Source: an optimization exercise on an open RTL-to-GDS flow (aim: small area and a short achievable clock period). Production flows keep margins and buffers that such runs may drop. At most, simulation tests tie the RTL to the original design; equivalence was not proved. The series may have gaps, and a smaller design here may also do less where the tests do not look. The RTL of runs 7, 8 and 10 to 15 was laid out without a check of its function.

==> flow/design.v <==
module register
#(
    parameter int WIDTH = 24
)
(
    input logic clk,
    input logic reset,
    input logic enable,
    input logic [WIDTH-1:0] in,
    output logic [WIDTH-1:0] out
);
always_ff @(posedge clk or posedge reset) begin
    if(reset)
        out <= '0;
    else if (enable)
        out <= in;
end
endmodule
module delay 
#(
    parameter int WIDTH = 24,
    parameter int CYCLES = 2
)
(
    input logic clk,
    input logic reset,
    input logic enable,
    input logic [WIDTH-1:0] in,
    output logic [WIDTH-1:0] out
);
logic [WIDTH-1:0] regs [CYCLES+1];
for(genvar i = 0; i < CYCLES; i++) begin : reg_array
    register #(.WIDTH(WIDTH))
    reg_array (
        .clk(clk),
        .reset(reset),
        .enable(enable),
        .in(regs[i]),
        .out(regs[i+1])
    );
end 
assign regs[0] = in;
assign out = regs[CYCLES];
endmodule
module multiplexer
#(
    parameter int WIDTH = 24
)
(
    input logic [WIDTH-1:0] in0,
    input logic [WIDTH-1:0] in1,
    input logic sel,
    output logic [WIDTH-1:0]out
);
assign out = sel == 1'b1 ? in1 : in0;
endmodule
module multiplier
#(
    parameter int WIDTH = 24
)
(
    input logic[WIDTH-1:0] a,
    input logic[WIDTH-1:0] b,
    output logic[2*WIDTH-1:0] product
);
assign product = signed'(a) * signed'(b); 
endmodule
module adder
#(
    parameter int WIDTH = 24
)
(
    input logic [WIDTH-1:0] in0, in1,
    input logic carry_in,
    output logic [WIDTH-1:0] sum,
    output logic carry_out
);
assign {carry_out, sum} = in0 + in1 + carry_in;
endmodule
module comparator
#(
    parameter int WIDTH = 24
)
(
    input logic [WIDTH-1:0] in0, in1,
    output logic out
);
    assign out = (in0 >= in1);
endmodule
module rectifier
#(
    parameter int WIDTH = 24
)
(
    input logic [WIDTH-1:0] in,
    output logic [WIDTH-1:0] out
);
    assign out = in[WIDTH-1] ? ~in + 1 : in;
endmodule
module distortion
#(
    parameter int WIDTH = 24
)
(
    input logic clk,
    input logic reset,
    input logic enable,
    input logic [WIDTH-1:0] in,
    input logic [WIDTH-1:0] gain,
    input logic [WIDTH-1:0] threshold,
    output logic [WIDTH-1:0] out
);
logic [23:0] d;
logic [11:0] b_one, b_two, b_neg;
logic        b_g23;
logic [11:0] e_one, e_two, e_neg;
wire  [24:0] gx = {gain, 1'b0};
always_comb begin
    for (int i = 0; i < 12; i++) begin
        e_one[i] = gx[2*i+1] ^ gx[2*i];
        e_two[i] = (gx[2*i+2] & ~gx[2*i+1] & ~gx[2*i]) | (~gx[2*i+2] & gx[2*i+1] & gx[2*i]);
        e_neg[i] = gx[2*i+2] & ~(gx[2*i+1] & gx[2*i]);
    end
end
logic v1, v2, v3;
always_ff @(posedge clk or posedge reset) begin
    if (reset) begin
        v1 <= 1'b0; v2 <= 1'b0; v3 <= 1'b0;
    end else if (enable) begin
        v1 <= 1'b1; v2 <= v1; v3 <= v2;
    end
end
always_ff @(posedge clk) begin
    if (enable) begin
        d <= in; b_one <= e_one; b_two <= e_two; b_neg <= e_neg; b_g23 <= gain[23];
    end
end
wire pp_0_0 = ((b_one[0] & d[0]) | (b_two[0] & 1'b0)) ^ b_neg[0];
wire pp_0_1 = ((b_one[0] & d[1]) | (b_two[0] & d[0])) ^ b_neg[0];
wire pp_0_2 = ((b_one[0] & d[2]) | (b_two[0] & d[1])) ^ b_neg[0];
wire pp_0_3 = ((b_one[0] & d[3]) | (b_two[0] & d[2])) ^ b_neg[0];
wire pp_0_4 = ((b_one[0] & d[4]) | (b_two[0] & d[3])) ^ b_neg[0];
wire pp_0_5 = ((b_one[0] & d[5]) | (b_two[0] & d[4])) ^ b_neg[0];
wire pp_0_6 = ((b_one[0] & d[6]) | (b_two[0] & d[5])) ^ b_neg[0];
wire pp_0_7 = ((b_one[0] & d[7]) | (b_two[0] & d[6])) ^ b_neg[0];
wire pp_0_8 = ((b_one[0] & d[8]) | (b_two[0] & d[7])) ^ b_neg[0];
wire pp_0_9 = ((b_one[0] & d[9]) | (b_two[0] & d[8])) ^ b_neg[0];
wire pp_0_10 = ((b_one[0] & d[10]) | (b_two[0] & d[9])) ^ b_neg[0];
wire pp_0_11 = ((b_one[0] & d[11]) | (b_two[0] & d[10])) ^ b_neg[0];
wire pp_0_12 = ((b_one[0] & d[12]) | (b_two[0] & d[11])) ^ b_neg[0];
wire pp_0_13 = ((b_one[0] & d[13]) | (b_two[0] & d[12])) ^ b_neg[0];
wire pp_0_14 = ((b_one[0] & d[14]) | (b_two[0] & d[13])) ^ b_neg[0];
wire pp_0_15 = ((b_one[0] & d[15]) | (b_two[0] & d[14])) ^ b_neg[0];
wire pp_0_16 = ((b_one[0] & d[16]) | (b_two[0] & d[15])) ^ b_neg[0];
wire pp_0_17 = ((b_one[0] & d[17]) | (b_two[0] & d[16])) ^ b_neg[0];
wire pp_0_18 = ((b_one[0] & d[18]) | (b_two[0] & d[17])) ^ b_neg[0];
wire pp_0_19 = ((b_one[0] & d[19]) | (b_two[0] & d[18])) ^ b_neg[0];
wire pp_0_20 = ((b_one[0] & d[20]) | (b_two[0] & d[19])) ^ b_neg[0];
wire pp_0_21 = ((b_one[0] & d[21]) | (b_two[0] & d[20])) ^ b_neg[0];
wire pp_0_22 = ((b_one[0] & d[22]) | (b_two[0] & d[21])) ^ b_neg[0];
wire pp_0_23 = ((b_one[0] & d[23]) | (b_two[0] & d[22])) ^ b_neg[0];
wire pp_0_24 = ((b_one[0] | b_two[0]) & d[23]) ^ b_neg[0];
wire pp_1_0 = ((b_one[1] & d[0]) | (b_two[1] & 1'b0)) ^ b_neg[1];
wire pp_1_1 = ((b_one[1] & d[1]) | (b_two[1] & d[0])) ^ b_neg[1];
wire pp_1_2 = ((b_one[1] & d[2]) | (b_two[1] & d[1])) ^ b_neg[1];
wire pp_1_3 = ((b_one[1] & d[3]) | (b_two[1] & d[2])) ^ b_neg[1];
wire pp_1_4 = ((b_one[1] & d[4]) | (b_two[1] & d[3])) ^ b_neg[1];
wire pp_1_5 = ((b_one[1] & d[5]) | (b_two[1] & d[4])) ^ b_neg[1];
wire pp_1_6 = ((b_one[1] & d[6]) | (b_two[1] & d[5])) ^ b_neg[1];
wire pp_1_7 = ((b_one[1] & d[7]) | (b_two[1] & d[6])) ^ b_neg[1];
wire pp_1_8 = ((b_one[1] & d[8]) | (b_two[1] & d[7])) ^ b_neg[1];
wire pp_1_9 = ((b_one[1] & d[9]) | (b_two[1] & d[8])) ^ b_neg[1];
wire pp_1_10 = ((b_one[1] & d[10]) | (b_two[1] & d[9])) ^ b_neg[1];
wire pp_1_11 = ((b_one[1] & d[11]) | (b_two[1] & d[10])) ^ b_neg[1];
wire pp_1_12 = ((b_one[1] & d[12]) | (b_two[1] & d[11])) ^ b_neg[1];
wire pp_1_13 = ((b_one[1] & d[13]) | (b_two[1] & d[12])) ^ b_neg[1];
wire pp_1_14 = ((b_one[1] & d[14]) | (b_two[1] & d[13])) ^ b_neg[1];
wire pp_1_15 = ((b_one[1] & d[15]) | (b_two[1] & d[14])) ^ b_neg[1];
wire pp_1_16 = ((b_one[1] & d[16]) | (b_two[1] & d[15])) ^ b_neg[1];
wire pp_1_17 = ((b_one[1] & d[17]) | (b_two[1] & d[16])) ^ b_neg[1];
wire pp_1_18 = ((b_one[1] & d[18]) | (b_two[1] & d[17])) ^ b_neg[1];
wire pp_1_19 = ((b_one[1] & d[19]) | (b_two[1] & d[18])) ^ b_neg[1];
wire pp_1_20 = ((b_one[1] & d[20]) | (b_two[1] & d[19])) ^ b_neg[1];
wire pp_1_21 = ((b_one[1] & d[21]) | (b_two[1] & d[20])) ^ b_neg[1];
wire pp_1_22 = ((b_one[1] & d[22]) | (b_two[1] & d[21])) ^ b_neg[1];
wire pp_1_23 = ((b_one[1] & d[23]) | (b_two[1] & d[22])) ^ b_neg[1];
wire pp_1_24 = ((b_one[1] | b_two[1]) & d[23]) ^ b_neg[1];
wire pp_2_0 = ((b_one[2] & d[0]) | (b_two[2] & 1'b0)) ^ b_neg[2];
wire pp_2_1 = ((b_one[2] & d[1]) | (b_two[2] & d[0])) ^ b_neg[2];
wire pp_2_2 = ((b_one[2] & d[2]) | (b_two[2] & d[1])) ^ b_neg[2];
wire pp_2_3 = ((b_one[2] & d[3]) | (b_two[2] & d[2])) ^ b_neg[2];
wire pp_2_4 = ((b_one[2] & d[4]) | (b_two[2] & d[3])) ^ b_neg[2];
wire pp_2_5 = ((b_one[2] & d[5]) | (b_two[2] & d[4])) ^ b_neg[2];
wire pp_2_6 = ((b_one[2] & d[6]) | (b_two[2] & d[5])) ^ b_neg[2];
wire pp_2_7 = ((b_one[2] & d[7]) | (b_two[2] & d[6])) ^ b_neg[2];
wire pp_2_8 = ((b_one[2] & d[8]) | (b_two[2] & d[7])) ^ b_neg[2];
wire pp_2_9 = ((b_one[2] & d[9]) | (b_two[2] & d[8])) ^ b_neg[2];
wire pp_2_10 = ((b_one[2] & d[10]) | (b_two[2] & d[9])) ^ b_neg[2];
wire pp_2_11 = ((b_one[2] & d[11]) | (b_two[2] & d[10])) ^ b_neg[2];
wire pp_2_12 = ((b_one[2] & d[12]) | (b_two[2] & d[11])) ^ b_neg[2];
wire pp_2_13 = ((b_one[2] & d[13]) | (b_two[2] & d[12])) ^ b_neg[2];
wire pp_2_14 = ((b_one[2] & d[14]) | (b_two[2] & d[13])) ^ b_neg[2];
wire pp_2_15 = ((b_one[2] & d[15]) | (b_two[2] & d[14])) ^ b_neg[2];
wire pp_2_16 = ((b_one[2] & d[16]) | (b_two[2] & d[15])) ^ b_neg[2];
wire pp_2_17 = ((b_one[2] & d[17]) | (b_two[2] & d[16])) ^ b_neg[2];
wire pp_2_18 = ((b_one[2] & d[18]) | (b_two[2] & d[17])) ^ b_neg[2];
wire pp_2_19 = ((b_one[2] & d[19]) | (b_two[2] & d[18])) ^ b_neg[2];
wire pp_2_20 = ((b_one[2] & d[20]) | (b_two[2] & d[19])) ^ b_neg[2];
wire pp_2_21 = ((b_one[2] & d[21]) | (b_two[2] & d[20])) ^ b_neg[2];
wire pp_2_22 = ((b_one[2] & d[22]) | (b_two[2] & d[21])) ^ b_neg[2];
wire pp_2_23 = ((b_one[2] & d[23]) | (b_two[2] & d[22])) ^ b_neg[2];
wire pp_2_24 = ((b_one[2] | b_two[2]) & d[23]) ^ b_neg[2];
wire pp_3_0 = ((b_one[3] & d[0]) | (b_two[3] & 1'b0)) ^ b_neg[3];
wire pp_3_1 = ((b_one[3] & d[1]) | (b_two[3] & d[0])) ^ b_neg[3];
wire pp_3_2 = ((b_one[3] & d[2]) | (b_two[3] & d[1])) ^ b_neg[3];
wire pp_3_3 = ((b_one[3] & d[3]) | (b_two[3] & d[2])) ^ b_neg[3];
wire pp_3_4 = ((b_one[3] & d[4]) | (b_two[3] & d[3])) ^ b_neg[3];
wire pp_3_5 = ((b_one[3] & d[5]) | (b_two[3] & d[4])) ^ b_neg[3];
wire pp_3_6 = ((b_one[3] & d[6]) | (b_two[3] & d[5])) ^ b_neg[3];
wire pp_3_7 = ((b_one[3] & d[7]) | (b_two[3] & d[6])) ^ b_neg[3];
wire pp_3_8 = ((b_one[3] & d[8]) | (b_two[3] & d[7])) ^ b_neg[3];
wire pp_3_9 = ((b_one[3] & d[9]) | (b_two[3] & d[8])) ^ b_neg[3];
wire pp_3_10 = ((b_one[3] & d[10]) | (b_two[3] & d[9])) ^ b_neg[3];
wire pp_3_11 = ((b_one[3] & d[11]) | (b_two[3] & d[10])) ^ b_neg[3];
wire pp_3_12 = ((b_one[3] & d[12]) | (b_two[3] & d[11])) ^ b_neg[3];
wire pp_3_13 = ((b_one[3] & d[13]) | (b_two[3] & d[12])) ^ b_neg[3];
wire pp_3_14 = ((b_one[3] & d[14]) | (b_two[3] & d[13])) ^ b_neg[3];
wire pp_3_15 = ((b_one[3] & d[15]) | (b_two[3] & d[14])) ^ b_neg[3];
wire pp_3_16 = ((b_one[3] & d[16]) | (b_two[3] & d[15])) ^ b_neg[3];
wire pp_3_17 = ((b_one[3] & d[17]) | (b_two[3] & d[16])) ^ b_neg[3];
wire pp_3_18 = ((b_one[3] & d[18]) | (b_two[3] & d[17])) ^ b_neg[3];
wire pp_3_19 = ((b_one[3] & d[19]) | (b_two[3] & d[18])) ^ b_neg[3];
wire pp_3_20 = ((b_one[3] & d[20]) | (b_two[3] & d[19])) ^ b_neg[3];
wire pp_3_21 = ((b_one[3] & d[21]) | (b_two[3] & d[20])) ^ b_neg[3];
wire pp_3_22 = ((b_one[3] & d[22]) | (b_two[3] & d[21])) ^ b_neg[3];
wire pp_3_23 = ((b_one[3] & d[23]) | (b_two[3] & d[22])) ^ b_neg[3];
wire pp_3_24 = ((b_one[3] | b_two[3]) & d[23]) ^ b_neg[3];
wire pp_4_0 = ((b_one[4] & d[0]) | (b_two[4] & 1'b0)) ^ b_neg[4];
wire pp_4_1 = ((b_one[4] & d[1]) | (b_two[4] & d[0])) ^ b_neg[4];
wire pp_4_2 = ((b_one[4] & d[2]) | (b_two[4] & d[1])) ^ b_neg[4];
wire pp_4_3 = ((b_one[4] & d[3]) | (b_two[4] & d[2])) ^ b_neg[4];
wire pp_4_4 = ((b_one[4] & d[4]) | (b_two[4] & d[3])) ^ b_neg[4];
wire pp_4_5 = ((b_one[4] & d[5]) | (b_two[4] & d[4])) ^ b_neg[4];
wire pp_4_6 = ((b_one[4] & d[6]) | (b_two[4] & d[5])) ^ b_neg[4];
wire pp_4_7 = ((b_one[4] & d[7]) | (b_two[4] & d[6])) ^ b_neg[4];
wire pp_4_8 = ((b_one[4] & d[8]) | (b_two[4] & d[7])) ^ b_neg[4];
wire pp_4_9 = ((b_one[4] & d[9]) | (b_two[4] & d[8])) ^ b_neg[4];
wire pp_4_10 = ((b_one[4] & d[10]) | (b_two[4] & d[9])) ^ b_neg[4];
wire pp_4_11 = ((b_one[4] & d[11]) | (b_two[4] & d[10])) ^ b_neg[4];
wire pp_4_12 = ((b_one[4] & d[12]) | (b_two[4] & d[11])) ^ b_neg[4];
wire pp_4_13 = ((b_one[4] & d[13]) | (b_two[4] & d[12])) ^ b_neg[4];
wire pp_4_14 = ((b_one[4] & d[14]) | (b_two[4] & d[13])) ^ b_neg[4];
wire pp_4_15 = ((b_one[4] & d[15]) | (b_two[4] & d[14])) ^ b_neg[4];
wire pp_4_16 = ((b_one[4] & d[16]) | (b_two[4] & d[15])) ^ b_neg[4];
wire pp_4_17 = ((b_one[4] & d[17]) | (b_two[4] & d[16])) ^ b_neg[4];
wire pp_4_18 = ((b_one[4] & d[18]) | (b_two[4] & d[17])) ^ b_neg[4];
wire pp_4_19 = ((b_one[4] & d[19]) | (b_two[4] & d[18])) ^ b_neg[4];
wire pp_4_20 = ((b_one[4] & d[20]) | (b_two[4] & d[19])) ^ b_neg[4];
wire pp_4_21 = ((b_one[4] & d[21]) | (b_two[4] & d[20])) ^ b_neg[4];
wire pp_4_22 = ((b_one[4] & d[22]) | (b_two[4] & d[21])) ^ b_neg[4];
wire pp_4_23 = ((b_one[4] & d[23]) | (b_two[4] & d[22])) ^ b_neg[4];
wire pp_4_24 = ((b_one[4] | b_two[4]) & d[23]) ^ b_neg[4];
wire pp_5_0 = ((b_one[5] & d[0]) | (b_two[5] & 1'b0)) ^ b_neg[5];
wire pp_5_1 = ((b_one[5] & d[1]) | (b_two[5] & d[0])) ^ b_neg[5];
wire pp_5_2 = ((b_one[5] & d[2]) | (b_two[5] & d[1])) ^ b_neg[5];
wire pp_5_3 = ((b_one[5] & d[3]) | (b_two[5] & d[2])) ^ b_neg[5];
wire pp_5_4 = ((b_one[5] & d[4]) | (b_two[5] & d[3])) ^ b_neg[5];
wire pp_5_5 = ((b_one[5] & d[5]) | (b_two[5] & d[4])) ^ b_neg[5];
wire pp_5_6 = ((b_one[5] & d[6]) | (b_two[5] & d[5])) ^ b_neg[5];
wire pp_5_7 = ((b_one[5] & d[7]) | (b_two[5] & d[6])) ^ b_neg[5];
wire pp_5_8 = ((b_one[5] & d[8]) | (b_two[5] & d[7])) ^ b_neg[5];
wire pp_5_9 = ((b_one[5] & d[9]) | (b_two[5] & d[8])) ^ b_neg[5];
wire pp_5_10 = ((b_one[5] & d[10]) | (b_two[5] & d[9])) ^ b_neg[5];
wire pp_5_11 = ((b_one[5] & d[11]) | (b_two[5] & d[10])) ^ b_neg[5];
wire pp_5_12 = ((b_one[5] & d[12]) | (b_two[5] & d[11])) ^ b_neg[5];
wire pp_5_13 = ((b_one[5] & d[13]) | (b_two[5] & d[12])) ^ b_neg[5];
wire pp_5_14 = ((b_one[5] & d[14]) | (b_two[5] & d[13])) ^ b_neg[5];
wire pp_5_15 = ((b_one[5] & d[15]) | (b_two[5] & d[14])) ^ b_neg[5];
wire pp_5_16 = ((b_one[5] & d[16]) | (b_two[5] & d[15])) ^ b_neg[5];
wire pp_5_17 = ((b_one[5] & d[17]) | (b_two[5] & d[16])) ^ b_neg[5];
wire pp_5_18 = ((b_one[5] & d[18]) | (b_two[5] & d[17])) ^ b_neg[5];
wire pp_5_19 = ((b_one[5] & d[19]) | (b_two[5] & d[18])) ^ b_neg[5];
wire pp_5_20 = ((b_one[5] & d[20]) | (b_two[5] & d[19])) ^ b_neg[5];
wire pp_5_21 = ((b_one[5] & d[21]) | (b_two[5] & d[20])) ^ b_neg[5];
wire pp_5_22 = ((b_one[5] & d[22]) | (b_two[5] & d[21])) ^ b_neg[5];
wire pp_5_23 = ((b_one[5] & d[23]) | (b_two[5] & d[22])) ^ b_neg[5];
wire pp_5_24 = ((b_one[5] | b_two[5]) & d[23]) ^ b_neg[5];
wire pp_6_0 = ((b_one[6] & d[0]) | (b_two[6] & 1'b0)) ^ b_neg[6];
wire pp_6_1 = ((b_one[6] & d[1]) | (b_two[6] & d[0])) ^ b_neg[6];
wire pp_6_2 = ((b_one[6] & d[2]) | (b_two[6] & d[1])) ^ b_neg[6];
wire pp_6_3 = ((b_one[6] & d[3]) | (b_two[6] & d[2])) ^ b_neg[6];
wire pp_6_4 = ((b_one[6] & d[4]) | (b_two[6] & d[3])) ^ b_neg[6];
wire pp_6_5 = ((b_one[6] & d[5]) | (b_two[6] & d[4])) ^ b_neg[6];
wire pp_6_6 = ((b_one[6] & d[6]) | (b_two[6] & d[5])) ^ b_neg[6];
wire pp_6_7 = ((b_one[6] & d[7]) | (b_two[6] & d[6])) ^ b_neg[6];
wire pp_6_8 = ((b_one[6] & d[8]) | (b_two[6] & d[7])) ^ b_neg[6];
wire pp_6_9 = ((b_one[6] & d[9]) | (b_two[6] & d[8])) ^ b_neg[6];
wire pp_6_10 = ((b_one[6] & d[10]) | (b_two[6] & d[9])) ^ b_neg[6];
wire pp_6_11 = ((b_one[6] & d[11]) | (b_two[6] & d[10])) ^ b_neg[6];
wire pp_6_12 = ((b_one[6] & d[12]) | (b_two[6] & d[11])) ^ b_neg[6];
wire pp_6_13 = ((b_one[6] & d[13]) | (b_two[6] & d[12])) ^ b_neg[6];
wire pp_6_14 = ((b_one[6] & d[14]) | (b_two[6] & d[13])) ^ b_neg[6];
wire pp_6_15 = ((b_one[6] & d[15]) | (b_two[6] & d[14])) ^ b_neg[6];
wire pp_6_16 = ((b_one[6] & d[16]) | (b_two[6] & d[15])) ^ b_neg[6];
wire pp_6_17 = ((b_one[6] & d[17]) | (b_two[6] & d[16])) ^ b_neg[6];
wire pp_6_18 = ((b_one[6] & d[18]) | (b_two[6] & d[17])) ^ b_neg[6];
wire pp_6_19 = ((b_one[6] & d[19]) | (b_two[6] & d[18])) ^ b_neg[6];
wire pp_6_20 = ((b_one[6] & d[20]) | (b_two[6] & d[19])) ^ b_neg[6];
wire pp_6_21 = ((b_one[6] & d[21]) | (b_two[6] & d[20])) ^ b_neg[6];
wire pp_6_22 = ((b_one[6] & d[22]) | (b_two[6] & d[21])) ^ b_neg[6];
wire pp_6_23 = ((b_one[6] & d[23]) | (b_two[6] & d[22])) ^ b_neg[6];
wire pp_6_24 = ((b_one[6] | b_two[6]) & d[23]) ^ b_neg[6];
wire pp_7_0 = ((b_one[7] & d[0]) | (b_two[7] & 1'b0)) ^ b_neg[7];
wire pp_7_1 = ((b_one[7] & d[1]) | (b_two[7] & d[0])) ^ b_neg[7];
wire pp_7_2 = ((b_one[7] & d[2]) | (b_two[7] & d[1])) ^ b_neg[7];
wire pp_7_3 = ((b_one[7] & d[3]) | (b_two[7] & d[2])) ^ b_neg[7];
wire pp_7_4 = ((b_one[7] & d[4]) | (b_two[7] & d[3])) ^ b_neg[7];
wire pp_7_5 = ((b_one[7] & d[5]) | (b_two[7] & d[4])) ^ b_neg[7];
wire pp_7_6 = ((b_one[7] & d[6]) | (b_two[7] & d[5])) ^ b_neg[7];
wire pp_7_7 = ((b_one[7] & d[7]) | (b_two[7] & d[6])) ^ b_neg[7];
wire pp_7_8 = ((b_one[7] & d[8]) | (b_two[7] & d[7])) ^ b_neg[7];
wire pp_7_9 = ((b_one[7] & d[9]) | (b_two[7] & d[8])) ^ b_neg[7];
wire pp_7_10 = ((b_one[7] & d[10]) | (b_two[7] & d[9])) ^ b_neg[7];
wire pp_7_11 = ((b_one[7] & d[11]) | (b_two[7] & d[10])) ^ b_neg[7];
wire pp_7_12 = ((b_one[7] & d[12]) | (b_two[7] & d[11])) ^ b_neg[7];
wire pp_7_13 = ((b_one[7] & d[13]) | (b_two[7] & d[12])) ^ b_neg[7];
wire pp_7_14 = ((b_one[7] & d[14]) | (b_two[7] & d[13])) ^ b_neg[7];
wire pp_7_15 = ((b_one[7] & d[15]) | (b_two[7] & d[14])) ^ b_neg[7];
wire pp_7_16 = ((b_one[7] & d[16]) | (b_two[7] & d[15])) ^ b_neg[7];
wire pp_7_17 = ((b_one[7] & d[17]) | (b_two[7] & d[16])) ^ b_neg[7];
wire pp_7_18 = ((b_one[7] & d[18]) | (b_two[7] & d[17])) ^ b_neg[7];
wire pp_7_19 = ((b_one[7] & d[19]) | (b_two[7] & d[18])) ^ b_neg[7];
wire pp_7_20 = ((b_one[7] & d[20]) | (b_two[7] & d[19])) ^ b_neg[7];
wire pp_7_21 = ((b_one[7] & d[21]) | (b_two[7] & d[20])) ^ b_neg[7];
wire pp_7_22 = ((b_one[7] & d[22]) | (b_two[7] & d[21])) ^ b_neg[7];
wire pp_7_23 = ((b_one[7] & d[23]) | (b_two[7] & d[22])) ^ b_neg[7];
wire pp_7_24 = ((b_one[7] | b_two[7]) & d[23]) ^ b_neg[7];
wire pp_8_0 = ((b_one[8] & d[0]) | (b_two[8] & 1'b0)) ^ b_neg[8];
wire pp_8_1 = ((b_one[8] & d[1]) | (b_two[8] & d[0])) ^ b_neg[8];
wire pp_8_2 = ((b_one[8] & d[2]) | (b_two[8] & d[1])) ^ b_neg[8];
wire pp_8_3 = ((b_one[8] & d[3]) | (b_two[8] & d[2])) ^ b_neg[8];
wire pp_8_4 = ((b_one[8] & d[4]) | (b_two[8] & d[3])) ^ b_neg[8];
wire pp_8_5 = ((b_one[8] & d[5]) | (b_two[8] & d[4])) ^ b_neg[8];
wire pp_8_6 = ((b_one[8] & d[6]) | (b_two[8] & d[5])) ^ b_neg[8];
wire pp_8_7 = ((b_one[8] & d[7]) | (b_two[8] & d[6])) ^ b_neg[8];
wire pp_8_8 = ((b_one[8] & d[8]) | (b_two[8] & d[7])) ^ b_neg[8];
wire pp_8_9 = ((b_one[8] & d[9]) | (b_two[8] & d[8])) ^ b_neg[8];
wire pp_8_10 = ((b_one[8] & d[10]) | (b_two[8] & d[9])) ^ b_neg[8];
wire pp_8_11 = ((b_one[8] & d[11]) | (b_two[8] & d[10])) ^ b_neg[8];
wire pp_8_12 = ((b_one[8] & d[12]) | (b_two[8] & d[11])) ^ b_neg[8];
wire pp_8_13 = ((b_one[8] & d[13]) | (b_two[8] & d[12])) ^ b_neg[8];
wire pp_8_14 = ((b_one[8] & d[14]) | (b_two[8] & d[13])) ^ b_neg[8];
wire pp_8_15 = ((b_one[8] & d[15]) | (b_two[8] & d[14])) ^ b_neg[8];
wire pp_8_16 = ((b_one[8] & d[16]) | (b_two[8] & d[15])) ^ b_neg[8];
wire pp_8_17 = ((b_one[8] & d[17]) | (b_two[8] & d[16])) ^ b_neg[8];
wire pp_8_18 = ((b_one[8] & d[18]) | (b_two[8] & d[17])) ^ b_neg[8];
wire pp_8_19 = ((b_one[8] & d[19]) | (b_two[8] & d[18])) ^ b_neg[8];
wire pp_8_20 = ((b_one[8] & d[20]) | (b_two[8] & d[19])) ^ b_neg[8];
wire pp_8_21 = ((b_one[8] & d[21]) | (b_two[8] & d[20])) ^ b_neg[8];
wire pp_8_22 = ((b_one[8] & d[22]) | (b_two[8] & d[21])) ^ b_neg[8];
wire pp_8_23 = ((b_one[8] & d[23]) | (b_two[8] & d[22])) ^ b_neg[8];
wire pp_8_24 = ((b_one[8] | b_two[8]) & d[23]) ^ b_neg[8];
wire pp_9_0 = ((b_one[9] & d[0]) | (b_two[9] & 1'b0)) ^ b_neg[9];
wire pp_9_1 = ((b_one[9] & d[1]) | (b_two[9] & d[0])) ^ b_neg[9];
wire pp_9_2 = ((b_one[9] & d[2]) | (b_two[9] & d[1])) ^ b_neg[9];
wire pp_9_3 = ((b_one[9] & d[3]) | (b_two[9] & d[2])) ^ b_neg[9];
wire pp_9_4 = ((b_one[9] & d[4]) | (b_two[9] & d[3])) ^ b_neg[9];
wire pp_9_5 = ((b_one[9] & d[5]) | (b_two[9] & d[4])) ^ b_neg[9];
wire pp_9_6 = ((b_one[9] & d[6]) | (b_two[9] & d[5])) ^ b_neg[9];
wire pp_9_7 = ((b_one[9] & d[7]) | (b_two[9] & d[6])) ^ b_neg[9];
wire pp_9_8 = ((b_one[9] & d[8]) | (b_two[9] & d[7])) ^ b_neg[9];
wire pp_9_9 = ((b_one[9] & d[9]) | (b_two[9] & d[8])) ^ b_neg[9];
wire pp_9_10 = ((b_one[9] & d[10]) | (b_two[9] & d[9])) ^ b_neg[9];
wire pp_9_11 = ((b_one[9] & d[11]) | (b_two[9] & d[10])) ^ b_neg[9];
wire pp_9_12 = ((b_one[9] & d[12]) | (b_two[9] & d[11])) ^ b_neg[9];
wire pp_9_13 = ((b_one[9] & d[13]) | (b_two[9] & d[12])) ^ b_neg[9];
wire pp_9_14 = ((b_one[9] & d[14]) | (b_two[9] & d[13])) ^ b_neg[9];
wire pp_9_15 = ((b_one[9] & d[15]) | (b_two[9] & d[14])) ^ b_neg[9];
wire pp_9_16 = ((b_one[9] & d[16]) | (b_two[9] & d[15])) ^ b_neg[9];
wire pp_9_17 = ((b_one[9] & d[17]) | (b_two[9] & d[16])) ^ b_neg[9];
wire pp_9_18 = ((b_one[9] & d[18]) | (b_two[9] & d[17])) ^ b_neg[9];
wire pp_9_19 = ((b_one[9] & d[19]) | (b_two[9] & d[18])) ^ b_neg[9];
wire pp_9_20 = ((b_one[9] & d[20]) | (b_two[9] & d[19])) ^ b_neg[9];
wire pp_9_21 = ((b_one[9] & d[21]) | (b_two[9] & d[20])) ^ b_neg[9];
wire pp_9_22 = ((b_one[9] & d[22]) | (b_two[9] & d[21])) ^ b_neg[9];
wire pp_9_23 = ((b_one[9] & d[23]) | (b_two[9] & d[22])) ^ b_neg[9];
wire pp_9_24 = ((b_one[9] | b_two[9]) & d[23]) ^ b_neg[9];
wire pp_10_0 = ((b_one[10] & d[0]) | (b_two[10] & 1'b0)) ^ b_neg[10];
wire pp_10_1 = ((b_one[10] & d[1]) | (b_two[10] & d[0])) ^ b_neg[10];
wire pp_10_2 = ((b_one[10] & d[2]) | (b_two[10] & d[1])) ^ b_neg[10];
wire pp_10_3 = ((b_one[10] & d[3]) | (b_two[10] & d[2])) ^ b_neg[10];
wire pp_10_4 = ((b_one[10] & d[4]) | (b_two[10] & d[3])) ^ b_neg[10];
wire pp_10_5 = ((b_one[10] & d[5]) | (b_two[10] & d[4])) ^ b_neg[10];
wire pp_10_6 = ((b_one[10] & d[6]) | (b_two[10] & d[5])) ^ b_neg[10];
wire pp_10_7 = ((b_one[10] & d[7]) | (b_two[10] & d[6])) ^ b_neg[10];
wire pp_10_8 = ((b_one[10] & d[8]) | (b_two[10] & d[7])) ^ b_neg[10];
wire pp_10_9 = ((b_one[10] & d[9]) | (b_two[10] & d[8])) ^ b_neg[10];
wire pp_10_10 = ((b_one[10] & d[10]) | (b_two[10] & d[9])) ^ b_neg[10];
wire pp_10_11 = ((b_one[10] & d[11]) | (b_two[10] & d[10])) ^ b_neg[10];
wire pp_10_12 = ((b_one[10] & d[12]) | (b_two[10] & d[11])) ^ b_neg[10];
wire pp_10_13 = ((b_one[10] & d[13]) | (b_two[10] & d[12])) ^ b_neg[10];
wire pp_10_14 = ((b_one[10] & d[14]) | (b_two[10] & d[13])) ^ b_neg[10];
wire pp_10_15 = ((b_one[10] & d[15]) | (b_two[10] & d[14])) ^ b_neg[10];
wire pp_10_16 = ((b_one[10] & d[16]) | (b_two[10] & d[15])) ^ b_neg[10];
wire pp_10_17 = ((b_one[10] & d[17]) | (b_two[10] & d[16])) ^ b_neg[10];
wire pp_10_18 = ((b_one[10] & d[18]) | (b_two[10] & d[17])) ^ b_neg[10];
wire pp_10_19 = ((b_one[10] & d[19]) | (b_two[10] & d[18])) ^ b_neg[10];
wire pp_10_20 = ((b_one[10] & d[20]) | (b_two[10] & d[19])) ^ b_neg[10];
wire pp_10_21 = ((b_one[10] & d[21]) | (b_two[10] & d[20])) ^ b_neg[10];
wire pp_10_22 = ((b_one[10] & d[22]) | (b_two[10] & d[21])) ^ b_neg[10];
wire pp_10_23 = ((b_one[10] & d[23]) | (b_two[10] & d[22])) ^ b_neg[10];
wire pp_11_0 = ((b_one[11] & d[0]) | (b_two[11] & 1'b0)) ^ b_neg[11];
wire pp_11_1 = ((b_one[11] & d[1]) | (b_two[11] & d[0])) ^ b_neg[11];
wire pp_11_2 = ((b_one[11] & d[2]) | (b_two[11] & d[1])) ^ b_neg[11];
wire pp_11_3 = ((b_one[11] & d[3]) | (b_two[11] & d[2])) ^ b_neg[11];
wire pp_11_4 = ((b_one[11] & d[4]) | (b_two[11] & d[3])) ^ b_neg[11];
wire pp_11_5 = ((b_one[11] & d[5]) | (b_two[11] & d[4])) ^ b_neg[11];
wire pp_11_6 = ((b_one[11] & d[6]) | (b_two[11] & d[5])) ^ b_neg[11];
wire pp_11_7 = ((b_one[11] & d[7]) | (b_two[11] & d[6])) ^ b_neg[11];
wire pp_11_8 = ((b_one[11] & d[8]) | (b_two[11] & d[7])) ^ b_neg[11];
wire pp_11_9 = ((b_one[11] & d[9]) | (b_two[11] & d[8])) ^ b_neg[11];
wire pp_11_10 = ((b_one[11] & d[10]) | (b_two[11] & d[9])) ^ b_neg[11];
wire pp_11_11 = ((b_one[11] & d[11]) | (b_two[11] & d[10])) ^ b_neg[11];
wire pp_11_12 = ((b_one[11] & d[12]) | (b_two[11] & d[11])) ^ b_neg[11];
wire pp_11_13 = ((b_one[11] & d[13]) | (b_two[11] & d[12])) ^ b_neg[11];
wire pp_11_14 = ((b_one[11] & d[14]) | (b_two[11] & d[13])) ^ b_neg[11];
wire pp_11_15 = ((b_one[11] & d[15]) | (b_two[11] & d[14])) ^ b_neg[11];
wire pp_11_16 = ((b_one[11] & d[16]) | (b_two[11] & d[15])) ^ b_neg[11];
wire pp_11_17 = ((b_one[11] & d[17]) | (b_two[11] & d[16])) ^ b_neg[11];
wire pp_11_18 = ((b_one[11] & d[18]) | (b_two[11] & d[17])) ^ b_neg[11];
wire pp_11_19 = ((b_one[11] & d[19]) | (b_two[11] & d[18])) ^ b_neg[11];
wire pp_11_20 = ((b_one[11] & d[20]) | (b_two[11] & d[19])) ^ b_neg[11];
wire pp_11_21 = ((b_one[11] & d[21]) | (b_two[11] & d[20])) ^ b_neg[11];
wire pp_12_0 = b_g23 & d[0];
wire pp_12_1 = b_g23 & d[1];
wire pp_12_2 = b_g23 & d[2];
wire pp_12_3 = b_g23 & d[3];
wire pp_12_4 = b_g23 & d[4];
wire pp_12_5 = b_g23 & d[5];
wire pp_12_6 = b_g23 & d[6];
wire pp_12_7 = b_g23 & d[7];
wire pp_12_8 = b_g23 & d[8];
wire pp_12_9 = b_g23 & d[9];
wire pp_12_10 = b_g23 & d[10];
wire pp_12_11 = b_g23 & d[11];
wire pp_12_12 = b_g23 & d[12];
wire pp_12_13 = b_g23 & d[13];
wire pp_12_14 = b_g23 & d[14];
wire pp_12_15 = b_g23 & d[15];
wire pp_12_16 = b_g23 & d[16];
wire pp_12_17 = b_g23 & d[17];
wire pp_12_18 = b_g23 & d[18];
wire pp_12_19 = b_g23 & d[19];
wire s1 = b_neg[8] ^ pp_0_16;
wire c2 = b_neg[8] & pp_0_16;
wire s3 = pp_0_17 ^ pp_1_15;
wire c4 = pp_0_17 & pp_1_15;
wire s5 = b_neg[9] ^ pp_0_18 ^ pp_1_16;
wire c6 = (b_neg[9] & pp_0_18) | (b_neg[9] & pp_1_16) | (pp_0_18 & pp_1_16);
wire s7 = pp_2_14 ^ pp_3_12;
wire c8 = pp_2_14 & pp_3_12;
wire s9 = pp_0_19 ^ pp_1_17 ^ pp_2_15;
wire c10 = (pp_0_19 & pp_1_17) | (pp_0_19 & pp_2_15) | (pp_1_17 & pp_2_15);
wire s11 = pp_3_13 ^ pp_4_11;
wire c12 = pp_3_13 & pp_4_11;
wire s13 = b_neg[10] ^ pp_0_20 ^ pp_1_18;
wire c14 = (b_neg[10] & pp_0_20) | (b_neg[10] & pp_1_18) | (pp_0_20 & pp_1_18);
wire s15 = pp_2_16 ^ pp_3_14 ^ pp_4_12;
wire c16 = (pp_2_16 & pp_3_14) | (pp_2_16 & pp_4_12) | (pp_3_14 & pp_4_12);
wire s17 = pp_5_10 ^ pp_6_8;
wire c18 = pp_5_10 & pp_6_8;
wire s19 = pp_0_21 ^ pp_1_19 ^ pp_2_17;
wire c20 = (pp_0_21 & pp_1_19) | (pp_0_21 & pp_2_17) | (pp_1_19 & pp_2_17);
wire s21 = pp_3_15 ^ pp_4_13 ^ pp_5_11;
wire c22 = (pp_3_15 & pp_4_13) | (pp_3_15 & pp_5_11) | (pp_4_13 & pp_5_11);
wire s23 = pp_6_9 ^ pp_7_7;
wire c24 = pp_6_9 & pp_7_7;
wire s25 = b_neg[11] ^ pp_0_22 ^ pp_1_20;
wire c26 = (b_neg[11] & pp_0_22) | (b_neg[11] & pp_1_20) | (pp_0_22 & pp_1_20);
wire s27 = pp_2_18 ^ pp_3_16 ^ pp_4_14;
wire c28 = (pp_2_18 & pp_3_16) | (pp_2_18 & pp_4_14) | (pp_3_16 & pp_4_14);
wire s29 = pp_5_12 ^ pp_6_10 ^ pp_7_8;
wire c30 = (pp_5_12 & pp_6_10) | (pp_5_12 & pp_7_8) | (pp_6_10 & pp_7_8);
wire s31 = pp_8_6 ^ pp_9_4;
wire c32 = pp_8_6 & pp_9_4;
wire s33 = pp_0_23 ^ pp_1_21 ^ pp_2_19;
wire c34 = (pp_0_23 & pp_1_21) | (pp_0_23 & pp_2_19) | (pp_1_21 & pp_2_19);
wire s35 = pp_3_17 ^ pp_4_15 ^ pp_5_13;
wire c36 = (pp_3_17 & pp_4_15) | (pp_3_17 & pp_5_13) | (pp_4_15 & pp_5_13);
wire s37 = pp_6_11 ^ pp_7_9 ^ pp_8_7;
wire c38 = (pp_6_11 & pp_7_9) | (pp_6_11 & pp_8_7) | (pp_7_9 & pp_8_7);
wire s39 = pp_9_5 ^ pp_10_3;
wire c40 = pp_9_5 & pp_10_3;
wire s41 = pp_12_0 ^ pp_0_24 ^ pp_1_22;
wire c42 = (pp_12_0 & pp_0_24) | (pp_12_0 & pp_1_22) | (pp_0_24 & pp_1_22);
wire s43 = pp_2_20 ^ pp_3_18 ^ pp_4_16;
wire c44 = (pp_2_20 & pp_3_18) | (pp_2_20 & pp_4_16) | (pp_3_18 & pp_4_16);
wire s45 = pp_5_14 ^ pp_6_12 ^ pp_7_10;
wire c46 = (pp_5_14 & pp_6_12) | (pp_5_14 & pp_7_10) | (pp_6_12 & pp_7_10);
wire s47 = pp_8_8 ^ pp_9_6 ^ pp_10_4;
wire c48 = (pp_8_8 & pp_9_6) | (pp_8_8 & pp_10_4) | (pp_9_6 & pp_10_4);
wire s49 = pp_12_1 ^ pp_0_24 ^ pp_1_23;
wire c50 = (pp_12_1 & pp_0_24) | (pp_12_1 & pp_1_23) | (pp_0_24 & pp_1_23);
wire s51 = pp_2_21 ^ pp_3_19 ^ pp_4_17;
wire c52 = (pp_2_21 & pp_3_19) | (pp_2_21 & pp_4_17) | (pp_3_19 & pp_4_17);
wire s53 = pp_5_15 ^ pp_6_13 ^ pp_7_11;
wire c54 = (pp_5_15 & pp_6_13) | (pp_5_15 & pp_7_11) | (pp_6_13 & pp_7_11);
wire s55 = pp_8_9 ^ pp_9_7 ^ pp_10_5;
wire c56 = (pp_8_9 & pp_9_7) | (pp_8_9 & pp_10_5) | (pp_9_7 & pp_10_5);
wire s57 = pp_12_2 ^ ~pp_0_24 ^ ~pp_1_24;
wire c58 = (pp_12_2 & ~pp_0_24) | (pp_12_2 & ~pp_1_24) | (~pp_0_24 & ~pp_1_24);
wire s59 = pp_2_22 ^ pp_3_20 ^ pp_4_18;
wire c60 = (pp_2_22 & pp_3_20) | (pp_2_22 & pp_4_18) | (pp_3_20 & pp_4_18);
wire s61 = pp_5_16 ^ pp_6_14 ^ pp_7_12;
wire c62 = (pp_5_16 & pp_6_14) | (pp_5_16 & pp_7_12) | (pp_6_14 & pp_7_12);
wire s63 = pp_8_10 ^ pp_9_8 ^ pp_10_6;
wire c64 = (pp_8_10 & pp_9_8) | (pp_8_10 & pp_10_6) | (pp_9_8 & pp_10_6);
wire s65 = 1'b1 ^ pp_12_3 ^ pp_2_23;
wire c66 = (1'b1 & pp_12_3) | (1'b1 & pp_2_23) | (pp_12_3 & pp_2_23);
wire s67 = pp_3_21 ^ pp_4_19 ^ pp_5_17;
wire c68 = (pp_3_21 & pp_4_19) | (pp_3_21 & pp_5_17) | (pp_4_19 & pp_5_17);
wire s69 = pp_6_15 ^ pp_7_13 ^ pp_8_11;
wire c70 = (pp_6_15 & pp_7_13) | (pp_6_15 & pp_8_11) | (pp_7_13 & pp_8_11);
wire s71 = pp_9_9 ^ pp_10_7;
wire c72 = pp_9_9 & pp_10_7;
wire s73 = pp_12_4 ^ ~pp_2_24 ^ pp_3_22;
wire c74 = (pp_12_4 & ~pp_2_24) | (pp_12_4 & pp_3_22) | (~pp_2_24 & pp_3_22);
wire s75 = pp_4_20 ^ pp_5_18 ^ pp_6_16;
wire c76 = (pp_4_20 & pp_5_18) | (pp_4_20 & pp_6_16) | (pp_5_18 & pp_6_16);
wire s77 = pp_7_14 ^ pp_8_12 ^ pp_9_10;
wire c78 = (pp_7_14 & pp_8_12) | (pp_7_14 & pp_9_10) | (pp_8_12 & pp_9_10);
wire s79 = 1'b1 ^ pp_12_5 ^ pp_3_23;
wire c80 = (1'b1 & pp_12_5) | (1'b1 & pp_3_23) | (pp_12_5 & pp_3_23);
wire s81 = pp_4_21 ^ pp_5_19 ^ pp_6_17;
wire c82 = (pp_4_21 & pp_5_19) | (pp_4_21 & pp_6_17) | (pp_5_19 & pp_6_17);
wire s83 = pp_7_15 ^ pp_8_13;
wire c84 = pp_7_15 & pp_8_13;
wire s85 = pp_12_6 ^ ~pp_3_24 ^ pp_4_22;
wire c86 = (pp_12_6 & ~pp_3_24) | (pp_12_6 & pp_4_22) | (~pp_3_24 & pp_4_22);
wire s87 = pp_5_20 ^ pp_6_18 ^ pp_7_16;
wire c88 = (pp_5_20 & pp_6_18) | (pp_5_20 & pp_7_16) | (pp_6_18 & pp_7_16);
wire s89 = 1'b1 ^ pp_12_7 ^ pp_4_23;
wire c90 = (1'b1 & pp_12_7) | (1'b1 & pp_4_23) | (pp_12_7 & pp_4_23);
wire s91 = pp_5_21 ^ pp_6_19;
wire c92 = pp_5_21 & pp_6_19;
wire s93 = pp_12_8 ^ ~pp_4_24 ^ pp_5_22;
wire c94 = (pp_12_8 & ~pp_4_24) | (pp_12_8 & pp_5_22) | (~pp_4_24 & pp_5_22);
wire s95 = 1'b1 ^ pp_12_9;
wire c96 = 1'b1 & pp_12_9;
wire s97 = b_neg[5] ^ pp_0_10;
wire c98 = b_neg[5] & pp_0_10;
wire s99 = pp_0_11 ^ pp_1_9;
wire c100 = pp_0_11 & pp_1_9;
wire s101 = b_neg[6] ^ pp_0_12 ^ pp_1_10;
wire c102 = (b_neg[6] & pp_0_12) | (b_neg[6] & pp_1_10) | (pp_0_12 & pp_1_10);
wire s103 = pp_2_8 ^ pp_3_6;
wire c104 = pp_2_8 & pp_3_6;
wire s105 = pp_0_13 ^ pp_1_11 ^ pp_2_9;
wire c106 = (pp_0_13 & pp_1_11) | (pp_0_13 & pp_2_9) | (pp_1_11 & pp_2_9);
wire s107 = pp_3_7 ^ pp_4_5;
wire c108 = pp_3_7 & pp_4_5;
wire s109 = b_neg[7] ^ pp_0_14 ^ pp_1_12;
wire c110 = (b_neg[7] & pp_0_14) | (b_neg[7] & pp_1_12) | (pp_0_14 & pp_1_12);
wire s111 = pp_2_10 ^ pp_3_8 ^ pp_4_6;
wire c112 = (pp_2_10 & pp_3_8) | (pp_2_10 & pp_4_6) | (pp_3_8 & pp_4_6);
wire s113 = pp_5_4 ^ pp_6_2;
wire c114 = pp_5_4 & pp_6_2;
wire s115 = pp_0_15 ^ pp_1_13 ^ pp_2_11;
wire c116 = (pp_0_15 & pp_1_13) | (pp_0_15 & pp_2_11) | (pp_1_13 & pp_2_11);
wire s117 = pp_3_9 ^ pp_4_7 ^ pp_5_5;
wire c118 = (pp_3_9 & pp_4_7) | (pp_3_9 & pp_5_5) | (pp_4_7 & pp_5_5);
wire s119 = pp_6_3 ^ pp_7_1;
wire c120 = pp_6_3 & pp_7_1;
wire s121 = pp_1_14 ^ pp_2_12 ^ pp_3_10;
wire c122 = (pp_1_14 & pp_2_12) | (pp_1_14 & pp_3_10) | (pp_2_12 & pp_3_10);
wire s123 = pp_4_8 ^ pp_5_6 ^ pp_6_4;
wire c124 = (pp_4_8 & pp_5_6) | (pp_4_8 & pp_6_4) | (pp_5_6 & pp_6_4);
wire s125 = pp_7_2 ^ pp_8_0 ^ s1;
wire c126 = (pp_7_2 & pp_8_0) | (pp_7_2 & s1) | (pp_8_0 & s1);
wire s127 = pp_2_13 ^ pp_3_11 ^ pp_4_9;
wire c128 = (pp_2_13 & pp_3_11) | (pp_2_13 & pp_4_9) | (pp_3_11 & pp_4_9);
wire s129 = pp_5_7 ^ pp_6_5 ^ pp_7_3;
wire c130 = (pp_5_7 & pp_6_5) | (pp_5_7 & pp_7_3) | (pp_6_5 & pp_7_3);
wire s131 = pp_8_1 ^ c2 ^ s3;
wire c132 = (pp_8_1 & c2) | (pp_8_1 & s3) | (c2 & s3);
wire s133 = pp_4_10 ^ pp_5_8 ^ pp_6_6;
wire c134 = (pp_4_10 & pp_5_8) | (pp_4_10 & pp_6_6) | (pp_5_8 & pp_6_6);
wire s135 = pp_7_4 ^ pp_8_2 ^ pp_9_0;
wire c136 = (pp_7_4 & pp_8_2) | (pp_7_4 & pp_9_0) | (pp_8_2 & pp_9_0);
wire s137 = c4 ^ s7 ^ s5;
wire c138 = (c4 & s7) | (c4 & s5) | (s7 & s5);
wire s139 = pp_5_9 ^ pp_6_7 ^ pp_7_5;
wire c140 = (pp_5_9 & pp_6_7) | (pp_5_9 & pp_7_5) | (pp_6_7 & pp_7_5);
wire s141 = pp_8_3 ^ pp_9_1 ^ c8;
wire c142 = (pp_8_3 & pp_9_1) | (pp_8_3 & c8) | (pp_9_1 & c8);
wire s143 = s11 ^ c6 ^ s9;
wire c144 = (s11 & c6) | (s11 & s9) | (c6 & s9);
wire s145 = pp_7_6 ^ pp_8_4 ^ pp_9_2;
wire c146 = (pp_7_6 & pp_8_4) | (pp_7_6 & pp_9_2) | (pp_8_4 & pp_9_2);
wire s147 = pp_10_0 ^ c12 ^ s17;
wire c148 = (pp_10_0 & c12) | (pp_10_0 & s17) | (c12 & s17);
wire s149 = c10 ^ s13 ^ s15;
wire c150 = (c10 & s13) | (c10 & s15) | (s13 & s15);
wire s151 = pp_8_5 ^ pp_9_3 ^ pp_10_1;
wire c152 = (pp_8_5 & pp_9_3) | (pp_8_5 & pp_10_1) | (pp_9_3 & pp_10_1);
wire s153 = c18 ^ s23 ^ c14;
wire c154 = (c18 & s23) | (c18 & c14) | (s23 & c14);
wire s155 = c16 ^ s19 ^ s21;
wire c156 = (c16 & s19) | (c16 & s21) | (s19 & s21);
wire s157 = pp_10_2 ^ pp_11_0 ^ c24;
wire c158 = (pp_10_2 & pp_11_0) | (pp_10_2 & c24) | (pp_11_0 & c24);
wire s159 = s31 ^ c20 ^ c22;
wire c160 = (s31 & c20) | (s31 & c22) | (c20 & c22);
wire s161 = s25 ^ s27 ^ s29;
wire c162 = (s25 & s27) | (s25 & s29) | (s27 & s29);
wire s163 = pp_11_1 ^ c32 ^ s39;
wire c164 = (pp_11_1 & c32) | (pp_11_1 & s39) | (c32 & s39);
wire s165 = c26 ^ c28 ^ c30;
wire c166 = (c26 & c28) | (c26 & c30) | (c28 & c30);
wire s167 = s33 ^ s35 ^ s37;
wire c168 = (s33 & s35) | (s33 & s37) | (s35 & s37);
wire s169 = pp_11_2 ^ c40 ^ c34;
wire c170 = (pp_11_2 & c40) | (pp_11_2 & c34) | (c40 & c34);
wire s171 = c36 ^ c38 ^ s41;
wire c172 = (c36 & c38) | (c36 & s41) | (c38 & s41);
wire s173 = s43 ^ s45 ^ s47;
wire c174 = (s43 & s45) | (s43 & s47) | (s45 & s47);
wire s175 = pp_11_3 ^ c42 ^ c44;
wire c176 = (pp_11_3 & c42) | (pp_11_3 & c44) | (c42 & c44);
wire s177 = c46 ^ c48 ^ s49;
wire c178 = (c46 & c48) | (c46 & s49) | (c48 & s49);
wire s179 = s51 ^ s53 ^ s55;
wire c180 = (s51 & s53) | (s51 & s55) | (s53 & s55);
wire s181 = pp_11_4 ^ c50 ^ c52;
wire c182 = (pp_11_4 & c50) | (pp_11_4 & c52) | (c50 & c52);
wire s183 = c54 ^ c56 ^ s57;
wire c184 = (c54 & c56) | (c54 & s57) | (c56 & s57);
wire s185 = s59 ^ s61 ^ s63;
wire c186 = (s59 & s61) | (s59 & s63) | (s61 & s63);
wire s187 = pp_11_5 ^ s71 ^ c58;
wire c188 = (pp_11_5 & s71) | (pp_11_5 & c58) | (s71 & c58);
wire s189 = c60 ^ c62 ^ c64;
wire c190 = (c60 & c62) | (c60 & c64) | (c62 & c64);
wire s191 = s65 ^ s67 ^ s69;
wire c192 = (s65 & s67) | (s65 & s69) | (s67 & s69);
wire s193 = pp_10_8 ^ pp_11_6 ^ c72;
wire c194 = (pp_10_8 & pp_11_6) | (pp_10_8 & c72) | (pp_11_6 & c72);
wire s195 = c66 ^ c68 ^ c70;
wire c196 = (c66 & c68) | (c66 & c70) | (c68 & c70);
wire s197 = s73 ^ s75 ^ s77;
wire c198 = (s73 & s75) | (s73 & s77) | (s75 & s77);
wire s199 = pp_9_11 ^ pp_10_9 ^ pp_11_7;
wire c200 = (pp_9_11 & pp_10_9) | (pp_9_11 & pp_11_7) | (pp_10_9 & pp_11_7);
wire s201 = s83 ^ c74 ^ c76;
wire c202 = (s83 & c74) | (s83 & c76) | (c74 & c76);
wire s203 = c78 ^ s79 ^ s81;
wire c204 = (c78 & s79) | (c78 & s81) | (s79 & s81);
wire s205 = pp_8_14 ^ pp_9_12 ^ pp_10_10;
wire c206 = (pp_8_14 & pp_9_12) | (pp_8_14 & pp_10_10) | (pp_9_12 & pp_10_10);
wire s207 = pp_11_8 ^ c84 ^ c80;
wire c208 = (pp_11_8 & c84) | (pp_11_8 & c80) | (c84 & c80);
wire s209 = c82 ^ s85 ^ s87;
wire c210 = (c82 & s85) | (c82 & s87) | (s85 & s87);
wire s211 = pp_7_17 ^ pp_8_15 ^ pp_9_13;
wire c212 = (pp_7_17 & pp_8_15) | (pp_7_17 & pp_9_13) | (pp_8_15 & pp_9_13);
wire s213 = pp_10_11 ^ pp_11_9 ^ s91;
wire c214 = (pp_10_11 & pp_11_9) | (pp_10_11 & s91) | (pp_11_9 & s91);
wire s215 = c86 ^ c88 ^ s89;
wire c216 = (c86 & c88) | (c86 & s89) | (c88 & s89);
wire s217 = pp_6_20 ^ pp_7_18 ^ pp_8_16;
wire c218 = (pp_6_20 & pp_7_18) | (pp_6_20 & pp_8_16) | (pp_7_18 & pp_8_16);
wire s219 = pp_9_14 ^ pp_10_12 ^ pp_11_10;
wire c220 = (pp_9_14 & pp_10_12) | (pp_9_14 & pp_11_10) | (pp_10_12 & pp_11_10);
wire s221 = c92 ^ c90 ^ s93;
wire c222 = (c92 & c90) | (c92 & s93) | (c90 & s93);
wire s223 = pp_5_23 ^ pp_6_21 ^ pp_7_19;
wire c224 = (pp_5_23 & pp_6_21) | (pp_5_23 & pp_7_19) | (pp_6_21 & pp_7_19);
wire s225 = pp_8_17 ^ pp_9_15 ^ pp_10_13;
wire c226 = (pp_8_17 & pp_9_15) | (pp_8_17 & pp_10_13) | (pp_9_15 & pp_10_13);
wire s227 = pp_11_11 ^ s95 ^ c94;
wire c228 = (pp_11_11 & s95) | (pp_11_11 & c94) | (s95 & c94);
wire s229 = pp_12_10 ^ ~pp_5_24 ^ pp_6_22;
wire c230 = (pp_12_10 & ~pp_5_24) | (pp_12_10 & pp_6_22) | (~pp_5_24 & pp_6_22);
wire s231 = pp_7_20 ^ pp_8_18 ^ pp_9_16;
wire c232 = (pp_7_20 & pp_8_18) | (pp_7_20 & pp_9_16) | (pp_8_18 & pp_9_16);
wire s233 = pp_10_14 ^ pp_11_12 ^ c96;
wire c234 = (pp_10_14 & pp_11_12) | (pp_10_14 & c96) | (pp_11_12 & c96);
wire s235 = 1'b1 ^ pp_12_11 ^ pp_6_23;
wire c236 = (1'b1 & pp_12_11) | (1'b1 & pp_6_23) | (pp_12_11 & pp_6_23);
wire s237 = pp_7_21 ^ pp_8_19 ^ pp_9_17;
wire c238 = (pp_7_21 & pp_8_19) | (pp_7_21 & pp_9_17) | (pp_8_19 & pp_9_17);
wire s239 = pp_10_15 ^ pp_11_13;
wire c240 = pp_10_15 & pp_11_13;
wire s241 = pp_12_12 ^ ~pp_6_24 ^ pp_7_22;
wire c242 = (pp_12_12 & ~pp_6_24) | (pp_12_12 & pp_7_22) | (~pp_6_24 & pp_7_22);
wire s243 = pp_8_20 ^ pp_9_18 ^ pp_10_16;
wire c244 = (pp_8_20 & pp_9_18) | (pp_8_20 & pp_10_16) | (pp_9_18 & pp_10_16);
wire s245 = 1'b1 ^ pp_12_13 ^ pp_7_23;
wire c246 = (1'b1 & pp_12_13) | (1'b1 & pp_7_23) | (pp_12_13 & pp_7_23);
wire s247 = pp_8_21 ^ pp_9_19;
wire c248 = pp_8_21 & pp_9_19;
wire s249 = pp_12_14 ^ ~pp_7_24 ^ pp_8_22;
wire c250 = (pp_12_14 & ~pp_7_24) | (pp_12_14 & pp_8_22) | (~pp_7_24 & pp_8_22);
wire s251 = 1'b1 ^ pp_12_15;
wire c252 = 1'b1 & pp_12_15;
wire s253 = b_neg[3] ^ pp_0_6;
wire c254 = b_neg[3] & pp_0_6;
wire s255 = pp_0_7 ^ pp_1_5;
wire c256 = pp_0_7 & pp_1_5;
wire s257 = b_neg[4] ^ pp_0_8 ^ pp_1_6;
wire c258 = (b_neg[4] & pp_0_8) | (b_neg[4] & pp_1_6) | (pp_0_8 & pp_1_6);
wire s259 = pp_2_4 ^ pp_3_2;
wire c260 = pp_2_4 & pp_3_2;
wire s261 = pp_0_9 ^ pp_1_7 ^ pp_2_5;
wire c262 = (pp_0_9 & pp_1_7) | (pp_0_9 & pp_2_5) | (pp_1_7 & pp_2_5);
wire s263 = pp_3_3 ^ pp_4_1;
wire c264 = pp_3_3 & pp_4_1;
wire s265 = pp_1_8 ^ pp_2_6 ^ pp_3_4;
wire c266 = (pp_1_8 & pp_2_6) | (pp_1_8 & pp_3_4) | (pp_2_6 & pp_3_4);
wire s267 = pp_4_2 ^ pp_5_0 ^ s97;
wire c268 = (pp_4_2 & pp_5_0) | (pp_4_2 & s97) | (pp_5_0 & s97);
wire s269 = pp_2_7 ^ pp_3_5 ^ pp_4_3;
wire c270 = (pp_2_7 & pp_3_5) | (pp_2_7 & pp_4_3) | (pp_3_5 & pp_4_3);
wire s271 = pp_5_1 ^ c98 ^ s99;
wire c272 = (pp_5_1 & c98) | (pp_5_1 & s99) | (c98 & s99);
wire s273 = pp_4_4 ^ pp_5_2 ^ pp_6_0;
wire c274 = (pp_4_4 & pp_5_2) | (pp_4_4 & pp_6_0) | (pp_5_2 & pp_6_0);
wire s275 = c100 ^ s103 ^ s101;
wire c276 = (c100 & s103) | (c100 & s101) | (s103 & s101);
wire s277 = pp_5_3 ^ pp_6_1 ^ c104;
wire c278 = (pp_5_3 & pp_6_1) | (pp_5_3 & c104) | (pp_6_1 & c104);
wire s279 = s107 ^ c102 ^ s105;
wire c280 = (s107 & c102) | (s107 & s105) | (c102 & s105);
wire s281 = pp_7_0 ^ c108 ^ s113;
wire c282 = (pp_7_0 & c108) | (pp_7_0 & s113) | (c108 & s113);
wire s283 = c106 ^ s109 ^ s111;
wire c284 = (c106 & s109) | (c106 & s111) | (s109 & s111);
wire s285 = c114 ^ s119 ^ c110;
wire c286 = (c114 & s119) | (c114 & c110) | (s119 & c110);
wire s287 = c112 ^ s115 ^ s117;
wire c288 = (c112 & s115) | (c112 & s117) | (s115 & s117);
wire s289 = c120 ^ c116 ^ c118;
wire c290 = (c120 & c116) | (c120 & c118) | (c116 & c118);
wire s291 = s121 ^ s123 ^ s125;
wire c292 = (s121 & s123) | (s121 & s125) | (s123 & s125);
wire s293 = c122 ^ c124 ^ s127;
wire c294 = (c122 & c124) | (c122 & s127) | (c124 & s127);
wire s295 = s129 ^ c126 ^ s131;
wire c296 = (s129 & c126) | (s129 & s131) | (c126 & s131);
wire s297 = c128 ^ c130 ^ s133;
wire c298 = (c128 & c130) | (c128 & s133) | (c130 & s133);
wire s299 = s135 ^ c132 ^ s137;
wire c300 = (s135 & c132) | (s135 & s137) | (c132 & s137);
wire s301 = c134 ^ c136 ^ s139;
wire c302 = (c134 & c136) | (c134 & s139) | (c136 & s139);
wire s303 = s141 ^ c138 ^ s143;
wire c304 = (s141 & c138) | (s141 & s143) | (c138 & s143);
wire s305 = c140 ^ s145 ^ c142;
wire c306 = (c140 & s145) | (c140 & c142) | (s145 & c142);
wire s307 = s147 ^ c144 ^ s149;
wire c308 = (s147 & c144) | (s147 & s149) | (c144 & s149);
wire s309 = c146 ^ s151 ^ c148;
wire c310 = (c146 & s151) | (c146 & c148) | (s151 & c148);
wire s311 = c150 ^ s153 ^ s155;
wire c312 = (c150 & s153) | (c150 & s155) | (s153 & s155);
wire s313 = c152 ^ s157 ^ c154;
wire c314 = (c152 & s157) | (c152 & c154) | (s157 & c154);
wire s315 = c156 ^ s159 ^ s161;
wire c316 = (c156 & s159) | (c156 & s161) | (s159 & s161);
wire s317 = c158 ^ s163 ^ c160;
wire c318 = (c158 & s163) | (c158 & c160) | (s163 & c160);
wire s319 = c162 ^ s165 ^ s167;
wire c320 = (c162 & s165) | (c162 & s167) | (s165 & s167);
wire s321 = c164 ^ c166 ^ c168;
wire c322 = (c164 & c166) | (c164 & c168) | (c166 & c168);
wire s323 = s169 ^ s171 ^ s173;
wire c324 = (s169 & s171) | (s169 & s173) | (s171 & s173);
wire s325 = c170 ^ c172 ^ c174;
wire c326 = (c170 & c172) | (c170 & c174) | (c172 & c174);
wire s327 = s175 ^ s177 ^ s179;
wire c328 = (s175 & s177) | (s175 & s179) | (s177 & s179);
wire s329 = c176 ^ c178 ^ c180;
wire c330 = (c176 & c178) | (c176 & c180) | (c178 & c180);
wire s331 = s181 ^ s183 ^ s185;
wire c332 = (s181 & s183) | (s181 & s185) | (s183 & s185);
wire s333 = c182 ^ c184 ^ c186;
wire c334 = (c182 & c184) | (c182 & c186) | (c184 & c186);
wire s335 = s187 ^ s189 ^ s191;
wire c336 = (s187 & s189) | (s187 & s191) | (s189 & s191);
wire s337 = s193 ^ c188 ^ c190;
wire c338 = (s193 & c188) | (s193 & c190) | (c188 & c190);
wire s339 = c192 ^ s195 ^ s197;
wire c340 = (c192 & s195) | (c192 & s197) | (s195 & s197);
wire s341 = s199 ^ c194 ^ c196;
wire c342 = (s199 & c194) | (s199 & c196) | (c194 & c196);
wire s343 = c198 ^ s201 ^ s203;
wire c344 = (c198 & s201) | (c198 & s203) | (s201 & s203);
wire s345 = c200 ^ s205 ^ c202;
wire c346 = (c200 & s205) | (c200 & c202) | (s205 & c202);
wire s347 = c204 ^ s207 ^ s209;
wire c348 = (c204 & s207) | (c204 & s209) | (s207 & s209);
wire s349 = c206 ^ s211 ^ s213;
wire c350 = (c206 & s211) | (c206 & s213) | (s211 & s213);
wire s351 = c208 ^ c210 ^ s215;
wire c352 = (c208 & c210) | (c208 & s215) | (c210 & s215);
wire s353 = c212 ^ s217 ^ s219;
wire c354 = (c212 & s217) | (c212 & s219) | (s217 & s219);
wire s355 = c214 ^ c216 ^ s221;
wire c356 = (c214 & c216) | (c214 & s221) | (c216 & s221);
wire s357 = c218 ^ c220 ^ s223;
wire c358 = (c218 & c220) | (c218 & s223) | (c220 & s223);
wire s359 = s225 ^ c222 ^ s227;
wire c360 = (s225 & c222) | (s225 & s227) | (c222 & s227);
wire s361 = c224 ^ c226 ^ s229;
wire c362 = (c224 & c226) | (c224 & s229) | (c226 & s229);
wire s363 = s231 ^ s233 ^ c228;
wire c364 = (s231 & s233) | (s231 & c228) | (s233 & c228);
wire s365 = s239 ^ c230 ^ c232;
wire c366 = (s239 & c230) | (s239 & c232) | (c230 & c232);
wire s367 = s235 ^ s237 ^ c234;
wire c368 = (s235 & s237) | (s235 & c234) | (s237 & c234);
wire s369 = pp_11_14 ^ c240 ^ c236;
wire c370 = (pp_11_14 & c240) | (pp_11_14 & c236) | (c240 & c236);
wire s371 = c238 ^ s241 ^ s243;
wire c372 = (c238 & s241) | (c238 & s243) | (s241 & s243);
wire s373 = pp_10_17 ^ pp_11_15 ^ s247;
wire c374 = (pp_10_17 & pp_11_15) | (pp_10_17 & s247) | (pp_11_15 & s247);
wire s375 = c242 ^ c244 ^ s245;
wire c376 = (c242 & c244) | (c242 & s245) | (c244 & s245);
wire s377 = pp_9_20 ^ pp_10_18 ^ pp_11_16;
wire c378 = (pp_9_20 & pp_10_18) | (pp_9_20 & pp_11_16) | (pp_10_18 & pp_11_16);
wire s379 = c248 ^ c246 ^ s249;
wire c380 = (c248 & c246) | (c248 & s249) | (c246 & s249);
wire s381 = pp_8_23 ^ pp_9_21 ^ pp_10_19;
wire c382 = (pp_8_23 & pp_9_21) | (pp_8_23 & pp_10_19) | (pp_9_21 & pp_10_19);
wire s383 = pp_11_17 ^ s251 ^ c250;
wire c384 = (pp_11_17 & s251) | (pp_11_17 & c250) | (s251 & c250);
wire s385 = pp_12_16 ^ ~pp_8_24 ^ pp_9_22;
wire c386 = (pp_12_16 & ~pp_8_24) | (pp_12_16 & pp_9_22) | (~pp_8_24 & pp_9_22);
wire s387 = pp_10_20 ^ pp_11_18 ^ c252;
wire c388 = (pp_10_20 & pp_11_18) | (pp_10_20 & c252) | (pp_11_18 & c252);
wire s389 = 1'b1 ^ pp_12_17 ^ pp_9_23;
wire c390 = (1'b1 & pp_12_17) | (1'b1 & pp_9_23) | (pp_12_17 & pp_9_23);
wire s391 = pp_10_21 ^ pp_11_19;
wire c392 = pp_10_21 & pp_11_19;
wire s393 = pp_12_18 ^ ~pp_9_24 ^ pp_10_22;
wire c394 = (pp_12_18 & ~pp_9_24) | (pp_12_18 & pp_10_22) | (~pp_9_24 & pp_10_22);
wire s395 = 1'b1 ^ pp_12_19;
wire c396 = 1'b1 & pp_12_19;
wire s397 = b_neg[2] ^ pp_0_4;
wire c398 = b_neg[2] & pp_0_4;
wire s399 = pp_0_5 ^ pp_1_3;
wire c400 = pp_0_5 & pp_1_3;
wire s401 = pp_1_4 ^ pp_2_2 ^ pp_3_0;
wire c402 = (pp_1_4 & pp_2_2) | (pp_1_4 & pp_3_0) | (pp_2_2 & pp_3_0);
wire s403 = pp_2_3 ^ pp_3_1 ^ c254;
wire c404 = (pp_2_3 & pp_3_1) | (pp_2_3 & c254) | (pp_3_1 & c254);
wire s405 = pp_4_0 ^ c256 ^ s259;
wire c406 = (pp_4_0 & c256) | (pp_4_0 & s259) | (c256 & s259);
wire s407 = c260 ^ s263 ^ c258;
wire c408 = (c260 & s263) | (c260 & c258) | (s263 & c258);
wire s409 = c264 ^ c262 ^ s265;
wire c410 = (c264 & c262) | (c264 & s265) | (c262 & s265);
wire s411 = c266 ^ s269 ^ c268;
wire c412 = (c266 & s269) | (c266 & c268) | (s269 & c268);
wire s413 = c270 ^ s273 ^ c272;
wire c414 = (c270 & s273) | (c270 & c272) | (s273 & c272);
wire s415 = c274 ^ s277 ^ c276;
wire c416 = (c274 & s277) | (c274 & c276) | (s277 & c276);
wire s417 = c278 ^ s281 ^ c280;
wire c418 = (c278 & s281) | (c278 & c280) | (s281 & c280);
wire s419 = c282 ^ c284 ^ s285;
wire c420 = (c282 & c284) | (c282 & s285) | (c284 & s285);
wire s421 = c286 ^ c288 ^ s289;
wire c422 = (c286 & c288) | (c286 & s289) | (c288 & s289);
wire s423 = c290 ^ s293 ^ c292;
wire c424 = (c290 & s293) | (c290 & c292) | (s293 & c292);
wire s425 = c294 ^ s297 ^ c296;
wire c426 = (c294 & s297) | (c294 & c296) | (s297 & c296);
wire s427 = c298 ^ s301 ^ c300;
wire c428 = (c298 & s301) | (c298 & c300) | (s301 & c300);
wire s429 = c302 ^ s305 ^ c304;
wire c430 = (c302 & s305) | (c302 & c304) | (s305 & c304);
wire s431 = c306 ^ s309 ^ c308;
wire c432 = (c306 & s309) | (c306 & c308) | (s309 & c308);
wire s433 = c310 ^ s313 ^ c312;
wire c434 = (c310 & s313) | (c310 & c312) | (s313 & c312);
wire s435 = c314 ^ s317 ^ c316;
wire c436 = (c314 & s317) | (c314 & c316) | (s317 & c316);
wire s437 = c318 ^ s321 ^ c320;
wire c438 = (c318 & s321) | (c318 & c320) | (s321 & c320);
wire s439 = c322 ^ s325 ^ c324;
wire c440 = (c322 & s325) | (c322 & c324) | (s325 & c324);
wire s441 = c326 ^ s329 ^ c328;
wire c442 = (c326 & s329) | (c326 & c328) | (s329 & c328);
wire s443 = c330 ^ s333 ^ c332;
wire c444 = (c330 & s333) | (c330 & c332) | (s333 & c332);
wire s445 = c334 ^ s337 ^ c336;
wire c446 = (c334 & s337) | (c334 & c336) | (s337 & c336);
wire s447 = c338 ^ s341 ^ c340;
wire c448 = (c338 & s341) | (c338 & c340) | (s341 & c340);
wire s449 = c342 ^ s345 ^ c344;
wire c450 = (c342 & s345) | (c342 & c344) | (s345 & c344);
wire s451 = c346 ^ s349 ^ c348;
wire c452 = (c346 & s349) | (c346 & c348) | (s349 & c348);
wire s453 = s353 ^ c350 ^ c352;
wire c454 = (s353 & c350) | (s353 & c352) | (c350 & c352);
wire s455 = c354 ^ s357 ^ s359;
wire c456 = (c354 & s357) | (c354 & s359) | (s357 & s359);
wire s457 = c358 ^ s361 ^ c360;
wire c458 = (c358 & s361) | (c358 & c360) | (s361 & c360);
wire s459 = c362 ^ s365 ^ s367;
wire c460 = (c362 & s365) | (c362 & s367) | (s365 & s367);
wire s461 = c366 ^ s369 ^ c368;
wire c462 = (c366 & s369) | (c366 & c368) | (s369 & c368);
wire s463 = s373 ^ c370 ^ c372;
wire c464 = (s373 & c370) | (s373 & c372) | (c370 & c372);
wire s465 = s377 ^ c374 ^ c376;
wire c466 = (s377 & c374) | (s377 & c376) | (c374 & c376);
wire s467 = c378 ^ s381 ^ c380;
wire c468 = (c378 & s381) | (c378 & c380) | (s381 & c380);
wire s469 = c382 ^ s385 ^ s387;
wire c470 = (c382 & s385) | (c382 & s387) | (s385 & s387);
wire s471 = s391 ^ c386 ^ s389;
wire c472 = (s391 & c386) | (s391 & s389) | (c386 & s389);
wire s473 = pp_11_20 ^ c392 ^ c390;
wire c474 = (pp_11_20 & c392) | (pp_11_20 & c390) | (c392 & c390);
wire s475 = pp_10_23 ^ pp_11_21 ^ s395;
wire c476 = (pp_10_23 & pp_11_21) | (pp_10_23 & s395) | (pp_11_21 & s395);
wire s477 = b_neg[1] ^ pp_0_2;
wire c478 = b_neg[1] & pp_0_2;
wire s479 = pp_0_3 ^ pp_1_1;
wire c480 = pp_0_3 & pp_1_1;
wire s481 = pp_1_2 ^ pp_2_0 ^ s397;
wire c482 = (pp_1_2 & pp_2_0) | (pp_1_2 & s397) | (pp_2_0 & s397);
wire s483 = pp_2_1 ^ c398 ^ s399;
wire c484 = (pp_2_1 & c398) | (pp_2_1 & s399) | (c398 & s399);
wire s485 = c400 ^ s253 ^ s401;
wire c486 = (c400 & s253) | (c400 & s401) | (s253 & s401);
wire s487 = s255 ^ c402 ^ s403;
wire c488 = (s255 & c402) | (s255 & s403) | (c402 & s403);
wire s489 = s257 ^ c404 ^ s405;
wire c490 = (s257 & c404) | (s257 & s405) | (c404 & s405);
wire s491 = s261 ^ c406 ^ s407;
wire c492 = (s261 & c406) | (s261 & s407) | (c406 & s407);
wire s493 = s267 ^ c408 ^ s409;
wire c494 = (s267 & c408) | (s267 & s409) | (c408 & s409);
wire s495 = s271 ^ c410 ^ s411;
wire c496 = (s271 & c410) | (s271 & s411) | (c410 & s411);
wire s497 = s275 ^ c412 ^ s413;
wire c498 = (s275 & c412) | (s275 & s413) | (c412 & s413);
wire s499 = s279 ^ c414 ^ s415;
wire c500 = (s279 & c414) | (s279 & s415) | (c414 & s415);
wire s501 = s283 ^ c416 ^ s417;
wire c502 = (s283 & c416) | (s283 & s417) | (c416 & s417);
wire s503 = s287 ^ c418 ^ s419;
wire c504 = (s287 & c418) | (s287 & s419) | (c418 & s419);
wire s505 = s291 ^ c420 ^ s421;
wire c506 = (s291 & c420) | (s291 & s421) | (c420 & s421);
wire [8:0] lowsum = {1'b0, c486, c484, c482, c480, c478, pp_1_0, pp_0_1, b_neg[0]} + {1'b0, s487, s485, s483, s481, s479, s477, 1'b0, pp_0_0};
logic [100:0] r2;
wire  [100:0] r2_d = {c474, s475, c394, s473, c472, s393, c470, s471, c388, c468, s469, c384, s467, c466, s383, s465, c464, s379, s463, c462, s375, c460, s461, s371, c458, s459, c364, s457, c456, s363, s455, c454, c356, s453, c452, s355, s451, c450, s351, s449, c448, s347, s447, c446, s343, s445, c444, s339, s443, c442, s335, s441, c440, s331, s439, c438, s327, s437, c436, s323, s435, c434, s319, s433, c432, s315, s431, c430, s311, s429, c428, s307, s427, c426, s303, s425, c424, s299, s423, c422, s295, c506, s505, c504, s503, c502, s501, c500, s499, c498, s497, c496, c494, s495, s493, c492, s491, c490, lowsum[8], s489, c488};
always_ff @(posedge clk) begin
    if (enable) r2 <= r2_d;
end
wire q0 = r2[0];
wire q1 = r2[1];
wire q2 = r2[2];
wire q3 = r2[3];
wire q4 = r2[4];
wire q5 = r2[5];
wire q6 = r2[6];
wire q7 = r2[7];
wire q8 = r2[8];
wire q9 = r2[9];
wire q10 = r2[10];
wire q11 = r2[11];
wire q12 = r2[12];
wire q13 = r2[13];
wire q14 = r2[14];
wire q15 = r2[15];
wire q16 = r2[16];
wire q17 = r2[17];
wire q18 = r2[18];
wire q19 = r2[19];
wire q20 = r2[20];
wire q21 = r2[21];
wire q22 = r2[22];
wire q23 = r2[23];
wire q24 = r2[24];
wire q25 = r2[25];
wire q26 = r2[26];
wire q27 = r2[27];
wire q28 = r2[28];
wire q29 = r2[29];
wire q30 = r2[30];
wire q31 = r2[31];
wire q32 = r2[32];
wire q33 = r2[33];
wire q34 = r2[34];
wire q35 = r2[35];
wire q36 = r2[36];
wire q37 = r2[37];
wire q38 = r2[38];
wire q39 = r2[39];
wire q40 = r2[40];
wire q41 = r2[41];
wire q42 = r2[42];
wire q43 = r2[43];
wire q44 = r2[44];
wire q45 = r2[45];
wire q46 = r2[46];
wire q47 = r2[47];
wire q48 = r2[48];
wire q49 = r2[49];
wire q50 = r2[50];
wire q51 = r2[51];
wire q52 = r2[52];
wire q53 = r2[53];
wire q54 = r2[54];
wire q55 = r2[55];
wire q56 = r2[56];
wire q57 = r2[57];
wire q58 = r2[58];
wire q59 = r2[59];
wire q60 = r2[60];
wire q61 = r2[61];
wire q62 = r2[62];
wire q63 = r2[63];
wire q64 = r2[64];
wire q65 = r2[65];
wire q66 = r2[66];
wire q67 = r2[67];
wire q68 = r2[68];
wire q69 = r2[69];
wire q70 = r2[70];
wire q71 = r2[71];
wire q72 = r2[72];
wire q73 = r2[73];
wire q74 = r2[74];
wire q75 = r2[75];
wire q76 = r2[76];
wire q77 = r2[77];
wire q78 = r2[78];
wire q79 = r2[79];
wire q80 = r2[80];
wire q81 = r2[81];
wire q82 = r2[82];
wire q83 = r2[83];
wire q84 = r2[84];
wire q85 = r2[85];
wire q86 = r2[86];
wire q87 = r2[87];
wire q88 = r2[88];
wire q89 = r2[89];
wire q90 = r2[90];
wire q91 = r2[91];
wire q92 = r2[92];
wire q93 = r2[93];
wire q94 = r2[94];
wire q95 = r2[95];
wire q96 = r2[96];
wire q97 = r2[97];
wire q98 = r2[98];
wire q99 = r2[99];
wire q100 = r2[100];
wire s561 = q19 ^ q20 ^ q21;
wire c562 = (q19 & q20) | (q19 & q21) | (q20 & q21);
wire s563 = q23 ^ q24 ^ q25;
wire c564 = (q23 & q24) | (q23 & q25) | (q24 & q25);
wire s565 = q26 ^ q27 ^ q28;
wire c566 = (q26 & q27) | (q26 & q28) | (q27 & q28);
wire s567 = q29 ^ q30 ^ q31;
wire c568 = (q29 & q30) | (q29 & q31) | (q30 & q31);
wire s569 = q32 ^ q33 ^ q34;
wire c570 = (q32 & q33) | (q32 & q34) | (q33 & q34);
wire s571 = q35 ^ q36 ^ q37;
wire c572 = (q35 & q36) | (q35 & q37) | (q36 & q37);
wire s573 = q38 ^ q39 ^ q40;
wire c574 = (q38 & q39) | (q38 & q40) | (q39 & q40);
wire s575 = q41 ^ q42 ^ q43;
wire c576 = (q41 & q42) | (q41 & q43) | (q42 & q43);
wire s577 = q44 ^ q45 ^ q46;
wire c578 = (q44 & q45) | (q44 & q46) | (q45 & q46);
wire s579 = q47 ^ q48 ^ q49;
wire c580 = (q47 & q48) | (q47 & q49) | (q48 & q49);
wire s581 = q50 ^ q51 ^ q52;
wire c582 = (q50 & q51) | (q50 & q52) | (q51 & q52);
wire s583 = q53 ^ q54 ^ q55;
wire c584 = (q53 & q54) | (q53 & q55) | (q54 & q55);
wire s585 = q56 ^ q57 ^ q58;
wire c586 = (q56 & q57) | (q56 & q58) | (q57 & q58);
wire s587 = q59 ^ q60 ^ q61;
wire c588 = (q59 & q60) | (q59 & q61) | (q60 & q61);
wire s589 = q62 ^ q63 ^ q64;
wire c590 = (q62 & q63) | (q62 & q64) | (q63 & q64);
wire s591 = q65 ^ q66 ^ q67;
wire c592 = (q65 & q66) | (q65 & q67) | (q66 & q67);
wire s593 = q68 ^ q69 ^ q70;
wire c594 = (q68 & q69) | (q68 & q70) | (q69 & q70);
wire s595 = q71 ^ q72 ^ q73;
wire c596 = (q71 & q72) | (q71 & q73) | (q72 & q73);
wire s597 = q74 ^ q75 ^ q76;
wire c598 = (q74 & q75) | (q74 & q76) | (q75 & q76);
wire s599 = q77 ^ q78 ^ q79;
wire c600 = (q77 & q78) | (q77 & q79) | (q78 & q79);
wire s601 = q80 ^ q81 ^ q82;
wire c602 = (q80 & q81) | (q80 & q82) | (q81 & q82);
wire s603 = q83 ^ q84 ^ q85;
wire c604 = (q83 & q84) | (q83 & q85) | (q84 & q85);
wire s605 = q86 ^ q87 ^ q88;
wire c606 = (q86 & q87) | (q86 & q88) | (q87 & q88);
wire s607 = q89 ^ q90 ^ q91;
wire c608 = (q89 & q90) | (q89 & q91) | (q90 & q91);
wire s609 = q92 ^ q93 ^ q94;
wire c610 = (q92 & q93) | (q92 & q94) | (q93 & q94);
wire s611 = q95 ^ q96 ^ q97;
wire c612 = (q95 & q96) | (q95 & q97) | (q96 & q97);
wire s613 = q98 ^ q99 ^ q100;
wire c614 = (q98 & q99) | (q98 & q100) | (q99 & q100);
wire [43:0] ra = {c612, c610, c608, c606, c604, c602, c600, c598, c596, c594, c592, c590, c588, c586, c584, c582, c580, c578, c576, c574, c572, c570, c568, c566, c564, c562, s561, q17, q15, q13, q11, q9, q7, q5, q3, q0, 1'b0, 1'b0, 1'b0, 1'b0, 1'b0, 1'b0, 1'b0, 1'b0};
wire [43:0] rb = {s613, s611, s609, s607, s605, s603, s601, s599, s597, s595, s593, s591, s589, s587, s585, s583, s581, s579, s577, s575, s573, s571, s569, s567, s565, s563, q22, q18, q16, q14, q12, q10, q8, q6, q4, q1, 1'b0, 1'b0, 1'b0, 1'b0, 1'b0, 1'b0, 1'b0, 1'b0};
wire [36:0] pa = {ra[43:8], q2}, pb = {rb[43:8], q2};
wire [36:0] pg0 = pa & pb, pp0 = pa ^ pb;
wire [36:0] pg1, pp1;
assign pg1[0] = pg0[0];
assign pp1[0] = pp0[0];
assign pg1[1] = pg0[1] | (pp0[1] & pg0[0]);
assign pp1[1] = pp0[1] & pp0[0];
assign pg1[2] = pg0[2] | (pp0[2] & pg0[1]);
assign pp1[2] = pp0[2] & pp0[1];
assign pg1[3] = pg0[3] | (pp0[3] & pg0[2]);
assign pp1[3] = pp0[3] & pp0[2];
assign pg1[4] = pg0[4] | (pp0[4] & pg0[3]);
assign pp1[4] = pp0[4] & pp0[3];
assign pg1[5] = pg0[5] | (pp0[5] & pg0[4]);
assign pp1[5] = pp0[5] & pp0[4];
assign pg1[6] = pg0[6] | (pp0[6] & pg0[5]);
assign pp1[6] = pp0[6] & pp0[5];
assign pg1[7] = pg0[7] | (pp0[7] & pg0[6]);
assign pp1[7] = pp0[7] & pp0[6];
assign pg1[8] = pg0[8] | (pp0[8] & pg0[7]);
assign pp1[8] = pp0[8] & pp0[7];
assign pg1[9] = pg0[9] | (pp0[9] & pg0[8]);
assign pp1[9] = pp0[9] & pp0[8];
assign pg1[10] = pg0[10] | (pp0[10] & pg0[9]);
assign pp1[10] = pp0[10] & pp0[9];
assign pg1[11] = pg0[11] | (pp0[11] & pg0[10]);
assign pp1[11] = pp0[11] & pp0[10];
assign pg1[12] = pg0[12] | (pp0[12] & pg0[11]);
assign pp1[12] = pp0[12] & pp0[11];
assign pg1[13] = pg0[13] | (pp0[13] & pg0[12]);
assign pp1[13] = pp0[13] & pp0[12];
assign pg1[14] = pg0[14] | (pp0[14] & pg0[13]);
assign pp1[14] = pp0[14] & pp0[13];
assign pg1[15] = pg0[15] | (pp0[15] & pg0[14]);
assign pp1[15] = pp0[15] & pp0[14];
assign pg1[16] = pg0[16] | (pp0[16] & pg0[15]);
assign pp1[16] = pp0[16] & pp0[15];
assign pg1[17] = pg0[17] | (pp0[17] & pg0[16]);
assign pp1[17] = pp0[17] & pp0[16];
assign pg1[18] = pg0[18] | (pp0[18] & pg0[17]);
assign pp1[18] = pp0[18] & pp0[17];
assign pg1[19] = pg0[19] | (pp0[19] & pg0[18]);
assign pp1[19] = pp0[19] & pp0[18];
assign pg1[20] = pg0[20] | (pp0[20] & pg0[19]);
assign pp1[20] = pp0[20] & pp0[19];
assign pg1[21] = pg0[21] | (pp0[21] & pg0[20]);
assign pp1[21] = pp0[21] & pp0[20];
assign pg1[22] = pg0[22] | (pp0[22] & pg0[21]);
assign pp1[22] = pp0[22] & pp0[21];
assign pg1[23] = pg0[23] | (pp0[23] & pg0[22]);
assign pp1[23] = pp0[23] & pp0[22];
assign pg1[24] = pg0[24] | (pp0[24] & pg0[23]);
assign pp1[24] = pp0[24] & pp0[23];
assign pg1[25] = pg0[25] | (pp0[25] & pg0[24]);
assign pp1[25] = pp0[25] & pp0[24];
assign pg1[26] = pg0[26] | (pp0[26] & pg0[25]);
assign pp1[26] = pp0[26] & pp0[25];
assign pg1[27] = pg0[27] | (pp0[27] & pg0[26]);
assign pp1[27] = pp0[27] & pp0[26];
assign pg1[28] = pg0[28] | (pp0[28] & pg0[27]);
assign pp1[28] = pp0[28] & pp0[27];
assign pg1[29] = pg0[29] | (pp0[29] & pg0[28]);
assign pp1[29] = pp0[29] & pp0[28];
assign pg1[30] = pg0[30] | (pp0[30] & pg0[29]);
assign pp1[30] = pp0[30] & pp0[29];
assign pg1[31] = pg0[31] | (pp0[31] & pg0[30]);
assign pp1[31] = pp0[31] & pp0[30];
assign pg1[32] = pg0[32] | (pp0[32] & pg0[31]);
assign pp1[32] = pp0[32] & pp0[31];
assign pg1[33] = pg0[33] | (pp0[33] & pg0[32]);
assign pp1[33] = pp0[33] & pp0[32];
assign pg1[34] = pg0[34] | (pp0[34] & pg0[33]);
assign pp1[34] = pp0[34] & pp0[33];
assign pg1[35] = pg0[35] | (pp0[35] & pg0[34]);
assign pp1[35] = pp0[35] & pp0[34];
assign pg1[36] = pg0[36] | (pp0[36] & pg0[35]);
assign pp1[36] = pp0[36] & pp0[35];
wire [36:0] pg2, pp2;
assign pg2[0] = pg1[0];
assign pp2[0] = pp1[0];
assign pg2[1] = pg1[1];
assign pp2[1] = pp1[1];
assign pg2[2] = pg1[2] | (pp1[2] & pg1[0]);
assign pp2[2] = pp1[2] & pp1[0];
assign pg2[3] = pg1[3] | (pp1[3] & pg1[1]);
assign pp2[3] = pp1[3] & pp1[1];
assign pg2[4] = pg1[4] | (pp1[4] & pg1[2]);
assign pp2[4] = pp1[4] & pp1[2];
assign pg2[5] = pg1[5] | (pp1[5] & pg1[3]);
assign pp2[5] = pp1[5] & pp1[3];
assign pg2[6] = pg1[6] | (pp1[6] & pg1[4]);
assign pp2[6] = pp1[6] & pp1[4];
assign pg2[7] = pg1[7] | (pp1[7] & pg1[5]);
assign pp2[7] = pp1[7] & pp1[5];
assign pg2[8] = pg1[8] | (pp1[8] & pg1[6]);
assign pp2[8] = pp1[8] & pp1[6];
assign pg2[9] = pg1[9] | (pp1[9] & pg1[7]);
assign pp2[9] = pp1[9] & pp1[7];
assign pg2[10] = pg1[10] | (pp1[10] & pg1[8]);
assign pp2[10] = pp1[10] & pp1[8];
assign pg2[11] = pg1[11] | (pp1[11] & pg1[9]);
assign pp2[11] = pp1[11] & pp1[9];
assign pg2[12] = pg1[12] | (pp1[12] & pg1[10]);
assign pp2[12] = pp1[12] & pp1[10];
assign pg2[13] = pg1[13] | (pp1[13] & pg1[11]);
assign pp2[13] = pp1[13] & pp1[11];
assign pg2[14] = pg1[14] | (pp1[14] & pg1[12]);
assign pp2[14] = pp1[14] & pp1[12];
assign pg2[15] = pg1[15] | (pp1[15] & pg1[13]);
assign pp2[15] = pp1[15] & pp1[13];
assign pg2[16] = pg1[16] | (pp1[16] & pg1[14]);
assign pp2[16] = pp1[16] & pp1[14];
assign pg2[17] = pg1[17] | (pp1[17] & pg1[15]);
assign pp2[17] = pp1[17] & pp1[15];
assign pg2[18] = pg1[18] | (pp1[18] & pg1[16]);
assign pp2[18] = pp1[18] & pp1[16];
assign pg2[19] = pg1[19] | (pp1[19] & pg1[17]);
assign pp2[19] = pp1[19] & pp1[17];
assign pg2[20] = pg1[20] | (pp1[20] & pg1[18]);
assign pp2[20] = pp1[20] & pp1[18];
assign pg2[21] = pg1[21] | (pp1[21] & pg1[19]);
assign pp2[21] = pp1[21] & pp1[19];
assign pg2[22] = pg1[22] | (pp1[22] & pg1[20]);
assign pp2[22] = pp1[22] & pp1[20];
assign pg2[23] = pg1[23] | (pp1[23] & pg1[21]);
assign pp2[23] = pp1[23] & pp1[21];
assign pg2[24] = pg1[24] | (pp1[24] & pg1[22]);
assign pp2[24] = pp1[24] & pp1[22];
assign pg2[25] = pg1[25] | (pp1[25] & pg1[23]);
assign pp2[25] = pp1[25] & pp1[23];
assign pg2[26] = pg1[26] | (pp1[26] & pg1[24]);
assign pp2[26] = pp1[26] & pp1[24];
assign pg2[27] = pg1[27] | (pp1[27] & pg1[25]);
assign pp2[27] = pp1[27] & pp1[25];
assign pg2[28] = pg1[28] | (pp1[28] & pg1[26]);
assign pp2[28] = pp1[28] & pp1[26];
assign pg2[29] = pg1[29] | (pp1[29] & pg1[27]);
assign pp2[29] = pp1[29] & pp1[27];
assign pg2[30] = pg1[30] | (pp1[30] & pg1[28]);
assign pp2[30] = pp1[30] & pp1[28];
assign pg2[31] = pg1[31] | (pp1[31] & pg1[29]);
assign pp2[31] = pp1[31] & pp1[29];
assign pg2[32] = pg1[32] | (pp1[32] & pg1[30]);
assign pp2[32] = pp1[32] & pp1[30];
assign pg2[33] = pg1[33] | (pp1[33] & pg1[31]);
assign pp2[33] = pp1[33] & pp1[31];
assign pg2[34] = pg1[34] | (pp1[34] & pg1[32]);
assign pp2[34] = pp1[34] & pp1[32];
assign pg2[35] = pg1[35] | (pp1[35] & pg1[33]);
assign pp2[35] = pp1[35] & pp1[33];
assign pg2[36] = pg1[36] | (pp1[36] & pg1[34]);
assign pp2[36] = pp1[36] & pp1[34];
wire [36:0] pg3, pp3;
assign pg3[0] = pg2[0];
assign pp3[0] = pp2[0];
assign pg3[1] = pg2[1];
assign pp3[1] = pp2[1];
assign pg3[2] = pg2[2];
assign pp3[2] = pp2[2];
assign pg3[3] = pg2[3];
assign pp3[3] = pp2[3];
assign pg3[4] = pg2[4] | (pp2[4] & pg2[0]);
assign pp3[4] = pp2[4] & pp2[0];
assign pg3[5] = pg2[5] | (pp2[5] & pg2[1]);
assign pp3[5] = pp2[5] & pp2[1];
assign pg3[6] = pg2[6] | (pp2[6] & pg2[2]);
assign pp3[6] = pp2[6] & pp2[2];
assign pg3[7] = pg2[7] | (pp2[7] & pg2[3]);
assign pp3[7] = pp2[7] & pp2[3];
assign pg3[8] = pg2[8] | (pp2[8] & pg2[4]);
assign pp3[8] = pp2[8] & pp2[4];
assign pg3[9] = pg2[9] | (pp2[9] & pg2[5]);
assign pp3[9] = pp2[9] & pp2[5];
assign pg3[10] = pg2[10] | (pp2[10] & pg2[6]);
assign pp3[10] = pp2[10] & pp2[6];
assign pg3[11] = pg2[11] | (pp2[11] & pg2[7]);
assign pp3[11] = pp2[11] & pp2[7];
assign pg3[12] = pg2[12] | (pp2[12] & pg2[8]);
assign pp3[12] = pp2[12] & pp2[8];
assign pg3[13] = pg2[13] | (pp2[13] & pg2[9]);
assign pp3[13] = pp2[13] & pp2[9];
assign pg3[14] = pg2[14] | (pp2[14] & pg2[10]);
assign pp3[14] = pp2[14] & pp2[10];
assign pg3[15] = pg2[15] | (pp2[15] & pg2[11]);
assign pp3[15] = pp2[15] & pp2[11];
assign pg3[16] = pg2[16] | (pp2[16] & pg2[12]);
assign pp3[16] = pp2[16] & pp2[12];
assign pg3[17] = pg2[17] | (pp2[17] & pg2[13]);
assign pp3[17] = pp2[17] & pp2[13];
assign pg3[18] = pg2[18] | (pp2[18] & pg2[14]);
assign pp3[18] = pp2[18] & pp2[14];
assign pg3[19] = pg2[19] | (pp2[19] & pg2[15]);
assign pp3[19] = pp2[19] & pp2[15];
assign pg3[20] = pg2[20] | (pp2[20] & pg2[16]);
assign pp3[20] = pp2[20] & pp2[16];
assign pg3[21] = pg2[21] | (pp2[21] & pg2[17]);
assign pp3[21] = pp2[21] & pp2[17];
assign pg3[22] = pg2[22] | (pp2[22] & pg2[18]);
assign pp3[22] = pp2[22] & pp2[18];
assign pg3[23] = pg2[23] | (pp2[23] & pg2[19]);
assign pp3[23] = pp2[23] & pp2[19];
assign pg3[24] = pg2[24] | (pp2[24] & pg2[20]);
assign pp3[24] = pp2[24] & pp2[20];
assign pg3[25] = pg2[25] | (pp2[25] & pg2[21]);
assign pp3[25] = pp2[25] & pp2[21];
assign pg3[26] = pg2[26] | (pp2[26] & pg2[22]);
assign pp3[26] = pp2[26] & pp2[22];
assign pg3[27] = pg2[27] | (pp2[27] & pg2[23]);
assign pp3[27] = pp2[27] & pp2[23];
assign pg3[28] = pg2[28] | (pp2[28] & pg2[24]);
assign pp3[28] = pp2[28] & pp2[24];
assign pg3[29] = pg2[29] | (pp2[29] & pg2[25]);
assign pp3[29] = pp2[29] & pp2[25];
assign pg3[30] = pg2[30] | (pp2[30] & pg2[26]);
assign pp3[30] = pp2[30] & pp2[26];
assign pg3[31] = pg2[31] | (pp2[31] & pg2[27]);
assign pp3[31] = pp2[31] & pp2[27];
assign pg3[32] = pg2[32] | (pp2[32] & pg2[28]);
assign pp3[32] = pp2[32] & pp2[28];
assign pg3[33] = pg2[33] | (pp2[33] & pg2[29]);
assign pp3[33] = pp2[33] & pp2[29];
assign pg3[34] = pg2[34] | (pp2[34] & pg2[30]);
assign pp3[34] = pp2[34] & pp2[30];
assign pg3[35] = pg2[35] | (pp2[35] & pg2[31]);
assign pp3[35] = pp2[35] & pp2[31];
assign pg3[36] = pg2[36] | (pp2[36] & pg2[32]);
assign pp3[36] = pp2[36] & pp2[32];
wire [36:0] pg4, pp4;
assign pg4[0] = pg3[0];
assign pp4[0] = pp3[0];
assign pg4[1] = pg3[1];
assign pp4[1] = pp3[1];
assign pg4[2] = pg3[2];
assign pp4[2] = pp3[2];
assign pg4[3] = pg3[3];
assign pp4[3] = pp3[3];
assign pg4[4] = pg3[4];
assign pp4[4] = pp3[4];
assign pg4[5] = pg3[5];
assign pp4[5] = pp3[5];
assign pg4[6] = pg3[6];
assign pp4[6] = pp3[6];
assign pg4[7] = pg3[7];
assign pp4[7] = pp3[7];
assign pg4[8] = pg3[8] | (pp3[8] & pg3[0]);
assign pp4[8] = pp3[8] & pp3[0];
assign pg4[9] = pg3[9] | (pp3[9] & pg3[1]);
assign pp4[9] = pp3[9] & pp3[1];
assign pg4[10] = pg3[10] | (pp3[10] & pg3[2]);
assign pp4[10] = pp3[10] & pp3[2];
assign pg4[11] = pg3[11] | (pp3[11] & pg3[3]);
assign pp4[11] = pp3[11] & pp3[3];
assign pg4[12] = pg3[12] | (pp3[12] & pg3[4]);
assign pp4[12] = pp3[12] & pp3[4];
assign pg4[13] = pg3[13] | (pp3[13] & pg3[5]);
assign pp4[13] = pp3[13] & pp3[5];
assign pg4[14] = pg3[14] | (pp3[14] & pg3[6]);
assign pp4[14] = pp3[14] & pp3[6];
assign pg4[15] = pg3[15] | (pp3[15] & pg3[7]);
assign pp4[15] = pp3[15] & pp3[7];
assign pg4[16] = pg3[16] | (pp3[16] & pg3[8]);
assign pp4[16] = pp3[16] & pp3[8];
assign pg4[17] = pg3[17] | (pp3[17] & pg3[9]);
assign pp4[17] = pp3[17] & pp3[9];
assign pg4[18] = pg3[18] | (pp3[18] & pg3[10]);
assign pp4[18] = pp3[18] & pp3[10];
assign pg4[19] = pg3[19] | (pp3[19] & pg3[11]);
assign pp4[19] = pp3[19] & pp3[11];
assign pg4[20] = pg3[20] | (pp3[20] & pg3[12]);
assign pp4[20] = pp3[20] & pp3[12];
assign pg4[21] = pg3[21] | (pp3[21] & pg3[13]);
assign pp4[21] = pp3[21] & pp3[13];
assign pg4[22] = pg3[22] | (pp3[22] & pg3[14]);
assign pp4[22] = pp3[22] & pp3[14];
assign pg4[23] = pg3[23] | (pp3[23] & pg3[15]);
assign pp4[23] = pp3[23] & pp3[15];
assign pg4[24] = pg3[24] | (pp3[24] & pg3[16]);
assign pp4[24] = pp3[24] & pp3[16];
assign pg4[25] = pg3[25] | (pp3[25] & pg3[17]);
assign pp4[25] = pp3[25] & pp3[17];
assign pg4[26] = pg3[26] | (pp3[26] & pg3[18]);
assign pp4[26] = pp3[26] & pp3[18];
assign pg4[27] = pg3[27] | (pp3[27] & pg3[19]);
assign pp4[27] = pp3[27] & pp3[19];
assign pg4[28] = pg3[28] | (pp3[28] & pg3[20]);
assign pp4[28] = pp3[28] & pp3[20];
assign pg4[29] = pg3[29] | (pp3[29] & pg3[21]);
assign pp4[29] = pp3[29] & pp3[21];
assign pg4[30] = pg3[30] | (pp3[30] & pg3[22]);
assign pp4[30] = pp3[30] & pp3[22];
assign pg4[31] = pg3[31] | (pp3[31] & pg3[23]);
assign pp4[31] = pp3[31] & pp3[23];
assign pg4[32] = pg3[32] | (pp3[32] & pg3[24]);
assign pp4[32] = pp3[32] & pp3[24];
assign pg4[33] = pg3[33] | (pp3[33] & pg3[25]);
assign pp4[33] = pp3[33] & pp3[25];
assign pg4[34] = pg3[34] | (pp3[34] & pg3[26]);
assign pp4[34] = pp3[34] & pp3[26];
assign pg4[35] = pg3[35] | (pp3[35] & pg3[27]);
assign pp4[35] = pp3[35] & pp3[27];
assign pg4[36] = pg3[36] | (pp3[36] & pg3[28]);
assign pp4[36] = pp3[36] & pp3[28];
wire [36:0] pg5, pp5;
assign pg5[0] = pg4[0];
assign pp5[0] = pp4[0];
assign pg5[1] = pg4[1];
assign pp5[1] = pp4[1];
assign pg5[2] = pg4[2];
assign pp5[2] = pp4[2];
assign pg5[3] = pg4[3];
assign pp5[3] = pp4[3];
assign pg5[4] = pg4[4];
assign pp5[4] = pp4[4];
assign pg5[5] = pg4[5];
assign pp5[5] = pp4[5];
assign pg5[6] = pg4[6];
assign pp5[6] = pp4[6];
assign pg5[7] = pg4[7];
assign pp5[7] = pp4[7];
assign pg5[8] = pg4[8];
assign pp5[8] = pp4[8];
assign pg5[9] = pg4[9];
assign pp5[9] = pp4[9];
assign pg5[10] = pg4[10];
assign pp5[10] = pp4[10];
assign pg5[11] = pg4[11];
assign pp5[11] = pp4[11];
assign pg5[12] = pg4[12];
assign pp5[12] = pp4[12];
assign pg5[13] = pg4[13];
assign pp5[13] = pp4[13];
assign pg5[14] = pg4[14];
assign pp5[14] = pp4[14];
assign pg5[15] = pg4[15];
assign pp5[15] = pp4[15];
assign pg5[16] = pg4[16] | (pp4[16] & pg4[0]);
assign pp5[16] = pp4[16] & pp4[0];
assign pg5[17] = pg4[17] | (pp4[17] & pg4[1]);
assign pp5[17] = pp4[17] & pp4[1];
assign pg5[18] = pg4[18] | (pp4[18] & pg4[2]);
assign pp5[18] = pp4[18] & pp4[2];
assign pg5[19] = pg4[19] | (pp4[19] & pg4[3]);
assign pp5[19] = pp4[19] & pp4[3];
assign pg5[20] = pg4[20] | (pp4[20] & pg4[4]);
assign pp5[20] = pp4[20] & pp4[4];
assign pg5[21] = pg4[21] | (pp4[21] & pg4[5]);
assign pp5[21] = pp4[21] & pp4[5];
assign pg5[22] = pg4[22] | (pp4[22] & pg4[6]);
assign pp5[22] = pp4[22] & pp4[6];
assign pg5[23] = pg4[23] | (pp4[23] & pg4[7]);
assign pp5[23] = pp4[23] & pp4[7];
assign pg5[24] = pg4[24] | (pp4[24] & pg4[8]);
assign pp5[24] = pp4[24] & pp4[8];
assign pg5[25] = pg4[25] | (pp4[25] & pg4[9]);
assign pp5[25] = pp4[25] & pp4[9];
assign pg5[26] = pg4[26] | (pp4[26] & pg4[10]);
assign pp5[26] = pp4[26] & pp4[10];
assign pg5[27] = pg4[27] | (pp4[27] & pg4[11]);
assign pp5[27] = pp4[27] & pp4[11];
assign pg5[28] = pg4[28] | (pp4[28] & pg4[12]);
assign pp5[28] = pp4[28] & pp4[12];
assign pg5[29] = pg4[29] | (pp4[29] & pg4[13]);
assign pp5[29] = pp4[29] & pp4[13];
assign pg5[30] = pg4[30] | (pp4[30] & pg4[14]);
assign pp5[30] = pp4[30] & pp4[14];
assign pg5[31] = pg4[31] | (pp4[31] & pg4[15]);
assign pp5[31] = pp4[31] & pp4[15];
assign pg5[32] = pg4[32] | (pp4[32] & pg4[16]);
assign pp5[32] = pp4[32] & pp4[16];
assign pg5[33] = pg4[33] | (pp4[33] & pg4[17]);
assign pp5[33] = pp4[33] & pp4[17];
assign pg5[34] = pg4[34] | (pp4[34] & pg4[18]);
assign pp5[34] = pp4[34] & pp4[18];
assign pg5[35] = pg4[35] | (pp4[35] & pg4[19]);
assign pp5[35] = pp4[35] & pp4[19];
assign pg5[36] = pg4[36] | (pp4[36] & pg4[20]);
assign pp5[36] = pp4[36] & pp4[20];
wire [36:0] pg6, pp6;
assign pg6[0] = pg5[0];
assign pp6[0] = pp5[0];
assign pg6[1] = pg5[1];
assign pp6[1] = pp5[1];
assign pg6[2] = pg5[2];
assign pp6[2] = pp5[2];
assign pg6[3] = pg5[3];
assign pp6[3] = pp5[3];
assign pg6[4] = pg5[4];
assign pp6[4] = pp5[4];
assign pg6[5] = pg5[5];
assign pp6[5] = pp5[5];
assign pg6[6] = pg5[6];
assign pp6[6] = pp5[6];
assign pg6[7] = pg5[7];
assign pp6[7] = pp5[7];
assign pg6[8] = pg5[8];
assign pp6[8] = pp5[8];
assign pg6[9] = pg5[9];
assign pp6[9] = pp5[9];
assign pg6[10] = pg5[10];
assign pp6[10] = pp5[10];
assign pg6[11] = pg5[11];
assign pp6[11] = pp5[11];
assign pg6[12] = pg5[12];
assign pp6[12] = pp5[12];
assign pg6[13] = pg5[13];
assign pp6[13] = pp5[13];
assign pg6[14] = pg5[14];
assign pp6[14] = pp5[14];
assign pg6[15] = pg5[15];
assign pp6[15] = pp5[15];
assign pg6[16] = pg5[16];
assign pp6[16] = pp5[16];
assign pg6[17] = pg5[17];
assign pp6[17] = pp5[17];
assign pg6[18] = pg5[18];
assign pp6[18] = pp5[18];
assign pg6[19] = pg5[19];
assign pp6[19] = pp5[19];
assign pg6[20] = pg5[20];
assign pp6[20] = pp5[20];
assign pg6[21] = pg5[21];
assign pp6[21] = pp5[21];
assign pg6[22] = pg5[22];
assign pp6[22] = pp5[22];
assign pg6[23] = pg5[23];
assign pp6[23] = pp5[23];
assign pg6[24] = pg5[24];
assign pp6[24] = pp5[24];
assign pg6[25] = pg5[25];
assign pp6[25] = pp5[25];
assign pg6[26] = pg5[26];
assign pp6[26] = pp5[26];
assign pg6[27] = pg5[27];
assign pp6[27] = pp5[27];
assign pg6[28] = pg5[28];
assign pp6[28] = pp5[28];
assign pg6[29] = pg5[29];
assign pp6[29] = pp5[29];
assign pg6[30] = pg5[30];
assign pp6[30] = pp5[30];
assign pg6[31] = pg5[31];
assign pp6[31] = pp5[31];
assign pg6[32] = pg5[32] | (pp5[32] & pg5[0]);
assign pp6[32] = pp5[32] & pp5[0];
assign pg6[33] = pg5[33] | (pp5[33] & pg5[1]);
assign pp6[33] = pp5[33] & pp5[1];
assign pg6[34] = pg5[34] | (pp5[34] & pg5[2]);
assign pp6[34] = pp5[34] & pp5[2];
assign pg6[35] = pg5[35] | (pp5[35] & pg5[3]);
assign pp6[35] = pp5[35] & pp5[3];
assign pg6[36] = pg5[36] | (pp5[36] & pg5[4]);
assign pp6[36] = pp5[36] & pp5[4];
wire [36:0] pcarry = {pg6[35:0], 1'b0};
wire [36:0] psum_w = pp0 ^ pcarry;
wire [43:0] psum = {psum_w, 7'b0};
logic [23:0] x, t;
always_ff @(posedge clk) begin
    if (enable) begin
        x <= psum[43:20]; t <= threshold;
    end
end
wire        cmp_pos = x >= t;
wire [25:0] neg_sum = {{2{x[23]}}, x} + {2'b00, t} + 26'h3FFFFFF;
wire        cmp_neg = neg_sum[25];
wire        cmp = x[23] ? cmp_neg : cmp_pos;
wire [23:0] lvl = x[23] ? (~t + 24'd1) : t;
always_ff @(posedge clk or posedge reset) begin
    if (reset) out <= '0;
    else if (enable) out <= v3 ? (cmp ? lvl : x) : '0;
end
endmodule
==> flow/flow/run.sh <==
#!/bin/bash
# The standard layout (standard.sh) with two changes:
#  1. after the standard synthesis, flow/fixinv.py chooses the polarity of each
#     full-adder cell so that fewer inverters sit between adders (a full adder
#     is self-dual); registers and logic function are unchanged;
#  2. buffer_ports puts plain buf_1 cells on the ports instead of the default
#     clkdlybuf4s50_1 delay buffers (every port still gets its buffer).
# Each tool's output goes to a log file here; ORFS keeps each step's log under
# orfs/logs/.
set -euo pipefail
export BUFFER_PORTS_ARGS="-buffer_cell sky130_fd_sc_hd__buf_1"
R=orfs/results/${FLOW_PLATFORM:-sky130hd}/distortion/base
bash standard.sh synth > standard_synth.log 2>&1
cp $R/1_2_yosys.v $R/1_2_yosys.std.v
python3 flow/fixinv.py $R/1_2_yosys.std.v $R/1_2_yosys.v > fixinv.log 2>&1
rm -f $R/1_synth.odb $R/1_synth.sdc
bash standard.sh > standard.log 2>&1
==> flow/flow/fixinv.py <==
#!/usr/bin/env python3
"""Move inverters around full adders in a mapped sky130 netlist.

A full adder is self-dual: FA(~a, ~b, ~c) = (~sum, ~cout). Yosys's adder
extraction leaves many single inverters between adder cells. This script
chooses, for every fa_* cell, whether it works on inverted signals, so that
as few inverters as possible are needed, then rebuilds the netlist with one
inverter per signal that still needs an inverted copy. The logic function of
every output and register input is unchanged; no register is touched.

usage: fixinv.py IN.v OUT.v
"""
import re
import sys
from collections import defaultdict

OUT_PINS = {"X", "Y", "Q", "Q_N", "SUM", "COUT", "HI", "LO", "GCLK"}
INV_RE = re.compile(r"sky130_fd_sc_hd__(inv|clkinv)_\d+$")
FA_RE = re.compile(r"sky130_fd_sc_hd__fa_\d+$")

src = open(sys.argv[1]).read()
inst_re = re.compile(r"^(\s*)(sky130_fd_sc_hd__\w+)\s+(\S+)\s*\((.*?)\);\s*$", re.S | re.M)
pin_re = re.compile(r"\.(\w+)\(\s*(.*?)\s*\)(?=\s*,|\s*$)", re.S)

hdr = src[:src.index(");")]
ports = set()
for m in re.finditer(r"^\s*(input|output)\s+(\[\d+:\d+\]\s+)?(\S+);", src, re.M):
    name = m.group(3)
    if m.group(2):
        hi, lo = map(int, re.findall(r"\d+", m.group(2)))
        for i in range(min(hi, lo), max(hi, lo) + 1):
            ports.add(f"{name}[{i}]")
    ports.add(name)

insts = []   # [type, name, [(pin, net)]]
for m in inst_re.finditer(src):
    pins = [(p, n.strip()) for p, n in pin_re.findall(m.group(4))]
    insts.append([m.group(2), m.group(3), pins, m.start(), m.end()])

driver = {}
for k, (typ, name, pins, _, _) in enumerate(insts):
    for p, n in pins:
        if p in OUT_PINS:
            driver[n] = (k, p)


def is_handled_inv(k):
    typ, name, pins, _, _ = insts[k]
    if not INV_RE.search(typ):
        return False
    d = dict(pins)
    a, y = d.get("A"), d.get("Y")
    if a is None or y is None:
        return False
    if y in ports or a == "clk" or y == "clk":
        return False
    if a.startswith("1'") or a.startswith("\\1'"):
        return False
    return True


handled = {k for k in range(len(insts)) if is_handled_inv(k)}


def resolve(net):
    """Follow handled inverters back to the base signal: (base_net, parity)."""
    q = 0
    seen = 0
    while net in driver and driver[net][0] in handled:
        k = driver[net][0]
        net = dict(insts[k][2])["A"]
        q ^= 1
        seen += 1
        if seen > 1000:
            raise SystemExit("inverter loop")
    return net, q


# consumer pins of non-handled cells
cons = []    # (inst k, pin index, base net, parity)
for k, (typ, name, pins, _, _) in enumerate(insts):
    if k in handled:
        continue
    for j, (p, n) in enumerate(pins):
        if p in OUT_PINS:
            continue
        b, q = resolve(n)
        cons.append((k, j, b, q))

fa = [k for k in range(len(insts)) if FA_RE.search(insts[k][0])]
flip = defaultdict(int)
by_src = defaultdict(list)
for c in cons:
    by_src[c[2]].append(c)
fa_inputs = defaultdict(list)
for c in cons:
    if FA_RE.search(insts[c[0]][0]):
        fa_inputs[c[0]].append(c)
fa_outnets = defaultdict(list)
for n, (k, p) in driver.items():
    if FA_RE.search(insts[k][0]):
        fa_outnets[k].append(n)


def fmt(n):
    return n + " " if n.startswith("\\") else n


def avail(net):
    d = driver.get(net)
    if d and FA_RE.search(insts[d[0]][0]):
        return flip[d[0]]
    return 0


ABS_RE = re.compile(r"sky130_fd_sc_hd__(ha|xor2|xnor2)_\d+$")


def need(c):
    k, j, b, q = c
    pk = flip[k] if FA_RE.search(insts[k][0]) else 0
    return q ^ pk ^ avail(b)


def src_cost(b):
    # half adders and xor cells absorb inversions (see below), so they do not count
    return 1 if any(need(c) and not ABS_RE.search(insts[c[0]][0]) for c in by_src[b]) else 0


def local_cost(k):
    nets = set(fa_outnets[k]) | {c[2] for c in fa_inputs[k]}
    return sum(src_cost(b) for b in nets)


before = sum(src_cost(b) for b in by_src)


def greedy():
    for _ in range(50):
        changed = False
        for k in fa:
            c0 = local_cost(k)
            flip[k] ^= 1
            c1 = local_cost(k)
            if c1 < c0:
                changed = True
            else:
                flip[k] ^= 1
        if not changed:
            break


# greedy descent, then simulated annealing from the best state (fixed seed)
import random
import math
rng = random.Random(1)
greedy()
cur = sum(src_cost(b) for b in by_src)
best, best_flip = cur, dict(flip)
T = 2.0
for it in range(60000):
    k = fa[rng.randrange(len(fa))]
    c0 = local_cost(k)
    flip[k] ^= 1
    c1 = local_cost(k)
    d = c1 - c0
    if d <= 0 or rng.random() < math.exp(-d / T):
        cur += d
        if cur < best:
            best, best_flip = cur, dict(flip)
    else:
        flip[k] ^= 1
    T = max(0.05, T * 0.9999)
flip.clear()
flip.update(best_flip)
greedy()
# Half adders and 2-input xor cells can absorb inverted inputs by changing
# cell: HA(~a, ~b) = (a ^ b, ~(a | b)), HA(~a, b) = (~(a ^ b), ~a & b),
# xor(~a, b) = xnor(a, b). Cells that take this get new types and connect
# straight to the signals.
absorbed = set()
retype = {}      # inst k -> list of replacement cells (type, name, [(pin, net)])
HA_RE = re.compile(r"sky130_fd_sc_hd__ha_\d+$")
X2_RE = re.compile(r"sky130_fd_sc_hd__x(n?)or2_\d+$")
pins_of = defaultdict(dict)
for c in cons:
    pins_of[c[0]][insts[c[0]][2][c[1]][0]] = c
for k, (typ, name, pins, _, _) in enumerate(insts):
    if k in handled:
        continue
    d = dict(pins)
    if HA_RE.search(typ):
        ca, cb = pins_of[k].get("A"), pins_of[k].get("B")
        if ca is None or cb is None:
            continue
        na, nb = need(ca), need(cb)
        if not (na or nb):
            continue
        a, b = ca[2], cb[2]
        s_net, c_net = d.get("SUM"), d.get("COUT")
        cells = []
        if na and nb:
            if s_net:
                cells.append(("sky130_fd_sc_hd__xor2_1", name + "_x", [("A", a), ("B", b), ("X", s_net)]))
            if c_net:
                cells.append(("sky130_fd_sc_hd__nor2_1", name + "_c", [("A", a), ("B", b), ("Y", c_net)]))
        else:
            inv_, keep = (a, b) if na else (b, a)
            if s_net:
                cells.append(("sky130_fd_sc_hd__xnor2_1", name + "_x", [("A", a), ("B", b), ("Y", s_net)]))
            if c_net:
                cells.append(("sky130_fd_sc_hd__nor2b_1", name + "_c", [("A", inv_), ("B_N", keep), ("Y", c_net)]))
        retype[k] = cells
        absorbed.add(ca)
        absorbed.add(cb)
    elif X2_RE.search(typ):
        ca, cb = pins_of[k].get("A"), pins_of[k].get("B")
        if ca is None or cb is None:
            continue
        na, nb = need(ca), need(cb)
        if not (na or nb):
            continue
        xnor = X2_RE.search(typ).group(1) == "n"
        if na ^ nb:
            xnor = not xnor
        onet = d.get("Y") if "Y" in d else d.get("X")
        if xnor:
            cells = [("sky130_fd_sc_hd__xnor2_1", name, [("A", ca[2]), ("B", cb[2]), ("Y", onet)])]
        else:
            cells = [("sky130_fd_sc_hd__xor2_1", name, [("A", ca[2]), ("B", cb[2]), ("X", onet)])]
        retype[k] = cells
        absorbed.add(ca)
        absorbed.add(cb)

need_plain = need


def need(c):
    return 0 if c in absorbed else need_plain(c)


def src_cost(b):
    return 1 if any(need(c) for c in by_src[b]) else 0


after = sum(src_cost(b) for b in by_src)
print(f"fixinv: {len(retype)} half adders / xor cells rewritten", file=sys.stderr)
print(f"fixinv: {len(handled)} inverters before, {after} after "
      f"(base signals needing an inverted copy: {before} -> {after}); "
      f"{sum(flip.values())} of {len(fa)} adders flipped", file=sys.stderr)

# rebuild
newnet = {}
extra = []
cnt = 0
for b in sorted(by_src):
    if src_cost(b):
        cnt += 1
        nn = f"_fixinv_n{cnt}_"
        newnet[b] = nn
        extra.append((nn, f"  sky130_fd_sc_hd__inv_1 _fixinv_i{cnt}_ (\n    .A({fmt(b)}),\n    .Y({nn})\n  );\n"))
newpins = {}
for c in cons:
    k, j, b, q = c
    newpins[(k, j)] = newnet[b] if need(c) else b

out = []
pos = 0
for k, (typ, name, pins, s, e) in enumerate(insts):
    out.append(src[pos:s])
    pos = e
    if k in handled:
        continue
    if k in retype:
        blocks = []
        for t2, n2, p2 in retype[k]:
            blocks.append(f"  {t2} {fmt(n2)} (\n" + ",\n".join(f"    .{p}({fmt(n)})" for p, n in p2) + "\n  );")
        out.append("\n".join(blocks))
        continue
    lines = []
    for j, (p, n) in enumerate(pins):
        lines.append(f"    .{p}({fmt(newpins.get((k, j), n))})")
    out.append(f"  {typ} {name} (\n" + ",\n".join(lines) + "\n  );")
tail = src[pos:]
out.append(tail)
text = "".join(out)
decl = "".join(f"  wire {nn};\n" for nn, _ in extra)
cells = "".join(c for _, c in extra)
i = text.rindex("endmodule")
text = text[:i] + cells + text[i:]
j = text.index("  wire ")
text = text[:j] + decl + text[j:]
open(sys.argv[2], "w").write(text)
==> flow/standard.sh <==
#!/bin/bash
# synth_recipe.tcl (not shown) runs the flow's synth.tcl, then flattens the netlist and writes it again
# the make line also repeats each setting of config.mk as NAME=value (left out here)
make -C /OpenROAD-flow-scripts/flow DESIGN_CONFIG=/design/flow/config.mk WORK_HOME=/design/flow/orfs CLKGATE_MAP_FILE= SYNTH_SCRIPT=/design/flow/synth_recipe.tcl "${@:-finish}"
==> flow/config.mk <==
export PLATFORM = sky130hd
export DESIGN_NAME = distortion
export DESIGN_NICKNAME = distortion
export VERILOG_FILES = /design/flow/design.v
export SDC_FILE = /design/flow/constraint.sdc
export NUM_CORES = 4
export LEC_CHECK = 0
export CAP_MARGIN = 20
export CORE_MARGIN = 2
export CORE_UTILIZATION = 60
export CTS_BUF_LIST = sky130_fd_sc_hd__clkbuf_4 sky130_fd_sc_hd__clkbuf_8
export CTS_CLUSTER_SIZE = 20
export SETUP_SLACK_MARGIN = 4.4
export SLEW_MARGIN = 20
export TNS_END_PERCENT = 0
==> flow/constraint.sdc <==
create_clock -name core_clock -period 7.5 [get_ports {clk}]
set_input_delay 1.5000 -clock core_clock [delete_from_list [all_inputs] [get_ports {clk}]]
set_output_delay 1.5000 -clock core_clock [all_outputs]
set_load 0.01 [all_outputs]
### Nets reached from selected ports, run 1

Scale bar: 50 µm.
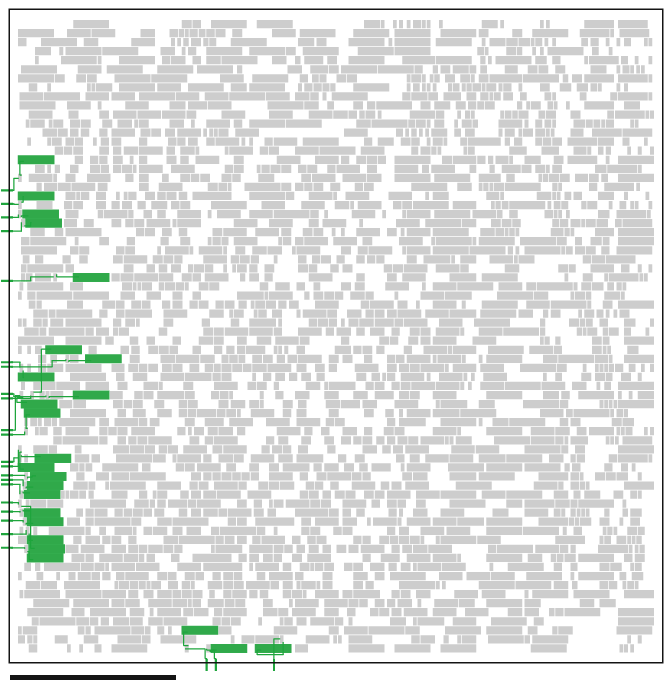
[in] green | bits: 24 | direction: input | end cells: 24 | buffers: 24 | wire: 299 µm
I/O Buffers: 98
io pins: 99

### Placed cells, one colour a class, run 1

Fill, decap, tap and diode cells in grey.
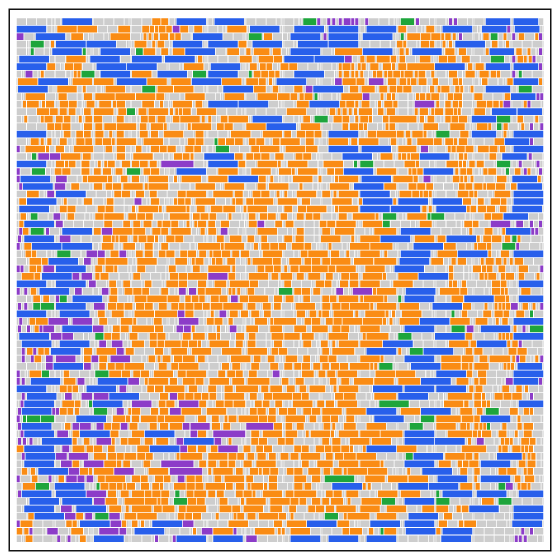
[remaining logic cells] orange | cells: 1,573 | share of their area: 61%
[sequential cells] blue | cells: 237 | share of their area: 28%
[clock drivers and dummy loads] green | cells: 79 | share of their area: 3.4%
[remaining buffers and delay cells] purple | cells: 221 | share of their area: 7.3%
fin area: 0.02519 mm²
Row Count: 70
Seq area share: 27.72%
final core utilization: 69.13%

### The metal 3 layer, run 1

Cells faint in the background.
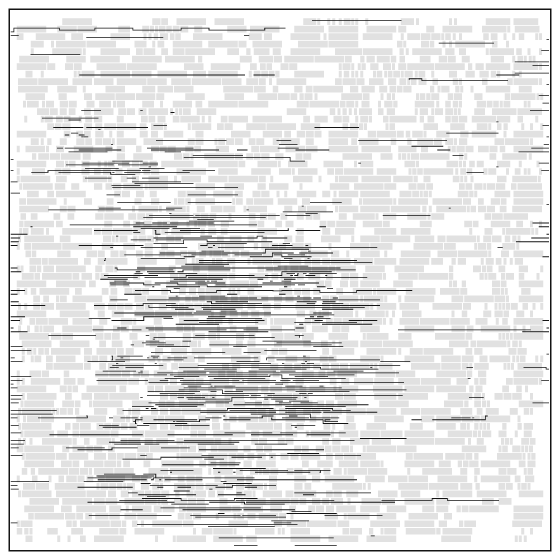
share of all routed wire: 12%
wire length on this layer: 7,860 µm
longest straight run: 92.5 µm
main direction: horizontal
via count: 16,247
GRT met3 Usage: 11.31%

run 1: through the flow:
stage	area, µm²	util, %
after floorplan	22270	-
after global placement	22830	62.66
after detailed placement	22840	62.70
after CTS	24810	68.10
after global routing	25190	69.13
final	25190	69.13
run 1: worst max-delay path, stage by stage, from the launching register on:
cell and delay (ns):
edfxtp_1 0.32, buf_4 0.35, a22oi_1 0.14, xor2_1 0.18
fa_1 0.61, inv_1 0.09, fa_1 0.39, fa_1 0.53
fa_1 0.43
run 1: registers in the layout (all words and copies together), names as in the netlist:
register	count
v3	1
b_two	12
b_one	12
b_g23	1
v2	1
x	24
t	24
b_neg	12
d	24
out	24
v1	1
r2	101
run 1: worst max path at each step:
stage                  start  endpoint  slack, ns  cells past startpoint
detailed placement  b_neg[6]    r2[43]       3.39                      7
CTS                 b_one[0]    r2[31]       4.25                      9
finish                  d[3]    r2[46]       4.19                      8
global route          r2[28]     x[17]       4.13                     12
floorplan           b_one[5]    r2[49]       4.35                      9
global placement    b_neg[4]    r2[70]       3.51                      6
run 1: layer usage:
metal	vias to the layer above	global-route usage, %	wire (µm)
li1	7037	-	-
met1	8029	45.43	25450
met2	988	51.58	28120
met3	187	11.31	7863
met4	6	12.07	1909
met5	-	1.660	110
run 1: cell usage in the layout, fill, tap and decap left out, types with 21 or more instances in the layout:
| master | count |
|---|---|
| nor2_1 | 63 |
| ha_1 | 82 |
| clkbuf_8 | 43 |
| a22oi_1 | 242 |
| a22oi_2 | 31 |
| o21ai_0 | 41 |
| o22ai_1 | 23 |
| edfxtp_1 | 210 |
| dfrtp_1 | 27 |
| nand2_1 | 49 |
| buf_6 | 33 |
| xnor2_1 | 210 |
| buf_1 | 97 |
| a21oi_1 | 28 |
| fa_2 | 21 |
| nor2b_1 | 43 |
| inv_1 | 153 |
| fa_1 | 220 |
| buf_4 | 64 |
| xor2_1 | 169 |
| a21o_1 | 22 |
run 1: cell type report:
cell class	instances	share of cell area, %
Tap cell	468	2.325
Clock buffer	52	2.618
Sequential cell	237	27.72
Clock inverter	27	0.6706
Inverter	161	2.429
Multi-Input combinational cell	1412	57.15
Timing Repair Buffer	221	7.094
==> notes.md, run 1 <==
* Setup bufs post-CTS at slightly below 60
* Die area at 0.03841 mm²
* Fmax at 302.2 MHz
* R2R cell count at 8
* DR iter-0 viols at 1,870
* Setup repair after global routing missed its margin: yes
* Clock root buffer: clkbuf_8
* DRC violations left at 0
* CTS Buf Count at 43
* Hold worst-path end: v1
* CP Max Fanout at 25
* Post-CTS Resized at 87
* Antenna violations before repair at 2
* Largest net degree at the start of global routing at 73
* Die Span Y at between 150 and 200 µm
* Clock Latency Late Sink at 0.61 ns
* Area grow syn2layout at 13.91%
* Worst-path clk slew at 0.06 ns
* Die X at ~200 µm
* Final period util at 44.12%
* Final setup TNS at 0 ns
* All-Layer GR Usage at 33.85%
* Post-DP HPWL at 39.79 mm
* Endpoint class of the critical path: flip-flop
* Worst-case clock buffer depth at 3
* Hold Crit Depth at 1
* Worst EP required at 7.85 ns
* CP startpoint kind: flip-flop
* Core Region at between 0.03 and 0.04 mm²
* Overflow after GRT at 0
* Slew Limit Headroom at 38.67%
* Fin cells at about 2,600
* Layout cells sized above 1 at 13.98%
* Final Hold Fails at 0
* CP Data Arrival Time at 3.66 ns
* Syn Area/Cell at 11.17 µm²
* CTS tree: done
* Hold WS at around 0.48 ns
* Post-Place Setup Slack at 3.390 ns
* First drt pass iteration count at 7
* Slew @ Worst Pin at approximately 0.9 ns
* Finish-stage setup viols at 0
* Post-Route WL at 63.46 mm
* Vias in the first global route at roughly 17,000
* Max Transition Viols Final at 0
* Worst flop-to-flop path startpoint: d[3]
* CTS Hold Bufs at 0
* Post-route antenna net violation count at 0
* Placed cell count at 2,426
* Ys Warns at 1
* Fillers at 2,726
* Hold Crit Class: flip-flop to flip-flop
* Status: no timing/DRC/antenna violations
* Syn nets at between 2,000 and 2,500
* Final setup margin at 4.191 ns
* Synth Instances at a little under 2,000
* First-pass GRT wire length at about 98 mm
* Clock Sinks at ~240
* Worst R2R Setup Slack at 4.19 ns
* Nets at approximately 2,500
* H-tree levels at 2
* RR Endpoint: r2[46]
* GPL Wtd Cong at 0.9201
* Hold wc startpoint: v1
* Final Critical Period at 3.309 ns
* Cell Area, Synth at 0.02211 mm²
* Max-Cap Viols at 0
* Critical path type: flip-flop to flip-flop
* Multi-input gate area at approximately 0.014 mm²
* Clock skew at 0.02592 ns
==> run 1 -> run 2 <==
--- a/flow/flow/fixinv.py
+++ b/flow/flow/fixinv.py
@@ -96,9 +96,12 @@
 for c in cons:
     if FA_RE.search(insts[c[0]][0]):
         fa_inputs[c[0]].append(c)
+X2_RE = re.compile(r"sky130_fd_sc_hd__x(n?)or2_\d+$")
+# xor2/xnor2 cells: the output polarity is free (swap xor2 <-> xnor2)
+x2 = [k for k in range(len(insts)) if k not in handled and X2_RE.search(insts[k][0])]
 fa_outnets = defaultdict(list)
 for n, (k, p) in driver.items():
-    if FA_RE.search(insts[k][0]):
+    if FA_RE.search(insts[k][0]) or X2_RE.search(insts[k][0]):
         fa_outnets[k].append(n)
 
 
@@ -108,7 +111,7 @@
 
 def avail(net):
     d = driver.get(net)
-    if d and FA_RE.search(insts[d[0]][0]):
+    if d and (FA_RE.search(insts[d[0]][0]) or X2_RE.search(insts[d[0]][0])):
         return flip[d[0]]
     return 0
 
@@ -138,7 +141,7 @@
 def greedy():
     for _ in range(50):
         changed = False
-        for k in fa:
+        for k in fa + x2:
             c0 = local_cost(k)
             flip[k] ^= 1
             c1 = local_cost(k)
@@ -159,7 +162,7 @@
 best, best_flip = cur, dict(flip)
 T = 2.0
 for it in range(60000):
-    k = fa[rng.randrange(len(fa))]
+    k = (fa + x2)[rng.randrange(len(fa) + len(x2))]
     c0 = local_cost(k)
     flip[k] ^= 1
     c1 = local_cost(k)
@@ -181,7 +184,6 @@
 absorbed = set()
 retype = {}      # inst k -> list of replacement cells (type, name, [(pin, net)])
 HA_RE = re.compile(r"sky130_fd_sc_hd__ha_\d+$")
-X2_RE = re.compile(r"sky130_fd_sc_hd__x(n?)or2_\d+$")
 pins_of = defaultdict(dict)
 for c in cons:
     pins_of[c[0]][insts[c[0]][2][c[1]][0]] = c
@@ -218,10 +220,10 @@
         if ca is None or cb is None:
             continue
         na, nb = need(ca), need(cb)
-        if not (na or nb):
+        if not (na or nb or flip[k]):
             continue
         xnor = X2_RE.search(typ).group(1) == "n"
-        if na ^ nb:
+        if na ^ nb ^ flip[k]:
             xnor = not xnor
         onet = d.get("Y") if "Y" in d else d.get("X")
         if xnor:
@@ -247,7 +249,7 @@
 print(f"fixinv: {len(retype)} half adders / xor cells rewritten", file=sys.stderr)
 print(f"fixinv: {len(handled)} inverters before, {after} after "
       f"(base signals needing an inverted copy: {before} -> {after}); "
-      f"{sum(flip.values())} of {len(fa)} adders flipped", file=sys.stderr)
+      f"{sum(flip[k] for k in fa)} of {len(fa)} adders and {sum(flip[k] for k in x2)} of {len(x2)} xor cells flipped", file=sys.stderr)
 
 # rebuild
 newnet = {}
### Routed metal, one colour a layer, run 2

Scale bar: 50 µm.
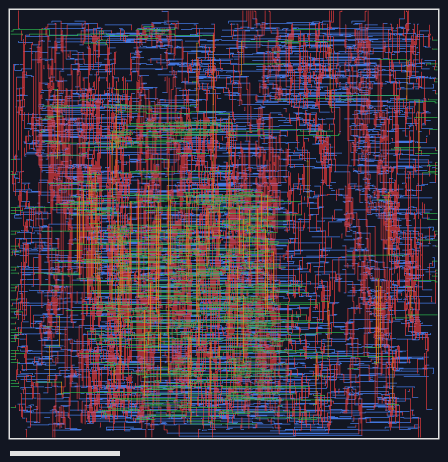
[M3] green | wire length: 7,230 µm
[M4] orange | wire length: 2,290 µm
[M1] blue | wire length: 25.1 mm
[M2] red | wire length: 26.9 mm
wire per inst: 24.50 µm
Post-Route WL: 61.55 mm

### Placed cells, one colour a class, run 2

Fill, decap, tap and diode cells in grey.
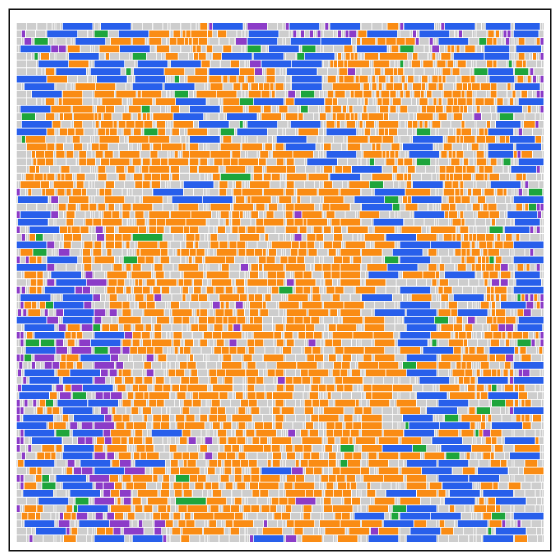
[remaining logic cells] orange | cells: 1,520 | share of their area: 61%
[remaining buffers and delay cells] purple | cells: 216 | share of their area: 6.3%
[sequential cells] blue | cells: 237 | share of their area: 29%
[clock drivers and dummy loads] green | cells: 78 | share of their area: 3.7%
final core utilization: 68.20%
fin area: 0.02438 mm²

==> notes.md, run 2 <==
* RR Endpoint: out[21]
* Layout cells sized above 1 at 11.17% (-2.8 points)
* R2R cell count at 9 (+1)
* Antenna diode count at 0
* DP Area at 0.02255 mm² (-1.3%)
* Syn nets at 2,305 (-3.2%)
* GPL Wtd Cong at 0.8780 (-4.6%)
* Worst R2R Setup Slack at 4.18 ns (about the same)
* Hold Crit Class: flip-flop to flip-flop
* Nets at 2,395 (-3.3%)
* Critical Path Stages at 9 (+1)
* Cell family with most CP delay: simple AND/OR/NAND/NOR gates
* Initial Util at 61.19%
* CTS Hold Bufs at 0 (unchanged)
* Ys Warns at 1 (unchanged)
* Setup repair after global routing missed its margin: yes
* Commonest non-fill, non-tap cell in the layout: xnor2_1
* Die X at 194.9 µm (-0.54%)
* Clock root buffer: clkbuf_8
* Worst path most repeated cell: or4_4
* Finish-stage setup viols at 0 (unchanged)
* Cell Area, Synth at 0.02187 mm² (-1.1%)
* DRC violations left at 0 (unchanged)
* Critical path type: flip-flop to flip-flop
* Io pins at 99 (unchanged)
* Worst-case clock buffer depth at 3 (unchanged)
* Vias in the first global route at 16,310 (-3.6%)
* I/O Buffers at 98 (unchanged)
* Clock Latency Late Sink at 0.63 ns (+0.02 ns)
* CP Max Fanout at 4 (-84%)
* Slowest-stage cell, CP: or4_4
* Worst-path clk slew at 0.06 ns (about the same)
* Max-Cap Viols at 0 (unchanged)
* Max reg flops at 101 (unchanged)
* H-tree levels at 2 (unchanged)
* Post-Place Setup Slack at 3.467 ns (+0.07711 ns)
* Via count at 15,975 (-1.7%)
* Vias per cell at 6.359
* Largest net degree at the start of global routing at 138 (+89%)
* CP Capture Point: out[21]
* First-pass GRT wire length at 94.92 mm (-3.2%)
* Hold WS at 0.4751 ns (-0.003517 ns)
* Synth Instances at 1,928 (-2.6%)
* Die Span Y at 194.9 µm (-0.54%)
* Max Transition Viols Final at 0 (unchanged)
* Overflow after GRT at 0 (unchanged)
* Die area at 0.03800 mm² (-1.1%)
* CTS Buf Count at 43 (unchanged)
* Commonest non-fill, non-tap cells in the layout: xnor2_1 (282), a22oi_1 (271), fa_1 (239)
* Buffers plus inverters on the worst setup path at 0 (-2)
* Antenna violations before repair at 0 (-2)
* Post-route antenna net violation count at 0 (unchanged)
* All-Layer GR Usage at 32.79% (-1.1 points)
* Core Region at 0.03574 mm² (-1.9%)
* Row Count at 69 (-1.4%)
* Post-DP HPWL at 38.86 mm (-2.3%)
* Slew @ Worst Pin at 0.9541 ns (+0.03412 ns)
* CP Data Arrival Time at 3.77 ns (+0.11 ns)
* CP startpoint kind: flip-flop
* Final Hold Fails at 0 (unchanged)
* Status: no timing/DRC/antenna violations
* Endpoint class of the critical path: flip-flop
* Clock Sinks at 237 (unchanged)
* First drt pass iteration count at 7 (unchanged)
* Clock skew at 0.04114 ns (+0.01522 ns)
* Crit-path cells: nor4_2 > nand2_1 > or4_4 > or4_4 > or4_4 > o41ai_4 > xnor2_1 > mux2i_1 > o22ai_1
* Area grow syn2layout at 11.46%
* DR iter-0 viols at 2,006 (+7.3%)
* Slew Limit Headroom at 36.39% (-2.3 points)
* CP peak stage delay at 0.49 ns (-0.12 ns)
* Worst EP required at 7.95 ns (+0.10 ns)
* Syn Area/Cell at 11.34 µm² (+1.6%)
* Biggest register: r2
* Final period util at 44.21% (+0.090 points)
* Critical Path Source: t[3]
* Worst flop-to-flop path startpoint: t[3]
* Fmax at 301.6 MHz (-0.20%)
* CTS tree: done
### The worst timing path, run 2

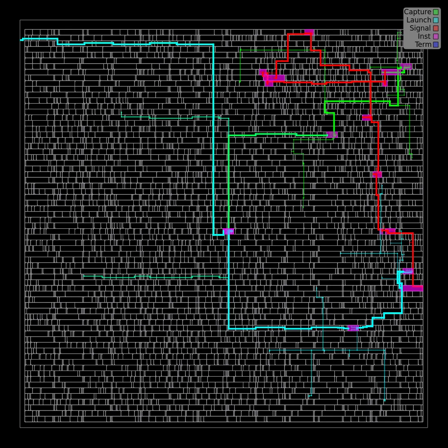
Final Critical Period: 3.316 ns
final setup margin: 4.184 ns
final setup TNS: 0 ns
fin cells: 2,512

-- run 2: worst min path at each step --
stage / cells past startpoint / slack, ns / startpoint / end
finish: 1 / 0.48 / v1 / v1
global route: 1 / 0.49 / v1 / v1
CTS: 1 / 0.48 / v1 / v1
detailed placement: 1 / 0.46 / v1 / v1
global placement: 1 / 0.45 / v1 / v1
floorplan: 1 / 0.43 / v1 / v1
-- run 2: per-stage QoR --
step                      utilization (%)  std cells
final                               68.20       2512
after floorplan                         -       1928
after global placement              63.09       2362
after CTS                           67.81       2504
after global routing                68.20       2512
after detailed placement            63.09       2362
-- run 2: area by class of cell --
cell class / instances / area [µm²]
clock buffers: 56 / 695.7
clock inverters: 22 / 181.4
fillers: 2739 / 11360
inverters: 84 / 322.8
multi-input cells: 1436 / 14120
flip-flops and latches: 237 / 6982
well taps: 461 / 576.8
repair buffers: 216 / 1498
-- run 2: layer usage --
layer | GRT usage, % | up-vias | wire (µm) | share of wire, %
li1 | - | 6932 | - | -
met1 | 45.75 | 7832 | 25120 | 41
met2 | 49.35 | 1031 | 26910 | 44
met3 | 9.613 | 180 | 7232 | 12
met4 | 11.05 | 0 | 2291 | 3.7
met5 | 0 | - | 0 | 0
-- run 2: repair_timing --
item,CTS,global route
gates resized for setup,34,14
setup buffers,64,8
endpoints found under the hold margin,0,0
pin swaps,12,6
setup endpoints to repair,116,84
==> run 2 -> run 3 <==
--- a/flow/config.mk
+++ b/flow/config.mk
@@ -10,6 +10,6 @@
 export CORE_UTILIZATION = 60
 export CTS_BUF_LIST = sky130_fd_sc_hd__clkbuf_4 sky130_fd_sc_hd__clkbuf_8
 export CTS_CLUSTER_SIZE = 20
-export SETUP_SLACK_MARGIN = 4.4
+export SETUP_SLACK_MARGIN = 4.0
 export SLEW_MARGIN = 20
 export TNS_END_PERCENT = 0
### Nets reached from selected ports, run 3

Scale bar: 50 µm.
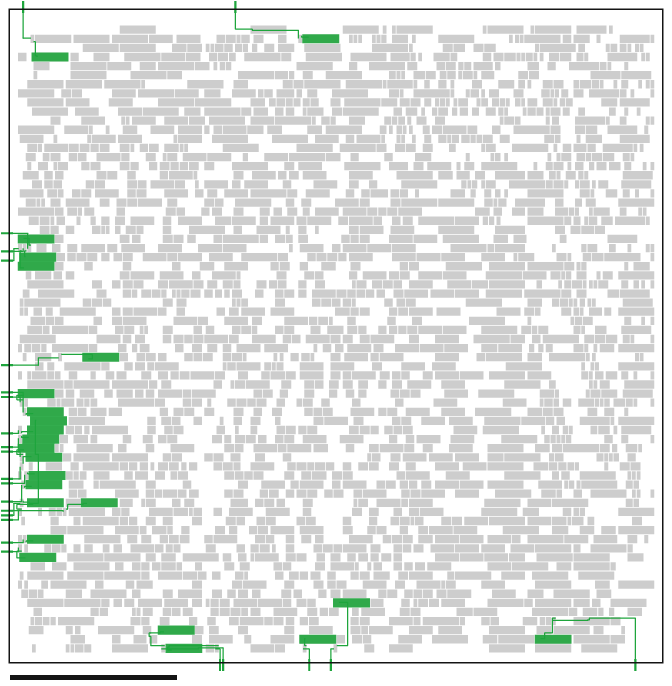
[in] green | bits: 24 | direction: input | end cells: 24 | buffers: 24 | wire: 407 µm

### Routed metal, one colour a layer, run 3

Scale bar: 50 µm.
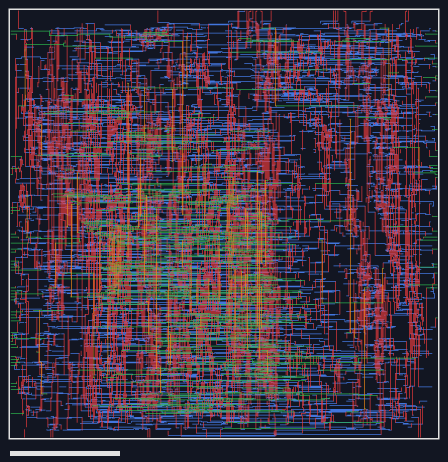
via count: 15,687
wire per inst: 24.22 µm
Post-Route WL: 59.94 mm

==> notes.md, run 3 <==
* Die Span Y at 194.9 µm (unchanged)
* RR Endpoint: r2[46]
* Die X at 194.9 µm (unchanged)
* Initial Util at 61.19% (unchanged)
* Final setup TNS at 0 ns (unchanged)
* Fin cells at 2,475 (-1.5%)
* CTS Buf Count at 44 (+2.3%)
* Hold Crit Class: flip-flop to flip-flop
* R2R cell count at 6 (-3)
* Finish-stage setup viols at 0 (unchanged)
* Worst-path clk slew at 0.06 ns (about the same)
* Antenna diode count at 0 (unchanged)
* GPL Wtd Cong at 0.8665 (-1.3%)
* First-pass GRT wire length at 93.43 mm (-1.6%)
* Syn Area/Cell at 11.34 µm² (unchanged)
* Worst flop-to-flop path startpoint: b_one[6]
* Worst-case clock buffer depth at 3 (unchanged)
* DR iter-0 viols at 1,839 (-8.3%)
* Nets at 2,357 (-1.6%)
* Post-route antenna net violation count at 0 (unchanged)
* Row Count at 69 (unchanged)
* Layout cells sized above 1 at 8.640% (-2.5 points)
* Slew @ Worst Pin at 0.9696 ns (+0.01545 ns)
* Hold worst-path end: v1
* Vias in the first global route at 16,208 (-0.63%)
* Cell Area, Synth at 0.02187 mm² (unchanged)
* CP Data Arrival Time at 3.91 ns (+0.14 ns)
* Die area at 0.03800 mm² (unchanged)
* Worst R2R Setup Slack at 3.93 ns (-0.25 ns)
* Endpoint class of the critical path: flip-flop
* CP startpoint kind: flip-flop
* Commonest non-fill, non-tap cell in the layout: xnor2_1
* Synth Instances at 1,928 (unchanged)
* Hold Crit Depth at 1 (unchanged)
* Biggest register: r2
* Slew Limit Headroom at 35.36% (-1.0 points)
* Final period util at 47.59% (+3.4 points)
* Clock Latency Late Sink at 0.61 ns (-0.02 ns)
* Fmax at 280.2 MHz (-7.1%)
* H-tree levels at 2 (unchanged)
* Critical path type: flip-flop to flip-flop
* I/O Buffers at 98 (unchanged)
* Setup repair after global routing missed its margin: yes
* CTS Hold Bufs at 0 (unchanged)
* Status: no timing/DRC/antenna violations
* Clock root buffer: clkbuf_8
* Post-DP HPWL at 38.98 mm (+0.32%)
* Overflow after GRT at 0 (unchanged)
* Area grow syn2layout at 8.524%
* Max reg flops at 101 (unchanged)
* Clock skew at 0.03044 ns (-0.01069 ns)
* Core Region at 0.03574 mm² (unchanged)
* Clock Sinks at 237 (unchanged)
* Worst EP required at 7.84 ns (-0.11 ns)
* DRC violations left at 0 (unchanged)
* Syn nets at 2,305 (unchanged)
* CTS tree: done
* All-Layer GR Usage at 32.34% (-0.44 points)
### Placed cells, one colour a class, run 3

Fill, decap, tap and diode cells in grey.
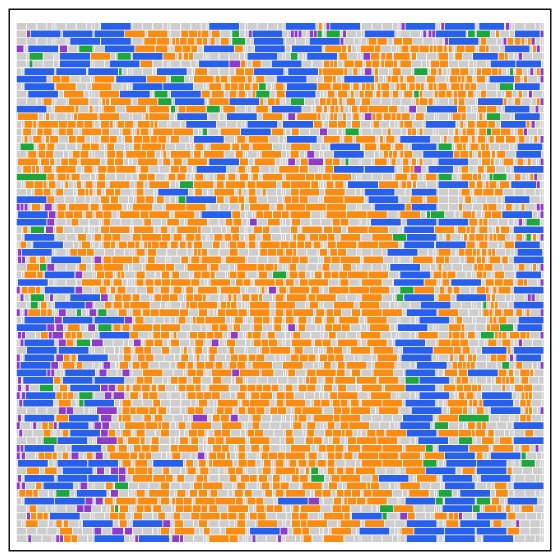
[remaining buffers and delay cells] purple | cells: 177 | share of their area: 4.5%
[sequential cells] blue | cells: 237 | share of their area: 30%
[remaining logic cells] orange | cells: 1,520 | share of their area: 62%
[clock drivers and dummy loads] green | cells: 80 | share of their area: 3.8%
final core utilization: 66.41%
fin area: 0.02374 mm²

[run 3: area by class of cell]
type / count / area [µm²] / area share [%]
Clock inverter: 23 / 163.9 / 0.6906
Clock buffer: 57 / 715.7 / 3.015
Sequential cell: 237 / 6982 / 29.41
Tap cell: 461 / 576.8 / 2.430
Multi-Input combinational cell: 1436 / 13950 / 58.76
Timing Repair Buffer: 177 / 1031 / 4.344
Inverter: 84 / 319.1 / 1.344
[run 3: per-stage QoR]
step           hold WS (ns)  setup slack (ns)  utilization, %  instance area [µm²]
2_1_floorplan        0.4305             4.021               -                21870
3_3_place_gp         0.4481             3.426           63.03                22530
3_5_place_dp         0.4550             3.387           63.11                22560
4_1_cts              0.4701             3.909           65.93                23570
5_1_grt              0.5091             3.875           66.41                23740
6_report             0.4707             3.931           66.41                23740
[run 3: repair_timing]
| action | 4_1_cts | 5_1_grt |
|---|---|---|
| setup buffers | 13 | 16 |
| setup endpoints to repair | 85 | 65 |
| resized for setup | 2 | 5 |
| hold endpoints to repair | 0 | 0 |
| pin swaps | 0 | 2 |
[run 3: routing by layer]
metal	track usage, %	up-vias	wire, µm
met4	11.73	0	1901
met1	45.41	7715	24820
met2	47.76	961	26060
li1	-	6850	-
met3	9.769	161	7152
met5	0	-	0
[run 3: worst max-delay path by stage]
| stage | cells past startpoint | startpoint | slack, ns | endpoint |
|---|---|---|---|---|
| finish | 6 | b_one[6] | 3.93 | r2[46] |
| global route | 11 | r2[23] | 3.87 | x[17] |
| CTS | 9 | x[23] | 3.91 | out[21] |
| detailed placement | 6 | b_neg[4] | 3.39 | r2[52] |
| global placement | 6 | b_neg[4] | 3.43 | r2[70] |
| floorplan | 8 | b_neg[2] | 4.02 | r2[46] |
[run 3: worst max-delay path: stages, from the launching register on]
cell	delay, ns
edfxtp_1	0.95
a22oi_1	0.22
xor2_1	0.22
fa_1	0.45
fa_1	0.47
fa_1	0.56
fa_1	0.43
==> run 3 -> run 4 <==
--- a/flow/config.mk
+++ b/flow/config.mk
@@ -10,6 +10,6 @@
 export CORE_UTILIZATION = 60
 export CTS_BUF_LIST = sky130_fd_sc_hd__clkbuf_4 sky130_fd_sc_hd__clkbuf_8
 export CTS_CLUSTER_SIZE = 20
-export SETUP_SLACK_MARGIN = 4.0
+export SETUP_SLACK_MARGIN = 4.2
 export SLEW_MARGIN = 20
 export TNS_END_PERCENT = 0
### Nets reached from selected ports, run 4

Scale bar: 50 µm.
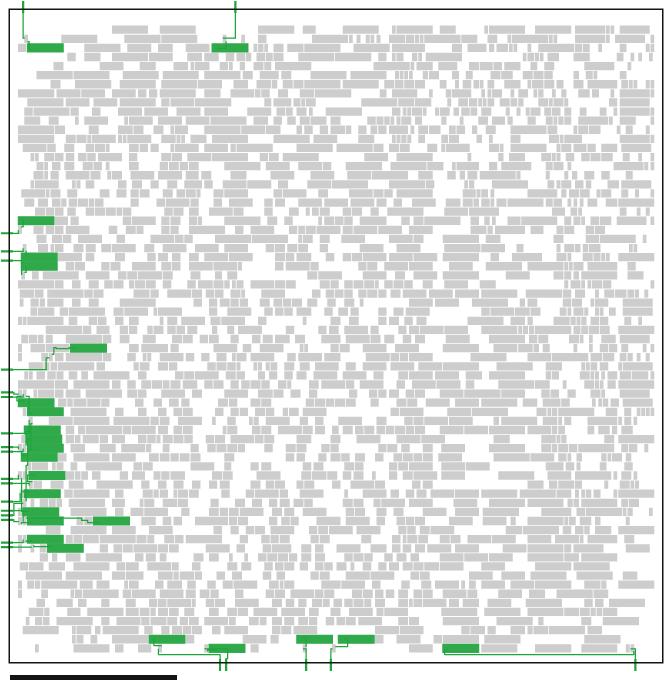
[in] green | bits: 24 | direction: input | end cells: 24 | buffers: 24 | wire: 369 µm

### Placed cells, one colour a class, run 4

Fill, decap, tap and diode cells in grey.
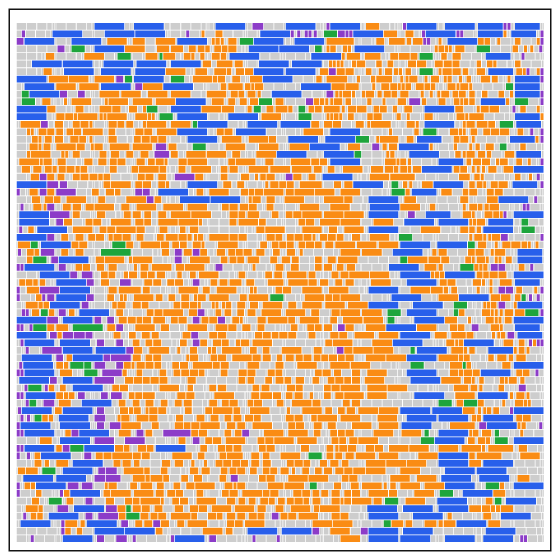
[remaining logic cells] orange | cells: 1,520 | share of their area: 61%
[clock drivers and dummy loads] green | cells: 77 | share of their area: 3.7%
[sequential cells] blue | cells: 237 | share of their area: 29%
[remaining buffers and delay cells] purple | cells: 219 | share of their area: 6.4%
Core Region: 0.03574 mm²
fin area: 0.02443 mm²
final core utilization: 68.34%
Seq area share: 28.58%

==> notes.md, run 4 <==
* Hold Crit Class: flip-flop to flip-flop
* Initial Util at 61.19% (unchanged)
* CP startpoint kind: flip-flop
* Die X at 194.9 µm (unchanged)
* Clock Latency Late Sink at 0.64 ns (+0.03 ns)
* Antenna violations before repair at 1
* Finish-stage setup viols at 0 (unchanged)
* Synth Instances at 1,928 (unchanged)
* Overflow after GRT at 0 (unchanged)
* Area grow syn2layout at 11.68%
* Syn Area/Cell at 11.34 µm² (unchanged)
* Final Hold Fails at 0
* CTS Hold Bufs at 0 (unchanged)
* Vias per cell at 6.344
* I/O Buffers at 98 (unchanged)
* Io pins at 99
* CP peak stage delay at 0.59 ns (-0.36 ns)
* Clock root buffer: clkbuf_8
* Crit-path cells: buf_4 > a22oi_1 > xnor2_1 > fa_1 > fa_1 > fa_1 > fa_1
* RR Endpoint: r2[43]
* Placed cell count at 2,367
* Cell Area, Synth at 0.02187 mm² (unchanged)
* Nets at 2,398 (+1.7%)
* Clock Sinks at 237 (unchanged)
* First-pass GRT wire length at 93.66 mm (+0.24%)
* Worst-case clock buffer depth at 3 (unchanged)
* Hold worst-path end: v1
* Syn nets at 2,305 (unchanged)
* DR iter-0 viols at 1,518 (-17%)
* Post-route antenna net violation count at 0 (unchanged)
* R2R cell count at 7 (+1)
* Commonest non-fill, non-tap cell in the layout: xnor2_1
* Row Count at 69 (unchanged)
* GPL Wtd Cong at 0.8745 (+0.92%)
* First drt pass iteration count at 7
* Commonest non-fill, non-tap cells in the layout: xnor2_1 (279), a22oi_1 (271), fa_1 (239)
* Post-DP HPWL at 38.66 mm (-0.80%)
* Worst flop-to-flop path startpoint: d[23]
* Final period util at 43.82% (-3.8 points)
* Fmax at 304.3 MHz (+8.6%)
* Clock skew at 0.03993 ns (+0.009489 ns)
* Layout cells sized above 1 at 11.93% (+3.3 points)
* Slew Limit Headroom at 36.13% (+0.76 points)
* Max reg flops at 101 (unchanged)
* All-Layer GR Usage at 32.37% (about the same)
* CP Max Fanout at 10
* H-tree levels at 2 (unchanged)
* Status: no timing/DRC/antenna violations
* CTS Buf Count at 43 (-2.3%)
* Worst R2R Setup Slack at 4.21 ns (+0.28 ns)
* Largest net degree at the start of global routing at 77
* DP Area at 0.02258 mm² (about the same)
* Hold Crit Depth at 1 (unchanged)
* Setup repair after global routing missed its margin: yes
* Die area at 0.03800 mm² (unchanged)
* Hold wc startpoint: v1
* Wire per inst at 24.11 µm (-0.45%)
* Max-Cap Viols at 0
* CTS tree: done
* Post-Route WL at 60.64 mm (+1.2%)
* Die Span Y at 194.9 µm (unchanged)
* Worst path most repeated cell: fa_1
* Slowest-stage cell, CP: fa_1
* Biggest register: r2
* Final setup TNS at 0 ns (unchanged)
* CP Data Arrival Time at 3.65 ns (-0.26 ns)
* Max Transition Viols Final at 0
* Via count at 15,956 (+1.7%)
* Critical Path Source: d[23]
* Vias in the first global route at 16,219 (+0.068%)
* Endpoint class of the critical path: flip-flop
* DRC violations left at 0 (unchanged)
* Worst-path clk slew at 0.06 ns (about the same)
* Critical path type: flip-flop to flip-flop
* Ys Warns at 1
* Worst EP required at 7.86 ns (+0.02 ns)
* Slew @ Worst Pin at 0.9581 ns (-0.01147 ns)
### The worst timing path, run 4

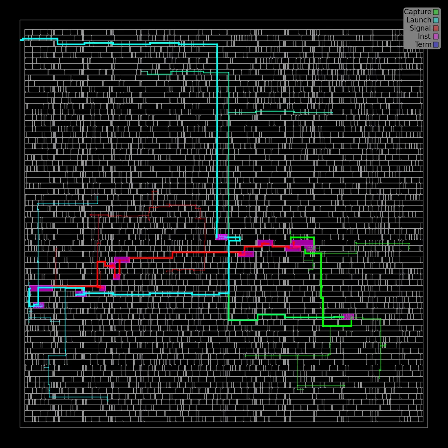
fin cells: 2,515
Final Critical Period: 3.287 ns

run 4: routing by layer:
metal / track usage [%] / vias to the layer above / part of all wire [%]
met2: 47.83 / 933 / 43
met1: 45.57 / 7944 / 42
met5: 0 / - / 0
li1: - / 6929 / -
met4: 10.55 / 0 / 3.1
met3: 10.31 / 150 / 12
run 4: stage by stage:
stage               worst slack [ns]  hold WS (ns)
CTS                            4.130        0.4795
detailed placement             3.444        0.4583
finish                         4.213        0.4820
global route                   4.120        0.5237
floorplan                      4.067        0.4305
global placement               3.494        0.4496
run 4: layout make-up:
type / count / area (µm²)
multi-input cells: 1436 / 14130
diodes: 1 / 2.502
repair buffers: 219 / 1538
inverters: 84 / 322.8
clock inverters: 14 / 128.9
flip-flops and latches: 237 / 6982
fillers: 2717 / 11320
well taps: 461 / 576.8
clock buffers: 63 / 748.2
run 4: worst max path at each step:
stage / endpoint / cells after the start / slack (ns)
after floorplan: r2[52] / 7 / 4.07
after global placement: r2[70] / 6 / 3.49
after detailed placement: r2[52] / 6 / 3.44
after CTS: r2[52] / 6 / 4.13
after global routing: x[22] / 13 / 4.12
final: r2[43] / 7 / 4.21
run 4: worst max-delay path: cells and delay by family, from the launching register on:
family	cells	cell delay, ns
flops	1	0.45
compound gates	1	0.22
xor+xnor	1	0.13
buf+inv	1	0.23
fa+ha+maj	4	2.03
run 4: timing repair:
item,CTS,global route
pin swaps,3,15
buffers inserted,36,34
resized for setup,7,55
gates cloned,0,0
endpoints found under the setup margin,82,72
==> run 4 -> run 5 <==
--- a/flow/config.mk
+++ b/flow/config.mk
@@ -5,11 +5,11 @@
 export SDC_FILE = /design/flow/constraint.sdc
 export NUM_CORES = 4
 export LEC_CHECK = 0
-export CAP_MARGIN = 20
+export CAP_MARGIN = 5
 export CORE_MARGIN = 2
 export CORE_UTILIZATION = 60
 export CTS_BUF_LIST = sky130_fd_sc_hd__clkbuf_4 sky130_fd_sc_hd__clkbuf_8
 export CTS_CLUSTER_SIZE = 20
 export SETUP_SLACK_MARGIN = 4.2
-export SLEW_MARGIN = 20
+export SLEW_MARGIN = 5
 export TNS_END_PERCENT = 0
### The metal 3 layer, run 5

Cells faint in the background.
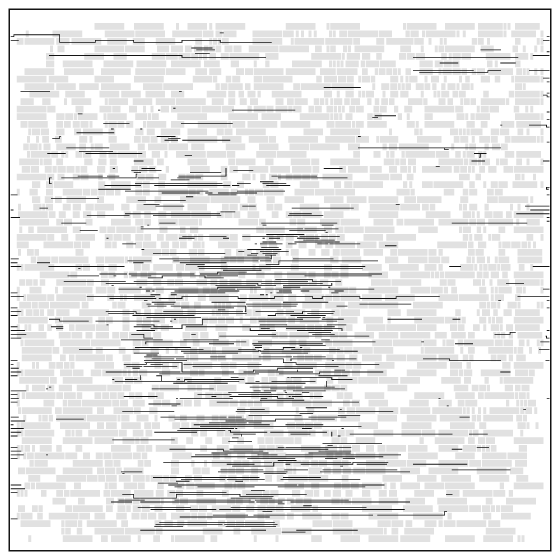
share of all routed wire: 12%
nets with wire on the layer: 255
main direction: horizontal
Post-Route WL: 60.51 mm
GRT met3 Usage: 9.630%
via count: 15,813

### Nets reached from selected ports, run 5

Scale bar: 50 µm.
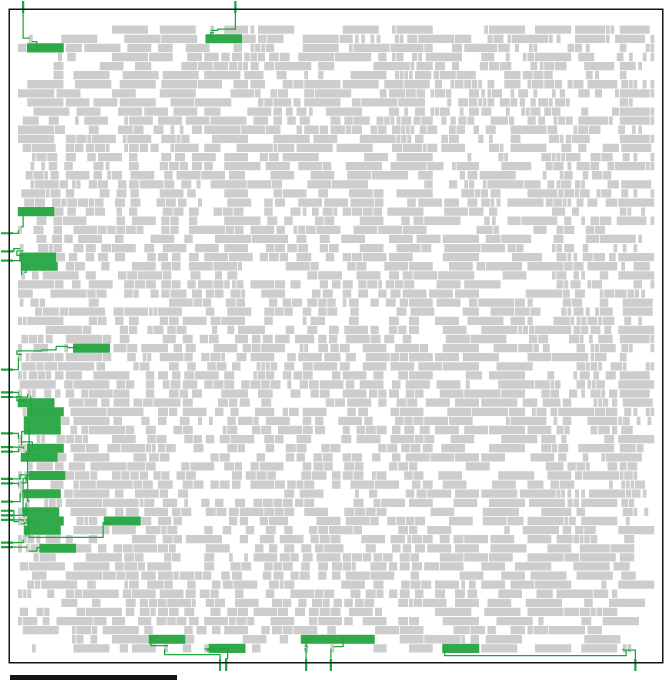
[in] green | bits: 24 | direction: input | end cells: 24 | buffers: 24 | wire: 386 µm

==> notes.md, run 5 <==
* CP Max Fanout at 24 (+14)
* DRC violations left at 0 (unchanged)
* Post-route antenna net violation count at 0 (unchanged)
* Core Region at 0.03574 mm² (unchanged)
* Worst EP required at 7.84 ns (-0.02 ns)
* Initial Util at 61.19% (unchanged)
* GPL Wtd Cong at 0.8745 (unchanged)
* Commonest non-fill, non-tap cell in the layout: xnor2_1
* Die area at 0.03800 mm² (unchanged)
* Max Transition Viols Final at 0 (unchanged)
* Hold Crit Depth at 1 (unchanged)
* Max reg flops at 101 (unchanged)
* Post-DP HPWL at 38.43 mm (-0.62%)
* Biggest register: r2
* Final Critical Period at 3.317 ns (+0.03040 ns)
* CTS tree: done
* Slew @ Worst Pin at 1.054 ns (+0.09573 ns)
* Antenna diode count at 0 (-1)
* First-pass GRT wire length at 94.27 mm (+0.65%)
* Fin area at 0.02435 mm² (-0.30%)
* Critical path type: flip-flop to flip-flop
* CTS Buf Count at 43 (unchanged)
* Clock Latency Late Sink at 0.61 ns (-0.03 ns)
* Worst flop-to-flop path startpoint: b_two[3]
* Synth Instances at 1,928 (unchanged)
* I/O Buffers at 98 (unchanged)
* Nets at 2,390 (-0.33%)
* Ys Warns at 1 (unchanged)
* Die X at 194.9 µm (unchanged)
* Slew Limit Headroom at 29.67% (-6.5 points)
* Vias per cell at 6.308 (-0.58%)
* Final Hold Fails at 0 (unchanged)
* Finish-stage setup viols at 0 (unchanged)
* CP startpoint kind: flip-flop
* Clock root buffer: clkbuf_8
* Status: no timing/DRC/antenna violations
* Final setup TNS at 0 ns (unchanged)
* Critical Path Source: b_two[3]
* Seq. cell area at 0.006982 mm² (unchanged)
* Commonest non-fill, non-tap cells in the layout: xnor2_1 (277), a22oi_1 (268), fa_1 (237)
* Max-Cap Viols at 0 (unchanged)
* Syn Area/Cell at 11.34 µm² (unchanged)
* Worst-path clk slew at 0.06 ns (about the same)
* Worst-case clock buffer depth at 3 (unchanged)
* Fillers at 2,689 (-1.0%)
* Largest net degree at the start of global routing at 77 (unchanged)
* Endpoint class of the critical path: flip-flop
* Overflow after GRT at 0 (unchanged)
* All-Layer GR Usage at 32.52% (+0.15 points)
* Setup repair after global routing missed its margin: yes
* Clock skew at 0.03729 ns (-0.002641 ns)
* Antenna violations before repair at 0 (-1)
* Hold WS at 0.4823 ns (+0.0003330 ns)
### Placed cells, one colour a class, run 5

Fill, decap, tap and diode cells in grey.
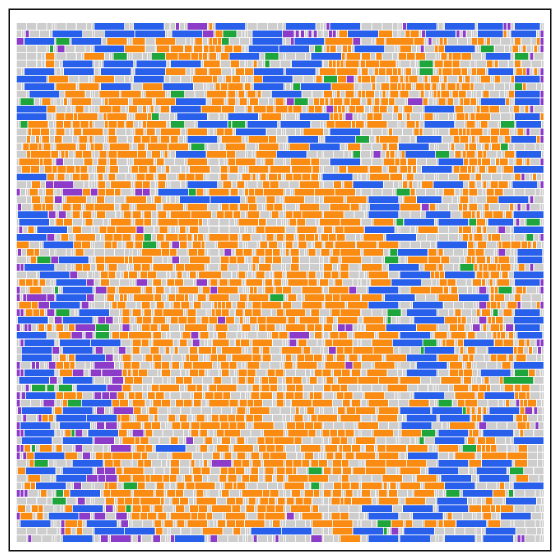
[clock drivers and dummy loads] green | cells: 78 | share of their area: 3.6%
[sequential cells] blue | cells: 237 | share of their area: 29%
[remaining logic cells] orange | cells: 1,520 | share of their area: 61%
[remaining buffers and delay cells] purple | cells: 211 | share of their area: 6.2%
Row Count: 69
Seq area share: 28.67%

## run 5: changes by cell type in the layout (fill, tap and decap cells not counted), moves of 3 or more
cell | before | now
clkbuf_4 | 20 | 15
buf_4 | 85 | 78
clkinv_1 | 2 | 9
a22oi_1 | 271 | 268
a22oi_2 | 2 | 5
## run 5: timing repair
action | 4_1_cts | 5_1_grt
resized for setup | 16 | 50
hold buffers | 0 | 0
setup buffers | 44 | 20
endpoints found under the setup margin | 85 | 61
pin swaps | 3 | 13
## run 5: path summary, 6_finish.rpt
check                               end  slack [ns]
worst max-delay path             r2[52]        4.18
worst min-delay path                 v1        0.48
worst max register to register   r2[52]        4.18
worst min register to register       v1        0.48
max in group asynchronous        out[2]        5.73
min in group asynchronous       out[22]        1.13
## run 5: routing by layer
layer	part of all wire (%)	routed length [µm]	GRT usage, %	vias to the layer above
li1	-	-	-	6911
met3	12	7084	9.630	156
met1	42	25220	45.67	7806
met2	43	26320	48.54	938
met5	0.11	65	1.277	-
met4	3.0	1818	10.74	2
## run 5: cell type report
| class | count | share of cell area, % |
|---|---|---|
| Timing Repair Buffer | 211 | 6.047 |
| Inverter | 84 | 1.326 |
| Clock inverter | 18 | 0.4624 |
| Clock buffer | 60 | 3.031 |
| Sequential cell | 237 | 28.67 |
| Tap cell | 461 | 2.369 |
| Multi-Input combinational cell | 1436 | 58.09 |
## run 5: critical path, cell delays in order (launching register included)
cell      delay [ns]
edfxtp_1        0.32
buf_4           0.33
a22oi_1         0.18
xnor2_1         0.31
fa_1            0.51
fa_1            0.45
fa_1            0.52
fa_1            0.42
## run 5: stage by stage
step                      setup WS, ns  std cells  utilization, %
final                            4.183       2507           68.13
after global routing             4.136       2507           68.13
after CTS                        4.158       2487           67.03
after detailed placement         3.425       2365           63.05
after global placement           3.494       2365           63.05
after floorplan                  4.067       1928               -
==> run 5 -> run 6 <==
--- a/flow/config.mk
+++ b/flow/config.mk
@@ -5,11 +5,11 @@
 export SDC_FILE = /design/flow/constraint.sdc
 export NUM_CORES = 4
 export LEC_CHECK = 0
-export CAP_MARGIN = 5
+export CAP_MARGIN = 10
 export CORE_MARGIN = 2
 export CORE_UTILIZATION = 60
 export CTS_BUF_LIST = sky130_fd_sc_hd__clkbuf_4 sky130_fd_sc_hd__clkbuf_8
 export CTS_CLUSTER_SIZE = 20
 export SETUP_SLACK_MARGIN = 4.2
-export SLEW_MARGIN = 5
+export SLEW_MARGIN = 10
 export TNS_END_PERCENT = 0
### The worst timing path, run 6

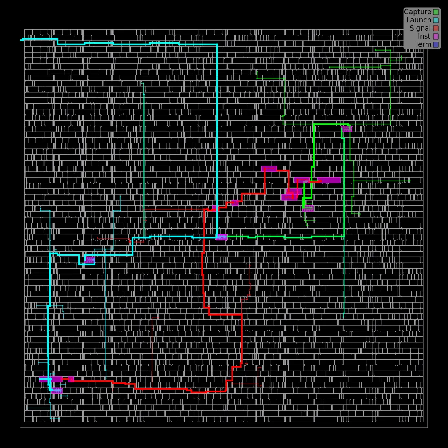
final setup margin: 4.183 ns
final core utilization: 68.13%
Final Critical Period: 3.317 ns

==> notes.md, run 6 <==
* Finish-stage setup viols at 0 (unchanged)
* Core Region at 0.03574 mm² (unchanged)
* DRC violations left at 0 (unchanged)
* Vias per cell at 6.308 (unchanged)
* Initial Util at 61.19% (unchanged)
* CTS Buf Count at 43 (unchanged)
* RR Endpoint: r2[52]
* I/O Buffers at 98 (unchanged)
* Post-Route WL at 60.51 mm (unchanged)
* CP Capture Point: r2[52]
* Ys Warns at 1 (unchanged)
* Slew Limit Headroom at 29.67% (unchanged)
* Synth Instances at 1,928 (unchanged)
* Worst EP required at 7.84 ns (about the same)
* Critical Path Source: b_two[3]
* Biggest register: r2
* Die X at 194.9 µm (unchanged)
* Clock Latency Late Sink at 0.61 ns (about the same)
* Antenna violations before repair at 0 (unchanged)
* Post-DP HPWL at 38.43 mm (unchanged)
* Slew @ Worst Pin at 1.054 ns (unchanged)
* Seq. cell area at 0.006982 mm² (unchanged)
* Post-route antenna net violation count at 0 (unchanged)
* Worst R2R Setup Slack at 4.18 ns (about the same)
* Commonest non-fill, non-tap cells in the layout: xnor2_1 (277), a22oi_1 (268), fa_1 (237)
* Worst-path clk slew at 0.06 ns (about the same)
* Final setup TNS at 0 ns (unchanged)
* Status: no timing/DRC/antenna violations
* Clock skew at 0.03729 ns (unchanged)
* Row Count at 69 (unchanged)
* Hold Crit Depth at 1 (unchanged)
* CP startpoint kind: flip-flop
* Fin area at 0.02435 mm² (unchanged)
* CP Data Arrival Time at approximately 3.7 ns
* Nets at 2,390 (unchanged)
* Syn Area/Cell at 11.34 µm² (unchanged)
* H-tree levels at 2
* GPL Wtd Cong at 0.8745 (unchanged)
* Syn nets at 2,305
* Worst-case clock buffer depth at 3 (unchanged)
* Antenna diode count at 0 (unchanged)
* Endpoint class of the critical path: flip-flop
* Max Transition Viols Final at 0 (unchanged)
* CP Max Fanout at 24 (unchanged)
* Fillers at 2,689 (unchanged)
* Worst flop-to-flop path startpoint: b_two[3]
* First-pass GRT wire length at 94.27 mm (unchanged)
* Largest net degree at the start of global routing at 77 (unchanged)
### Routed metal, one colour a layer, run 6

Scale bar: 50 µm.
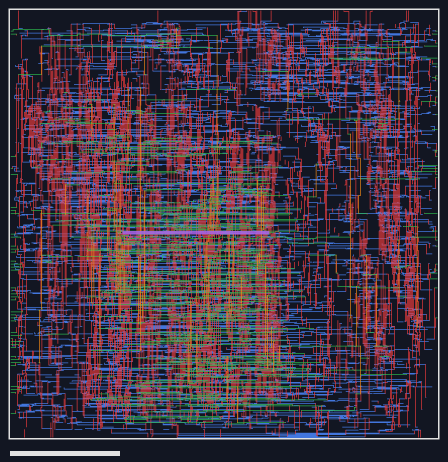
[M1] blue | wire length: 25.2 mm
[M5] purple | wire length: 65.3 µm
[M4] orange | wire length: 1,820 µm
[M2] red | wire length: 26.3 mm
[M3] green | wire length: 7,080 µm
All-Layer GR Usage: 32.52%
wire per inst: 24.14 µm

## run 6: how the worst min path moves through the flow
stage | to | from | slack [ns]
3_5_place_dp | v1 | v1 | 0.46
6_report | v1 | v1 | 0.48
2_1_floorplan | v1 | v1 | 0.43
3_3_place_gp | v1 | v1 | 0.45
4_1_cts | v1 | v1 | 0.48
5_1_grt | v1 | v1 | 0.52
## run 6: routing by layer
metal / up-vias / share of wire, % / GRT usage, %
met5: - / 0.11 / 1.277
met4: 2 / 3.0 / 10.74
met3: 156 / 12 / 9.630
met2: 938 / 43 / 48.54
met1: 7806 / 42 / 45.67
li1: 6911 / - / -
## run 6: timing repair
item	in CTS	in global routing
pin swaps	3	13
setup buffers	44	20
setup endpoints to repair	85	61
resized for setup	16	50
endpoints found under the hold margin	0	0
hold buffers	0	0
## run 6: stage by stage
| step | hold WS [ns] | utilization [%] | std cells | setup WS, ns |
|---|---|---|---|---|
| after floorplan | 0.4305 | - | 1928 | 4.067 |
| after global placement | 0.4496 | 63.05 | 2365 | 3.494 |
| after detailed placement | 0.4583 | 63.05 | 2365 | 3.425 |
| after CTS | 0.4799 | 67.03 | 2487 | 4.158 |
| after global routing | 0.5236 | 68.13 | 2507 | 4.136 |
| final | 0.4823 | 68.13 | 2507 | 4.183 |
## run 6: critical path, stage by stage (launching register included)
cell and delay (ns):
edfxtp_1 0.32, buf_4 0.33, a22oi_1 0.18, xnor2_1 0.31, fa_1 0.51, fa_1 0.45
fa_1 0.52, fa_1 0.42
## run 6: area by class of cell
| type | instances | area share, % |
|---|---|---|
| Tap cell | 461 | 2.369 |
| Sequential cell | 237 | 28.67 |
| Inverter | 84 | 1.326 |
| Timing Repair Buffer | 211 | 6.047 |
| Clock inverter | 18 | 0.4624 |
| Clock buffer | 60 | 3.031 |
| Multi-Input combinational cell | 1436 | 58.09 |
==> run 6 -> run 7 <==
--- a/flow/design.v
+++ b/flow/design.v
@@ -1585,7 +1585,13 @@
 wire [25:0] neg_sum = {{2{x[23]}}, x} + {2'b00, t} + 26'h3FFFFFF;
 wire        cmp_neg = neg_sum[25];
 wire        cmp = x[23] ? cmp_neg : cmp_pos;
-wire [23:0] lvl = x[23] ? (~t + 24'd1) : t;
+wire [23:0] tor0 = {t[22:0], 1'b0};
+wire [23:0] tor1 = tor0 | {tor0[22:0], 1'b0};
+wire [23:0] tor2 = tor1 | {tor1[21:0], 2'b0};
+wire [23:0] tor3 = tor2 | {tor2[19:0], 4'b0};
+wire [23:0] tor4 = tor3 | {tor3[15:0], 8'b0};
+wire [23:0] tor5 = tor4 | {tor4[7:0], 16'b0};
+wire [23:0] lvl = t ^ ({24{x[23]}} & tor5);
 always_ff @(posedge clk or posedge reset) begin
     if (reset) out <= '0;
     else if (enable) out <= v3 ? (cmp ? lvl : x) : '0;
==> flow/config.mk (replaced) <==
export PLATFORM = sky130hd
export DESIGN_NAME = distortion
export DESIGN_NICKNAME = distortion
export VERILOG_FILES = /design/flow/design.v
export SDC_FILE = /design/flow/constraint.sdc
export NUM_CORES = 4
export LEC_CHECK = 0
export CAP_MARGIN = 20
export CORE_MARGIN = 2
export CORE_UTILIZATION = 60
export CTS_BUF_LIST = sky130_fd_sc_hd__clkbuf_4 sky130_fd_sc_hd__clkbuf_8
export CTS_CLUSTER_SIZE = 20
export SETUP_SLACK_MARGIN = 4.4
export SLEW_MARGIN = 20
export TNS_END_PERCENT = 0
### The worst timing path, run 7

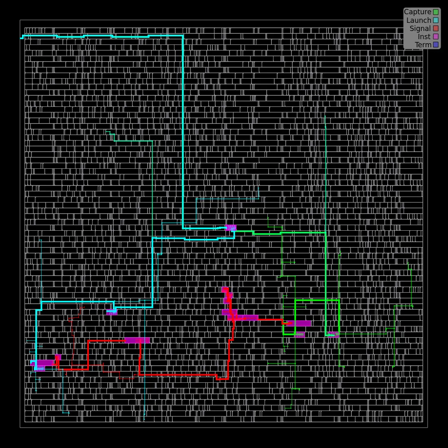
Final Critical Period: 3.236 ns
final setup margin: 4.264 ns
final core utilization: 68.70%
fin cells: 2,597

### Routed metal, one colour a layer, run 7

Scale bar: 50 µm.
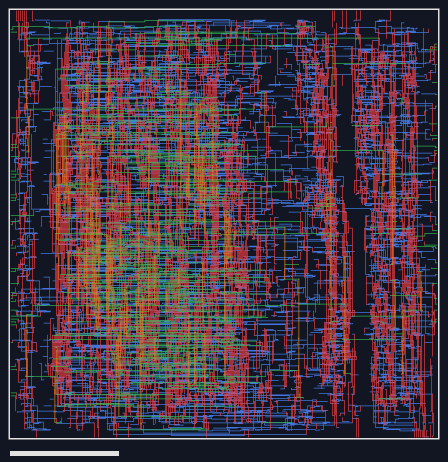
[M3] green | wire length: 8,150 µm
[M2] red | wire length: 29.2 mm
[M4] orange | wire length: 2,590 µm
[M1] blue | wire length: 24.4 mm
Post-Route WL: 64.31 mm
All-Layer GR Usage: 33.47%
wire per inst: 24.76 µm

==> notes.md, run 7 <==
* Ys Warns at 1 (unchanged)
* Max Transition Viols Final at 0 (unchanged)
* Final period util at 43.15%
* First-pass GRT wire length at 98.56 mm (+4.6%)
* Core Region at 0.03661 mm² (+2.4%)
* Hold worst-path end: v1
* Antenna violations before repair at 0 (unchanged)
* Max reg flops at 101
* Placed cell count at 2,468 (+4.4%)
* Finish-stage setup viols at 0 (unchanged)
* Endpoint class of the critical path: flip-flop
* Biggest register: r2
* Post-DP HPWL at 40.08 mm (+4.3%)
* CP Max Fanout at 12 (-50%)
* Nets at 2,472 (+3.4%)
* CP peak stage delay at 0.51 ns (about the same)
* Vias per cell at 6.511 (+3.2%)
* Syn Area/Cell at 11.05 µm² (-2.6%)
* Syn nets at 2,401 (+4.2%)
* H-tree levels at 2 (unchanged)
* Antenna diode count at 0 (unchanged)
* CP startpoint kind: flip-flop
* Commonest non-fill, non-tap cells in the layout: xnor2_1 (272), a22oi_1 (252), fa_1 (224)
* Clock skew at 0.04706 ns (+0.009764 ns)
* DRC violations left at 0 (unchanged)
* GPL Wtd Cong at 0.8991 (+2.8%)
* Initial Util at 60.97% (-0.22 points)
* Clock Latency Late Sink at 0.67 ns (+0.06 ns)
* Synth Instances at 2,021 (+4.8%)
* Worst-case clock buffer depth at 3 (unchanged)
* Row Count at 70 (+1.4%)
* Worst path most repeated cell: fa_1
* Die X at 196.9 µm (+1.0%)
* Final setup TNS at 0 ns (unchanged)
* Status: no timing/DRC/antenna violations
* Fillers at 2,765 (+2.8%)
* CTS tree: done
* Commonest non-fill, non-tap cell in the layout: xnor2_1
* Worst R2R Setup Slack at 4.26 ns (+0.08 ns)
* Worst-path clk slew at 0.06 ns (about the same)
* Hold Crit Depth at 1 (unchanged)
* CP Data Arrival Time at 3.61 ns (-0.05 ns)
* Worst EP required at 7.87 ns (+0.03 ns)
* Slew Limit Headroom at 34.94% (+5.3 points)
* Cell family with most CP delay: adder cells
* I/O Buffers at 98 (unchanged)
* Worst flop-to-flop path startpoint: b_two[0]
* Hold wc startpoint: v1
* Crit-path cells: buf_4 > bufbuf_16 > a22oi_1 > xor2_1 > xor2_1 > fa_1 > fa_1 > fa_1
* CTS Buf Count at 45 (+4.7%)
* RR Endpoint: r2[25]
* Slowest-stage cell, CP: fa_1
* Slew @ Worst Pin at 0.9759 ns (-0.07796 ns)
* Post-route antenna net violation count at 0 (unchanged)
### The metal 3 layer, run 7

Cells faint in the background.
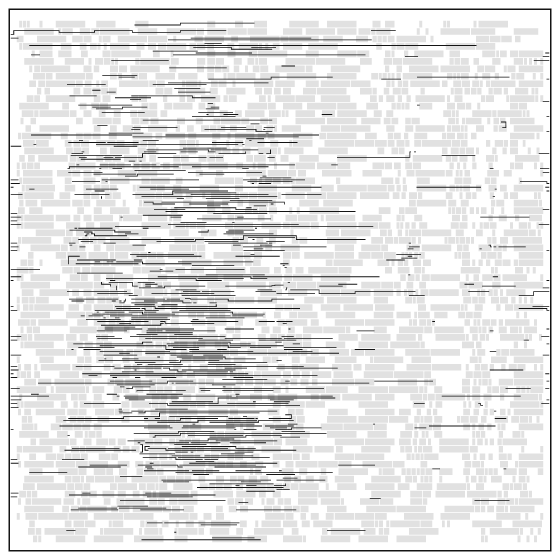
via count: 16,909
GRT met3 Usage: 11.29%

-- run 7: layout make-up --
class | count | area [µm²] | share of cell area [%]
clock inverters | 26 | 221.5 | 0.8805
well taps | 468 | 585.6 | 2.328
inverters | 86 | 330.3 | 1.313
multi-input cells | 1517 | 14710 | 58.49
repair buffers | 205 | 1593 | 6.333
clock buffers | 58 | 729.5 | 2.900
flip-flops and latches | 237 | 6982 | 27.76
-- run 7: worst max path at each step --
stage                     startpoint      to  slack, ns  cells after the start
after global placement      b_neg[4]  r2[70]       3.35                      6
after detailed placement    b_neg[4]  r2[18]       3.31                      6
final                       b_two[0]  r2[25]       4.26                      8
after global routing        b_one[0]  r2[40]       4.20                      8
after floorplan             b_neg[7]  r2[52]       4.35                      7
after CTS                      d[11]  r2[18]       4.29                      7
-- run 7: metrics by stage --
step | setup slack (ns) | area [µm²] | hold WS (ns)
after floorplan | 4.346 | 22480 | 0.4305
after CTS | 4.291 | 24910 | 0.4684
after global routing | 4.203 | 25150 | 0.4906
after detailed placement | 3.310 | 23130 | 0.4484
final | 4.264 | 25150 | 0.4681
after global placement | 3.349 | 23080 | 0.4496
-- run 7: routing by layer --
metal / wire [µm] / up-vias / GRT usage (%)
met5: 0 / - / 0
met4: 2591 / 0 / 13.84
met3: 8148 / 227 / 11.29
met2: 29170 / 1084 / 52.10
met1: 24390 / 8313 / 43.15
li1: - / 7285 / -
-- run 7: worst reg2reg max path, cell delays in order, from the launching register on --
cell       delay [ns]
edfxtp_1         0.43
buf_4            0.17
bufbuf_16        0.28
a22oi_1          0.18
xor2_1           0.24
xor2_1           0.23
fa_1             0.45
fa_1             0.47
fa_1             0.51
-- run 7: repair_timing --
item,4_1_cts,5_1_grt
pin swaps,37,21
cloned,3,2
hold buffers,0,0
endpoints found under the setup margin,121,87
hold endpoints to repair,0,0
gates resized for setup,99,50
setup buffers,39,1
==> run 7 -> run 8 <==
--- a/flow/flow/fixinv.py
+++ b/flow/flow/fixinv.py
@@ -126,8 +126,16 @@
 
 
 def src_cost(b):
-    # half adders and xor cells absorb inversions (see below), so they do not count
-    return 1 if any(need(c) and not ABS_RE.search(insts[c[0]][0]) for c in by_src[b]) else 0
+    # half adders and xor cells absorb inversions (see below), so they do not
+    # count. An inverter between two adders (on the adder-tree paths, which set
+    # the clock period) counts double.
+    w = 0
+    d = driver.get(b)
+    from_fa = bool(d and FA_RE.search(insts[d[0]][0]))
+    for c in by_src[b]:
+        if need(c) and not ABS_RE.search(insts[c[0]][0]):
+            w = max(w, 2 if (from_fa and FA_RE.search(insts[c[0]][0])) else 1)
+    return w
 
 
 def local_cost(k):
### The metal 3 layer, run 8

Cells faint in the background.
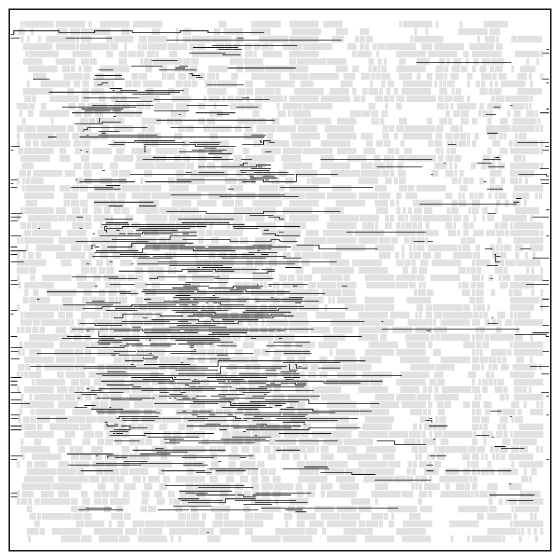
Post-Route WL: 63.41 mm
GRT met3 Usage: 11.26%
via count: 16,855

### Routed metal, one colour a layer, run 8

Scale bar: 50 µm.
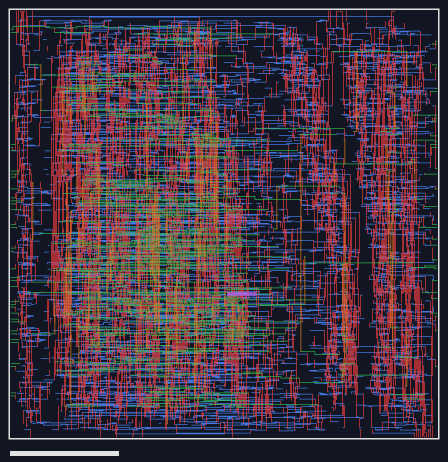
wire per inst: 24.35 µm
All-Layer GR Usage: 33.32%

==> notes.md, run 8 <==
* Die X at 196.9 µm (about the same)
* RR Endpoint: x[10]
* DRC violations left at 0 (unchanged)
* Final setup TNS at 0 ns (unchanged)
* GPL Wtd Cong at 0.9088 (+1.1%)
* Hold Crit Depth at 1 (unchanged)
* Slew @ Worst Pin at 1.102 ns (+0.1261 ns)
* Endpoint class of the critical path: flip-flop
* Clock Latency Late Sink at 0.63 ns (-0.04 ns)
* Vias per cell at 6.473 (-0.59%)
* Slew Limit Headroom at 26.53% (-8.4 points)
* Post-DP HPWL at 39.51 mm (-1.4%)
* Clock skew at 0.02111 ns (-0.02595 ns)
* Syn Area/Cell at 11.03 µm² (about the same)
* H-tree levels at 2 (unchanged)
* Core Region at 0.03661 mm² (unchanged)
* Critical Path Source: r2[28]
* Final Critical Period at 3.213 ns (-0.02337 ns)
* Synth Instances at 2,024 (+0.15%)
* CP Max Fanout at 5 (-7)
* Worst-path clk slew at 0.07 ns (about the same)
* CP Data Arrival Time at 3.58 ns (-0.03 ns)
* CTS Buf Count at 45 (unchanged)
* Commonest non-fill, non-tap cells in the layout: xnor2_1 (272), a22oi_1 (233), edfxtp_1 (210)
* Initial Util at 61.00% (about the same)
* Worst EP required at 7.86 ns (about the same)
* First-pass GRT wire length at 98.21 mm (-0.36%)
* Finish-stage setup viols at 0 (unchanged)
* Worst R2R Setup Slack at 4.29 ns (+0.02 ns)
* Post-route antenna net violation count at 0 (unchanged)
* Commonest non-fill, non-tap cell in the layout: xnor2_1
* Syn nets at 2,404 (+0.12%)
* Worst flop-to-flop path startpoint: r2[28]
* I/O Buffers at 98 (unchanged)
* Biggest register: r2
* Antenna violations before repair at 2 (+2)
* Max reg flops at 101 (unchanged)
* Hold worst-path end: v1
* Hold wc startpoint: v1
* Ys Warns at 1 (unchanged)
* Status: no timing/DRC/antenna violations
* Fillers at 2,726 (-1.4%)
* CP startpoint kind: flip-flop
* Worst-case clock buffer depth at 3 (unchanged)
* Nets at 2,477 (+0.20%)
* Max Transition Viols Final at 0 (unchanged)
* Final period util at 42.84% (-0.31 points)
### Placed cells, one colour a class, run 8

Fill, decap, tap and diode cells in grey.
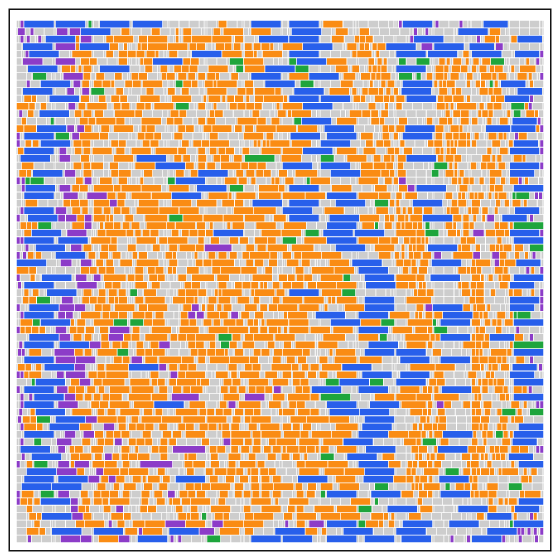
[remaining buffers and delay cells] purple | cells: 207 | share of their area: 6.7%
[clock drivers and dummy loads] green | cells: 83 | share of their area: 3.8%
[remaining logic cells] orange | cells: 1,606 | share of their area: 61%
[sequential cells] blue | cells: 237 | share of their area: 28%
Row Count: 70
final core utilization: 69.55%

run 8: routing by layer:
layer	GRT usage, %	wire (µm)	vias up
met4	12.45	2482	2
met1	44.28	25050	8298
met5	0	11	-
met3	11.26	7735	210
li1	-	-	7306
met2	50.99	28130	1039
run 8: worst max path at each step:
| stage | to | depth (start not counted) |
|---|---|---|
| after floorplan | r2[46] | 8 |
| after global placement | r2[70] | 6 |
| after detailed placement | r2[70] | 6 |
| after CTS | r2[40] | 9 |
| after global routing | r2[18] | 7 |
| final | x[10] | 11 |
run 8: cell type report:
cell class                      instances  area (µm²)  share of cell area [%]
Timing Repair Buffer                  207        1678                   6.590
Inverter                               89       341.6                   1.342
Tap cell                              468       585.6                   2.300
Clock inverter                         27       241.5                  0.9484
Sequential cell                       237        6982                   27.42
Multi-Input combinational cell       1517       14920                   58.61
Clock buffer                           56       701.9                   2.757
Antenna cell                            3       7.507                 0.02948
run 8: metrics by stage:
stage | setup WS [ns] | std cells | hold WS (ns) | cell area, µm²
after global routing | 4.212 | 2601 | 0.5157 | 25450
final | 4.287 | 2604 | 0.4765 | 25460
after floorplan | 4.361 | 2024 | 0.4305 | 22500
after global placement | 3.452 | 2467 | 0.4524 | 23070
after CTS | 4.332 | 2592 | 0.4764 | 25050
after detailed placement | 3.384 | 2468 | 0.4541 | 23080
run 8: what timing repair did:
| action | CTS | global route |
|---|---|---|
| cloned | 7 | 0 |
| pin swaps | 49 | 44 |
| gates resized for setup | 144 | 71 |
| hold buffers | 0 | 0 |
| endpoints found under the setup margin | 116 | 87 |
| setup buffers | 34 | 9 |
run 8: critical path: stages, from the launching register on:
cell and delay [ns]:
edfxtp_1 0.49, fa_1 0.46, ha_2 0.40, nand4_1 0.13, a21oi_2 0.24, o311ai_2 0.22, a211oi_2 0.27, buf_4 0.18
a21oi_1 0.10, o21bai_1 0.20, a21oi_1 0.11, xnor2_1 0.14
==> run 8 -> run 9 <==
--- a/flow/design.v
+++ b/flow/design.v
@@ -1585,13 +1585,7 @@
 wire [25:0] neg_sum = {{2{x[23]}}, x} + {2'b00, t} + 26'h3FFFFFF;
 wire        cmp_neg = neg_sum[25];
 wire        cmp = x[23] ? cmp_neg : cmp_pos;
-wire [23:0] tor0 = {t[22:0], 1'b0};
-wire [23:0] tor1 = tor0 | {tor0[22:0], 1'b0};
-wire [23:0] tor2 = tor1 | {tor1[21:0], 2'b0};
-wire [23:0] tor3 = tor2 | {tor2[19:0], 4'b0};
-wire [23:0] tor4 = tor3 | {tor3[15:0], 8'b0};
-wire [23:0] tor5 = tor4 | {tor4[7:0], 16'b0};
-wire [23:0] lvl = t ^ ({24{x[23]}} & tor5);
+wire [23:0] lvl = x[23] ? (~t + 24'd1) : t;
 always_ff @(posedge clk or posedge reset) begin
     if (reset) out <= '0;
     else if (enable) out <= v3 ? (cmp ? lvl : x) : '0;
### The metal 3 layer, run 9

Cells faint in the background.
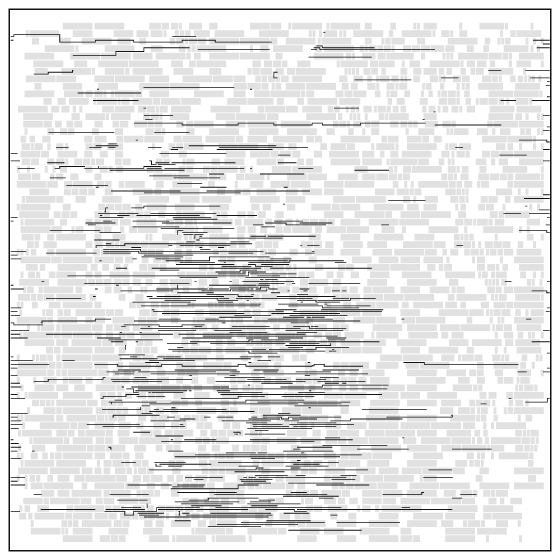
via count: 16,018
GRT met3 Usage: 8.676%
Post-Route WL: 62.24 mm

### The worst timing path, run 9

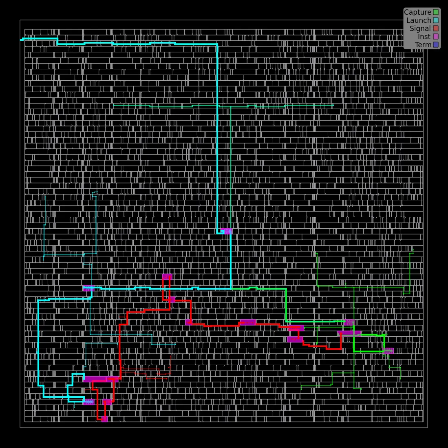
final core utilization: 69.60%
Final Critical Period: 3.271 ns

==> notes.md, run 9 <==
* Commonest non-fill, non-tap cell in the layout: xnor2_1
* Status: no timing/DRC/antenna violations
* Max Transition Viols Final at 0 (unchanged)
* Endpoint class of the critical path: flip-flop
* Post-route antenna net violation count at 0 (unchanged)
* CTS Buf Count at 43 (-4.4%)
* CP peak stage delay at 0.50 ns (about the same)
* Clock root buffer: clkbuf_8
* DRC violations left at 0 (unchanged)
* Slew @ Worst Pin at 0.9207 ns (-0.1813 ns)
* Slew Limit Headroom at 38.62% (+12 points)
* H-tree levels at 2 (unchanged)
* Die X at 194.8 µm (-1.1%)
* GPL Wtd Cong at 0.8884 (-2.2%)
* I/O Buffers at 98 (unchanged)
* Die Span Y at between 150 and 200 µm
* Finish-stage setup viols at 0 (unchanged)
* Max reg flops at 101 (unchanged)
* Commonest non-fill, non-tap cells in the layout: xnor2_1 (283), a22oi_1 (252), fa_1 (211)
* Post-DP HPWL at 39.18 mm (-0.82%)
* CP startpoint kind: flip-flop
* Clock skew at 0.03492 ns (+0.01381 ns)
* Worst-path clk slew at 0.06 ns (about the same)
* Worst path most repeated cell: fa_1
* Worst-case clock buffer depth at 3 (unchanged)
* Biggest register: r2
* Synth Instances at 1,923 (-5.0%)
* Vias per cell at 6.374 (-1.5%)
* CP Max Fanout at 9 (+4)
* Slowest-stage cell, CP: fa_1
* First-pass GRT wire length at 95.79 mm (-2.5%)
* Nets at 2,404 (-2.9%)
* Clock Sinks at 237
* Cell family with most CP delay: adder cells
* Buffers plus inverters on the worst setup path at 3 (+2)
* Syn nets at 2,303 (-4.2%)
* Io pins at 99
* Final period util at 43.61% (+0.77 points)
* Fillers at 2,644 (-3.0%)
* Initial Util at 61.14% (+0.14 points)
* Clock Latency Late Sink at 0.62 ns (about the same)
* Antenna diode count at 0 (-3)
* CP Data Arrival Time at 3.60 ns (+0.02 ns)
### Routed metal, one colour a layer, run 9

Scale bar: 50 µm.
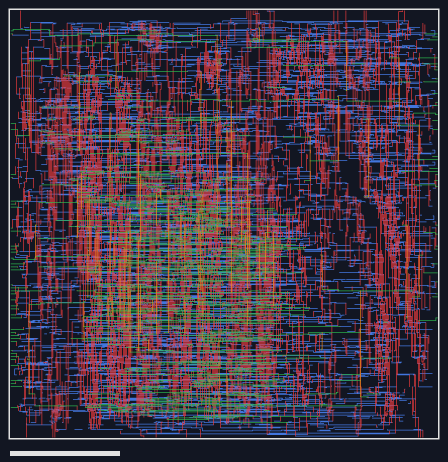
[M3] green | wire length: 7,410 µm
[M2] red | wire length: 27.5 mm
[M1] blue | wire length: 25.4 mm
[M4] orange | wire length: 1,890 µm
All-Layer GR Usage: 33.32%
wire per inst: 24.77 µm

[run 9: cell types whose count changed in the layout (fill, tap and decap cells not counted), moves of 19 or more]
cell / change
o32ai_1: -20
buf_4: +30
a21oi_1: -33
a22oi_1: +19
a22oi_2: -19
o22ai_1: +22
[run 9: timing repair]
| item | 4_1_cts | 5_1_grt |
|---|---|---|
| buffers inserted | 75 | 9 |
| cloned | 2 | 0 |
| pin swaps | 52 | 33 |
| resized for setup | 106 | 31 |
| setup endpoints to repair | 118 | 83 |
[run 9: final cells by class]
type                    count  area [µm²]  share of cell area, %
clock buffers              59       737.0                  2.962
inverters                  82       315.3                  1.267
repair buffers            226        1713                  6.886
clock inverters            14       146.4                 0.5885
flip-flops and latches    237        6982                  28.07
well taps                 461       576.8                  2.319
multi-input cells        1434       14410                  57.91
[run 9: layer usage]
layer,up-vias,global-route usage (%),part of all wire (%)
met5,-,0,0
met4,0,9.980,3.0
met3,161,8.676,12
met2,1030,50.37,44
met1,7897,47.67,41
li1,6930,-,-
[run 9: worst paths after layout]
check	to	start	cells after the start	slack, ns
min reg2reg	v1	v1	1	0.48
max	r2[25]	b_one[0]	9	4.23
max reg2reg	r2[25]	b_one[0]	9	4.23
max in group asynchronous	out[3]	reset	3	6.21
min	v1	v1	1	0.48
min in group asynchronous	out[18]	reset	2	0.84
[run 9: per-stage QoR]
| step | instance area, µm² | worst slack, ns | cells | hold slack [ns] |
|---|---|---|---|---|
| 2_1_floorplan | 21970 | 4.353 | 1923 | 0.4305 |
| 3_3_place_gp | 22500 | 3.518 | 2353 | 0.4470 |
| 3_5_place_dp | 22500 | 3.388 | 2353 | 0.4649 |
| 4_1_cts | 24640 | 4.308 | 2503 | 0.4789 |
| 5_1_grt | 24880 | 4.180 | 2513 | 0.5130 |
| 6_report | 24880 | 4.229 | 2513 | 0.4800 |
==> run 9 -> run 10 <==
--- a/flow/design.v
+++ b/flow/design.v
@@ -122,16 +122,10 @@
         e_neg[i] = gx[2*i+2] & ~(gx[2*i+1] & gx[2*i]);
     end
 end
-logic v1, v2, v3;
 always_ff @(posedge clk or posedge reset) begin
     if (reset) begin
-        v1 <= 1'b0; v2 <= 1'b0; v3 <= 1'b0;
+        d <= '0; b_one <= '0; b_two <= '0; b_neg <= '0; b_g23 <= 1'b0;
     end else if (enable) begin
-        v1 <= 1'b1; v2 <= v1; v3 <= v2;
-    end
-end
-always_ff @(posedge clk) begin
-    if (enable) begin
         d <= in; b_one <= e_one; b_two <= e_two; b_neg <= e_neg; b_g23 <= gain[23];
     end
 end
@@ -957,11 +951,16 @@
 wire c504 = (s287 & c418) | (s287 & s419) | (c418 & s419);
 wire s505 = s291 ^ c420 ^ s421;
 wire c506 = (s291 & c420) | (s291 & s421) | (c420 & s421);
+wire s507 = s295 ^ c422;
+wire c508 = s295 & c422;
+wire s509 = s299 ^ c508;
+wire c510 = s299 & c508;
 wire [8:0] lowsum = {1'b0, c486, c484, c482, c480, c478, pp_1_0, pp_0_1, b_neg[0]} + {1'b0, s487, s485, s483, s481, s479, s477, 1'b0, pp_0_0};
 logic [100:0] r2;
-wire  [100:0] r2_d = {c474, s475, c394, s473, c472, s393, c470, s471, c388, c468, s469, c384, s467, c466, s383, s465, c464, s379, s463, c462, s375, c460, s461, s371, c458, s459, c364, s457, c456, s363, s455, c454, c356, s453, c452, s355, s451, c450, s351, s449, c448, s347, s447, c446, s343, s445, c444, s339, s443, c442, s335, s441, c440, s331, s439, c438, s327, s437, c436, s323, s435, c434, s319, s433, c432, s315, s431, c430, s311, s429, c428, s307, s427, c426, s303, s425, c424, s299, s423, c422, s295, c506, s505, c504, s503, c502, s501, c500, s499, c498, s497, c496, c494, s495, s493, c492, s491, c490, lowsum[8], s489, c488};
-always_ff @(posedge clk) begin
-    if (enable) r2 <= r2_d;
+wire  [100:0] r2_d = {c474, ~s475, c394, s473, c472, ~s393, c470, ~s471, c388, c468, ~s469, c384, s467, c466, ~s383, s465, c464, ~s379, s463, c462, ~s375, c460, s461, ~s371, c458, ~s459, c364, ~s457, c456, s363, ~s455, c454, c356, s453, c452, ~s355, s451, c450, ~s351, s449, c448, ~s347, s447, c446, ~s343, ~s445, c444, ~s339, s443, c442, s335, s441, c440, s331, s439, c438, s327, s437, c436, s323, s435, c434, s319, s433, c432, s315, s431, c430, s311, s429, c428, s307, s427, c510, c426, s303, s509, s425, c424, c506, s423, s507, s505, c504, s503, c502, s501, c500, s499, c498, s497, c496, s495, c494, s493, c492, s491, c490, lowsum[8], s489, c488};
+always_ff @(posedge clk or posedge reset) begin
+    if (reset) r2 <= '0;
+    else if (enable) r2 <= r2_d;
 end
 wire q0 = r2[0];
 wire q1 = r2[1];
@@ -1016,113 +1015,181 @@
 wire q50 = r2[50];
 wire q51 = r2[51];
 wire q52 = r2[52];
-wire q53 = r2[53];
+wire q53 = r2[53] ^ 1'b1;
 wire q54 = r2[54];
-wire q55 = r2[55];
-wire q56 = r2[56];
+wire q55 = r2[55] ^ 1'b1;
+wire q56 = r2[56] ^ 1'b1;
 wire q57 = r2[57];
 wire q58 = r2[58];
-wire q59 = r2[59];
+wire q59 = r2[59] ^ 1'b1;
 wire q60 = r2[60];
 wire q61 = r2[61];
-wire q62 = r2[62];
+wire q62 = r2[62] ^ 1'b1;
 wire q63 = r2[63];
 wire q64 = r2[64];
-wire q65 = r2[65];
+wire q65 = r2[65] ^ 1'b1;
 wire q66 = r2[66];
 wire q67 = r2[67];
 wire q68 = r2[68];
 wire q69 = r2[69];
-wire q70 = r2[70];
+wire q70 = r2[70] ^ 1'b1;
 wire q71 = r2[71];
 wire q72 = r2[72];
-wire q73 = r2[73];
+wire q73 = r2[73] ^ 1'b1;
 wire q74 = r2[74];
-wire q75 = r2[75];
+wire q75 = r2[75] ^ 1'b1;
 wire q76 = r2[76];
-wire q77 = r2[77];
+wire q77 = r2[77] ^ 1'b1;
 wire q78 = r2[78];
 wire q79 = r2[79];
-wire q80 = r2[80];
+wire q80 = r2[80] ^ 1'b1;
 wire q81 = r2[81];
 wire q82 = r2[82];
-wire q83 = r2[83];
+wire q83 = r2[83] ^ 1'b1;
 wire q84 = r2[84];
 wire q85 = r2[85];
-wire q86 = r2[86];
+wire q86 = r2[86] ^ 1'b1;
 wire q87 = r2[87];
 wire q88 = r2[88];
 wire q89 = r2[89];
-wire q90 = r2[90];
+wire q90 = r2[90] ^ 1'b1;
 wire q91 = r2[91];
 wire q92 = r2[92];
-wire q93 = r2[93];
+wire q93 = r2[93] ^ 1'b1;
 wire q94 = r2[94];
-wire q95 = r2[95];
+wire q95 = r2[95] ^ 1'b1;
 wire q96 = r2[96];
 wire q97 = r2[97];
 wire q98 = r2[98];
-wire q99 = r2[99];
+wire q99 = r2[99] ^ 1'b1;
 wire q100 = r2[100];
-wire s561 = q19 ^ q20 ^ q21;
-wire c562 = (q19 & q20) | (q19 & q21) | (q20 & q21);
-wire s563 = q23 ^ q24 ^ q25;
-wire c564 = (q23 & q24) | (q23 & q25) | (q24 & q25);
-wire s565 = q26 ^ q27 ^ q28;
-wire c566 = (q26 & q27) | (q26 & q28) | (q27 & q28);
-wire s567 = q29 ^ q30 ^ q31;
-wire c568 = (q29 & q30) | (q29 & q31) | (q30 & q31);
-wire s569 = q32 ^ q33 ^ q34;
-wire c570 = (q32 & q33) | (q32 & q34) | (q33 & q34);
-wire s571 = q35 ^ q36 ^ q37;
-wire c572 = (q35 & q36) | (q35 & q37) | (q36 & q37);
-wire s573 = q38 ^ q39 ^ q40;
-wire c574 = (q38 & q39) | (q38 & q40) | (q39 & q40);
-wire s575 = q41 ^ q42 ^ q43;
-wire c576 = (q41 & q42) | (q41 & q43) | (q42 & q43);
-wire s577 = q44 ^ q45 ^ q46;
-wire c578 = (q44 & q45) | (q44 & q46) | (q45 & q46);
-wire s579 = q47 ^ q48 ^ q49;
-wire c580 = (q47 & q48) | (q47 & q49) | (q48 & q49);
-wire s581 = q50 ^ q51 ^ q52;
-wire c582 = (q50 & q51) | (q50 & q52) | (q51 & q52);
-wire s583 = q53 ^ q54 ^ q55;
-wire c584 = (q53 & q54) | (q53 & q55) | (q54 & q55);
-wire s585 = q56 ^ q57 ^ q58;
-wire c586 = (q56 & q57) | (q56 & q58) | (q57 & q58);
-wire s587 = q59 ^ q60 ^ q61;
-wire c588 = (q59 & q60) | (q59 & q61) | (q60 & q61);
-wire s589 = q62 ^ q63 ^ q64;
-wire c590 = (q62 & q63) | (q62 & q64) | (q63 & q64);
-wire s591 = q65 ^ q66 ^ q67;
-wire c592 = (q65 & q66) | (q65 & q67) | (q66 & q67);
-wire s593 = q68 ^ q69 ^ q70;
-wire c594 = (q68 & q69) | (q68 & q70) | (q69 & q70);
-wire s595 = q71 ^ q72 ^ q73;
-wire c596 = (q71 & q72) | (q71 & q73) | (q72 & q73);
-wire s597 = q74 ^ q75 ^ q76;
-wire c598 = (q74 & q75) | (q74 & q76) | (q75 & q76);
-wire s599 = q77 ^ q78 ^ q79;
-wire c600 = (q77 & q78) | (q77 & q79) | (q78 & q79);
-wire s601 = q80 ^ q81 ^ q82;
-wire c602 = (q80 & q81) | (q80 & q82) | (q81 & q82);
-wire s603 = q83 ^ q84 ^ q85;
-wire c604 = (q83 & q84) | (q83 & q85) | (q84 & q85);
-wire s605 = q86 ^ q87 ^ q88;
-wire c606 = (q86 & q87) | (q86 & q88) | (q87 & q88);
-wire s607 = q89 ^ q90 ^ q91;
-wire c608 = (q89 & q90) | (q89 & q91) | (q90 & q91);
-wire s609 = q92 ^ q93 ^ q94;
-wire c610 = (q92 & q93) | (q92 & q94) | (q93 & q94);
-wire s611 = q95 ^ q96 ^ q97;
-wire c612 = (q95 & q96) | (q95 & q97) | (q96 & q97);
-wire s613 = q98 ^ q99 ^ q100;
-wire c614 = (q98 & q99) | (q98 & q100) | (q99 & q100);
-wire [43:0] ra = {c612, c610, c608, c606, c604, c602, c600, c598, c596, c594, c592, c590, c588, c586, c584, c582, c580, c578, c576, c574, c572, c570, c568, c566, c564, c562, s561, q17, q15, q13, q11, q9, q7, q5, q3, q0, 1'b0, 1'b0, 1'b0, 1'b0, 1'b0, 1'b0, 1'b0, 1'b0};
-wire [43:0] rb = {s613, s611, s609, s607, s605, s603, s601, s599, s597, s595, s593, s591, s589, s587, s585, s583, s581, s579, s577, s575, s573, s571, s569, s567, s565, s563, q22, q18, q16, q14, q12, q10, q8, q6, q4, q1, 1'b0, 1'b0, 1'b0, 1'b0, 1'b0, 1'b0, 1'b0, 1'b0};
-wire [36:0] pa = {ra[43:8], q2}, pb = {rb[43:8], q2};
-wire [36:0] pg0 = pa & pb, pp0 = pa ^ pb;
-wire [36:0] pg1, pp1;
+wire s511 = q25 ^ q26;
+wire c512 = q25 & q26;
+wire s513 = q29 ^ q30;
+wire c514 = q29 & q30;
+wire s515 = q32 ^ q33;
+wire c516 = q32 & q33;
+wire s517 = q35 ^ q36;
+wire c518 = q35 & q36;
+wire s519 = q38 ^ q39;
+wire c520 = q38 & q39;
+wire s521 = q41 ^ q42;
+wire c522 = q41 & q42;
+wire s523 = q44 ^ q45;
+wire c524 = q44 & q45;
+wire s525 = q47 ^ q48;
+wire c526 = q47 & q48;
+wire s527 = q50 ^ q51;
+wire c528 = q50 & q51;
+wire s529 = q53 ^ q54;
+wire c530 = q53 & q54;
+wire s531 = q56 ^ q57;
+wire c532 = q56 & q57;
+wire s533 = q59 ^ q60;
+wire c534 = q59 & q60;
+wire s535 = q62 ^ q63;
+wire c536 = q62 & q63;
+wire s537 = q65 ^ q66;
+wire c538 = q65 & q66;
+wire s539 = q68 ^ q69;
+wire c540 = q68 & q69;
+wire s541 = q71 ^ q72;
+wire c542 = q71 & q72;
+wire s543 = q74 ^ q75;
+wire c544 = q74 & q75;
+wire s545 = q77 ^ q78;
+wire c546 = q77 & q78;
+wire s547 = q80 ^ q81;
+wire c548 = q80 & q81;
+wire s549 = q83 ^ q84;
+wire c550 = q83 & q84;
+wire s551 = q86 ^ q87;
+wire c552 = q86 & q87;
+wire s553 = q89 ^ q90;
+wire c554 = q89 & q90;
+wire s555 = q92 ^ q93;
+wire c556 = q92 & q93;
+wire s557 = q95 ^ q96;
+wire c558 = q95 & q96;
+wire s559 = q98 ^ q99;
+wire c560 = q98 & q99;
+wire s561 = q0 ^ q1;
+wire c562 = q0 & q1;
+wire s563 = q3 ^ q4;
+wire c564 = q3 & q4;
+wire s565 = q5 ^ q6;
+wire c566 = q5 & q6;
+wire s567 = q7 ^ q8;
+wire c568 = q7 & q8;
+wire s569 = q9 ^ q10;
+wire c570 = q9 & q10;
+wire s571 = q11 ^ q12;
+wire c572 = q11 & q12;
+wire s573 = q13 ^ q14;
+wire c574 = q13 & q14;
+wire s575 = q15 ^ q16;
+wire c576 = q15 & q16;
+wire s577 = q17 ^ q18;
+wire c578 = q17 & q18;
+wire s579 = q19 ^ q20 ^ q21;
+wire c580 = (q19 & q20) | (q19 & q21) | (q20 & q21);
+wire s581 = q22 ^ q23 ^ q24;
+wire c582 = (q22 & q23) | (q22 & q24) | (q23 & q24);
+wire s583 = q27 ^ q28 ^ s511;
+wire c584 = (q27 & q28) | (q27 & s511) | (q28 & s511);
+wire s585 = q31 ^ c512 ^ s513;
+wire c586 = (q31 & c512) | (q31 & s513) | (c512 & s513);
+wire s587 = q34 ^ c514 ^ s515;
+wire c588 = (q34 & c514) | (q34 & s515) | (c514 & s515);
+wire s589 = q37 ^ c516 ^ s517;
+wire c590 = (q37 & c516) | (q37 & s517) | (c516 & s517);
+wire s591 = q40 ^ c518 ^ s519;
+wire c592 = (q40 & c518) | (q40 & s519) | (c518 & s519);
+wire s593 = q43 ^ c520 ^ s521;
+wire c594 = (q43 & c520) | (q43 & s521) | (c520 & s521);
+wire s595 = q46 ^ c522 ^ s523;
+wire c596 = (q46 & c522) | (q46 & s523) | (c522 & s523);
+wire s597 = q49 ^ c524 ^ s525;
+wire c598 = (q49 & c524) | (q49 & s525) | (c524 & s525);
+wire s599 = q52 ^ c526 ^ s527;
+wire c600 = (q52 & c526) | (q52 & s527) | (c526 & s527);
+wire s601 = q55 ^ c528 ^ s529;
+wire c602 = (q55 & c528) | (q55 & s529) | (c528 & s529);
+wire s603 = q58 ^ c530 ^ s531;
+wire c604 = (q58 & c530) | (q58 & s531) | (c530 & s531);
+wire s605 = q61 ^ c532 ^ s533;
+wire c606 = (q61 & c532) | (q61 & s533) | (c532 & s533);
+wire s607 = q64 ^ c534 ^ s535;
+wire c608 = (q64 & c534) | (q64 & s535) | (c534 & s535);
+wire s609 = q67 ^ c536 ^ s537;
+wire c610 = (q67 & c536) | (q67 & s537) | (c536 & s537);
+wire s611 = q70 ^ c538 ^ s539;
+wire c612 = (q70 & c538) | (q70 & s539) | (c538 & s539);
+wire s613 = q73 ^ c540 ^ s541;
+wire c614 = (q73 & c540) | (q73 & s541) | (c540 & s541);
+wire s615 = q76 ^ c542 ^ s543;
+wire c616 = (q76 & c542) | (q76 & s543) | (c542 & s543);
+wire s617 = q79 ^ c544 ^ s545;
+wire c618 = (q79 & c544) | (q79 & s545) | (c544 & s545);
+wire s619 = q82 ^ c546 ^ s547;
+wire c620 = (q82 & c546) | (q82 & s547) | (c546 & s547);
+wire s621 = q85 ^ c548 ^ s549;
+wire c622 = (q85 & c548) | (q85 & s549) | (c548 & s549);
+wire s623 = q88 ^ c550 ^ s551;
+wire c624 = (q88 & c550) | (q88 & s551) | (c550 & s551);
+wire s625 = q91 ^ c552 ^ s553;
+wire c626 = (q91 & c552) | (q91 & s553) | (c552 & s553);
+wire s627 = q94 ^ c554 ^ s555;
+wire c628 = (q94 & c554) | (q94 & s555) | (c554 & s555);
+wire s629 = q97 ^ c556 ^ s557;
+wire c630 = (q97 & c556) | (q97 & s557) | (c556 & s557);
+wire s631 = q100 ^ c558 ^ s559;
+wire c632 = (q100 & c558) | (q100 & s559) | (c558 & s559);
+wire [43:0] ra = {c630, c628, c626, c624, c622, c620, c618, c616, c614, c612, c610, c608, c606, c604, c602, c600, c598, c596, c594, c592, c590, c588, c586, c584, c582, c580, c578, c576, c574, c572, c570, c568, c566, c564, c562, s561, 1'b0, 1'b0, 1'b0, 1'b0, 1'b0, 1'b0, 1'b0, 1'b0};
+wire [43:0] rb = {s631, s629, s627, s625, s623, s621, s619, s617, s615, s613, s611, s609, s607, s605, s603, s601, s599, s597, s595, s593, s591, s589, s587, s585, s583, s581, s579, s577, s575, s573, s571, s569, s567, s565, s563, q2, 1'b0, 1'b0, 1'b0, 1'b0, 1'b0, 1'b0, 1'b0, 1'b0};
+wire [35:0] pa = ra[43:8], pb = rb[43:8];
+wire [35:0] pg0 = pa & pb, pp0 = pa ^ pb;
+wire [35:0] pg1, pp1;
 assign pg1[0] = pg0[0];
 assign pp1[0] = pp0[0];
 assign pg1[1] = pg0[1] | (pp0[1] & pg0[0]);
@@ -1195,9 +1262,7 @@
 assign pp1[34] = pp0[34] & pp0[33];
 assign pg1[35] = pg0[35] | (pp0[35] & pg0[34]);
 assign pp1[35] = pp0[35] & pp0[34];
-assign pg1[36] = pg0[36] | (pp0[36] & pg0[35]);
-assign pp1[36] = pp0[36] & pp0[35];
-wire [36:0] pg2, pp2;
+wire [35:0] pg2, pp2;
 assign pg2[0] = pg1[0];
 assign pp2[0] = pp1[0];
 assign pg2[1] = pg1[1];
@@ -1270,9 +1335,7 @@
 assign pp2[34] = pp1[34] & pp1[32];
 assign pg2[35] = pg1[35] | (pp1[35] & pg1[33]);
 assign pp2[35] = pp1[35] & pp1[33];
-assign pg2[36] = pg1[36] | (pp1[36] & pg1[34]);
-assign pp2[36] = pp1[36] & pp1[34];
-wire [36:0] pg3, pp3;
+wire [35:0] pg3, pp3;
 assign pg3[0] = pg2[0];
 assign pp3[0] = pp2[0];
 assign pg3[1] = pg2[1];
@@ -1345,9 +1408,7 @@
 assign pp3[34] = pp2[34] & pp2[30];
 assign pg3[35] = pg2[35] | (pp2[35] & pg2[31]);
 assign pp3[35] = pp2[35] & pp2[31];
-assign pg3[36] = pg2[36] | (pp2[36] & pg2[32]);
-assign pp3[36] = pp2[36] & pp2[32];
-wire [36:0] pg4, pp4;
+wire [35:0] pg4, pp4;
 assign pg4[0] = pg3[0];
 assign pp4[0] = pp3[0];
 assign pg4[1] = pg3[1];
@@ -1420,9 +1481,7 @@
 assign pp4[34] = pp3[34] & pp3[26];
 assign pg4[35] = pg3[35] | (pp3[35] & pg3[27]);
 assign pp4[35] = pp3[35] & pp3[27];
-assign pg4[36] = pg3[36] | (pp3[36] & pg3[28]);
-assign pp4[36] = pp3[36] & pp3[28];
-wire [36:0] pg5, pp5;
+wire [35:0] pg5, pp5;
 assign pg5[0] = pg4[0];
 assign pp5[0] = pp4[0];
 assign pg5[1] = pg4[1];
@@ -1495,9 +1554,7 @@
 assign pp5[34] = pp4[34] & pp4[18];
 assign pg5[35] = pg4[35] | (pp4[35] & pg4[19]);
 assign pp5[35] = pp4[35] & pp4[19];
-assign pg5[36] = pg4[36] | (pp4[36] & pg4[20]);
-assign pp5[36] = pp4[36] & pp4[20];
-wire [36:0] pg6, pp6;
+wire [35:0] pg6, pp6;
 assign pg6[0] = pg5[0];
 assign pp6[0] = pp5[0];
 assign pg6[1] = pg5[1];
@@ -1570,14 +1627,15 @@
 assign pp6[34] = pp5[34] & pp5[2];
 assign pg6[35] = pg5[35] | (pp5[35] & pg5[3]);
 assign pp6[35] = pp5[35] & pp5[3];
-assign pg6[36] = pg5[36] | (pp5[36] & pg5[4]);
-assign pp6[36] = pp5[36] & pp5[4];
-wire [36:0] pcarry = {pg6[35:0], 1'b0};
-wire [36:0] psum_w = pp0 ^ pcarry;
-wire [43:0] psum = {psum_w, 7'b0};
+wire [35:0] pcarry = {pg6[34:0], 1'b0};
+wire [43:0] psum;
+assign psum[43:8] = pp0 ^ pcarry;
+assign psum[7:0] = '0;
 logic [23:0] x, t;
-always_ff @(posedge clk) begin
-    if (enable) begin
+always_ff @(posedge clk or posedge reset) begin
+    if (reset) begin
+        x <= '0; t <= '0;
+    end else if (enable) begin
         x <= psum[43:20]; t <= threshold;
     end
 end
@@ -1588,6 +1646,6 @@
 wire [23:0] lvl = x[23] ? (~t + 24'd1) : t;
 always_ff @(posedge clk or posedge reset) begin
     if (reset) out <= '0;
-    else if (enable) out <= v3 ? (cmp ? lvl : x) : '0;
+    else if (enable) out <= cmp ? lvl : x;
 end
 endmodule
==> flow/run.sh (new file) <==
#!/bin/bash
# synth_recipe.tcl (not shown) runs the flow's synth.tcl, then flattens the netlist and writes it again
# the make line also repeats each setting of config.mk as NAME=value (left out here)
make -C /OpenROAD-flow-scripts/flow DESIGN_CONFIG=/design/flow/config.mk WORK_HOME=/design/flow/orfs CLKGATE_MAP_FILE= SYNTH_SCRIPT=/design/flow/synth_recipe.tcl finish
==> flow/config.mk (replaced) <==
export PLATFORM = sky130hd
export DESIGN_NAME = distortion
export DESIGN_NICKNAME = distortion
export VERILOG_FILES = /design/flow/design.v
export SDC_FILE = /design/flow/constraint.sdc
export NUM_CORES = 4
export LEC_CHECK = 0
export CAP_MARGIN = 20
export CORE_MARGIN = 2
export CORE_UTILIZATION = 40
export SETUP_SLACK_MARGIN = 4.7
export SLEW_MARGIN = 20
removed: flow/flow/run.sh
removed: flow/flow/fixinv.py
removed: flow/standard.sh
### The worst timing path, run 10

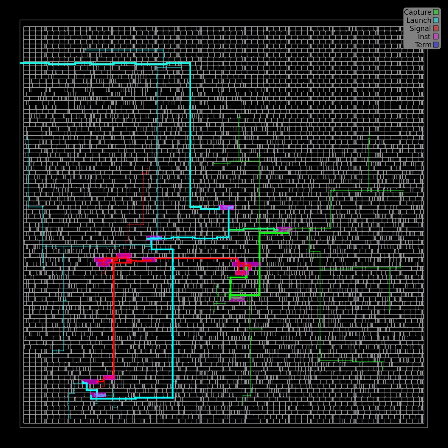
fin cells: 3,722
final setup margin: 4.171 ns
Final Critical Period: 3.329 ns
final core utilization: 54.75%

### Routed metal, one colour a layer, run 10

Scale bar: 100 µm.
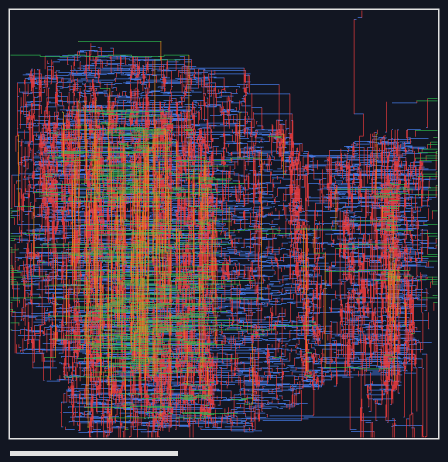
Post-Route WL: 82.42 mm
via count: 21,007
All-Layer GR Usage: 24.22%
wire per inst: 22.14 µm

==> notes.md, run 10 <==
* Status: no timing/DRC/antenna violations
* I/O Buffers at 98 (unchanged)
* Max reg flops at 101 (unchanged)
* CP startpoint kind: flip-flop
* CP Max Fanout at 5 (-4)
* Worst-path clk slew at 0.06 ns (about the same)
* Clock root buffer: clkbuf_16
* Clock skew at 0.01606 ns (-0.01886 ns)
* Worst-case clock buffer depth at 3 (unchanged)
* Worst flop-to-flop path startpoint: d[16]
* Fillers at 5,228 (+98%)
* Max Transition Viols Final at 0 (unchanged)
* DRC violations left at 0 (unchanged)
* Vias per cell at 5.644 (-11%)
* GPL Wtd Cong at 0.8874 (-0.11%)
* Die area at about 0.065 mm²
* Syn nets at 3,152 (+37%)
* Nets at 3,368 (+40%)
* Endpoint class of the critical path: flip-flop
* Post-DP HPWL at 49.40 mm (+26%)
* RR Endpoint: r2[55]
* Biggest register: r2
* CP Data Arrival Time at 3.79 ns (+0.19 ns)
* Clock Sinks at 234 (-1.3%)
* R2R cell count at 11 (+2)
* Clock Latency Late Sink at 0.61 ns (about the same)
* CP Capture Point: r2[55]
* Final period util at 44.38% (+0.78 points)
* Worst R2R Setup Slack at 4.17 ns (-0.06 ns)
* Commonest non-fill, non-tap cell in the layout: inv_1
* Finish-stage setup viols at 0 (unchanged)
* Hold WS at 0.5085 ns (+0.02856 ns)
* Die Span Y at 254.3 µm (+31%)
* Synth Instances at 2,645 (+38%)
* Slew @ Worst Pin at 0.8937 ns (-0.02699 ns)
* Post-route antenna net violation count at 0 (unchanged)
* Io pins at 99 (unchanged)
* Final Hold Fails at 0
* Largest net degree at the start of global routing at 172
* First-pass GRT wire length at 122.1 mm (+27%)
* Die X at 254.3 µm (+31%)
* Hold Crit Depth at 2 (+1)
* Critical Path Source: d[16]
* Initial Util at 40.54% (-21 points)
* H-tree levels at 1 (-1)
* Commonest non-fill, non-tap cells in the layout: inv_1 (331), xnor2_1 (264), dfrtp_1 (191)
### Placed cells, one colour a class, run 10

Fill, decap, tap and diode cells in grey.
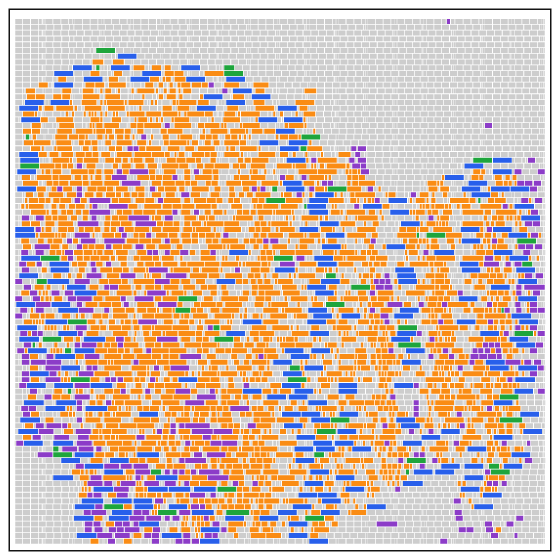
[clock drivers and dummy loads] green | cells: 57 | share of their area: 3.3%
[remaining logic cells] orange | cells: 2,193 | share of their area: 65%
[sequential cells] blue | cells: 234 | share of their area: 18%
[remaining buffers and delay cells] purple | cells: 401 | share of their area: 14%
Row Count: 91
Seq area share: 17.55%
fin area: 0.03385 mm²
Core Region: 0.06183 mm²

run 10: final cells by class:
type                            instances  area (µm²)  area share (%)
Clock inverter                         13       171.4          0.5064
Sequential cell                       234        5939           17.55
Multi-Input combinational cell       1768       19430           57.41
Tap cell                              837        1047           3.094
Inverter                              425        1737           5.130
Clock buffer                           44       904.6           2.672
Timing Repair Buffer                  401        4618           13.64
run 10: worst min path at each step:
stage	start	endpoint	slack, ns
floorplan	r2[2]	r2[2]	0.47
global placement	d[0]	d[0]	0.49
detailed placement	b_one[2]	b_one[2]	0.50
CTS	r2[56]	r2[56]	0.51
global route	r2[25]	r2[25]	0.53
finish	out[17]	out[17]	0.51
run 10: kinds of logic (layout without fill, tap and decap cells):
kind of cell	after synthesis	after routing	share of synthesized area, %
mux	107	107	4.762
buf+inv	645	883	9.664
simple gates	301	302	5.396
fa+ha+maj	432	432	28.81
flops	234	234	23.36
xor+xnor	335	335	11.71
compound gates	591	592	16.30
run 10: timing repair:
| action | in CTS | in global routing |
|---|---|---|
| gates resized for setup | 507 | 251 |
| cloned | 17 | 14 |
| endpoints found under the setup margin | 164 | 291 |
| pin swaps | 157 | 178 |
| setup buffers | 123 | 96 |
| endpoints found under the hold margin | 0 | 0 |
run 10: per-stage QoR:
step / worst slack, ns / cells / area, µm²
after floorplan: 2.936 / 2645 / 26840
after global placement: 3.460 / 3415 / 27570
after detailed placement: 3.434 / 3415 / 27570
after CTS: 4.250 / 3612 / 31760
after global routing: 4.068 / 3722 / 33850
final: 4.171 / 3722 / 33850
run 10: metal layers:
metal,up-vias,GRT usage [%],share of wire [%]
li1,9241,-,-
met1,10337,32.14,40
met2,1123,39.03,44
met3,306,4.450,9.3
met4,0,9.866,6.1
met5,-,0,0
run 10: critical path: stages, from the launching register on:
cell,delay (ns)
dfrtp_2,0.44
buf_12,0.15
clkbuf_16,0.15
a22oi_2,0.18
xnor2_2,0.09
fa_1,0.57
inv_2,0.05
fa_2,0.56
inv_2,0.05
fa_2,0.36
fa_2,0.52
a21oi_1,0.05
==> run 10 -> run 11 <==
--- a/flow/config.mk
+++ b/flow/config.mk
@@ -7,6 +7,7 @@
 export LEC_CHECK = 0
 export CAP_MARGIN = 20
 export CORE_MARGIN = 2
-export CORE_UTILIZATION = 40
+export CORE_UTILIZATION = 60
+export PLACE_DENSITY = 0.75
 export SETUP_SLACK_MARGIN = 4.7
 export SLEW_MARGIN = 20
### Placed cells, one colour a class, run 11

Fill, decap, tap and diode cells in grey.
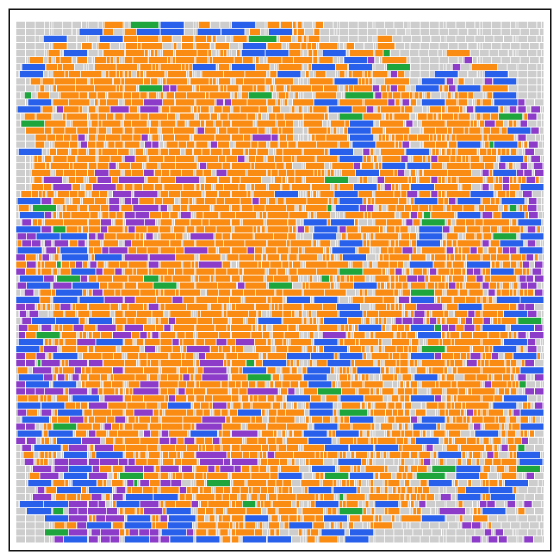
fin area: 0.03328 mm²
Core Region: 0.04102 mm²

### The metal 3 layer, run 11

Cells faint in the background.
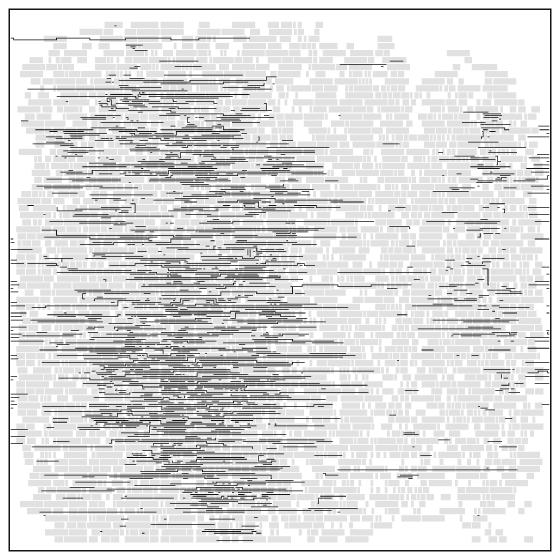
nets with wire on the layer: 502
main direction: horizontal
wire length on this layer: 11,700 µm
share of all routed wire: 13%
GRT met3 Usage: 9.057%
via count: 22,652
Post-Route WL: 91.60 mm

==> notes.md, run 11 <==
* Status: no timing/DRC/antenna violations
* Row Count at 74 (-19%)
* Post-route antenna net violation count at 0 (unchanged)
* Die Span Y at 208.4 µm (-18%)
* Max reg flops at 101 (unchanged)
* Overflow after GRT at 0
* Slew Limit Headroom at 44.57%
* Commonest non-fill, non-tap cell in the layout: inv_1
* Worst flop-to-flop path startpoint: d[13]
* GPL Wtd Cong at 0.9553 (+7.7%)
* Vias per cell at 6.672 (+18%)
* Area grow syn2layout at 32.78%
* First-pass GRT wire length at 121.1 mm (-0.79%)
* Endpoint class of the critical path: flip-flop
* Vias in the first global route at 22,162
* Ys async rst share at 100.0%
* Hold Crit Class: flip-flop to flip-flop
* Largest net degree at the start of global routing at 164 (-4.7%)
* Antenna violations before repair at 1
* DRC violations left at 0 (unchanged)
* Commonest non-fill, non-tap cells in the layout: inv_1 (324), xnor2_1 (258), dfrtp_1 (194)
* Main flop type after synthesis: dfrtp_1
* H-tree levels at 1 (unchanged)
* Nets at 3,348 (-0.59%)
* Finish-stage setup viols at 0 (unchanged)
* Layout cells sized above 1 at 36.01%
* Fin cells at 3,395 (-8.8%)
* Post-synth EDFFs at 0
* Sequential cell area fraction in the yosys report at 23.36%
* First drt pass iteration count at 9
* CP peak stage delay at 0.55 ns (-0.02 ns)
* CTS tree: done
* Crit-path cells: buf_6 > buf_4 > a22oi_2 > xnor2_1 > ha_1 > inv_1 > fa_2 > fa_1 > inv_2 > fa_2 > nand2_1 > o21ai_0
* Syn nets at 3,152 (unchanged)
* Synthesized flop and latch total at 234
* Final setup TNS at 0 ns
* Biggest register: r2
* Synth Instances at 2,645 (unchanged)
* Synth top cells by count: inv_1 (414), xnor2_1 (327), a22oi_1 (275)
* Clock skew at 0.01936 ns (+0.003298 ns)
* Clock Latency Late Sink at 0.60 ns (about the same)
* Final setup margin at 4.011 ns (-0.1602 ns)
* Clock root buffer: clkbuf_16
* Initial Util at 61.11% (+21 points)
* Max Transition Viols Final at 0 (unchanged)
* Die X at 208.4 µm (-18%)
* Hold Crit Depth at 2 (unchanged)
* Synth top area share at 23.36%
* Post-Place Setup Slack at 3.413 ns (-0.02165 ns)
* Post-synth top area cell: dfrtp_1
* CP Max Fanout at 5 (unchanged)
* Synth top area cells: dfrtp_1 (23%), fa_1 (19%), xnor2_1 (11%), ha_1 (9.5%), a22oi_1 (8.2%)
* Slew @ Worst Pin at 0.8238 ns (-0.06987 ns)
* Fmax at between 200 and 300 MHz
* Most frequent cell after synthesis: inv_1
* Hold wc startpoint: out[14]
* Worst R2R Setup Slack at 4.01 ns (-0.16 ns)
* Slowest-stage cell, CP: dfrtp_2
* Cell family with most CP delay: adder cells
* RR Endpoint: r2[61]
* CP startpoint kind: flip-flop
* CTS Buf Count at 28
* Antenna diode count at 0
* Post-DP HPWL at 47.53 mm (-3.8%)
* R2R cell count at 12 (+1)
* DR iter-0 viols at approximately 3,200
* Max-Cap Viols at 0
* Worst-case clock buffer depth at 3 (unchanged)
* Worst EP required at approximately 8 ns
* DP Area at 0.02717 mm² (-1.5%)
* Final Hold Fails at 0 (unchanged)
* Syn Area/Cell at 9.476 µm²
* Io pins at 99 (unchanged)
* Placed cell count at 3,107 (-9.0%)
* Count of cell types in the netlist at 64
* Cell Area, Synth at 0.02507 mm²
* I/O Buffers at 98 (unchanged)
* Die area at 0.04343 mm² (-33%)
* Critical Path Stages at 12 (+1)
* Worst-path clk slew at 0.07 ns (about the same)
* Ys Warns at 1
* Final Critical Period at 3.489 ns (+0.1602 ns)
* Hold worst-path end: out[14]
* Buffers plus inverters on the worst setup path at 4 (unchanged)
* Setup repair after global routing missed its margin: yes
* CP Data Arrival Time at 4.00 ns (+0.21 ns)
* Worst path most repeated cell: fa_2
* Final period util at 46.52% (+2.1 points)
* Clock Sinks at 234 (unchanged)
* Critical path type: flip-flop to flip-flop
### Routed metal, one colour a layer, run 11

Scale bar: 50 µm.
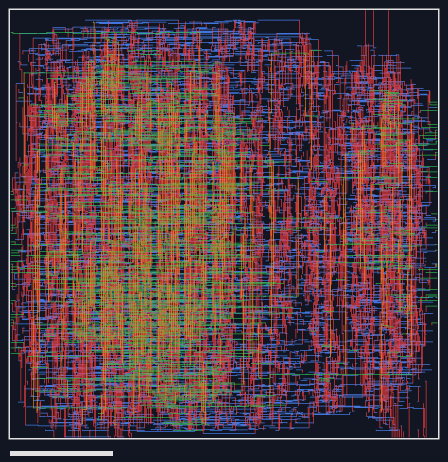
[M3] green | wire length: 11,700 µm
[M1] blue | wire length: 31.1 mm
[M2] red | wire length: 40.9 mm
[M4] orange | wire length: 7,890 µm
wire per inst: 26.98 µm
All-Layer GR Usage: 35.30%

run 11: cell counts after synthesis:
No cell type changed its count.
run 11: layout make-up:
type,count,area [µm²]
Clock inverter,20,267.8
Multi-Input combinational cell,1768,19560
Sequential cell,234,5943
Timing Repair Buffer,384,4403
Inverter,425,1705
Clock buffer,32,735.7
Tap cell,532,665.6
Fill cell,2157,7735
run 11: how the worst max path moves through the flow:
stage	from	to
5_1_grt	d[13]	r2[14]
4_1_cts	r2[42]	x[23]
3_5_place_dp	b_neg[10]	r2[49]
2_1_floorplan	reset	b_g23
3_3_place_gp	b_neg[10]	r2[46]
6_report	d[13]	r2[61]
run 11: worst min-delay path, cell delays in order, from the launching register on:
cell and delay (ns):
dfrtp_1 0.34, nand2_1 0.06, o311ai_1 0.07
run 11: cells by family (layout without fill, tap and decap cells):
group	count (synthesis)	count (layout)	share of synthesized area (%)
AO/OA/AOI/OAI	591	592	16.30
XOR/XNOR	335	335	11.71
adder cells (fa/ha/maj)	432	432	28.81
buffers and inverters	645	861	9.664
flip-flops	234	234	23.36
multiplexers	107	107	4.762
AND/OR/NAND/NOR	301	302	5.396
run 11: routing by layer:
metal,GRT usage (%),up-vias,share of wire (%)
li1,-,9181,-
met1,43.84,10952,34
met2,56.27,1802,45
met3,9.057,717,13
met4,20.02,0,8.6
met5,0,-,0
run 11: stage by stage:
step / util (%) / hold slack [ns]
global placement: 66.23 / 0.4916
floorplan: - / 0.4665
detailed placement: 66.23 / 0.4981
global route: 81.14 / 0.5241
finish: 81.14 / 0.5042
CTS: 75.04 / 0.5168
run 11: timing repair:
item,4_1_cts,5_1_grt
hold buffers,0,0
resized for setup,430,317
setup buffers,109,101
pin swaps,141,187
cloned,13,13
endpoints found under the setup margin,201,293
==> run 11 -> run 12 <==
--- a/flow/config.mk
+++ b/flow/config.mk
@@ -7,7 +7,6 @@
 export LEC_CHECK = 0
 export CAP_MARGIN = 20
 export CORE_MARGIN = 2
-export CORE_UTILIZATION = 60
-export PLACE_DENSITY = 0.75
-export SETUP_SLACK_MARGIN = 4.7
+export CORE_UTILIZATION = 40
+export SETUP_SLACK_MARGIN = 4.3
 export SLEW_MARGIN = 20
### Placed cells, one colour a class, run 12

Fill, decap, tap and diode cells in grey.
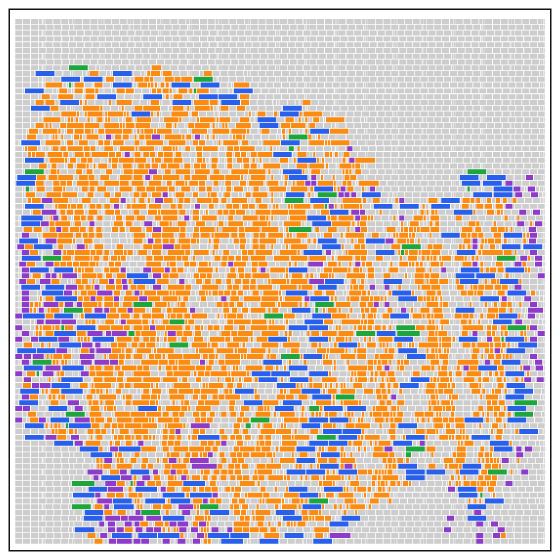
[remaining buffers and delay cells] purple | cells: 270 | share of their area: 9.8%
[clock drivers and dummy loads] green | cells: 54 | share of their area: 3.4%
[sequential cells] blue | cells: 234 | share of their area: 20%
[remaining logic cells] orange | cells: 2,193 | share of their area: 67%
final core utilization: 49.76%
fin area: 0.03076 mm²
Core Region: 0.06183 mm²
Seq area share: 19.39%

### Nets reached from selected ports, run 12

Scale bar: 100 µm.
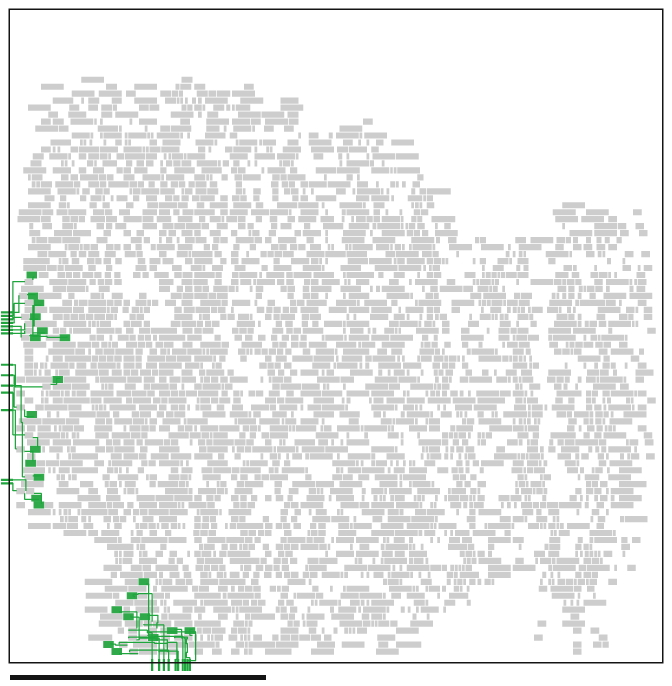
[in] green | bits: 24 | direction: input | end cells: 24 | buffers: 24 | wire: 624 µm

==> notes.md, run 12 <==
* Status: no timing/DRC/antenna violations
* Post-DP HPWL at 49.25 mm (+3.6%)
* Clock skew at 0.01252 ns (-0.006840 ns)
* Clock Sinks at 234 (unchanged)
* First-pass GRT wire length at 120.1 mm (-0.80%)
* Synth top area cells: dfrtp_1 (23%), fa_1 (19%), xnor2_1 (11%), ha_1 (9.5%), a22oi_1 (8.2%)
* Fillers at 5,518 (+160%)
* Synth Instances at 2,645 (unchanged)
* Synth top cells by count: inv_1 (414), xnor2_1 (327), a22oi_1 (275)
* Max Transition Viols Final at 0 (unchanged)
* CTS tree: done
* Biggest register: r2
* Die X at 254.3 µm (+22%)
* Post-route antenna net violation count at 0 (unchanged)
* CP peak stage delay at 0.58 ns (+0.03 ns)
* Post-synth EDFFs at 0 (unchanged)
* Overflow after GRT at 0 (unchanged)
* CP startpoint kind: flip-flop
* CP Max Fanout at 5 (unchanged)
* DRC violations left at 0 (unchanged)
* Syn Area/Cell at 9.476 µm² (unchanged)
* Syn nets at 3,152 (unchanged)
* Die Span Y at 254.3 µm (+22%)
* Buffers plus inverters on the worst setup path at 3 (-1)
* DP Area at 0.02669 mm² (-1.8%)
* Slew Limit Headroom at 39.23% (-5.3 points)
* Commonest non-fill, non-tap cells in the layout: inv_1 (375), xnor2_1 (297), dfrtp_1 (201)
* Synth top area share at 23.36% (unchanged)
* CP Data Arrival Time at 3.91 ns (-0.09 ns)
* Sequential cell area fraction in the yosys report at 23.36% (unchanged)
* Cell family with most CP delay: adder cells
* Max reg flops at 101 (unchanged)
* Commonest non-fill, non-tap cell in the layout: inv_1
* Slowest-stage cell, CP: fa_2
* Vias per cell at 5.604 (-16%)
* Io pins at 99 (unchanged)
* All-Layer GR Usage at 23.78% (-12 points)
* Final Hold Fails at 0 (unchanged)
* Antenna violations before repair at 0 (-1)
* Layout cells sized above 1 at 23.56% (-12 points)
* Synthesized flop and latch total at 234 (unchanged)
* Final Critical Period at 3.389 ns (-0.09988 ns)
* Vias in the first global route at 20,916 (-5.6%)
* Final period util at 45.19% (-1.3 points)
* Ys async rst share at 100.0% (unchanged)
* Nets at 3,237 (-3.3%)
* Die area at 0.06468 mm² (+49%)
* Crit-path cells: buf_12 > buf_6 > a22oi_2 > xnor2_2 > fa_2 > fa_2 > inv_2 > fa_2 > fa_2 > nand2_1 > o21ai_1
* Worst EP required at 8.02 ns (about the same)
* Setup repair after global routing missed its margin: yes
* I/O Buffers at 98 (unchanged)
* Most frequent cell after synthesis: inv_1
* DR iter-0 viols at 2,013 (-38%)
* Endpoint class of the critical path: flip-flop
* Hold Crit Class: flip-flop to flip-flop
* Finish-stage setup viols at 0 (unchanged)
* Ys Warns at 1 (unchanged)
* Initial Util at 40.54% (-21 points)
### The metal 3 layer, run 12

Cells faint in the background.
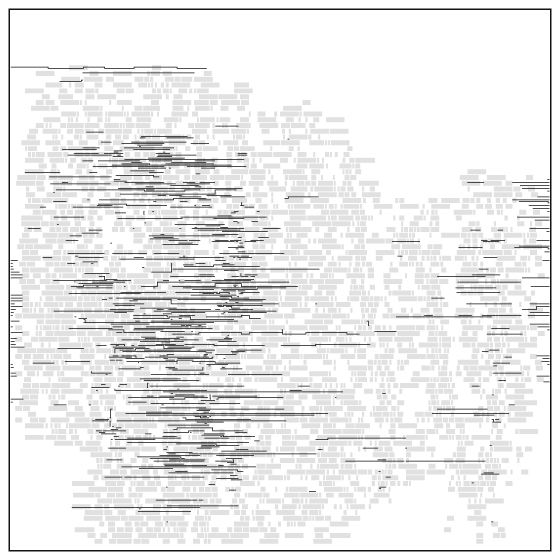
share of all routed wire: 9.1%
main direction: horizontal
longest straight run: 95.2 µm
Post-Route WL: 77.48 mm
GRT met3 Usage: 4.889%
via count: 20,108

## run 12: changes by cell type in the layout (fill, tap and decap cells not counted), sizes merged
cell	delta
bufinv	-1
clkbuf	-1
clkdlybuf4s50	+24
clkinvlp	-5
clkdlybuf4s15	-1
dlygate4sd2	-23
inv	+2
buf	-103
clkinv	-3
bufbuf	-1
## run 12: cell type report
cell class | instances | area, µm² | area share (%)
multi-input cells | 1768 | 18150 | 59.00
well taps | 837 | 1047 | 3.404
flip-flops and latches | 234 | 5964 | 19.39
repair buffers | 270 | 2905 | 9.444
inverters | 425 | 1682 | 5.466
clock buffers | 41 | 823.3 | 2.676
clock inverters | 13 | 191.4 | 0.6223
## run 12: final timing paths
path | start | slack [ns] | end | depth (start not counted)
max in group asynchronous | reset | 4.64 | d[10] | 3
min in group asynchronous | reset | 1.43 | out[19] | 2
min | r2[4] | 0.51 | r2[4] | 1
min reg2reg | r2[4] | 0.51 | r2[4] | 1
max reg2reg | b_one[1] | 4.11 | r2[46] | 11
max | b_one[1] | 4.11 | r2[46] | 11
## run 12: repair_timing
action / CTS / global route
resized for setup: 269 / 258
pin swaps: 66 / 166
cloned: 2 / 3
setup endpoints to repair: 166 / 96
setup buffers: 85 / 43
## run 12: logic make-up (layout without fill, tap and decap cells)
kind of cell,after synthesis,count (layout),synth area share (%)
compound gates,591,592,16.30
xor+xnor,335,335,11.71
fa+ha+maj,432,432,28.81
buf+inv,645,749,9.664
flops,234,234,23.36
mux,107,107,4.762
simple gates,301,302,5.396
## run 12: through the flow
step | std cells | setup WS [ns]
after global placement | 3401 | 3.265
final | 3588 | 4.111
after CTS | 3542 | 4.123
after detailed placement | 3401 | 3.236
after floorplan | 2645 | 2.936
after global routing | 3588 | 4.036
## run 12: routing by layer
metal	up-vias	wire length [µm]	share of wire, %	GRT usage [%]
met5	-	0	0	0
met4	0	3284	4.2	9.143
met3	228	7040	9.1	4.889
met2	1008	34970	45	38.19
met1	9939	32180	42	31.55
li1	8933	-	-	-
--- run 13 (changed files replaced; the others as in run 12) ---
==> flow/design.v <==
module register
#(
    parameter int WIDTH = 24
)
(
    input logic clk,
    input logic reset,
    input logic enable,
    input logic [WIDTH-1:0] in,
    output logic [WIDTH-1:0] out
);
always_ff @(posedge clk or posedge reset) begin
    if(reset)
        out <= '0;
    else if (enable)
        out <= in;
end
endmodule
module delay 
#(
    parameter int WIDTH = 24,
    parameter int CYCLES = 2
)
(
    input logic clk,
    input logic reset,
    input logic enable,
    input logic [WIDTH-1:0] in,
    output logic [WIDTH-1:0] out
);
logic [WIDTH-1:0] regs [CYCLES+1];
for(genvar i = 0; i < CYCLES; i++) begin : reg_array
    register #(.WIDTH(WIDTH))
    reg_array (
        .clk(clk),
        .reset(reset),
        .enable(enable),
        .in(regs[i]),
        .out(regs[i+1])
    );
end 
assign regs[0] = in;
assign out = regs[CYCLES];
endmodule
module multiplexer
#(
    parameter int WIDTH = 24
)
(
    input logic [WIDTH-1:0] in0,
    input logic [WIDTH-1:0] in1,
    input logic sel,
    output logic [WIDTH-1:0]out
);
assign out = sel == 1'b1 ? in1 : in0;
endmodule
module multiplier
#(
    parameter int WIDTH = 24
)
(
    input logic[WIDTH-1:0] a,
    input logic[WIDTH-1:0] b,
    output logic[2*WIDTH-1:0] product
);
assign product = signed'(a) * signed'(b); 
endmodule
module adder
#(
    parameter int WIDTH = 24
)
(
    input logic [WIDTH-1:0] in0, in1,
    input logic carry_in,
    output logic [WIDTH-1:0] sum,
    output logic carry_out
);
assign {carry_out, sum} = in0 + in1 + carry_in;
endmodule
module comparator
#(
    parameter int WIDTH = 24
)
(
    input logic [WIDTH-1:0] in0, in1,
    output logic out
);
    assign out = (in0 >= in1);
endmodule
module rectifier
#(
    parameter int WIDTH = 24
)
(
    input logic [WIDTH-1:0] in,
    output logic [WIDTH-1:0] out
);
    assign out = in[WIDTH-1] ? ~in + 1 : in;
endmodule
module distortion
#(
    parameter int WIDTH = 24
)
(
    input logic clk,
    input logic reset,
    input logic enable,
    input logic [WIDTH-1:0] in,
    input logic [WIDTH-1:0] gain,
    input logic [WIDTH-1:0] threshold,
    output logic [WIDTH-1:0] out
);
logic[WIDTH-1:0] data_register_out;
logic[WIDTH-1:0] gain_register_out;
logic[WIDTH-1:0] threshold_register_out; 
logic[2*WIDTH-1:0] data_register_out_fixed_point;
logic[2*WIDTH-1:0] gain_register_out_fixed_point;
logic[4*WIDTH-1:0] gained_signal;
logic[WIDTH-1:0] gained_signal_registered;
logic[WIDTH-1:0] comparator_in;
logic comparator_out;
logic[WIDTH-1:0] rectifier_out;
logic[WIDTH-1:0] gained_signal_delayed;
logic[WIDTH-1:0] clipped_signal;
logic[WIDTH-1:0] clip_level;
register #(.WIDTH(WIDTH)) data_in (.in(in), .out(data_register_out), .clk(clk), .reset(reset), .enable(enable));
register #(.WIDTH(WIDTH)) gain_knob_in (.in(gain), .out(gain_register_out), .clk(clk), .reset(reset), .enable(enable));
register #(.WIDTH(WIDTH)) threshold_in (.in(threshold), .out(threshold_register_out), .clk(clk), .reset(reset), .enable(enable));
assign data_register_out_fixed_point = {data_register_out, {WIDTH{1'b0}}};
assign gain_register_out_fixed_point = {20'b00000000000000000000, gain_register_out, 4'b0000};
multiplier #(.WIDTH(WIDTH*2)) gain_multiplier (.a(data_register_out_fixed_point), .b(gain_register_out_fixed_point), .product(gained_signal));
register #(.WIDTH(WIDTH)) multiplier_register (.in(gained_signal[3*WIDTH-1:2*WIDTH]), .out(gained_signal_registered), .clk(clk), .reset(reset), .enable(enable));
rectifier #(.WIDTH(WIDTH)) signal_rectifier (.in(gained_signal_registered), .out(rectifier_out));
register #(.WIDTH(WIDTH)) rectifier_register (.in(rectifier_out), .out(comparator_in), .clk(clk), .reset(reset), .enable(enable));
comparator #(.WIDTH(WIDTH)) threshold_comparator (.in0(comparator_in), .in1(threshold_register_out), .out(comparator_out));
register #(.WIDTH(WIDTH)) gained_signal_delay_register (.in(gained_signal_registered), .out(gained_signal_delayed), .clk(clk), .reset(reset), .enable(enable));
assign clip_level = gained_signal_delayed[WIDTH-1] ? (~threshold_register_out + 1'b1) : threshold_register_out;
multiplexer #(.WIDTH(WIDTH)) threshold_mux (.in0(gained_signal_delayed), .in1(clip_level), .sel(comparator_out), .out(clipped_signal));
register #(.WIDTH(WIDTH)) output_register (.in(clipped_signal), .out(out), .clk(clk), .reset(reset), .enable(enable));
endmodule
==> flow/config.mk <==
export PLATFORM = sky130hd
export DESIGN_NAME = distortion
export DESIGN_NICKNAME = distortion
export VERILOG_FILES = /design/flow/design.v
export SDC_FILE = /design/flow/constraint.sdc
export NUM_CORES = 4
export LEC_CHECK = 0
export CAP_MARGIN = 20
export CORE_MARGIN = 2
export CORE_UTILIZATION = 40
export SLEW_MARGIN = 20
### Placed cells, one colour a class, run 13

Fill, decap, tap and diode cells in grey.
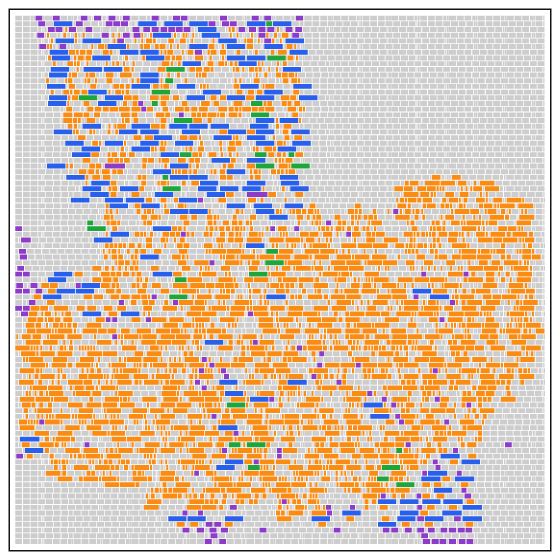
[sequential cells] blue | cells: 167 | share of their area: 15%
[remaining logic cells] orange | cells: 2,408 | share of their area: 77%
[clock drivers and dummy loads] green | cells: 32 | share of their area: 2.2%
[remaining buffers and delay cells] purple | cells: 174 | share of their area: 5.8%
Row Count: 93
Seq area share: 14.66%
fin area: 0.02865 mm²
final core utilization: 44.68%
Core Region: 0.06412 mm²

### The worst timing path, run 13

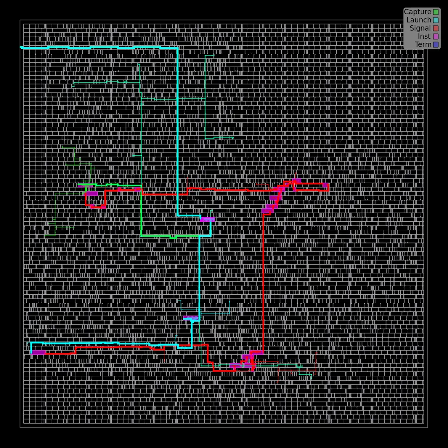
fin cells: 3,636
final setup margin: 0.3216 ns
Final Critical Period: 7.178 ns

==> notes.md, run 13 <==
* Main combinational cell family by area after synthesis: adder cells
* Worst flop-to-flop path startpoint: data_in.out[16]
* DRC violations left at 0 (unchanged)
* Clock root buffer: clkbuf_16
* Die X at 258.2 µm (+1.5%)
* Vias in the first global route at 20,922 (+0.029%)
* Simple-gate share of the synthesized area at 15.11% (+9.7 points)
* Compound-Gate Fraction of Synth Area at 6.767% (-9.5 points)
* Final period util at 95.71% (+51 points)
* Commonest non-fill, non-tap cells in the layout: inv_1 (542), fa_1 (477), nand2_1 (374)
* Post-synthesis adder-cell area fraction at 46.19% (+17 points)
* Endpoint class of the critical path: flip-flop
* DR iter-0 viols at 969 (-52%)
* CTS tree: done
* Commonest non-fill, non-tap cell in the layout: inv_1
* I/O Buffers at 98 (unchanged)
* Via count at 18,660 (-7.2%)
* Setup bufs post-CTS at 0 (-100%)
* Io pins at 99 (unchanged)
* First-pass GRT wire length at 111.8 mm (-7.0%)
* Initial Util at 40.32% (-0.23 points)
* Synth top cells by count: inv_1 (543), fa_1 (477), nand2_1 (374)
* Final Hold Fails at 0 (unchanged)
* Overflow after GRT at 0 (unchanged)
* Die area at 0.06667 mm² (+3.1%)
* Hold Crit Depth at 2 (+1)
* R2R cell count at 23 (+12)
* Ys async rst share at 100.0% (unchanged)
* Worst-path clk slew at 0.09 ns
* Worst EP required at 7.91 ns (-0.11 ns)
* Clock Sinks at 167 (-29%)
* Die Span Y at 258.2 µm (+1.5%)
* Worst R2R Setup Slack at 0.32 ns (-3.79 ns)
* Status: no timing/DRC/antenna violations
* Synthesized flop and latch total at 167 (-29%)
* CP Data Arrival Time at 7.59 ns (+3.68 ns)
* Post-route antenna net violation count at 0 (unchanged)
* Post-synthesis mux area share at 3.558% (-1.2 points)
* Synth Instances at 2,717 (+2.7%)
* Syn Area/Cell at 9.514 µm² (+0.39%)
* Post-Route WL at 66.15 mm (-15%)
* Slew Limit Headroom at 35.39% (-3.8 points)
* Syn nets at 3,460 (+9.8%)
* Ys Warns at 1 (unchanged)
* Wire per inst at approximately 18 µm
* Max Transition Viols Final at 0 (unchanged)
* Layout cells sized above 1 at 7.947% (-16 points)
* Post-CTS Resized at 0 (-100%)
* Most frequent cell after synthesis: inv_1
* Finish-stage setup viols at 0 (unchanged)
* Vias per cell at 5.132 (-8.4%)
* Setup repair after global routing missed its margin: yes
* Hold wc startpoint: output_register.out[0]
* Sequential cell area fraction in the yosys report at 16.17% (-7.2 points)
* CP startpoint kind: flip-flop
* Hold Crit Class: flip-flop to flip-flop
* RR Endpoint: multiplier_register.out[19]
* Clock skew at 0.01738 ns (+0.004861 ns)
* XOR/XNOR share of the synthesized area at 2.236% (-9.5 points)
* Synth top area cells: fa_1 (37%), dfrtp_1 (16%), ha_1 (9.2%), inv_1 (7.9%), and2_1 (6.4%)
* Post-DP HPWL at 53.69 mm (+9.0%)
* Antenna violations before repair at 3 (+3)
* Hold worst-path end: output_register.out[0]
* Post-synth EDFFs at 0 (unchanged)
* Nets at 3,511 (+8.5%)
* Synth top area share at 36.94% (+14 points)
### Nets reached from selected ports, run 13

Scale bar: 100 µm.
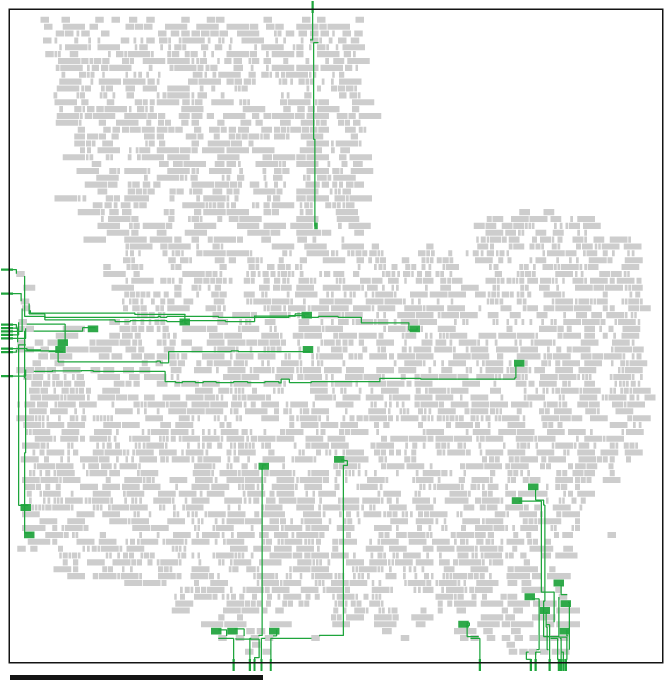
[in] green | bits: 24 | direction: input | end cells: 24 | buffers: 24 | wire: 1,630 µm

## run 13: cell count changes after synthesis, sizes merged, moves of 21 or more
cell    before  now
xnor2      327   42
a22oi      275    1
and2         7  266
fa         242  477
nand2      146  374
inv        421  543
dfrtp      234  167
clkbuf     188  137
o21ai      106   59
buf         32    5
nor2        70   49
## run 13: worst max-delay path by stage
stage	startpoint	endpoint	slack, ns
after CTS	data_in.out[6]	multiplier_register.out[19]	0.17
final	data_in.out[16]	multiplier_register.out[19]	0.32
after detailed placement	data_in.out[6]	multiplier_register.out[19]	0.24
after global placement	gain_knob_in.out[12]	multiplier_register.out[19]	0.36
after global routing	gain_knob_in.out[6]	multiplier_register.out[21]	-0.07
after floorplan	gain_knob_in.out[19]	multiplier_register.out[19]	0.96
## run 13: layout make-up
cell class	count	area [µm²]
fillers	6141	35470
multi-input cells	1864	19110
flip-flops and latches	167	4199
inverters	544	2047
repair buffers	174	1595
well taps	855	1070
clock buffers	17	425.4
clock inverters	15	193.9
## run 13: critical path, cell delays in order (launching register included)
cell	delay, ns
dfrtp_1	0.76
nand2_1	0.15
fa_1	0.53
inv_1	0.05
fa_1	0.50
inv_1	0.06
fa_1	0.54
inv_1	0.05
fa_1	0.59
fa_1	0.46
fa_1	0.49
inv_1	0.05
fa_1	0.47
inv_1	0.04
ha_1	0.32
o21ai_0	0.12
o21ai_0	0.15
a211o_1	0.29
nor4b_2	0.31
buf_4	0.20
o211a_1	0.20
nor3_1	0.11
or4_1	0.53
nand4_1	0.11
## run 13: metal layers
layer  wire length [µm]  track usage, %
met2              34370           38.50
met3               1918           1.934
met5                  0               0
met4               2334           7.707
met1              27530           26.60
## run 13: through the flow
| stage | instance area [µm²] | setup slack (ns) | utilization [%] | std cells |
|---|---|---|---|---|
| after floorplan | 25850 | 0.9564 | - | 2717 |
| after global placement | 27940 | 0.3580 | 43.58 | 3602 |
| after detailed placement | 27940 | 0.2413 | 43.58 | 3602 |
| after CTS | 28560 | 0.1729 | 44.54 | 3634 |
| after global routing | 28650 | -0.06769 | 44.68 | 3636 |
| final | 28650 | 0.3216 | 44.68 | 3636 |
--- run 14: outline of the changes from run 13 ---
flow/design.v: 140 -> 1223 lines; modules unchanged: 7
  distortion: edited, 41 -> 1124 lines
--- a/flow/config.mk
+++ b/flow/config.mk
@@ -9,3 +9,4 @@
 export CORE_MARGIN = 2
 export CORE_UTILIZATION = 40
+export SETUP_SLACK_MARGIN = 4.7
 export SLEW_MARGIN = 20
### The worst timing path, run 14

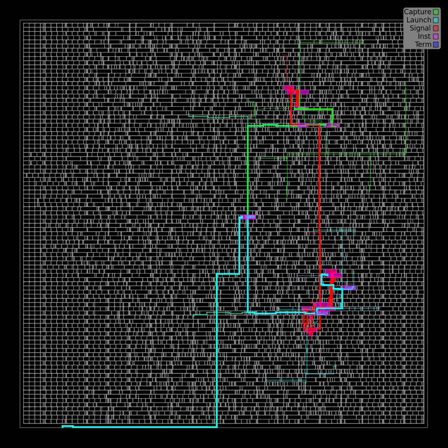
Final Critical Period: 3.585 ns
final core utilization: 49.83%
final setup margin: 3.915 ns
fin cells: 3,900

### Nets reached from selected ports, run 14

Scale bar: 100 µm.
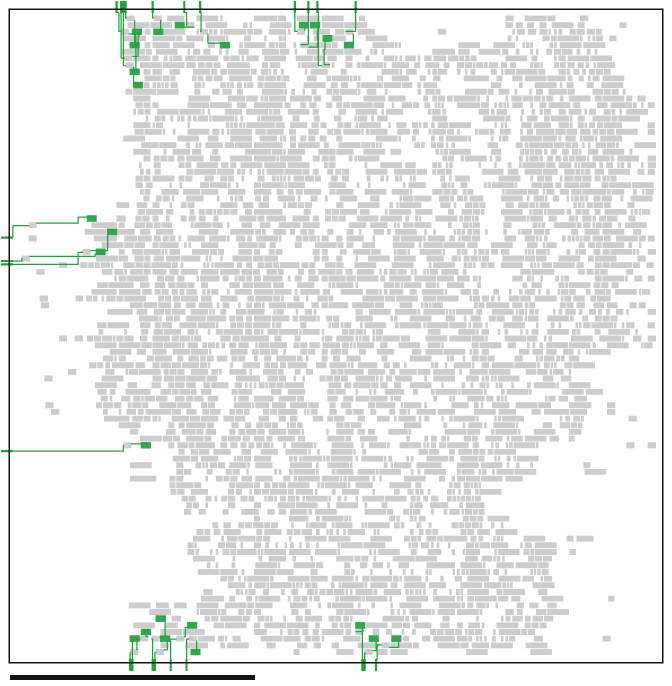
[in] green | bits: 24 | direction: input | end cells: 24 | buffers: 24 | wire: 558 µm

==> notes.md, run 14 <==
* Status: no timing/DRC/antenna violations
* Sequential cell area fraction in the yosys report at 27.36% (+11 points)
* Clock skew at 0.03040 ns (+0.01302 ns)
* Initial Util at 40.22% (-0.098 points)
* Setup repair after global routing missed its margin: yes
* CTS tree: done
* Antenna violations before repair at 0 (-3)
* Vias in the first global route at 23,791 (+14%)
* Max Transition Viols Final at 0 (unchanged)
* Nets at 3,475 (-1.0%)
* CP Data Arrival Time at 4.02 ns (-3.57 ns)
* Commonest non-fill, non-tap cell in the layout: inv_1
* Layout cells sized above 1 at 23.69% (+16 points)
* Die area at 0.07071 mm² (+6.1%)
* CP peak stage delay at 0.50 ns (-0.26 ns)
* Commonest non-fill, non-tap cells in the layout: inv_1 (358), dfrtp_1 (272), xnor2_1 (266)
* Hold Crit Class: flip-flop to flip-flop
* Synth Instances at 2,890 (+6.4%)
* DP Area at 0.02934 mm² (+5.0%)
* Clock Sinks at 300 (+80%)
* Post-synth EDFFs at 0 (unchanged)
* DR iter-0 viols at 2,130 (+120%)
* Vias per cell at 5.764 (+12%)
* Syn Area/Cell at 9.494 µm² (-0.20%)
* Finish-stage setup viols at 0 (unchanged)
* I/O Buffers at 98 (unchanged)
* Placed cell count at 3,682 (+2.2%)
* Seq. cell area at 0.007567 mm² (+80%)
* CP startpoint kind: flip-flop
* Worst-path clk slew at 0.06 ns (-0.03 ns)
* Buffers plus inverters on the worst setup path at 2 (-4)
* Ys async rst share at 100.0% (unchanged)
* Synth top area share at 27.36% (-9.6 points)
* Final Hold Fails at 0 (unchanged)
* Overflow after GRT at 0 (unchanged)
* Post-Place Setup Slack at 3.529 ns (+3.288 ns)
* Fillers at 6,067 (-1.2%)
* Synth top cells by count: inv_1 (412), dfrtp_1 (300), xnor2_1 (277)
* DRC violations left at 0 (unchanged)
* Ys Warns at 1 (unchanged)
* Cell family with most CP delay: compound AO/OA/AOI/OAI gates
* Core Region at 0.06823 mm² (+6.4%)
* Post-Route WL at 91.13 mm (+38%)
* Post-route antenna net violation count at 0 (unchanged)
* Crit-path cells: inv_2 > fa_1 > fa_1 > inv_1 > ha_4 > a21oi_1 > nor2b_1 > a221oi_2 > o211ai_4 > a211o_4 > a31o_4 > a211oi_2 > o21ai_1
### The metal 3 layer, run 14

Cells faint in the background.
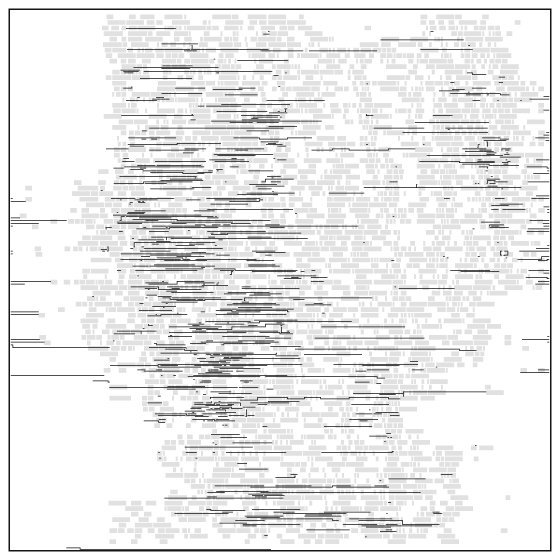
via count: 22,478
GRT met3 Usage: 5.037%

==> run 14: changes by cell type in the layout (fill, tap and decap cells not counted), sizes merged, moves of 29 or more <==
cell    delta
a22oi    +274
and2     -249
fa       -240
xnor2    +235
nand2    -176
inv      -135
dfrtp    +133
o21ai    +125
buf      +118
clkbuf    +43
xor2      +39
a21oi     +29
==> run 14: layer usage <==
metal	wire length [µm]	share of wire, %	track usage [%]
met5	0	0	0
met4	4520	5.0	11.40
met3	8386	9.2	5.037
met2	40820	45	40.64
met1	37410	41	34.20
==> run 14: logic make-up (layout without fill, tap and decap cells) <==
logic type	after synthesis	after routing	share of synthesized area (%)
adders and majority gates	410	410	25.18
AOI/OAI and AO/OA	713	720	17.41
muxes	96	96	3.899
and+or+nand+nor	368	368	6.206
DFF	300	300	27.36
xor gates and xnor gates	340	340	10.85
buffers and inverters	663	784	9.088
==> run 14: what timing repair did <==
action                                  CTS  global route
hold endpoints to repair                  0             0
setup buffers                           104            28
cloned                                   16             2
pin swaps                               112           109
gates resized for setup                 372           166
endpoints found under the setup margin  190           143
==> run 14: final cells by class <==
cell class / count / share of cell area (%)
Timing Repair Buffer: 300 / 10.00
Sequential cell: 300 / 22.26
Clock inverter: 10 / 0.3239
Inverter: 416 / 4.652
Clock buffer: 58 / 3.345
Tap cell: 882 / 3.246
Multi-Input combinational cell: 1934 / 56.17
==> run 14: final timing paths <==
check / startpoint / end / cells past startpoint
hold / removal: out[11] / out[11] / 1
min in group asynchronous: reset / r2[0] / 2
hold reg to reg: out[11] / out[11] / 1
setup / recovery: r2[73] / x[16] / 13
max in group asynchronous: reset / d[15] / 3
setup reg to reg: r2[73] / x[16] / 13
==> run 14: worst reg2reg max path: stages, from the launching register on <==
cell and delay (ns):
dfrtp_1 0.39, inv_2 0.08, fa_1 0.46, fa_1 0.51, inv_1 0.06, ha_4 0.23
a21oi_1 0.16, nor2b_1 0.09, a221oi_2 0.33, o211ai_4 0.18, a211o_4 0.40, a31o_4 0.25
a211oi_2 0.24, o21ai_1 0.10
==> run 15: too many edits to list; what changed since run 14 <==
flow/design.v: 1223 -> 1184 lines; modules unchanged: 7
  distortion: edited, 1124 -> 1085 lines
### The worst timing path, run 15

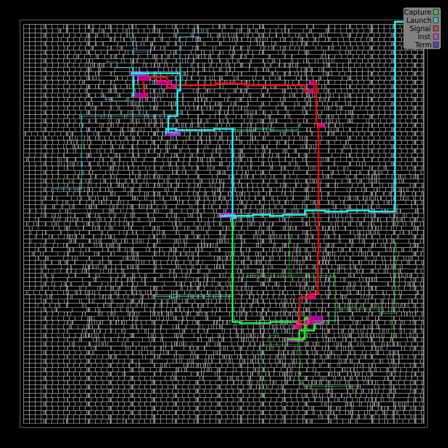
fin cells: 3,679
Final Critical Period: 3.450 ns
final core utilization: 51.19%
final setup margin: 4.050 ns

### Placed cells, one colour a class, run 15

Fill, decap, tap and diode cells in grey.
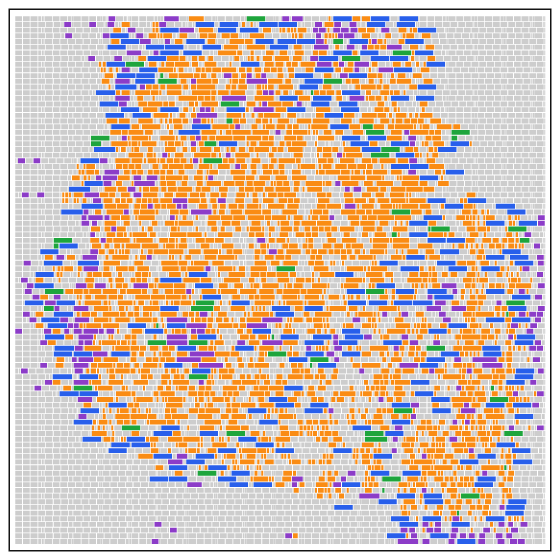
[remaining logic cells] orange | cells: 2,197 | share of their area: 64%
[remaining buffers and delay cells] purple | cells: 304 | share of their area: 11%
[clock drivers and dummy loads] green | cells: 61 | share of their area: 3.7%
[sequential cells] blue | cells: 261 | share of their area: 21%
Core Region: 0.06423 mm²
Seq area share: 20.02%

==> notes.md, run 15 <==
* Status: no timing/DRC/antenna violations
* Crit-path cells: fa_1 > ha_4 > nand4_1 > or4_1 > a211o_1 > and4_4 > or3_4 > a211oi_2 > o211ai_1 > o311ai_1
* Commonest non-fill, non-tap cell in the layout: inv_1
* Ys async rst share at 100.0% (unchanged)
* Die Span Y at 258.5 µm
* Critical path type: flip-flop to flip-flop
* Final period util at 46.01%
* Post-DP HPWL at 54.51 mm
* Fillers at 5,714 (-5.8%)
* Die area at 0.06683 mm² (-5.5%)
* Max-Cap Viols at 0
* CP Data Arrival Time at 3.92 ns (-0.10 ns)
* Layout cells sized above 1 at 29.12% (+5.4 points)
* All-Layer GR Usage at 25.95%
* Biggest register: r2
* Worst EP required at 7.97 ns
* Synthesized flop and latch total at between 200 and 300
* Fmax at 289.8 MHz
* Io pins at 99
* Final Hold Fails at 0 (unchanged)
* Post-synth top area cell: dfrtp_1
* Ys Warns at 1 (unchanged)
* Vias per cell at 5.832 (+1.2%)
* Synth top cells by count: inv_1 (374), xnor2_1 (319), a22oi_1 (275)
* Synth top area share at 25.21% (-2.2 points)
* Largest net degree at the start of global routing at roughly 160
* First-pass GRT wire length at 133.6 mm
* Critical Path Source: r2[34]
* Worst R2R Setup Slack at 4.05 ns
* DR iter-0 viols at 1,952 (-8.4%)
* First drt pass iteration count at 6
* Placed cell count at 3,470 (-5.8%)
* Synth Instances at 2,684 (-7.1%)
* Count of cell types in the netlist at 76
* Endpoint class of the critical path: flip-flop
* Final setup TNS at 0 ns
* Max reg flops at about 130
* Hold wc startpoint: out[6]
* Syn Area/Cell at 9.654 µm² (+1.7%)
* Worst flop-to-flop path startpoint: r2[34]
* Vias in the first global route at 22,090 (-7.1%)
* Worst-path clk slew at 0.05 ns (about the same)
* DRC violations left at 0 (unchanged)
* Post-route antenna net violation count at 0 (unchanged)
* Clock Sinks at 261 (-13%)
* Overflow after GRT at 0 (unchanged)
* CTS tree: done
* Slowest-stage cell, CP: fa_1
* Initial Util at 40.34% (+0.12 points)
* Hold Crit Class: flip-flop to flip-flop
* Max Transition Viols Final at 0 (unchanged)
* Post-synth EDFFs at 0 (unchanged)
* Commonest non-fill, non-tap cells in the layout: inv_1 (305), xnor2_1 (268), dfrtp_1 (236)
* Post-Route WL at 87.95 mm (-3.5%)
* Finish-stage setup viols at 0 (unchanged)
* Sequential cell area fraction in the yosys report at 25.21% (-2.2 points)
* Clock skew at 0.02285 ns (-0.007552 ns)
* Nets at 3,285 (-5.5%)
* Clock Latency Late Sink at 0.57 ns
* CP peak stage delay at 0.54 ns (+0.04 ns)
* I/O Buffers at 98 (unchanged)
* Row Count at 93
* Setup repair after global routing missed its margin: yes
* CTS Buf Count at 36
* Antenna violations before repair at 0 (unchanged)
* Cell Area, Synth at ~0.026 mm²
* CP startpoint kind: flip-flop
* Synth top area cells: dfrtp_1 (25%), fa_1 (18%), xnor2_1 (11%), ha_1 (8.3%), a22oi_1 (8.0%)
### Routed metal, one colour a layer, run 15

Scale bar: 100 µm.
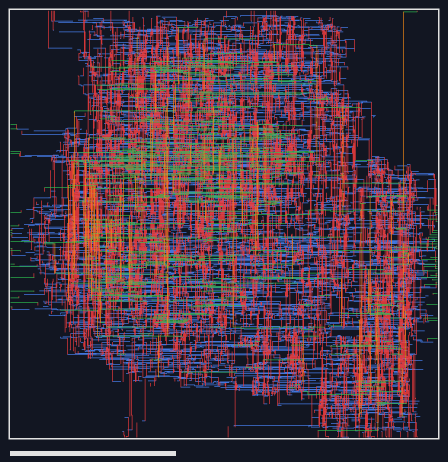
[M3] green | wire length: 8,190 µm
[M4] orange | wire length: 3,180 µm
[M1] blue | wire length: 36.8 mm
[M2] red | wire length: 39.7 mm
wire per inst: 23.91 µm
via count: 21,455

## run 15: changes by cell type after synthesis, sizes merged, moves of 34 or more
| cell | change |
|---|---|
| o21ai | -85 |
| dfrtp | -39 |
| xor2 | -48 |
| inv | -38 |
| mux2 | +34 |
| xnor2 | +42 |
## run 15: kinds of logic (layout without fill, tap and decap cells)
family / after synthesis / count (layout) / share of synthesized area, %
other: 0 / 1 / 0
xor gates and xnor gates: 334 / 334 / 11.29
adders and majority gates: 410 / 410 / 26.69
AOI/OAI and AO/OA: 611 / 614 / 16.52
buffers and inverters: 611 / 747 / 8.943
muxes: 129 / 129 / 5.553
DFF: 261 / 261 / 25.21
and+or+nand+nor: 328 / 328 / 5.795
## run 15: area by class of cell
cell class	count	area, µm²	area share [%]
repair buffers	304	3633	11.05
clock buffers	52	1054	3.204
repair inverters	1	5.005	0.01522
diodes	1	2.502	0.007611
flip-flops and latches	261	6583	20.02
well taps	855	1070	3.254
clock inverters	9	118.9	0.3615
inverters	381	1485	4.517
multi-input cells	1815	18930	57.57
## run 15: repair_timing
item,CTS,global route
setup endpoints to repair,262,309
hold buffers,0,0
pin swaps,129,98
setup buffers,96,28
resized for setup,395,159
gates cloned,21,2
## run 15: metrics by stage
step,setup WS [ns],instance area [µm²],hold slack (ns)
finish,4.050,32880,0.4912
floorplan,2.558,27380,0.4771
CTS,4.100,32010,0.5034
global route,3.999,32880,0.5082
global placement,3.068,28240,0.4910
detailed placement,2.977,28240,0.4946
## run 15: path summary, 6_finish.rpt
| kind | end | depth (start not counted) |
|---|---|---|
| setup reg to reg | x[23] | 10 |
| max in group asynchronous | b_neg[3] | 4 |
| min in group asynchronous | t[21] | 2 |
| hold reg to reg | out[6] | 2 |
| setup / recovery | x[23] | 10 |
| hold / removal | out[6] | 2 |
## run 15: critical path, delay by kind of cell (launching register included)
kind            cells  cell delay [ns]
compound gates      4             0.74
simple gates        4             1.37
fa+ha+maj           2             0.84
flops               1             0.40
## run 15: routing by layer
layer / vias up / routed length, µm / GRT usage, %
met5: - / 0 / 0
met4: 0 / 3176 / 9.104
met3: 207 / 8191 / 6.074
met2: 1071 / 39740 / 40.18
met1: 10919 / 36840 / 35.61
li1: 9258 / - / -

## separate check: timing with driven ports
Ports are ideal in the flow. The routed layouts listed here were re-timed in OpenROAD. Step 1: set_driving_cell puts a clkbuf_16 on clk and a buf_2 on each other input, an assumption about the parent block. Step 2 adds t to the input delays and takes it off the output delays; t is the mean of the earliest and latest rising clock arrival at the registers after step 1. Input paths then give back, and output paths get back, about the clock's delay inside the block. a / b / c = ideal / step 1 / step 2; a / b = the first two.
run	t (ns)	setup slack, ns	worst setup path after step 2	latest minus earliest clock arrival (ns)
run 1	0.653	4.191 / 4.191 / 4.180	input to register	0.032 / 0.032
run 2	0.667	4.184 / 4.184 / 3.749	input to register	0.041 / 0.041
run 3	0.646	3.931 / 3.931 / 3.931	register to register	0.030 / 0.030
run 4	0.667	4.213 / 4.213 / 4.213	register to register	0.040 / 0.040
run 5	0.639	4.183 / 4.183 / 4.183	register to register	0.038 / 0.038
run 6	0.639	4.183 / 4.183 / 4.183	register to register	0.038 / 0.038
run 7	0.697	4.264 / 4.264 / 4.264	register to register	0.047 / 0.048
run 8	0.673	4.287 / 4.287 / 3.856	input to register	0.022 / 0.021
run 9	0.657	4.229 / 4.229 / 3.731	input to register	0.035 / 0.035
run 10	0.667	4.171 / 4.171 / 4.025	input to register	0.017 / 0.017
run 11	0.649	4.011 / 4.011 / 3.891	input to register	0.020 / 0.020
run 12	0.659	4.111 / 4.111 / 3.801	input to register	0.012 / 0.012
run 13	0.534	0.322 / 0.322 / 0.322	register to register	0.017 / 0.017
run 14	0.617	3.915 / 3.915 / 3.915	register to register	0.031 / 0.031
run 15	0.617	4.050 / 4.050 / 3.857	input to register	0.023 / 0.023
After both steps every run listed still meets setup and hold. For run 9, which loses most, drivers alone change the setup slack by 0.000 ns; drivers and shift together by -0.498 ns.
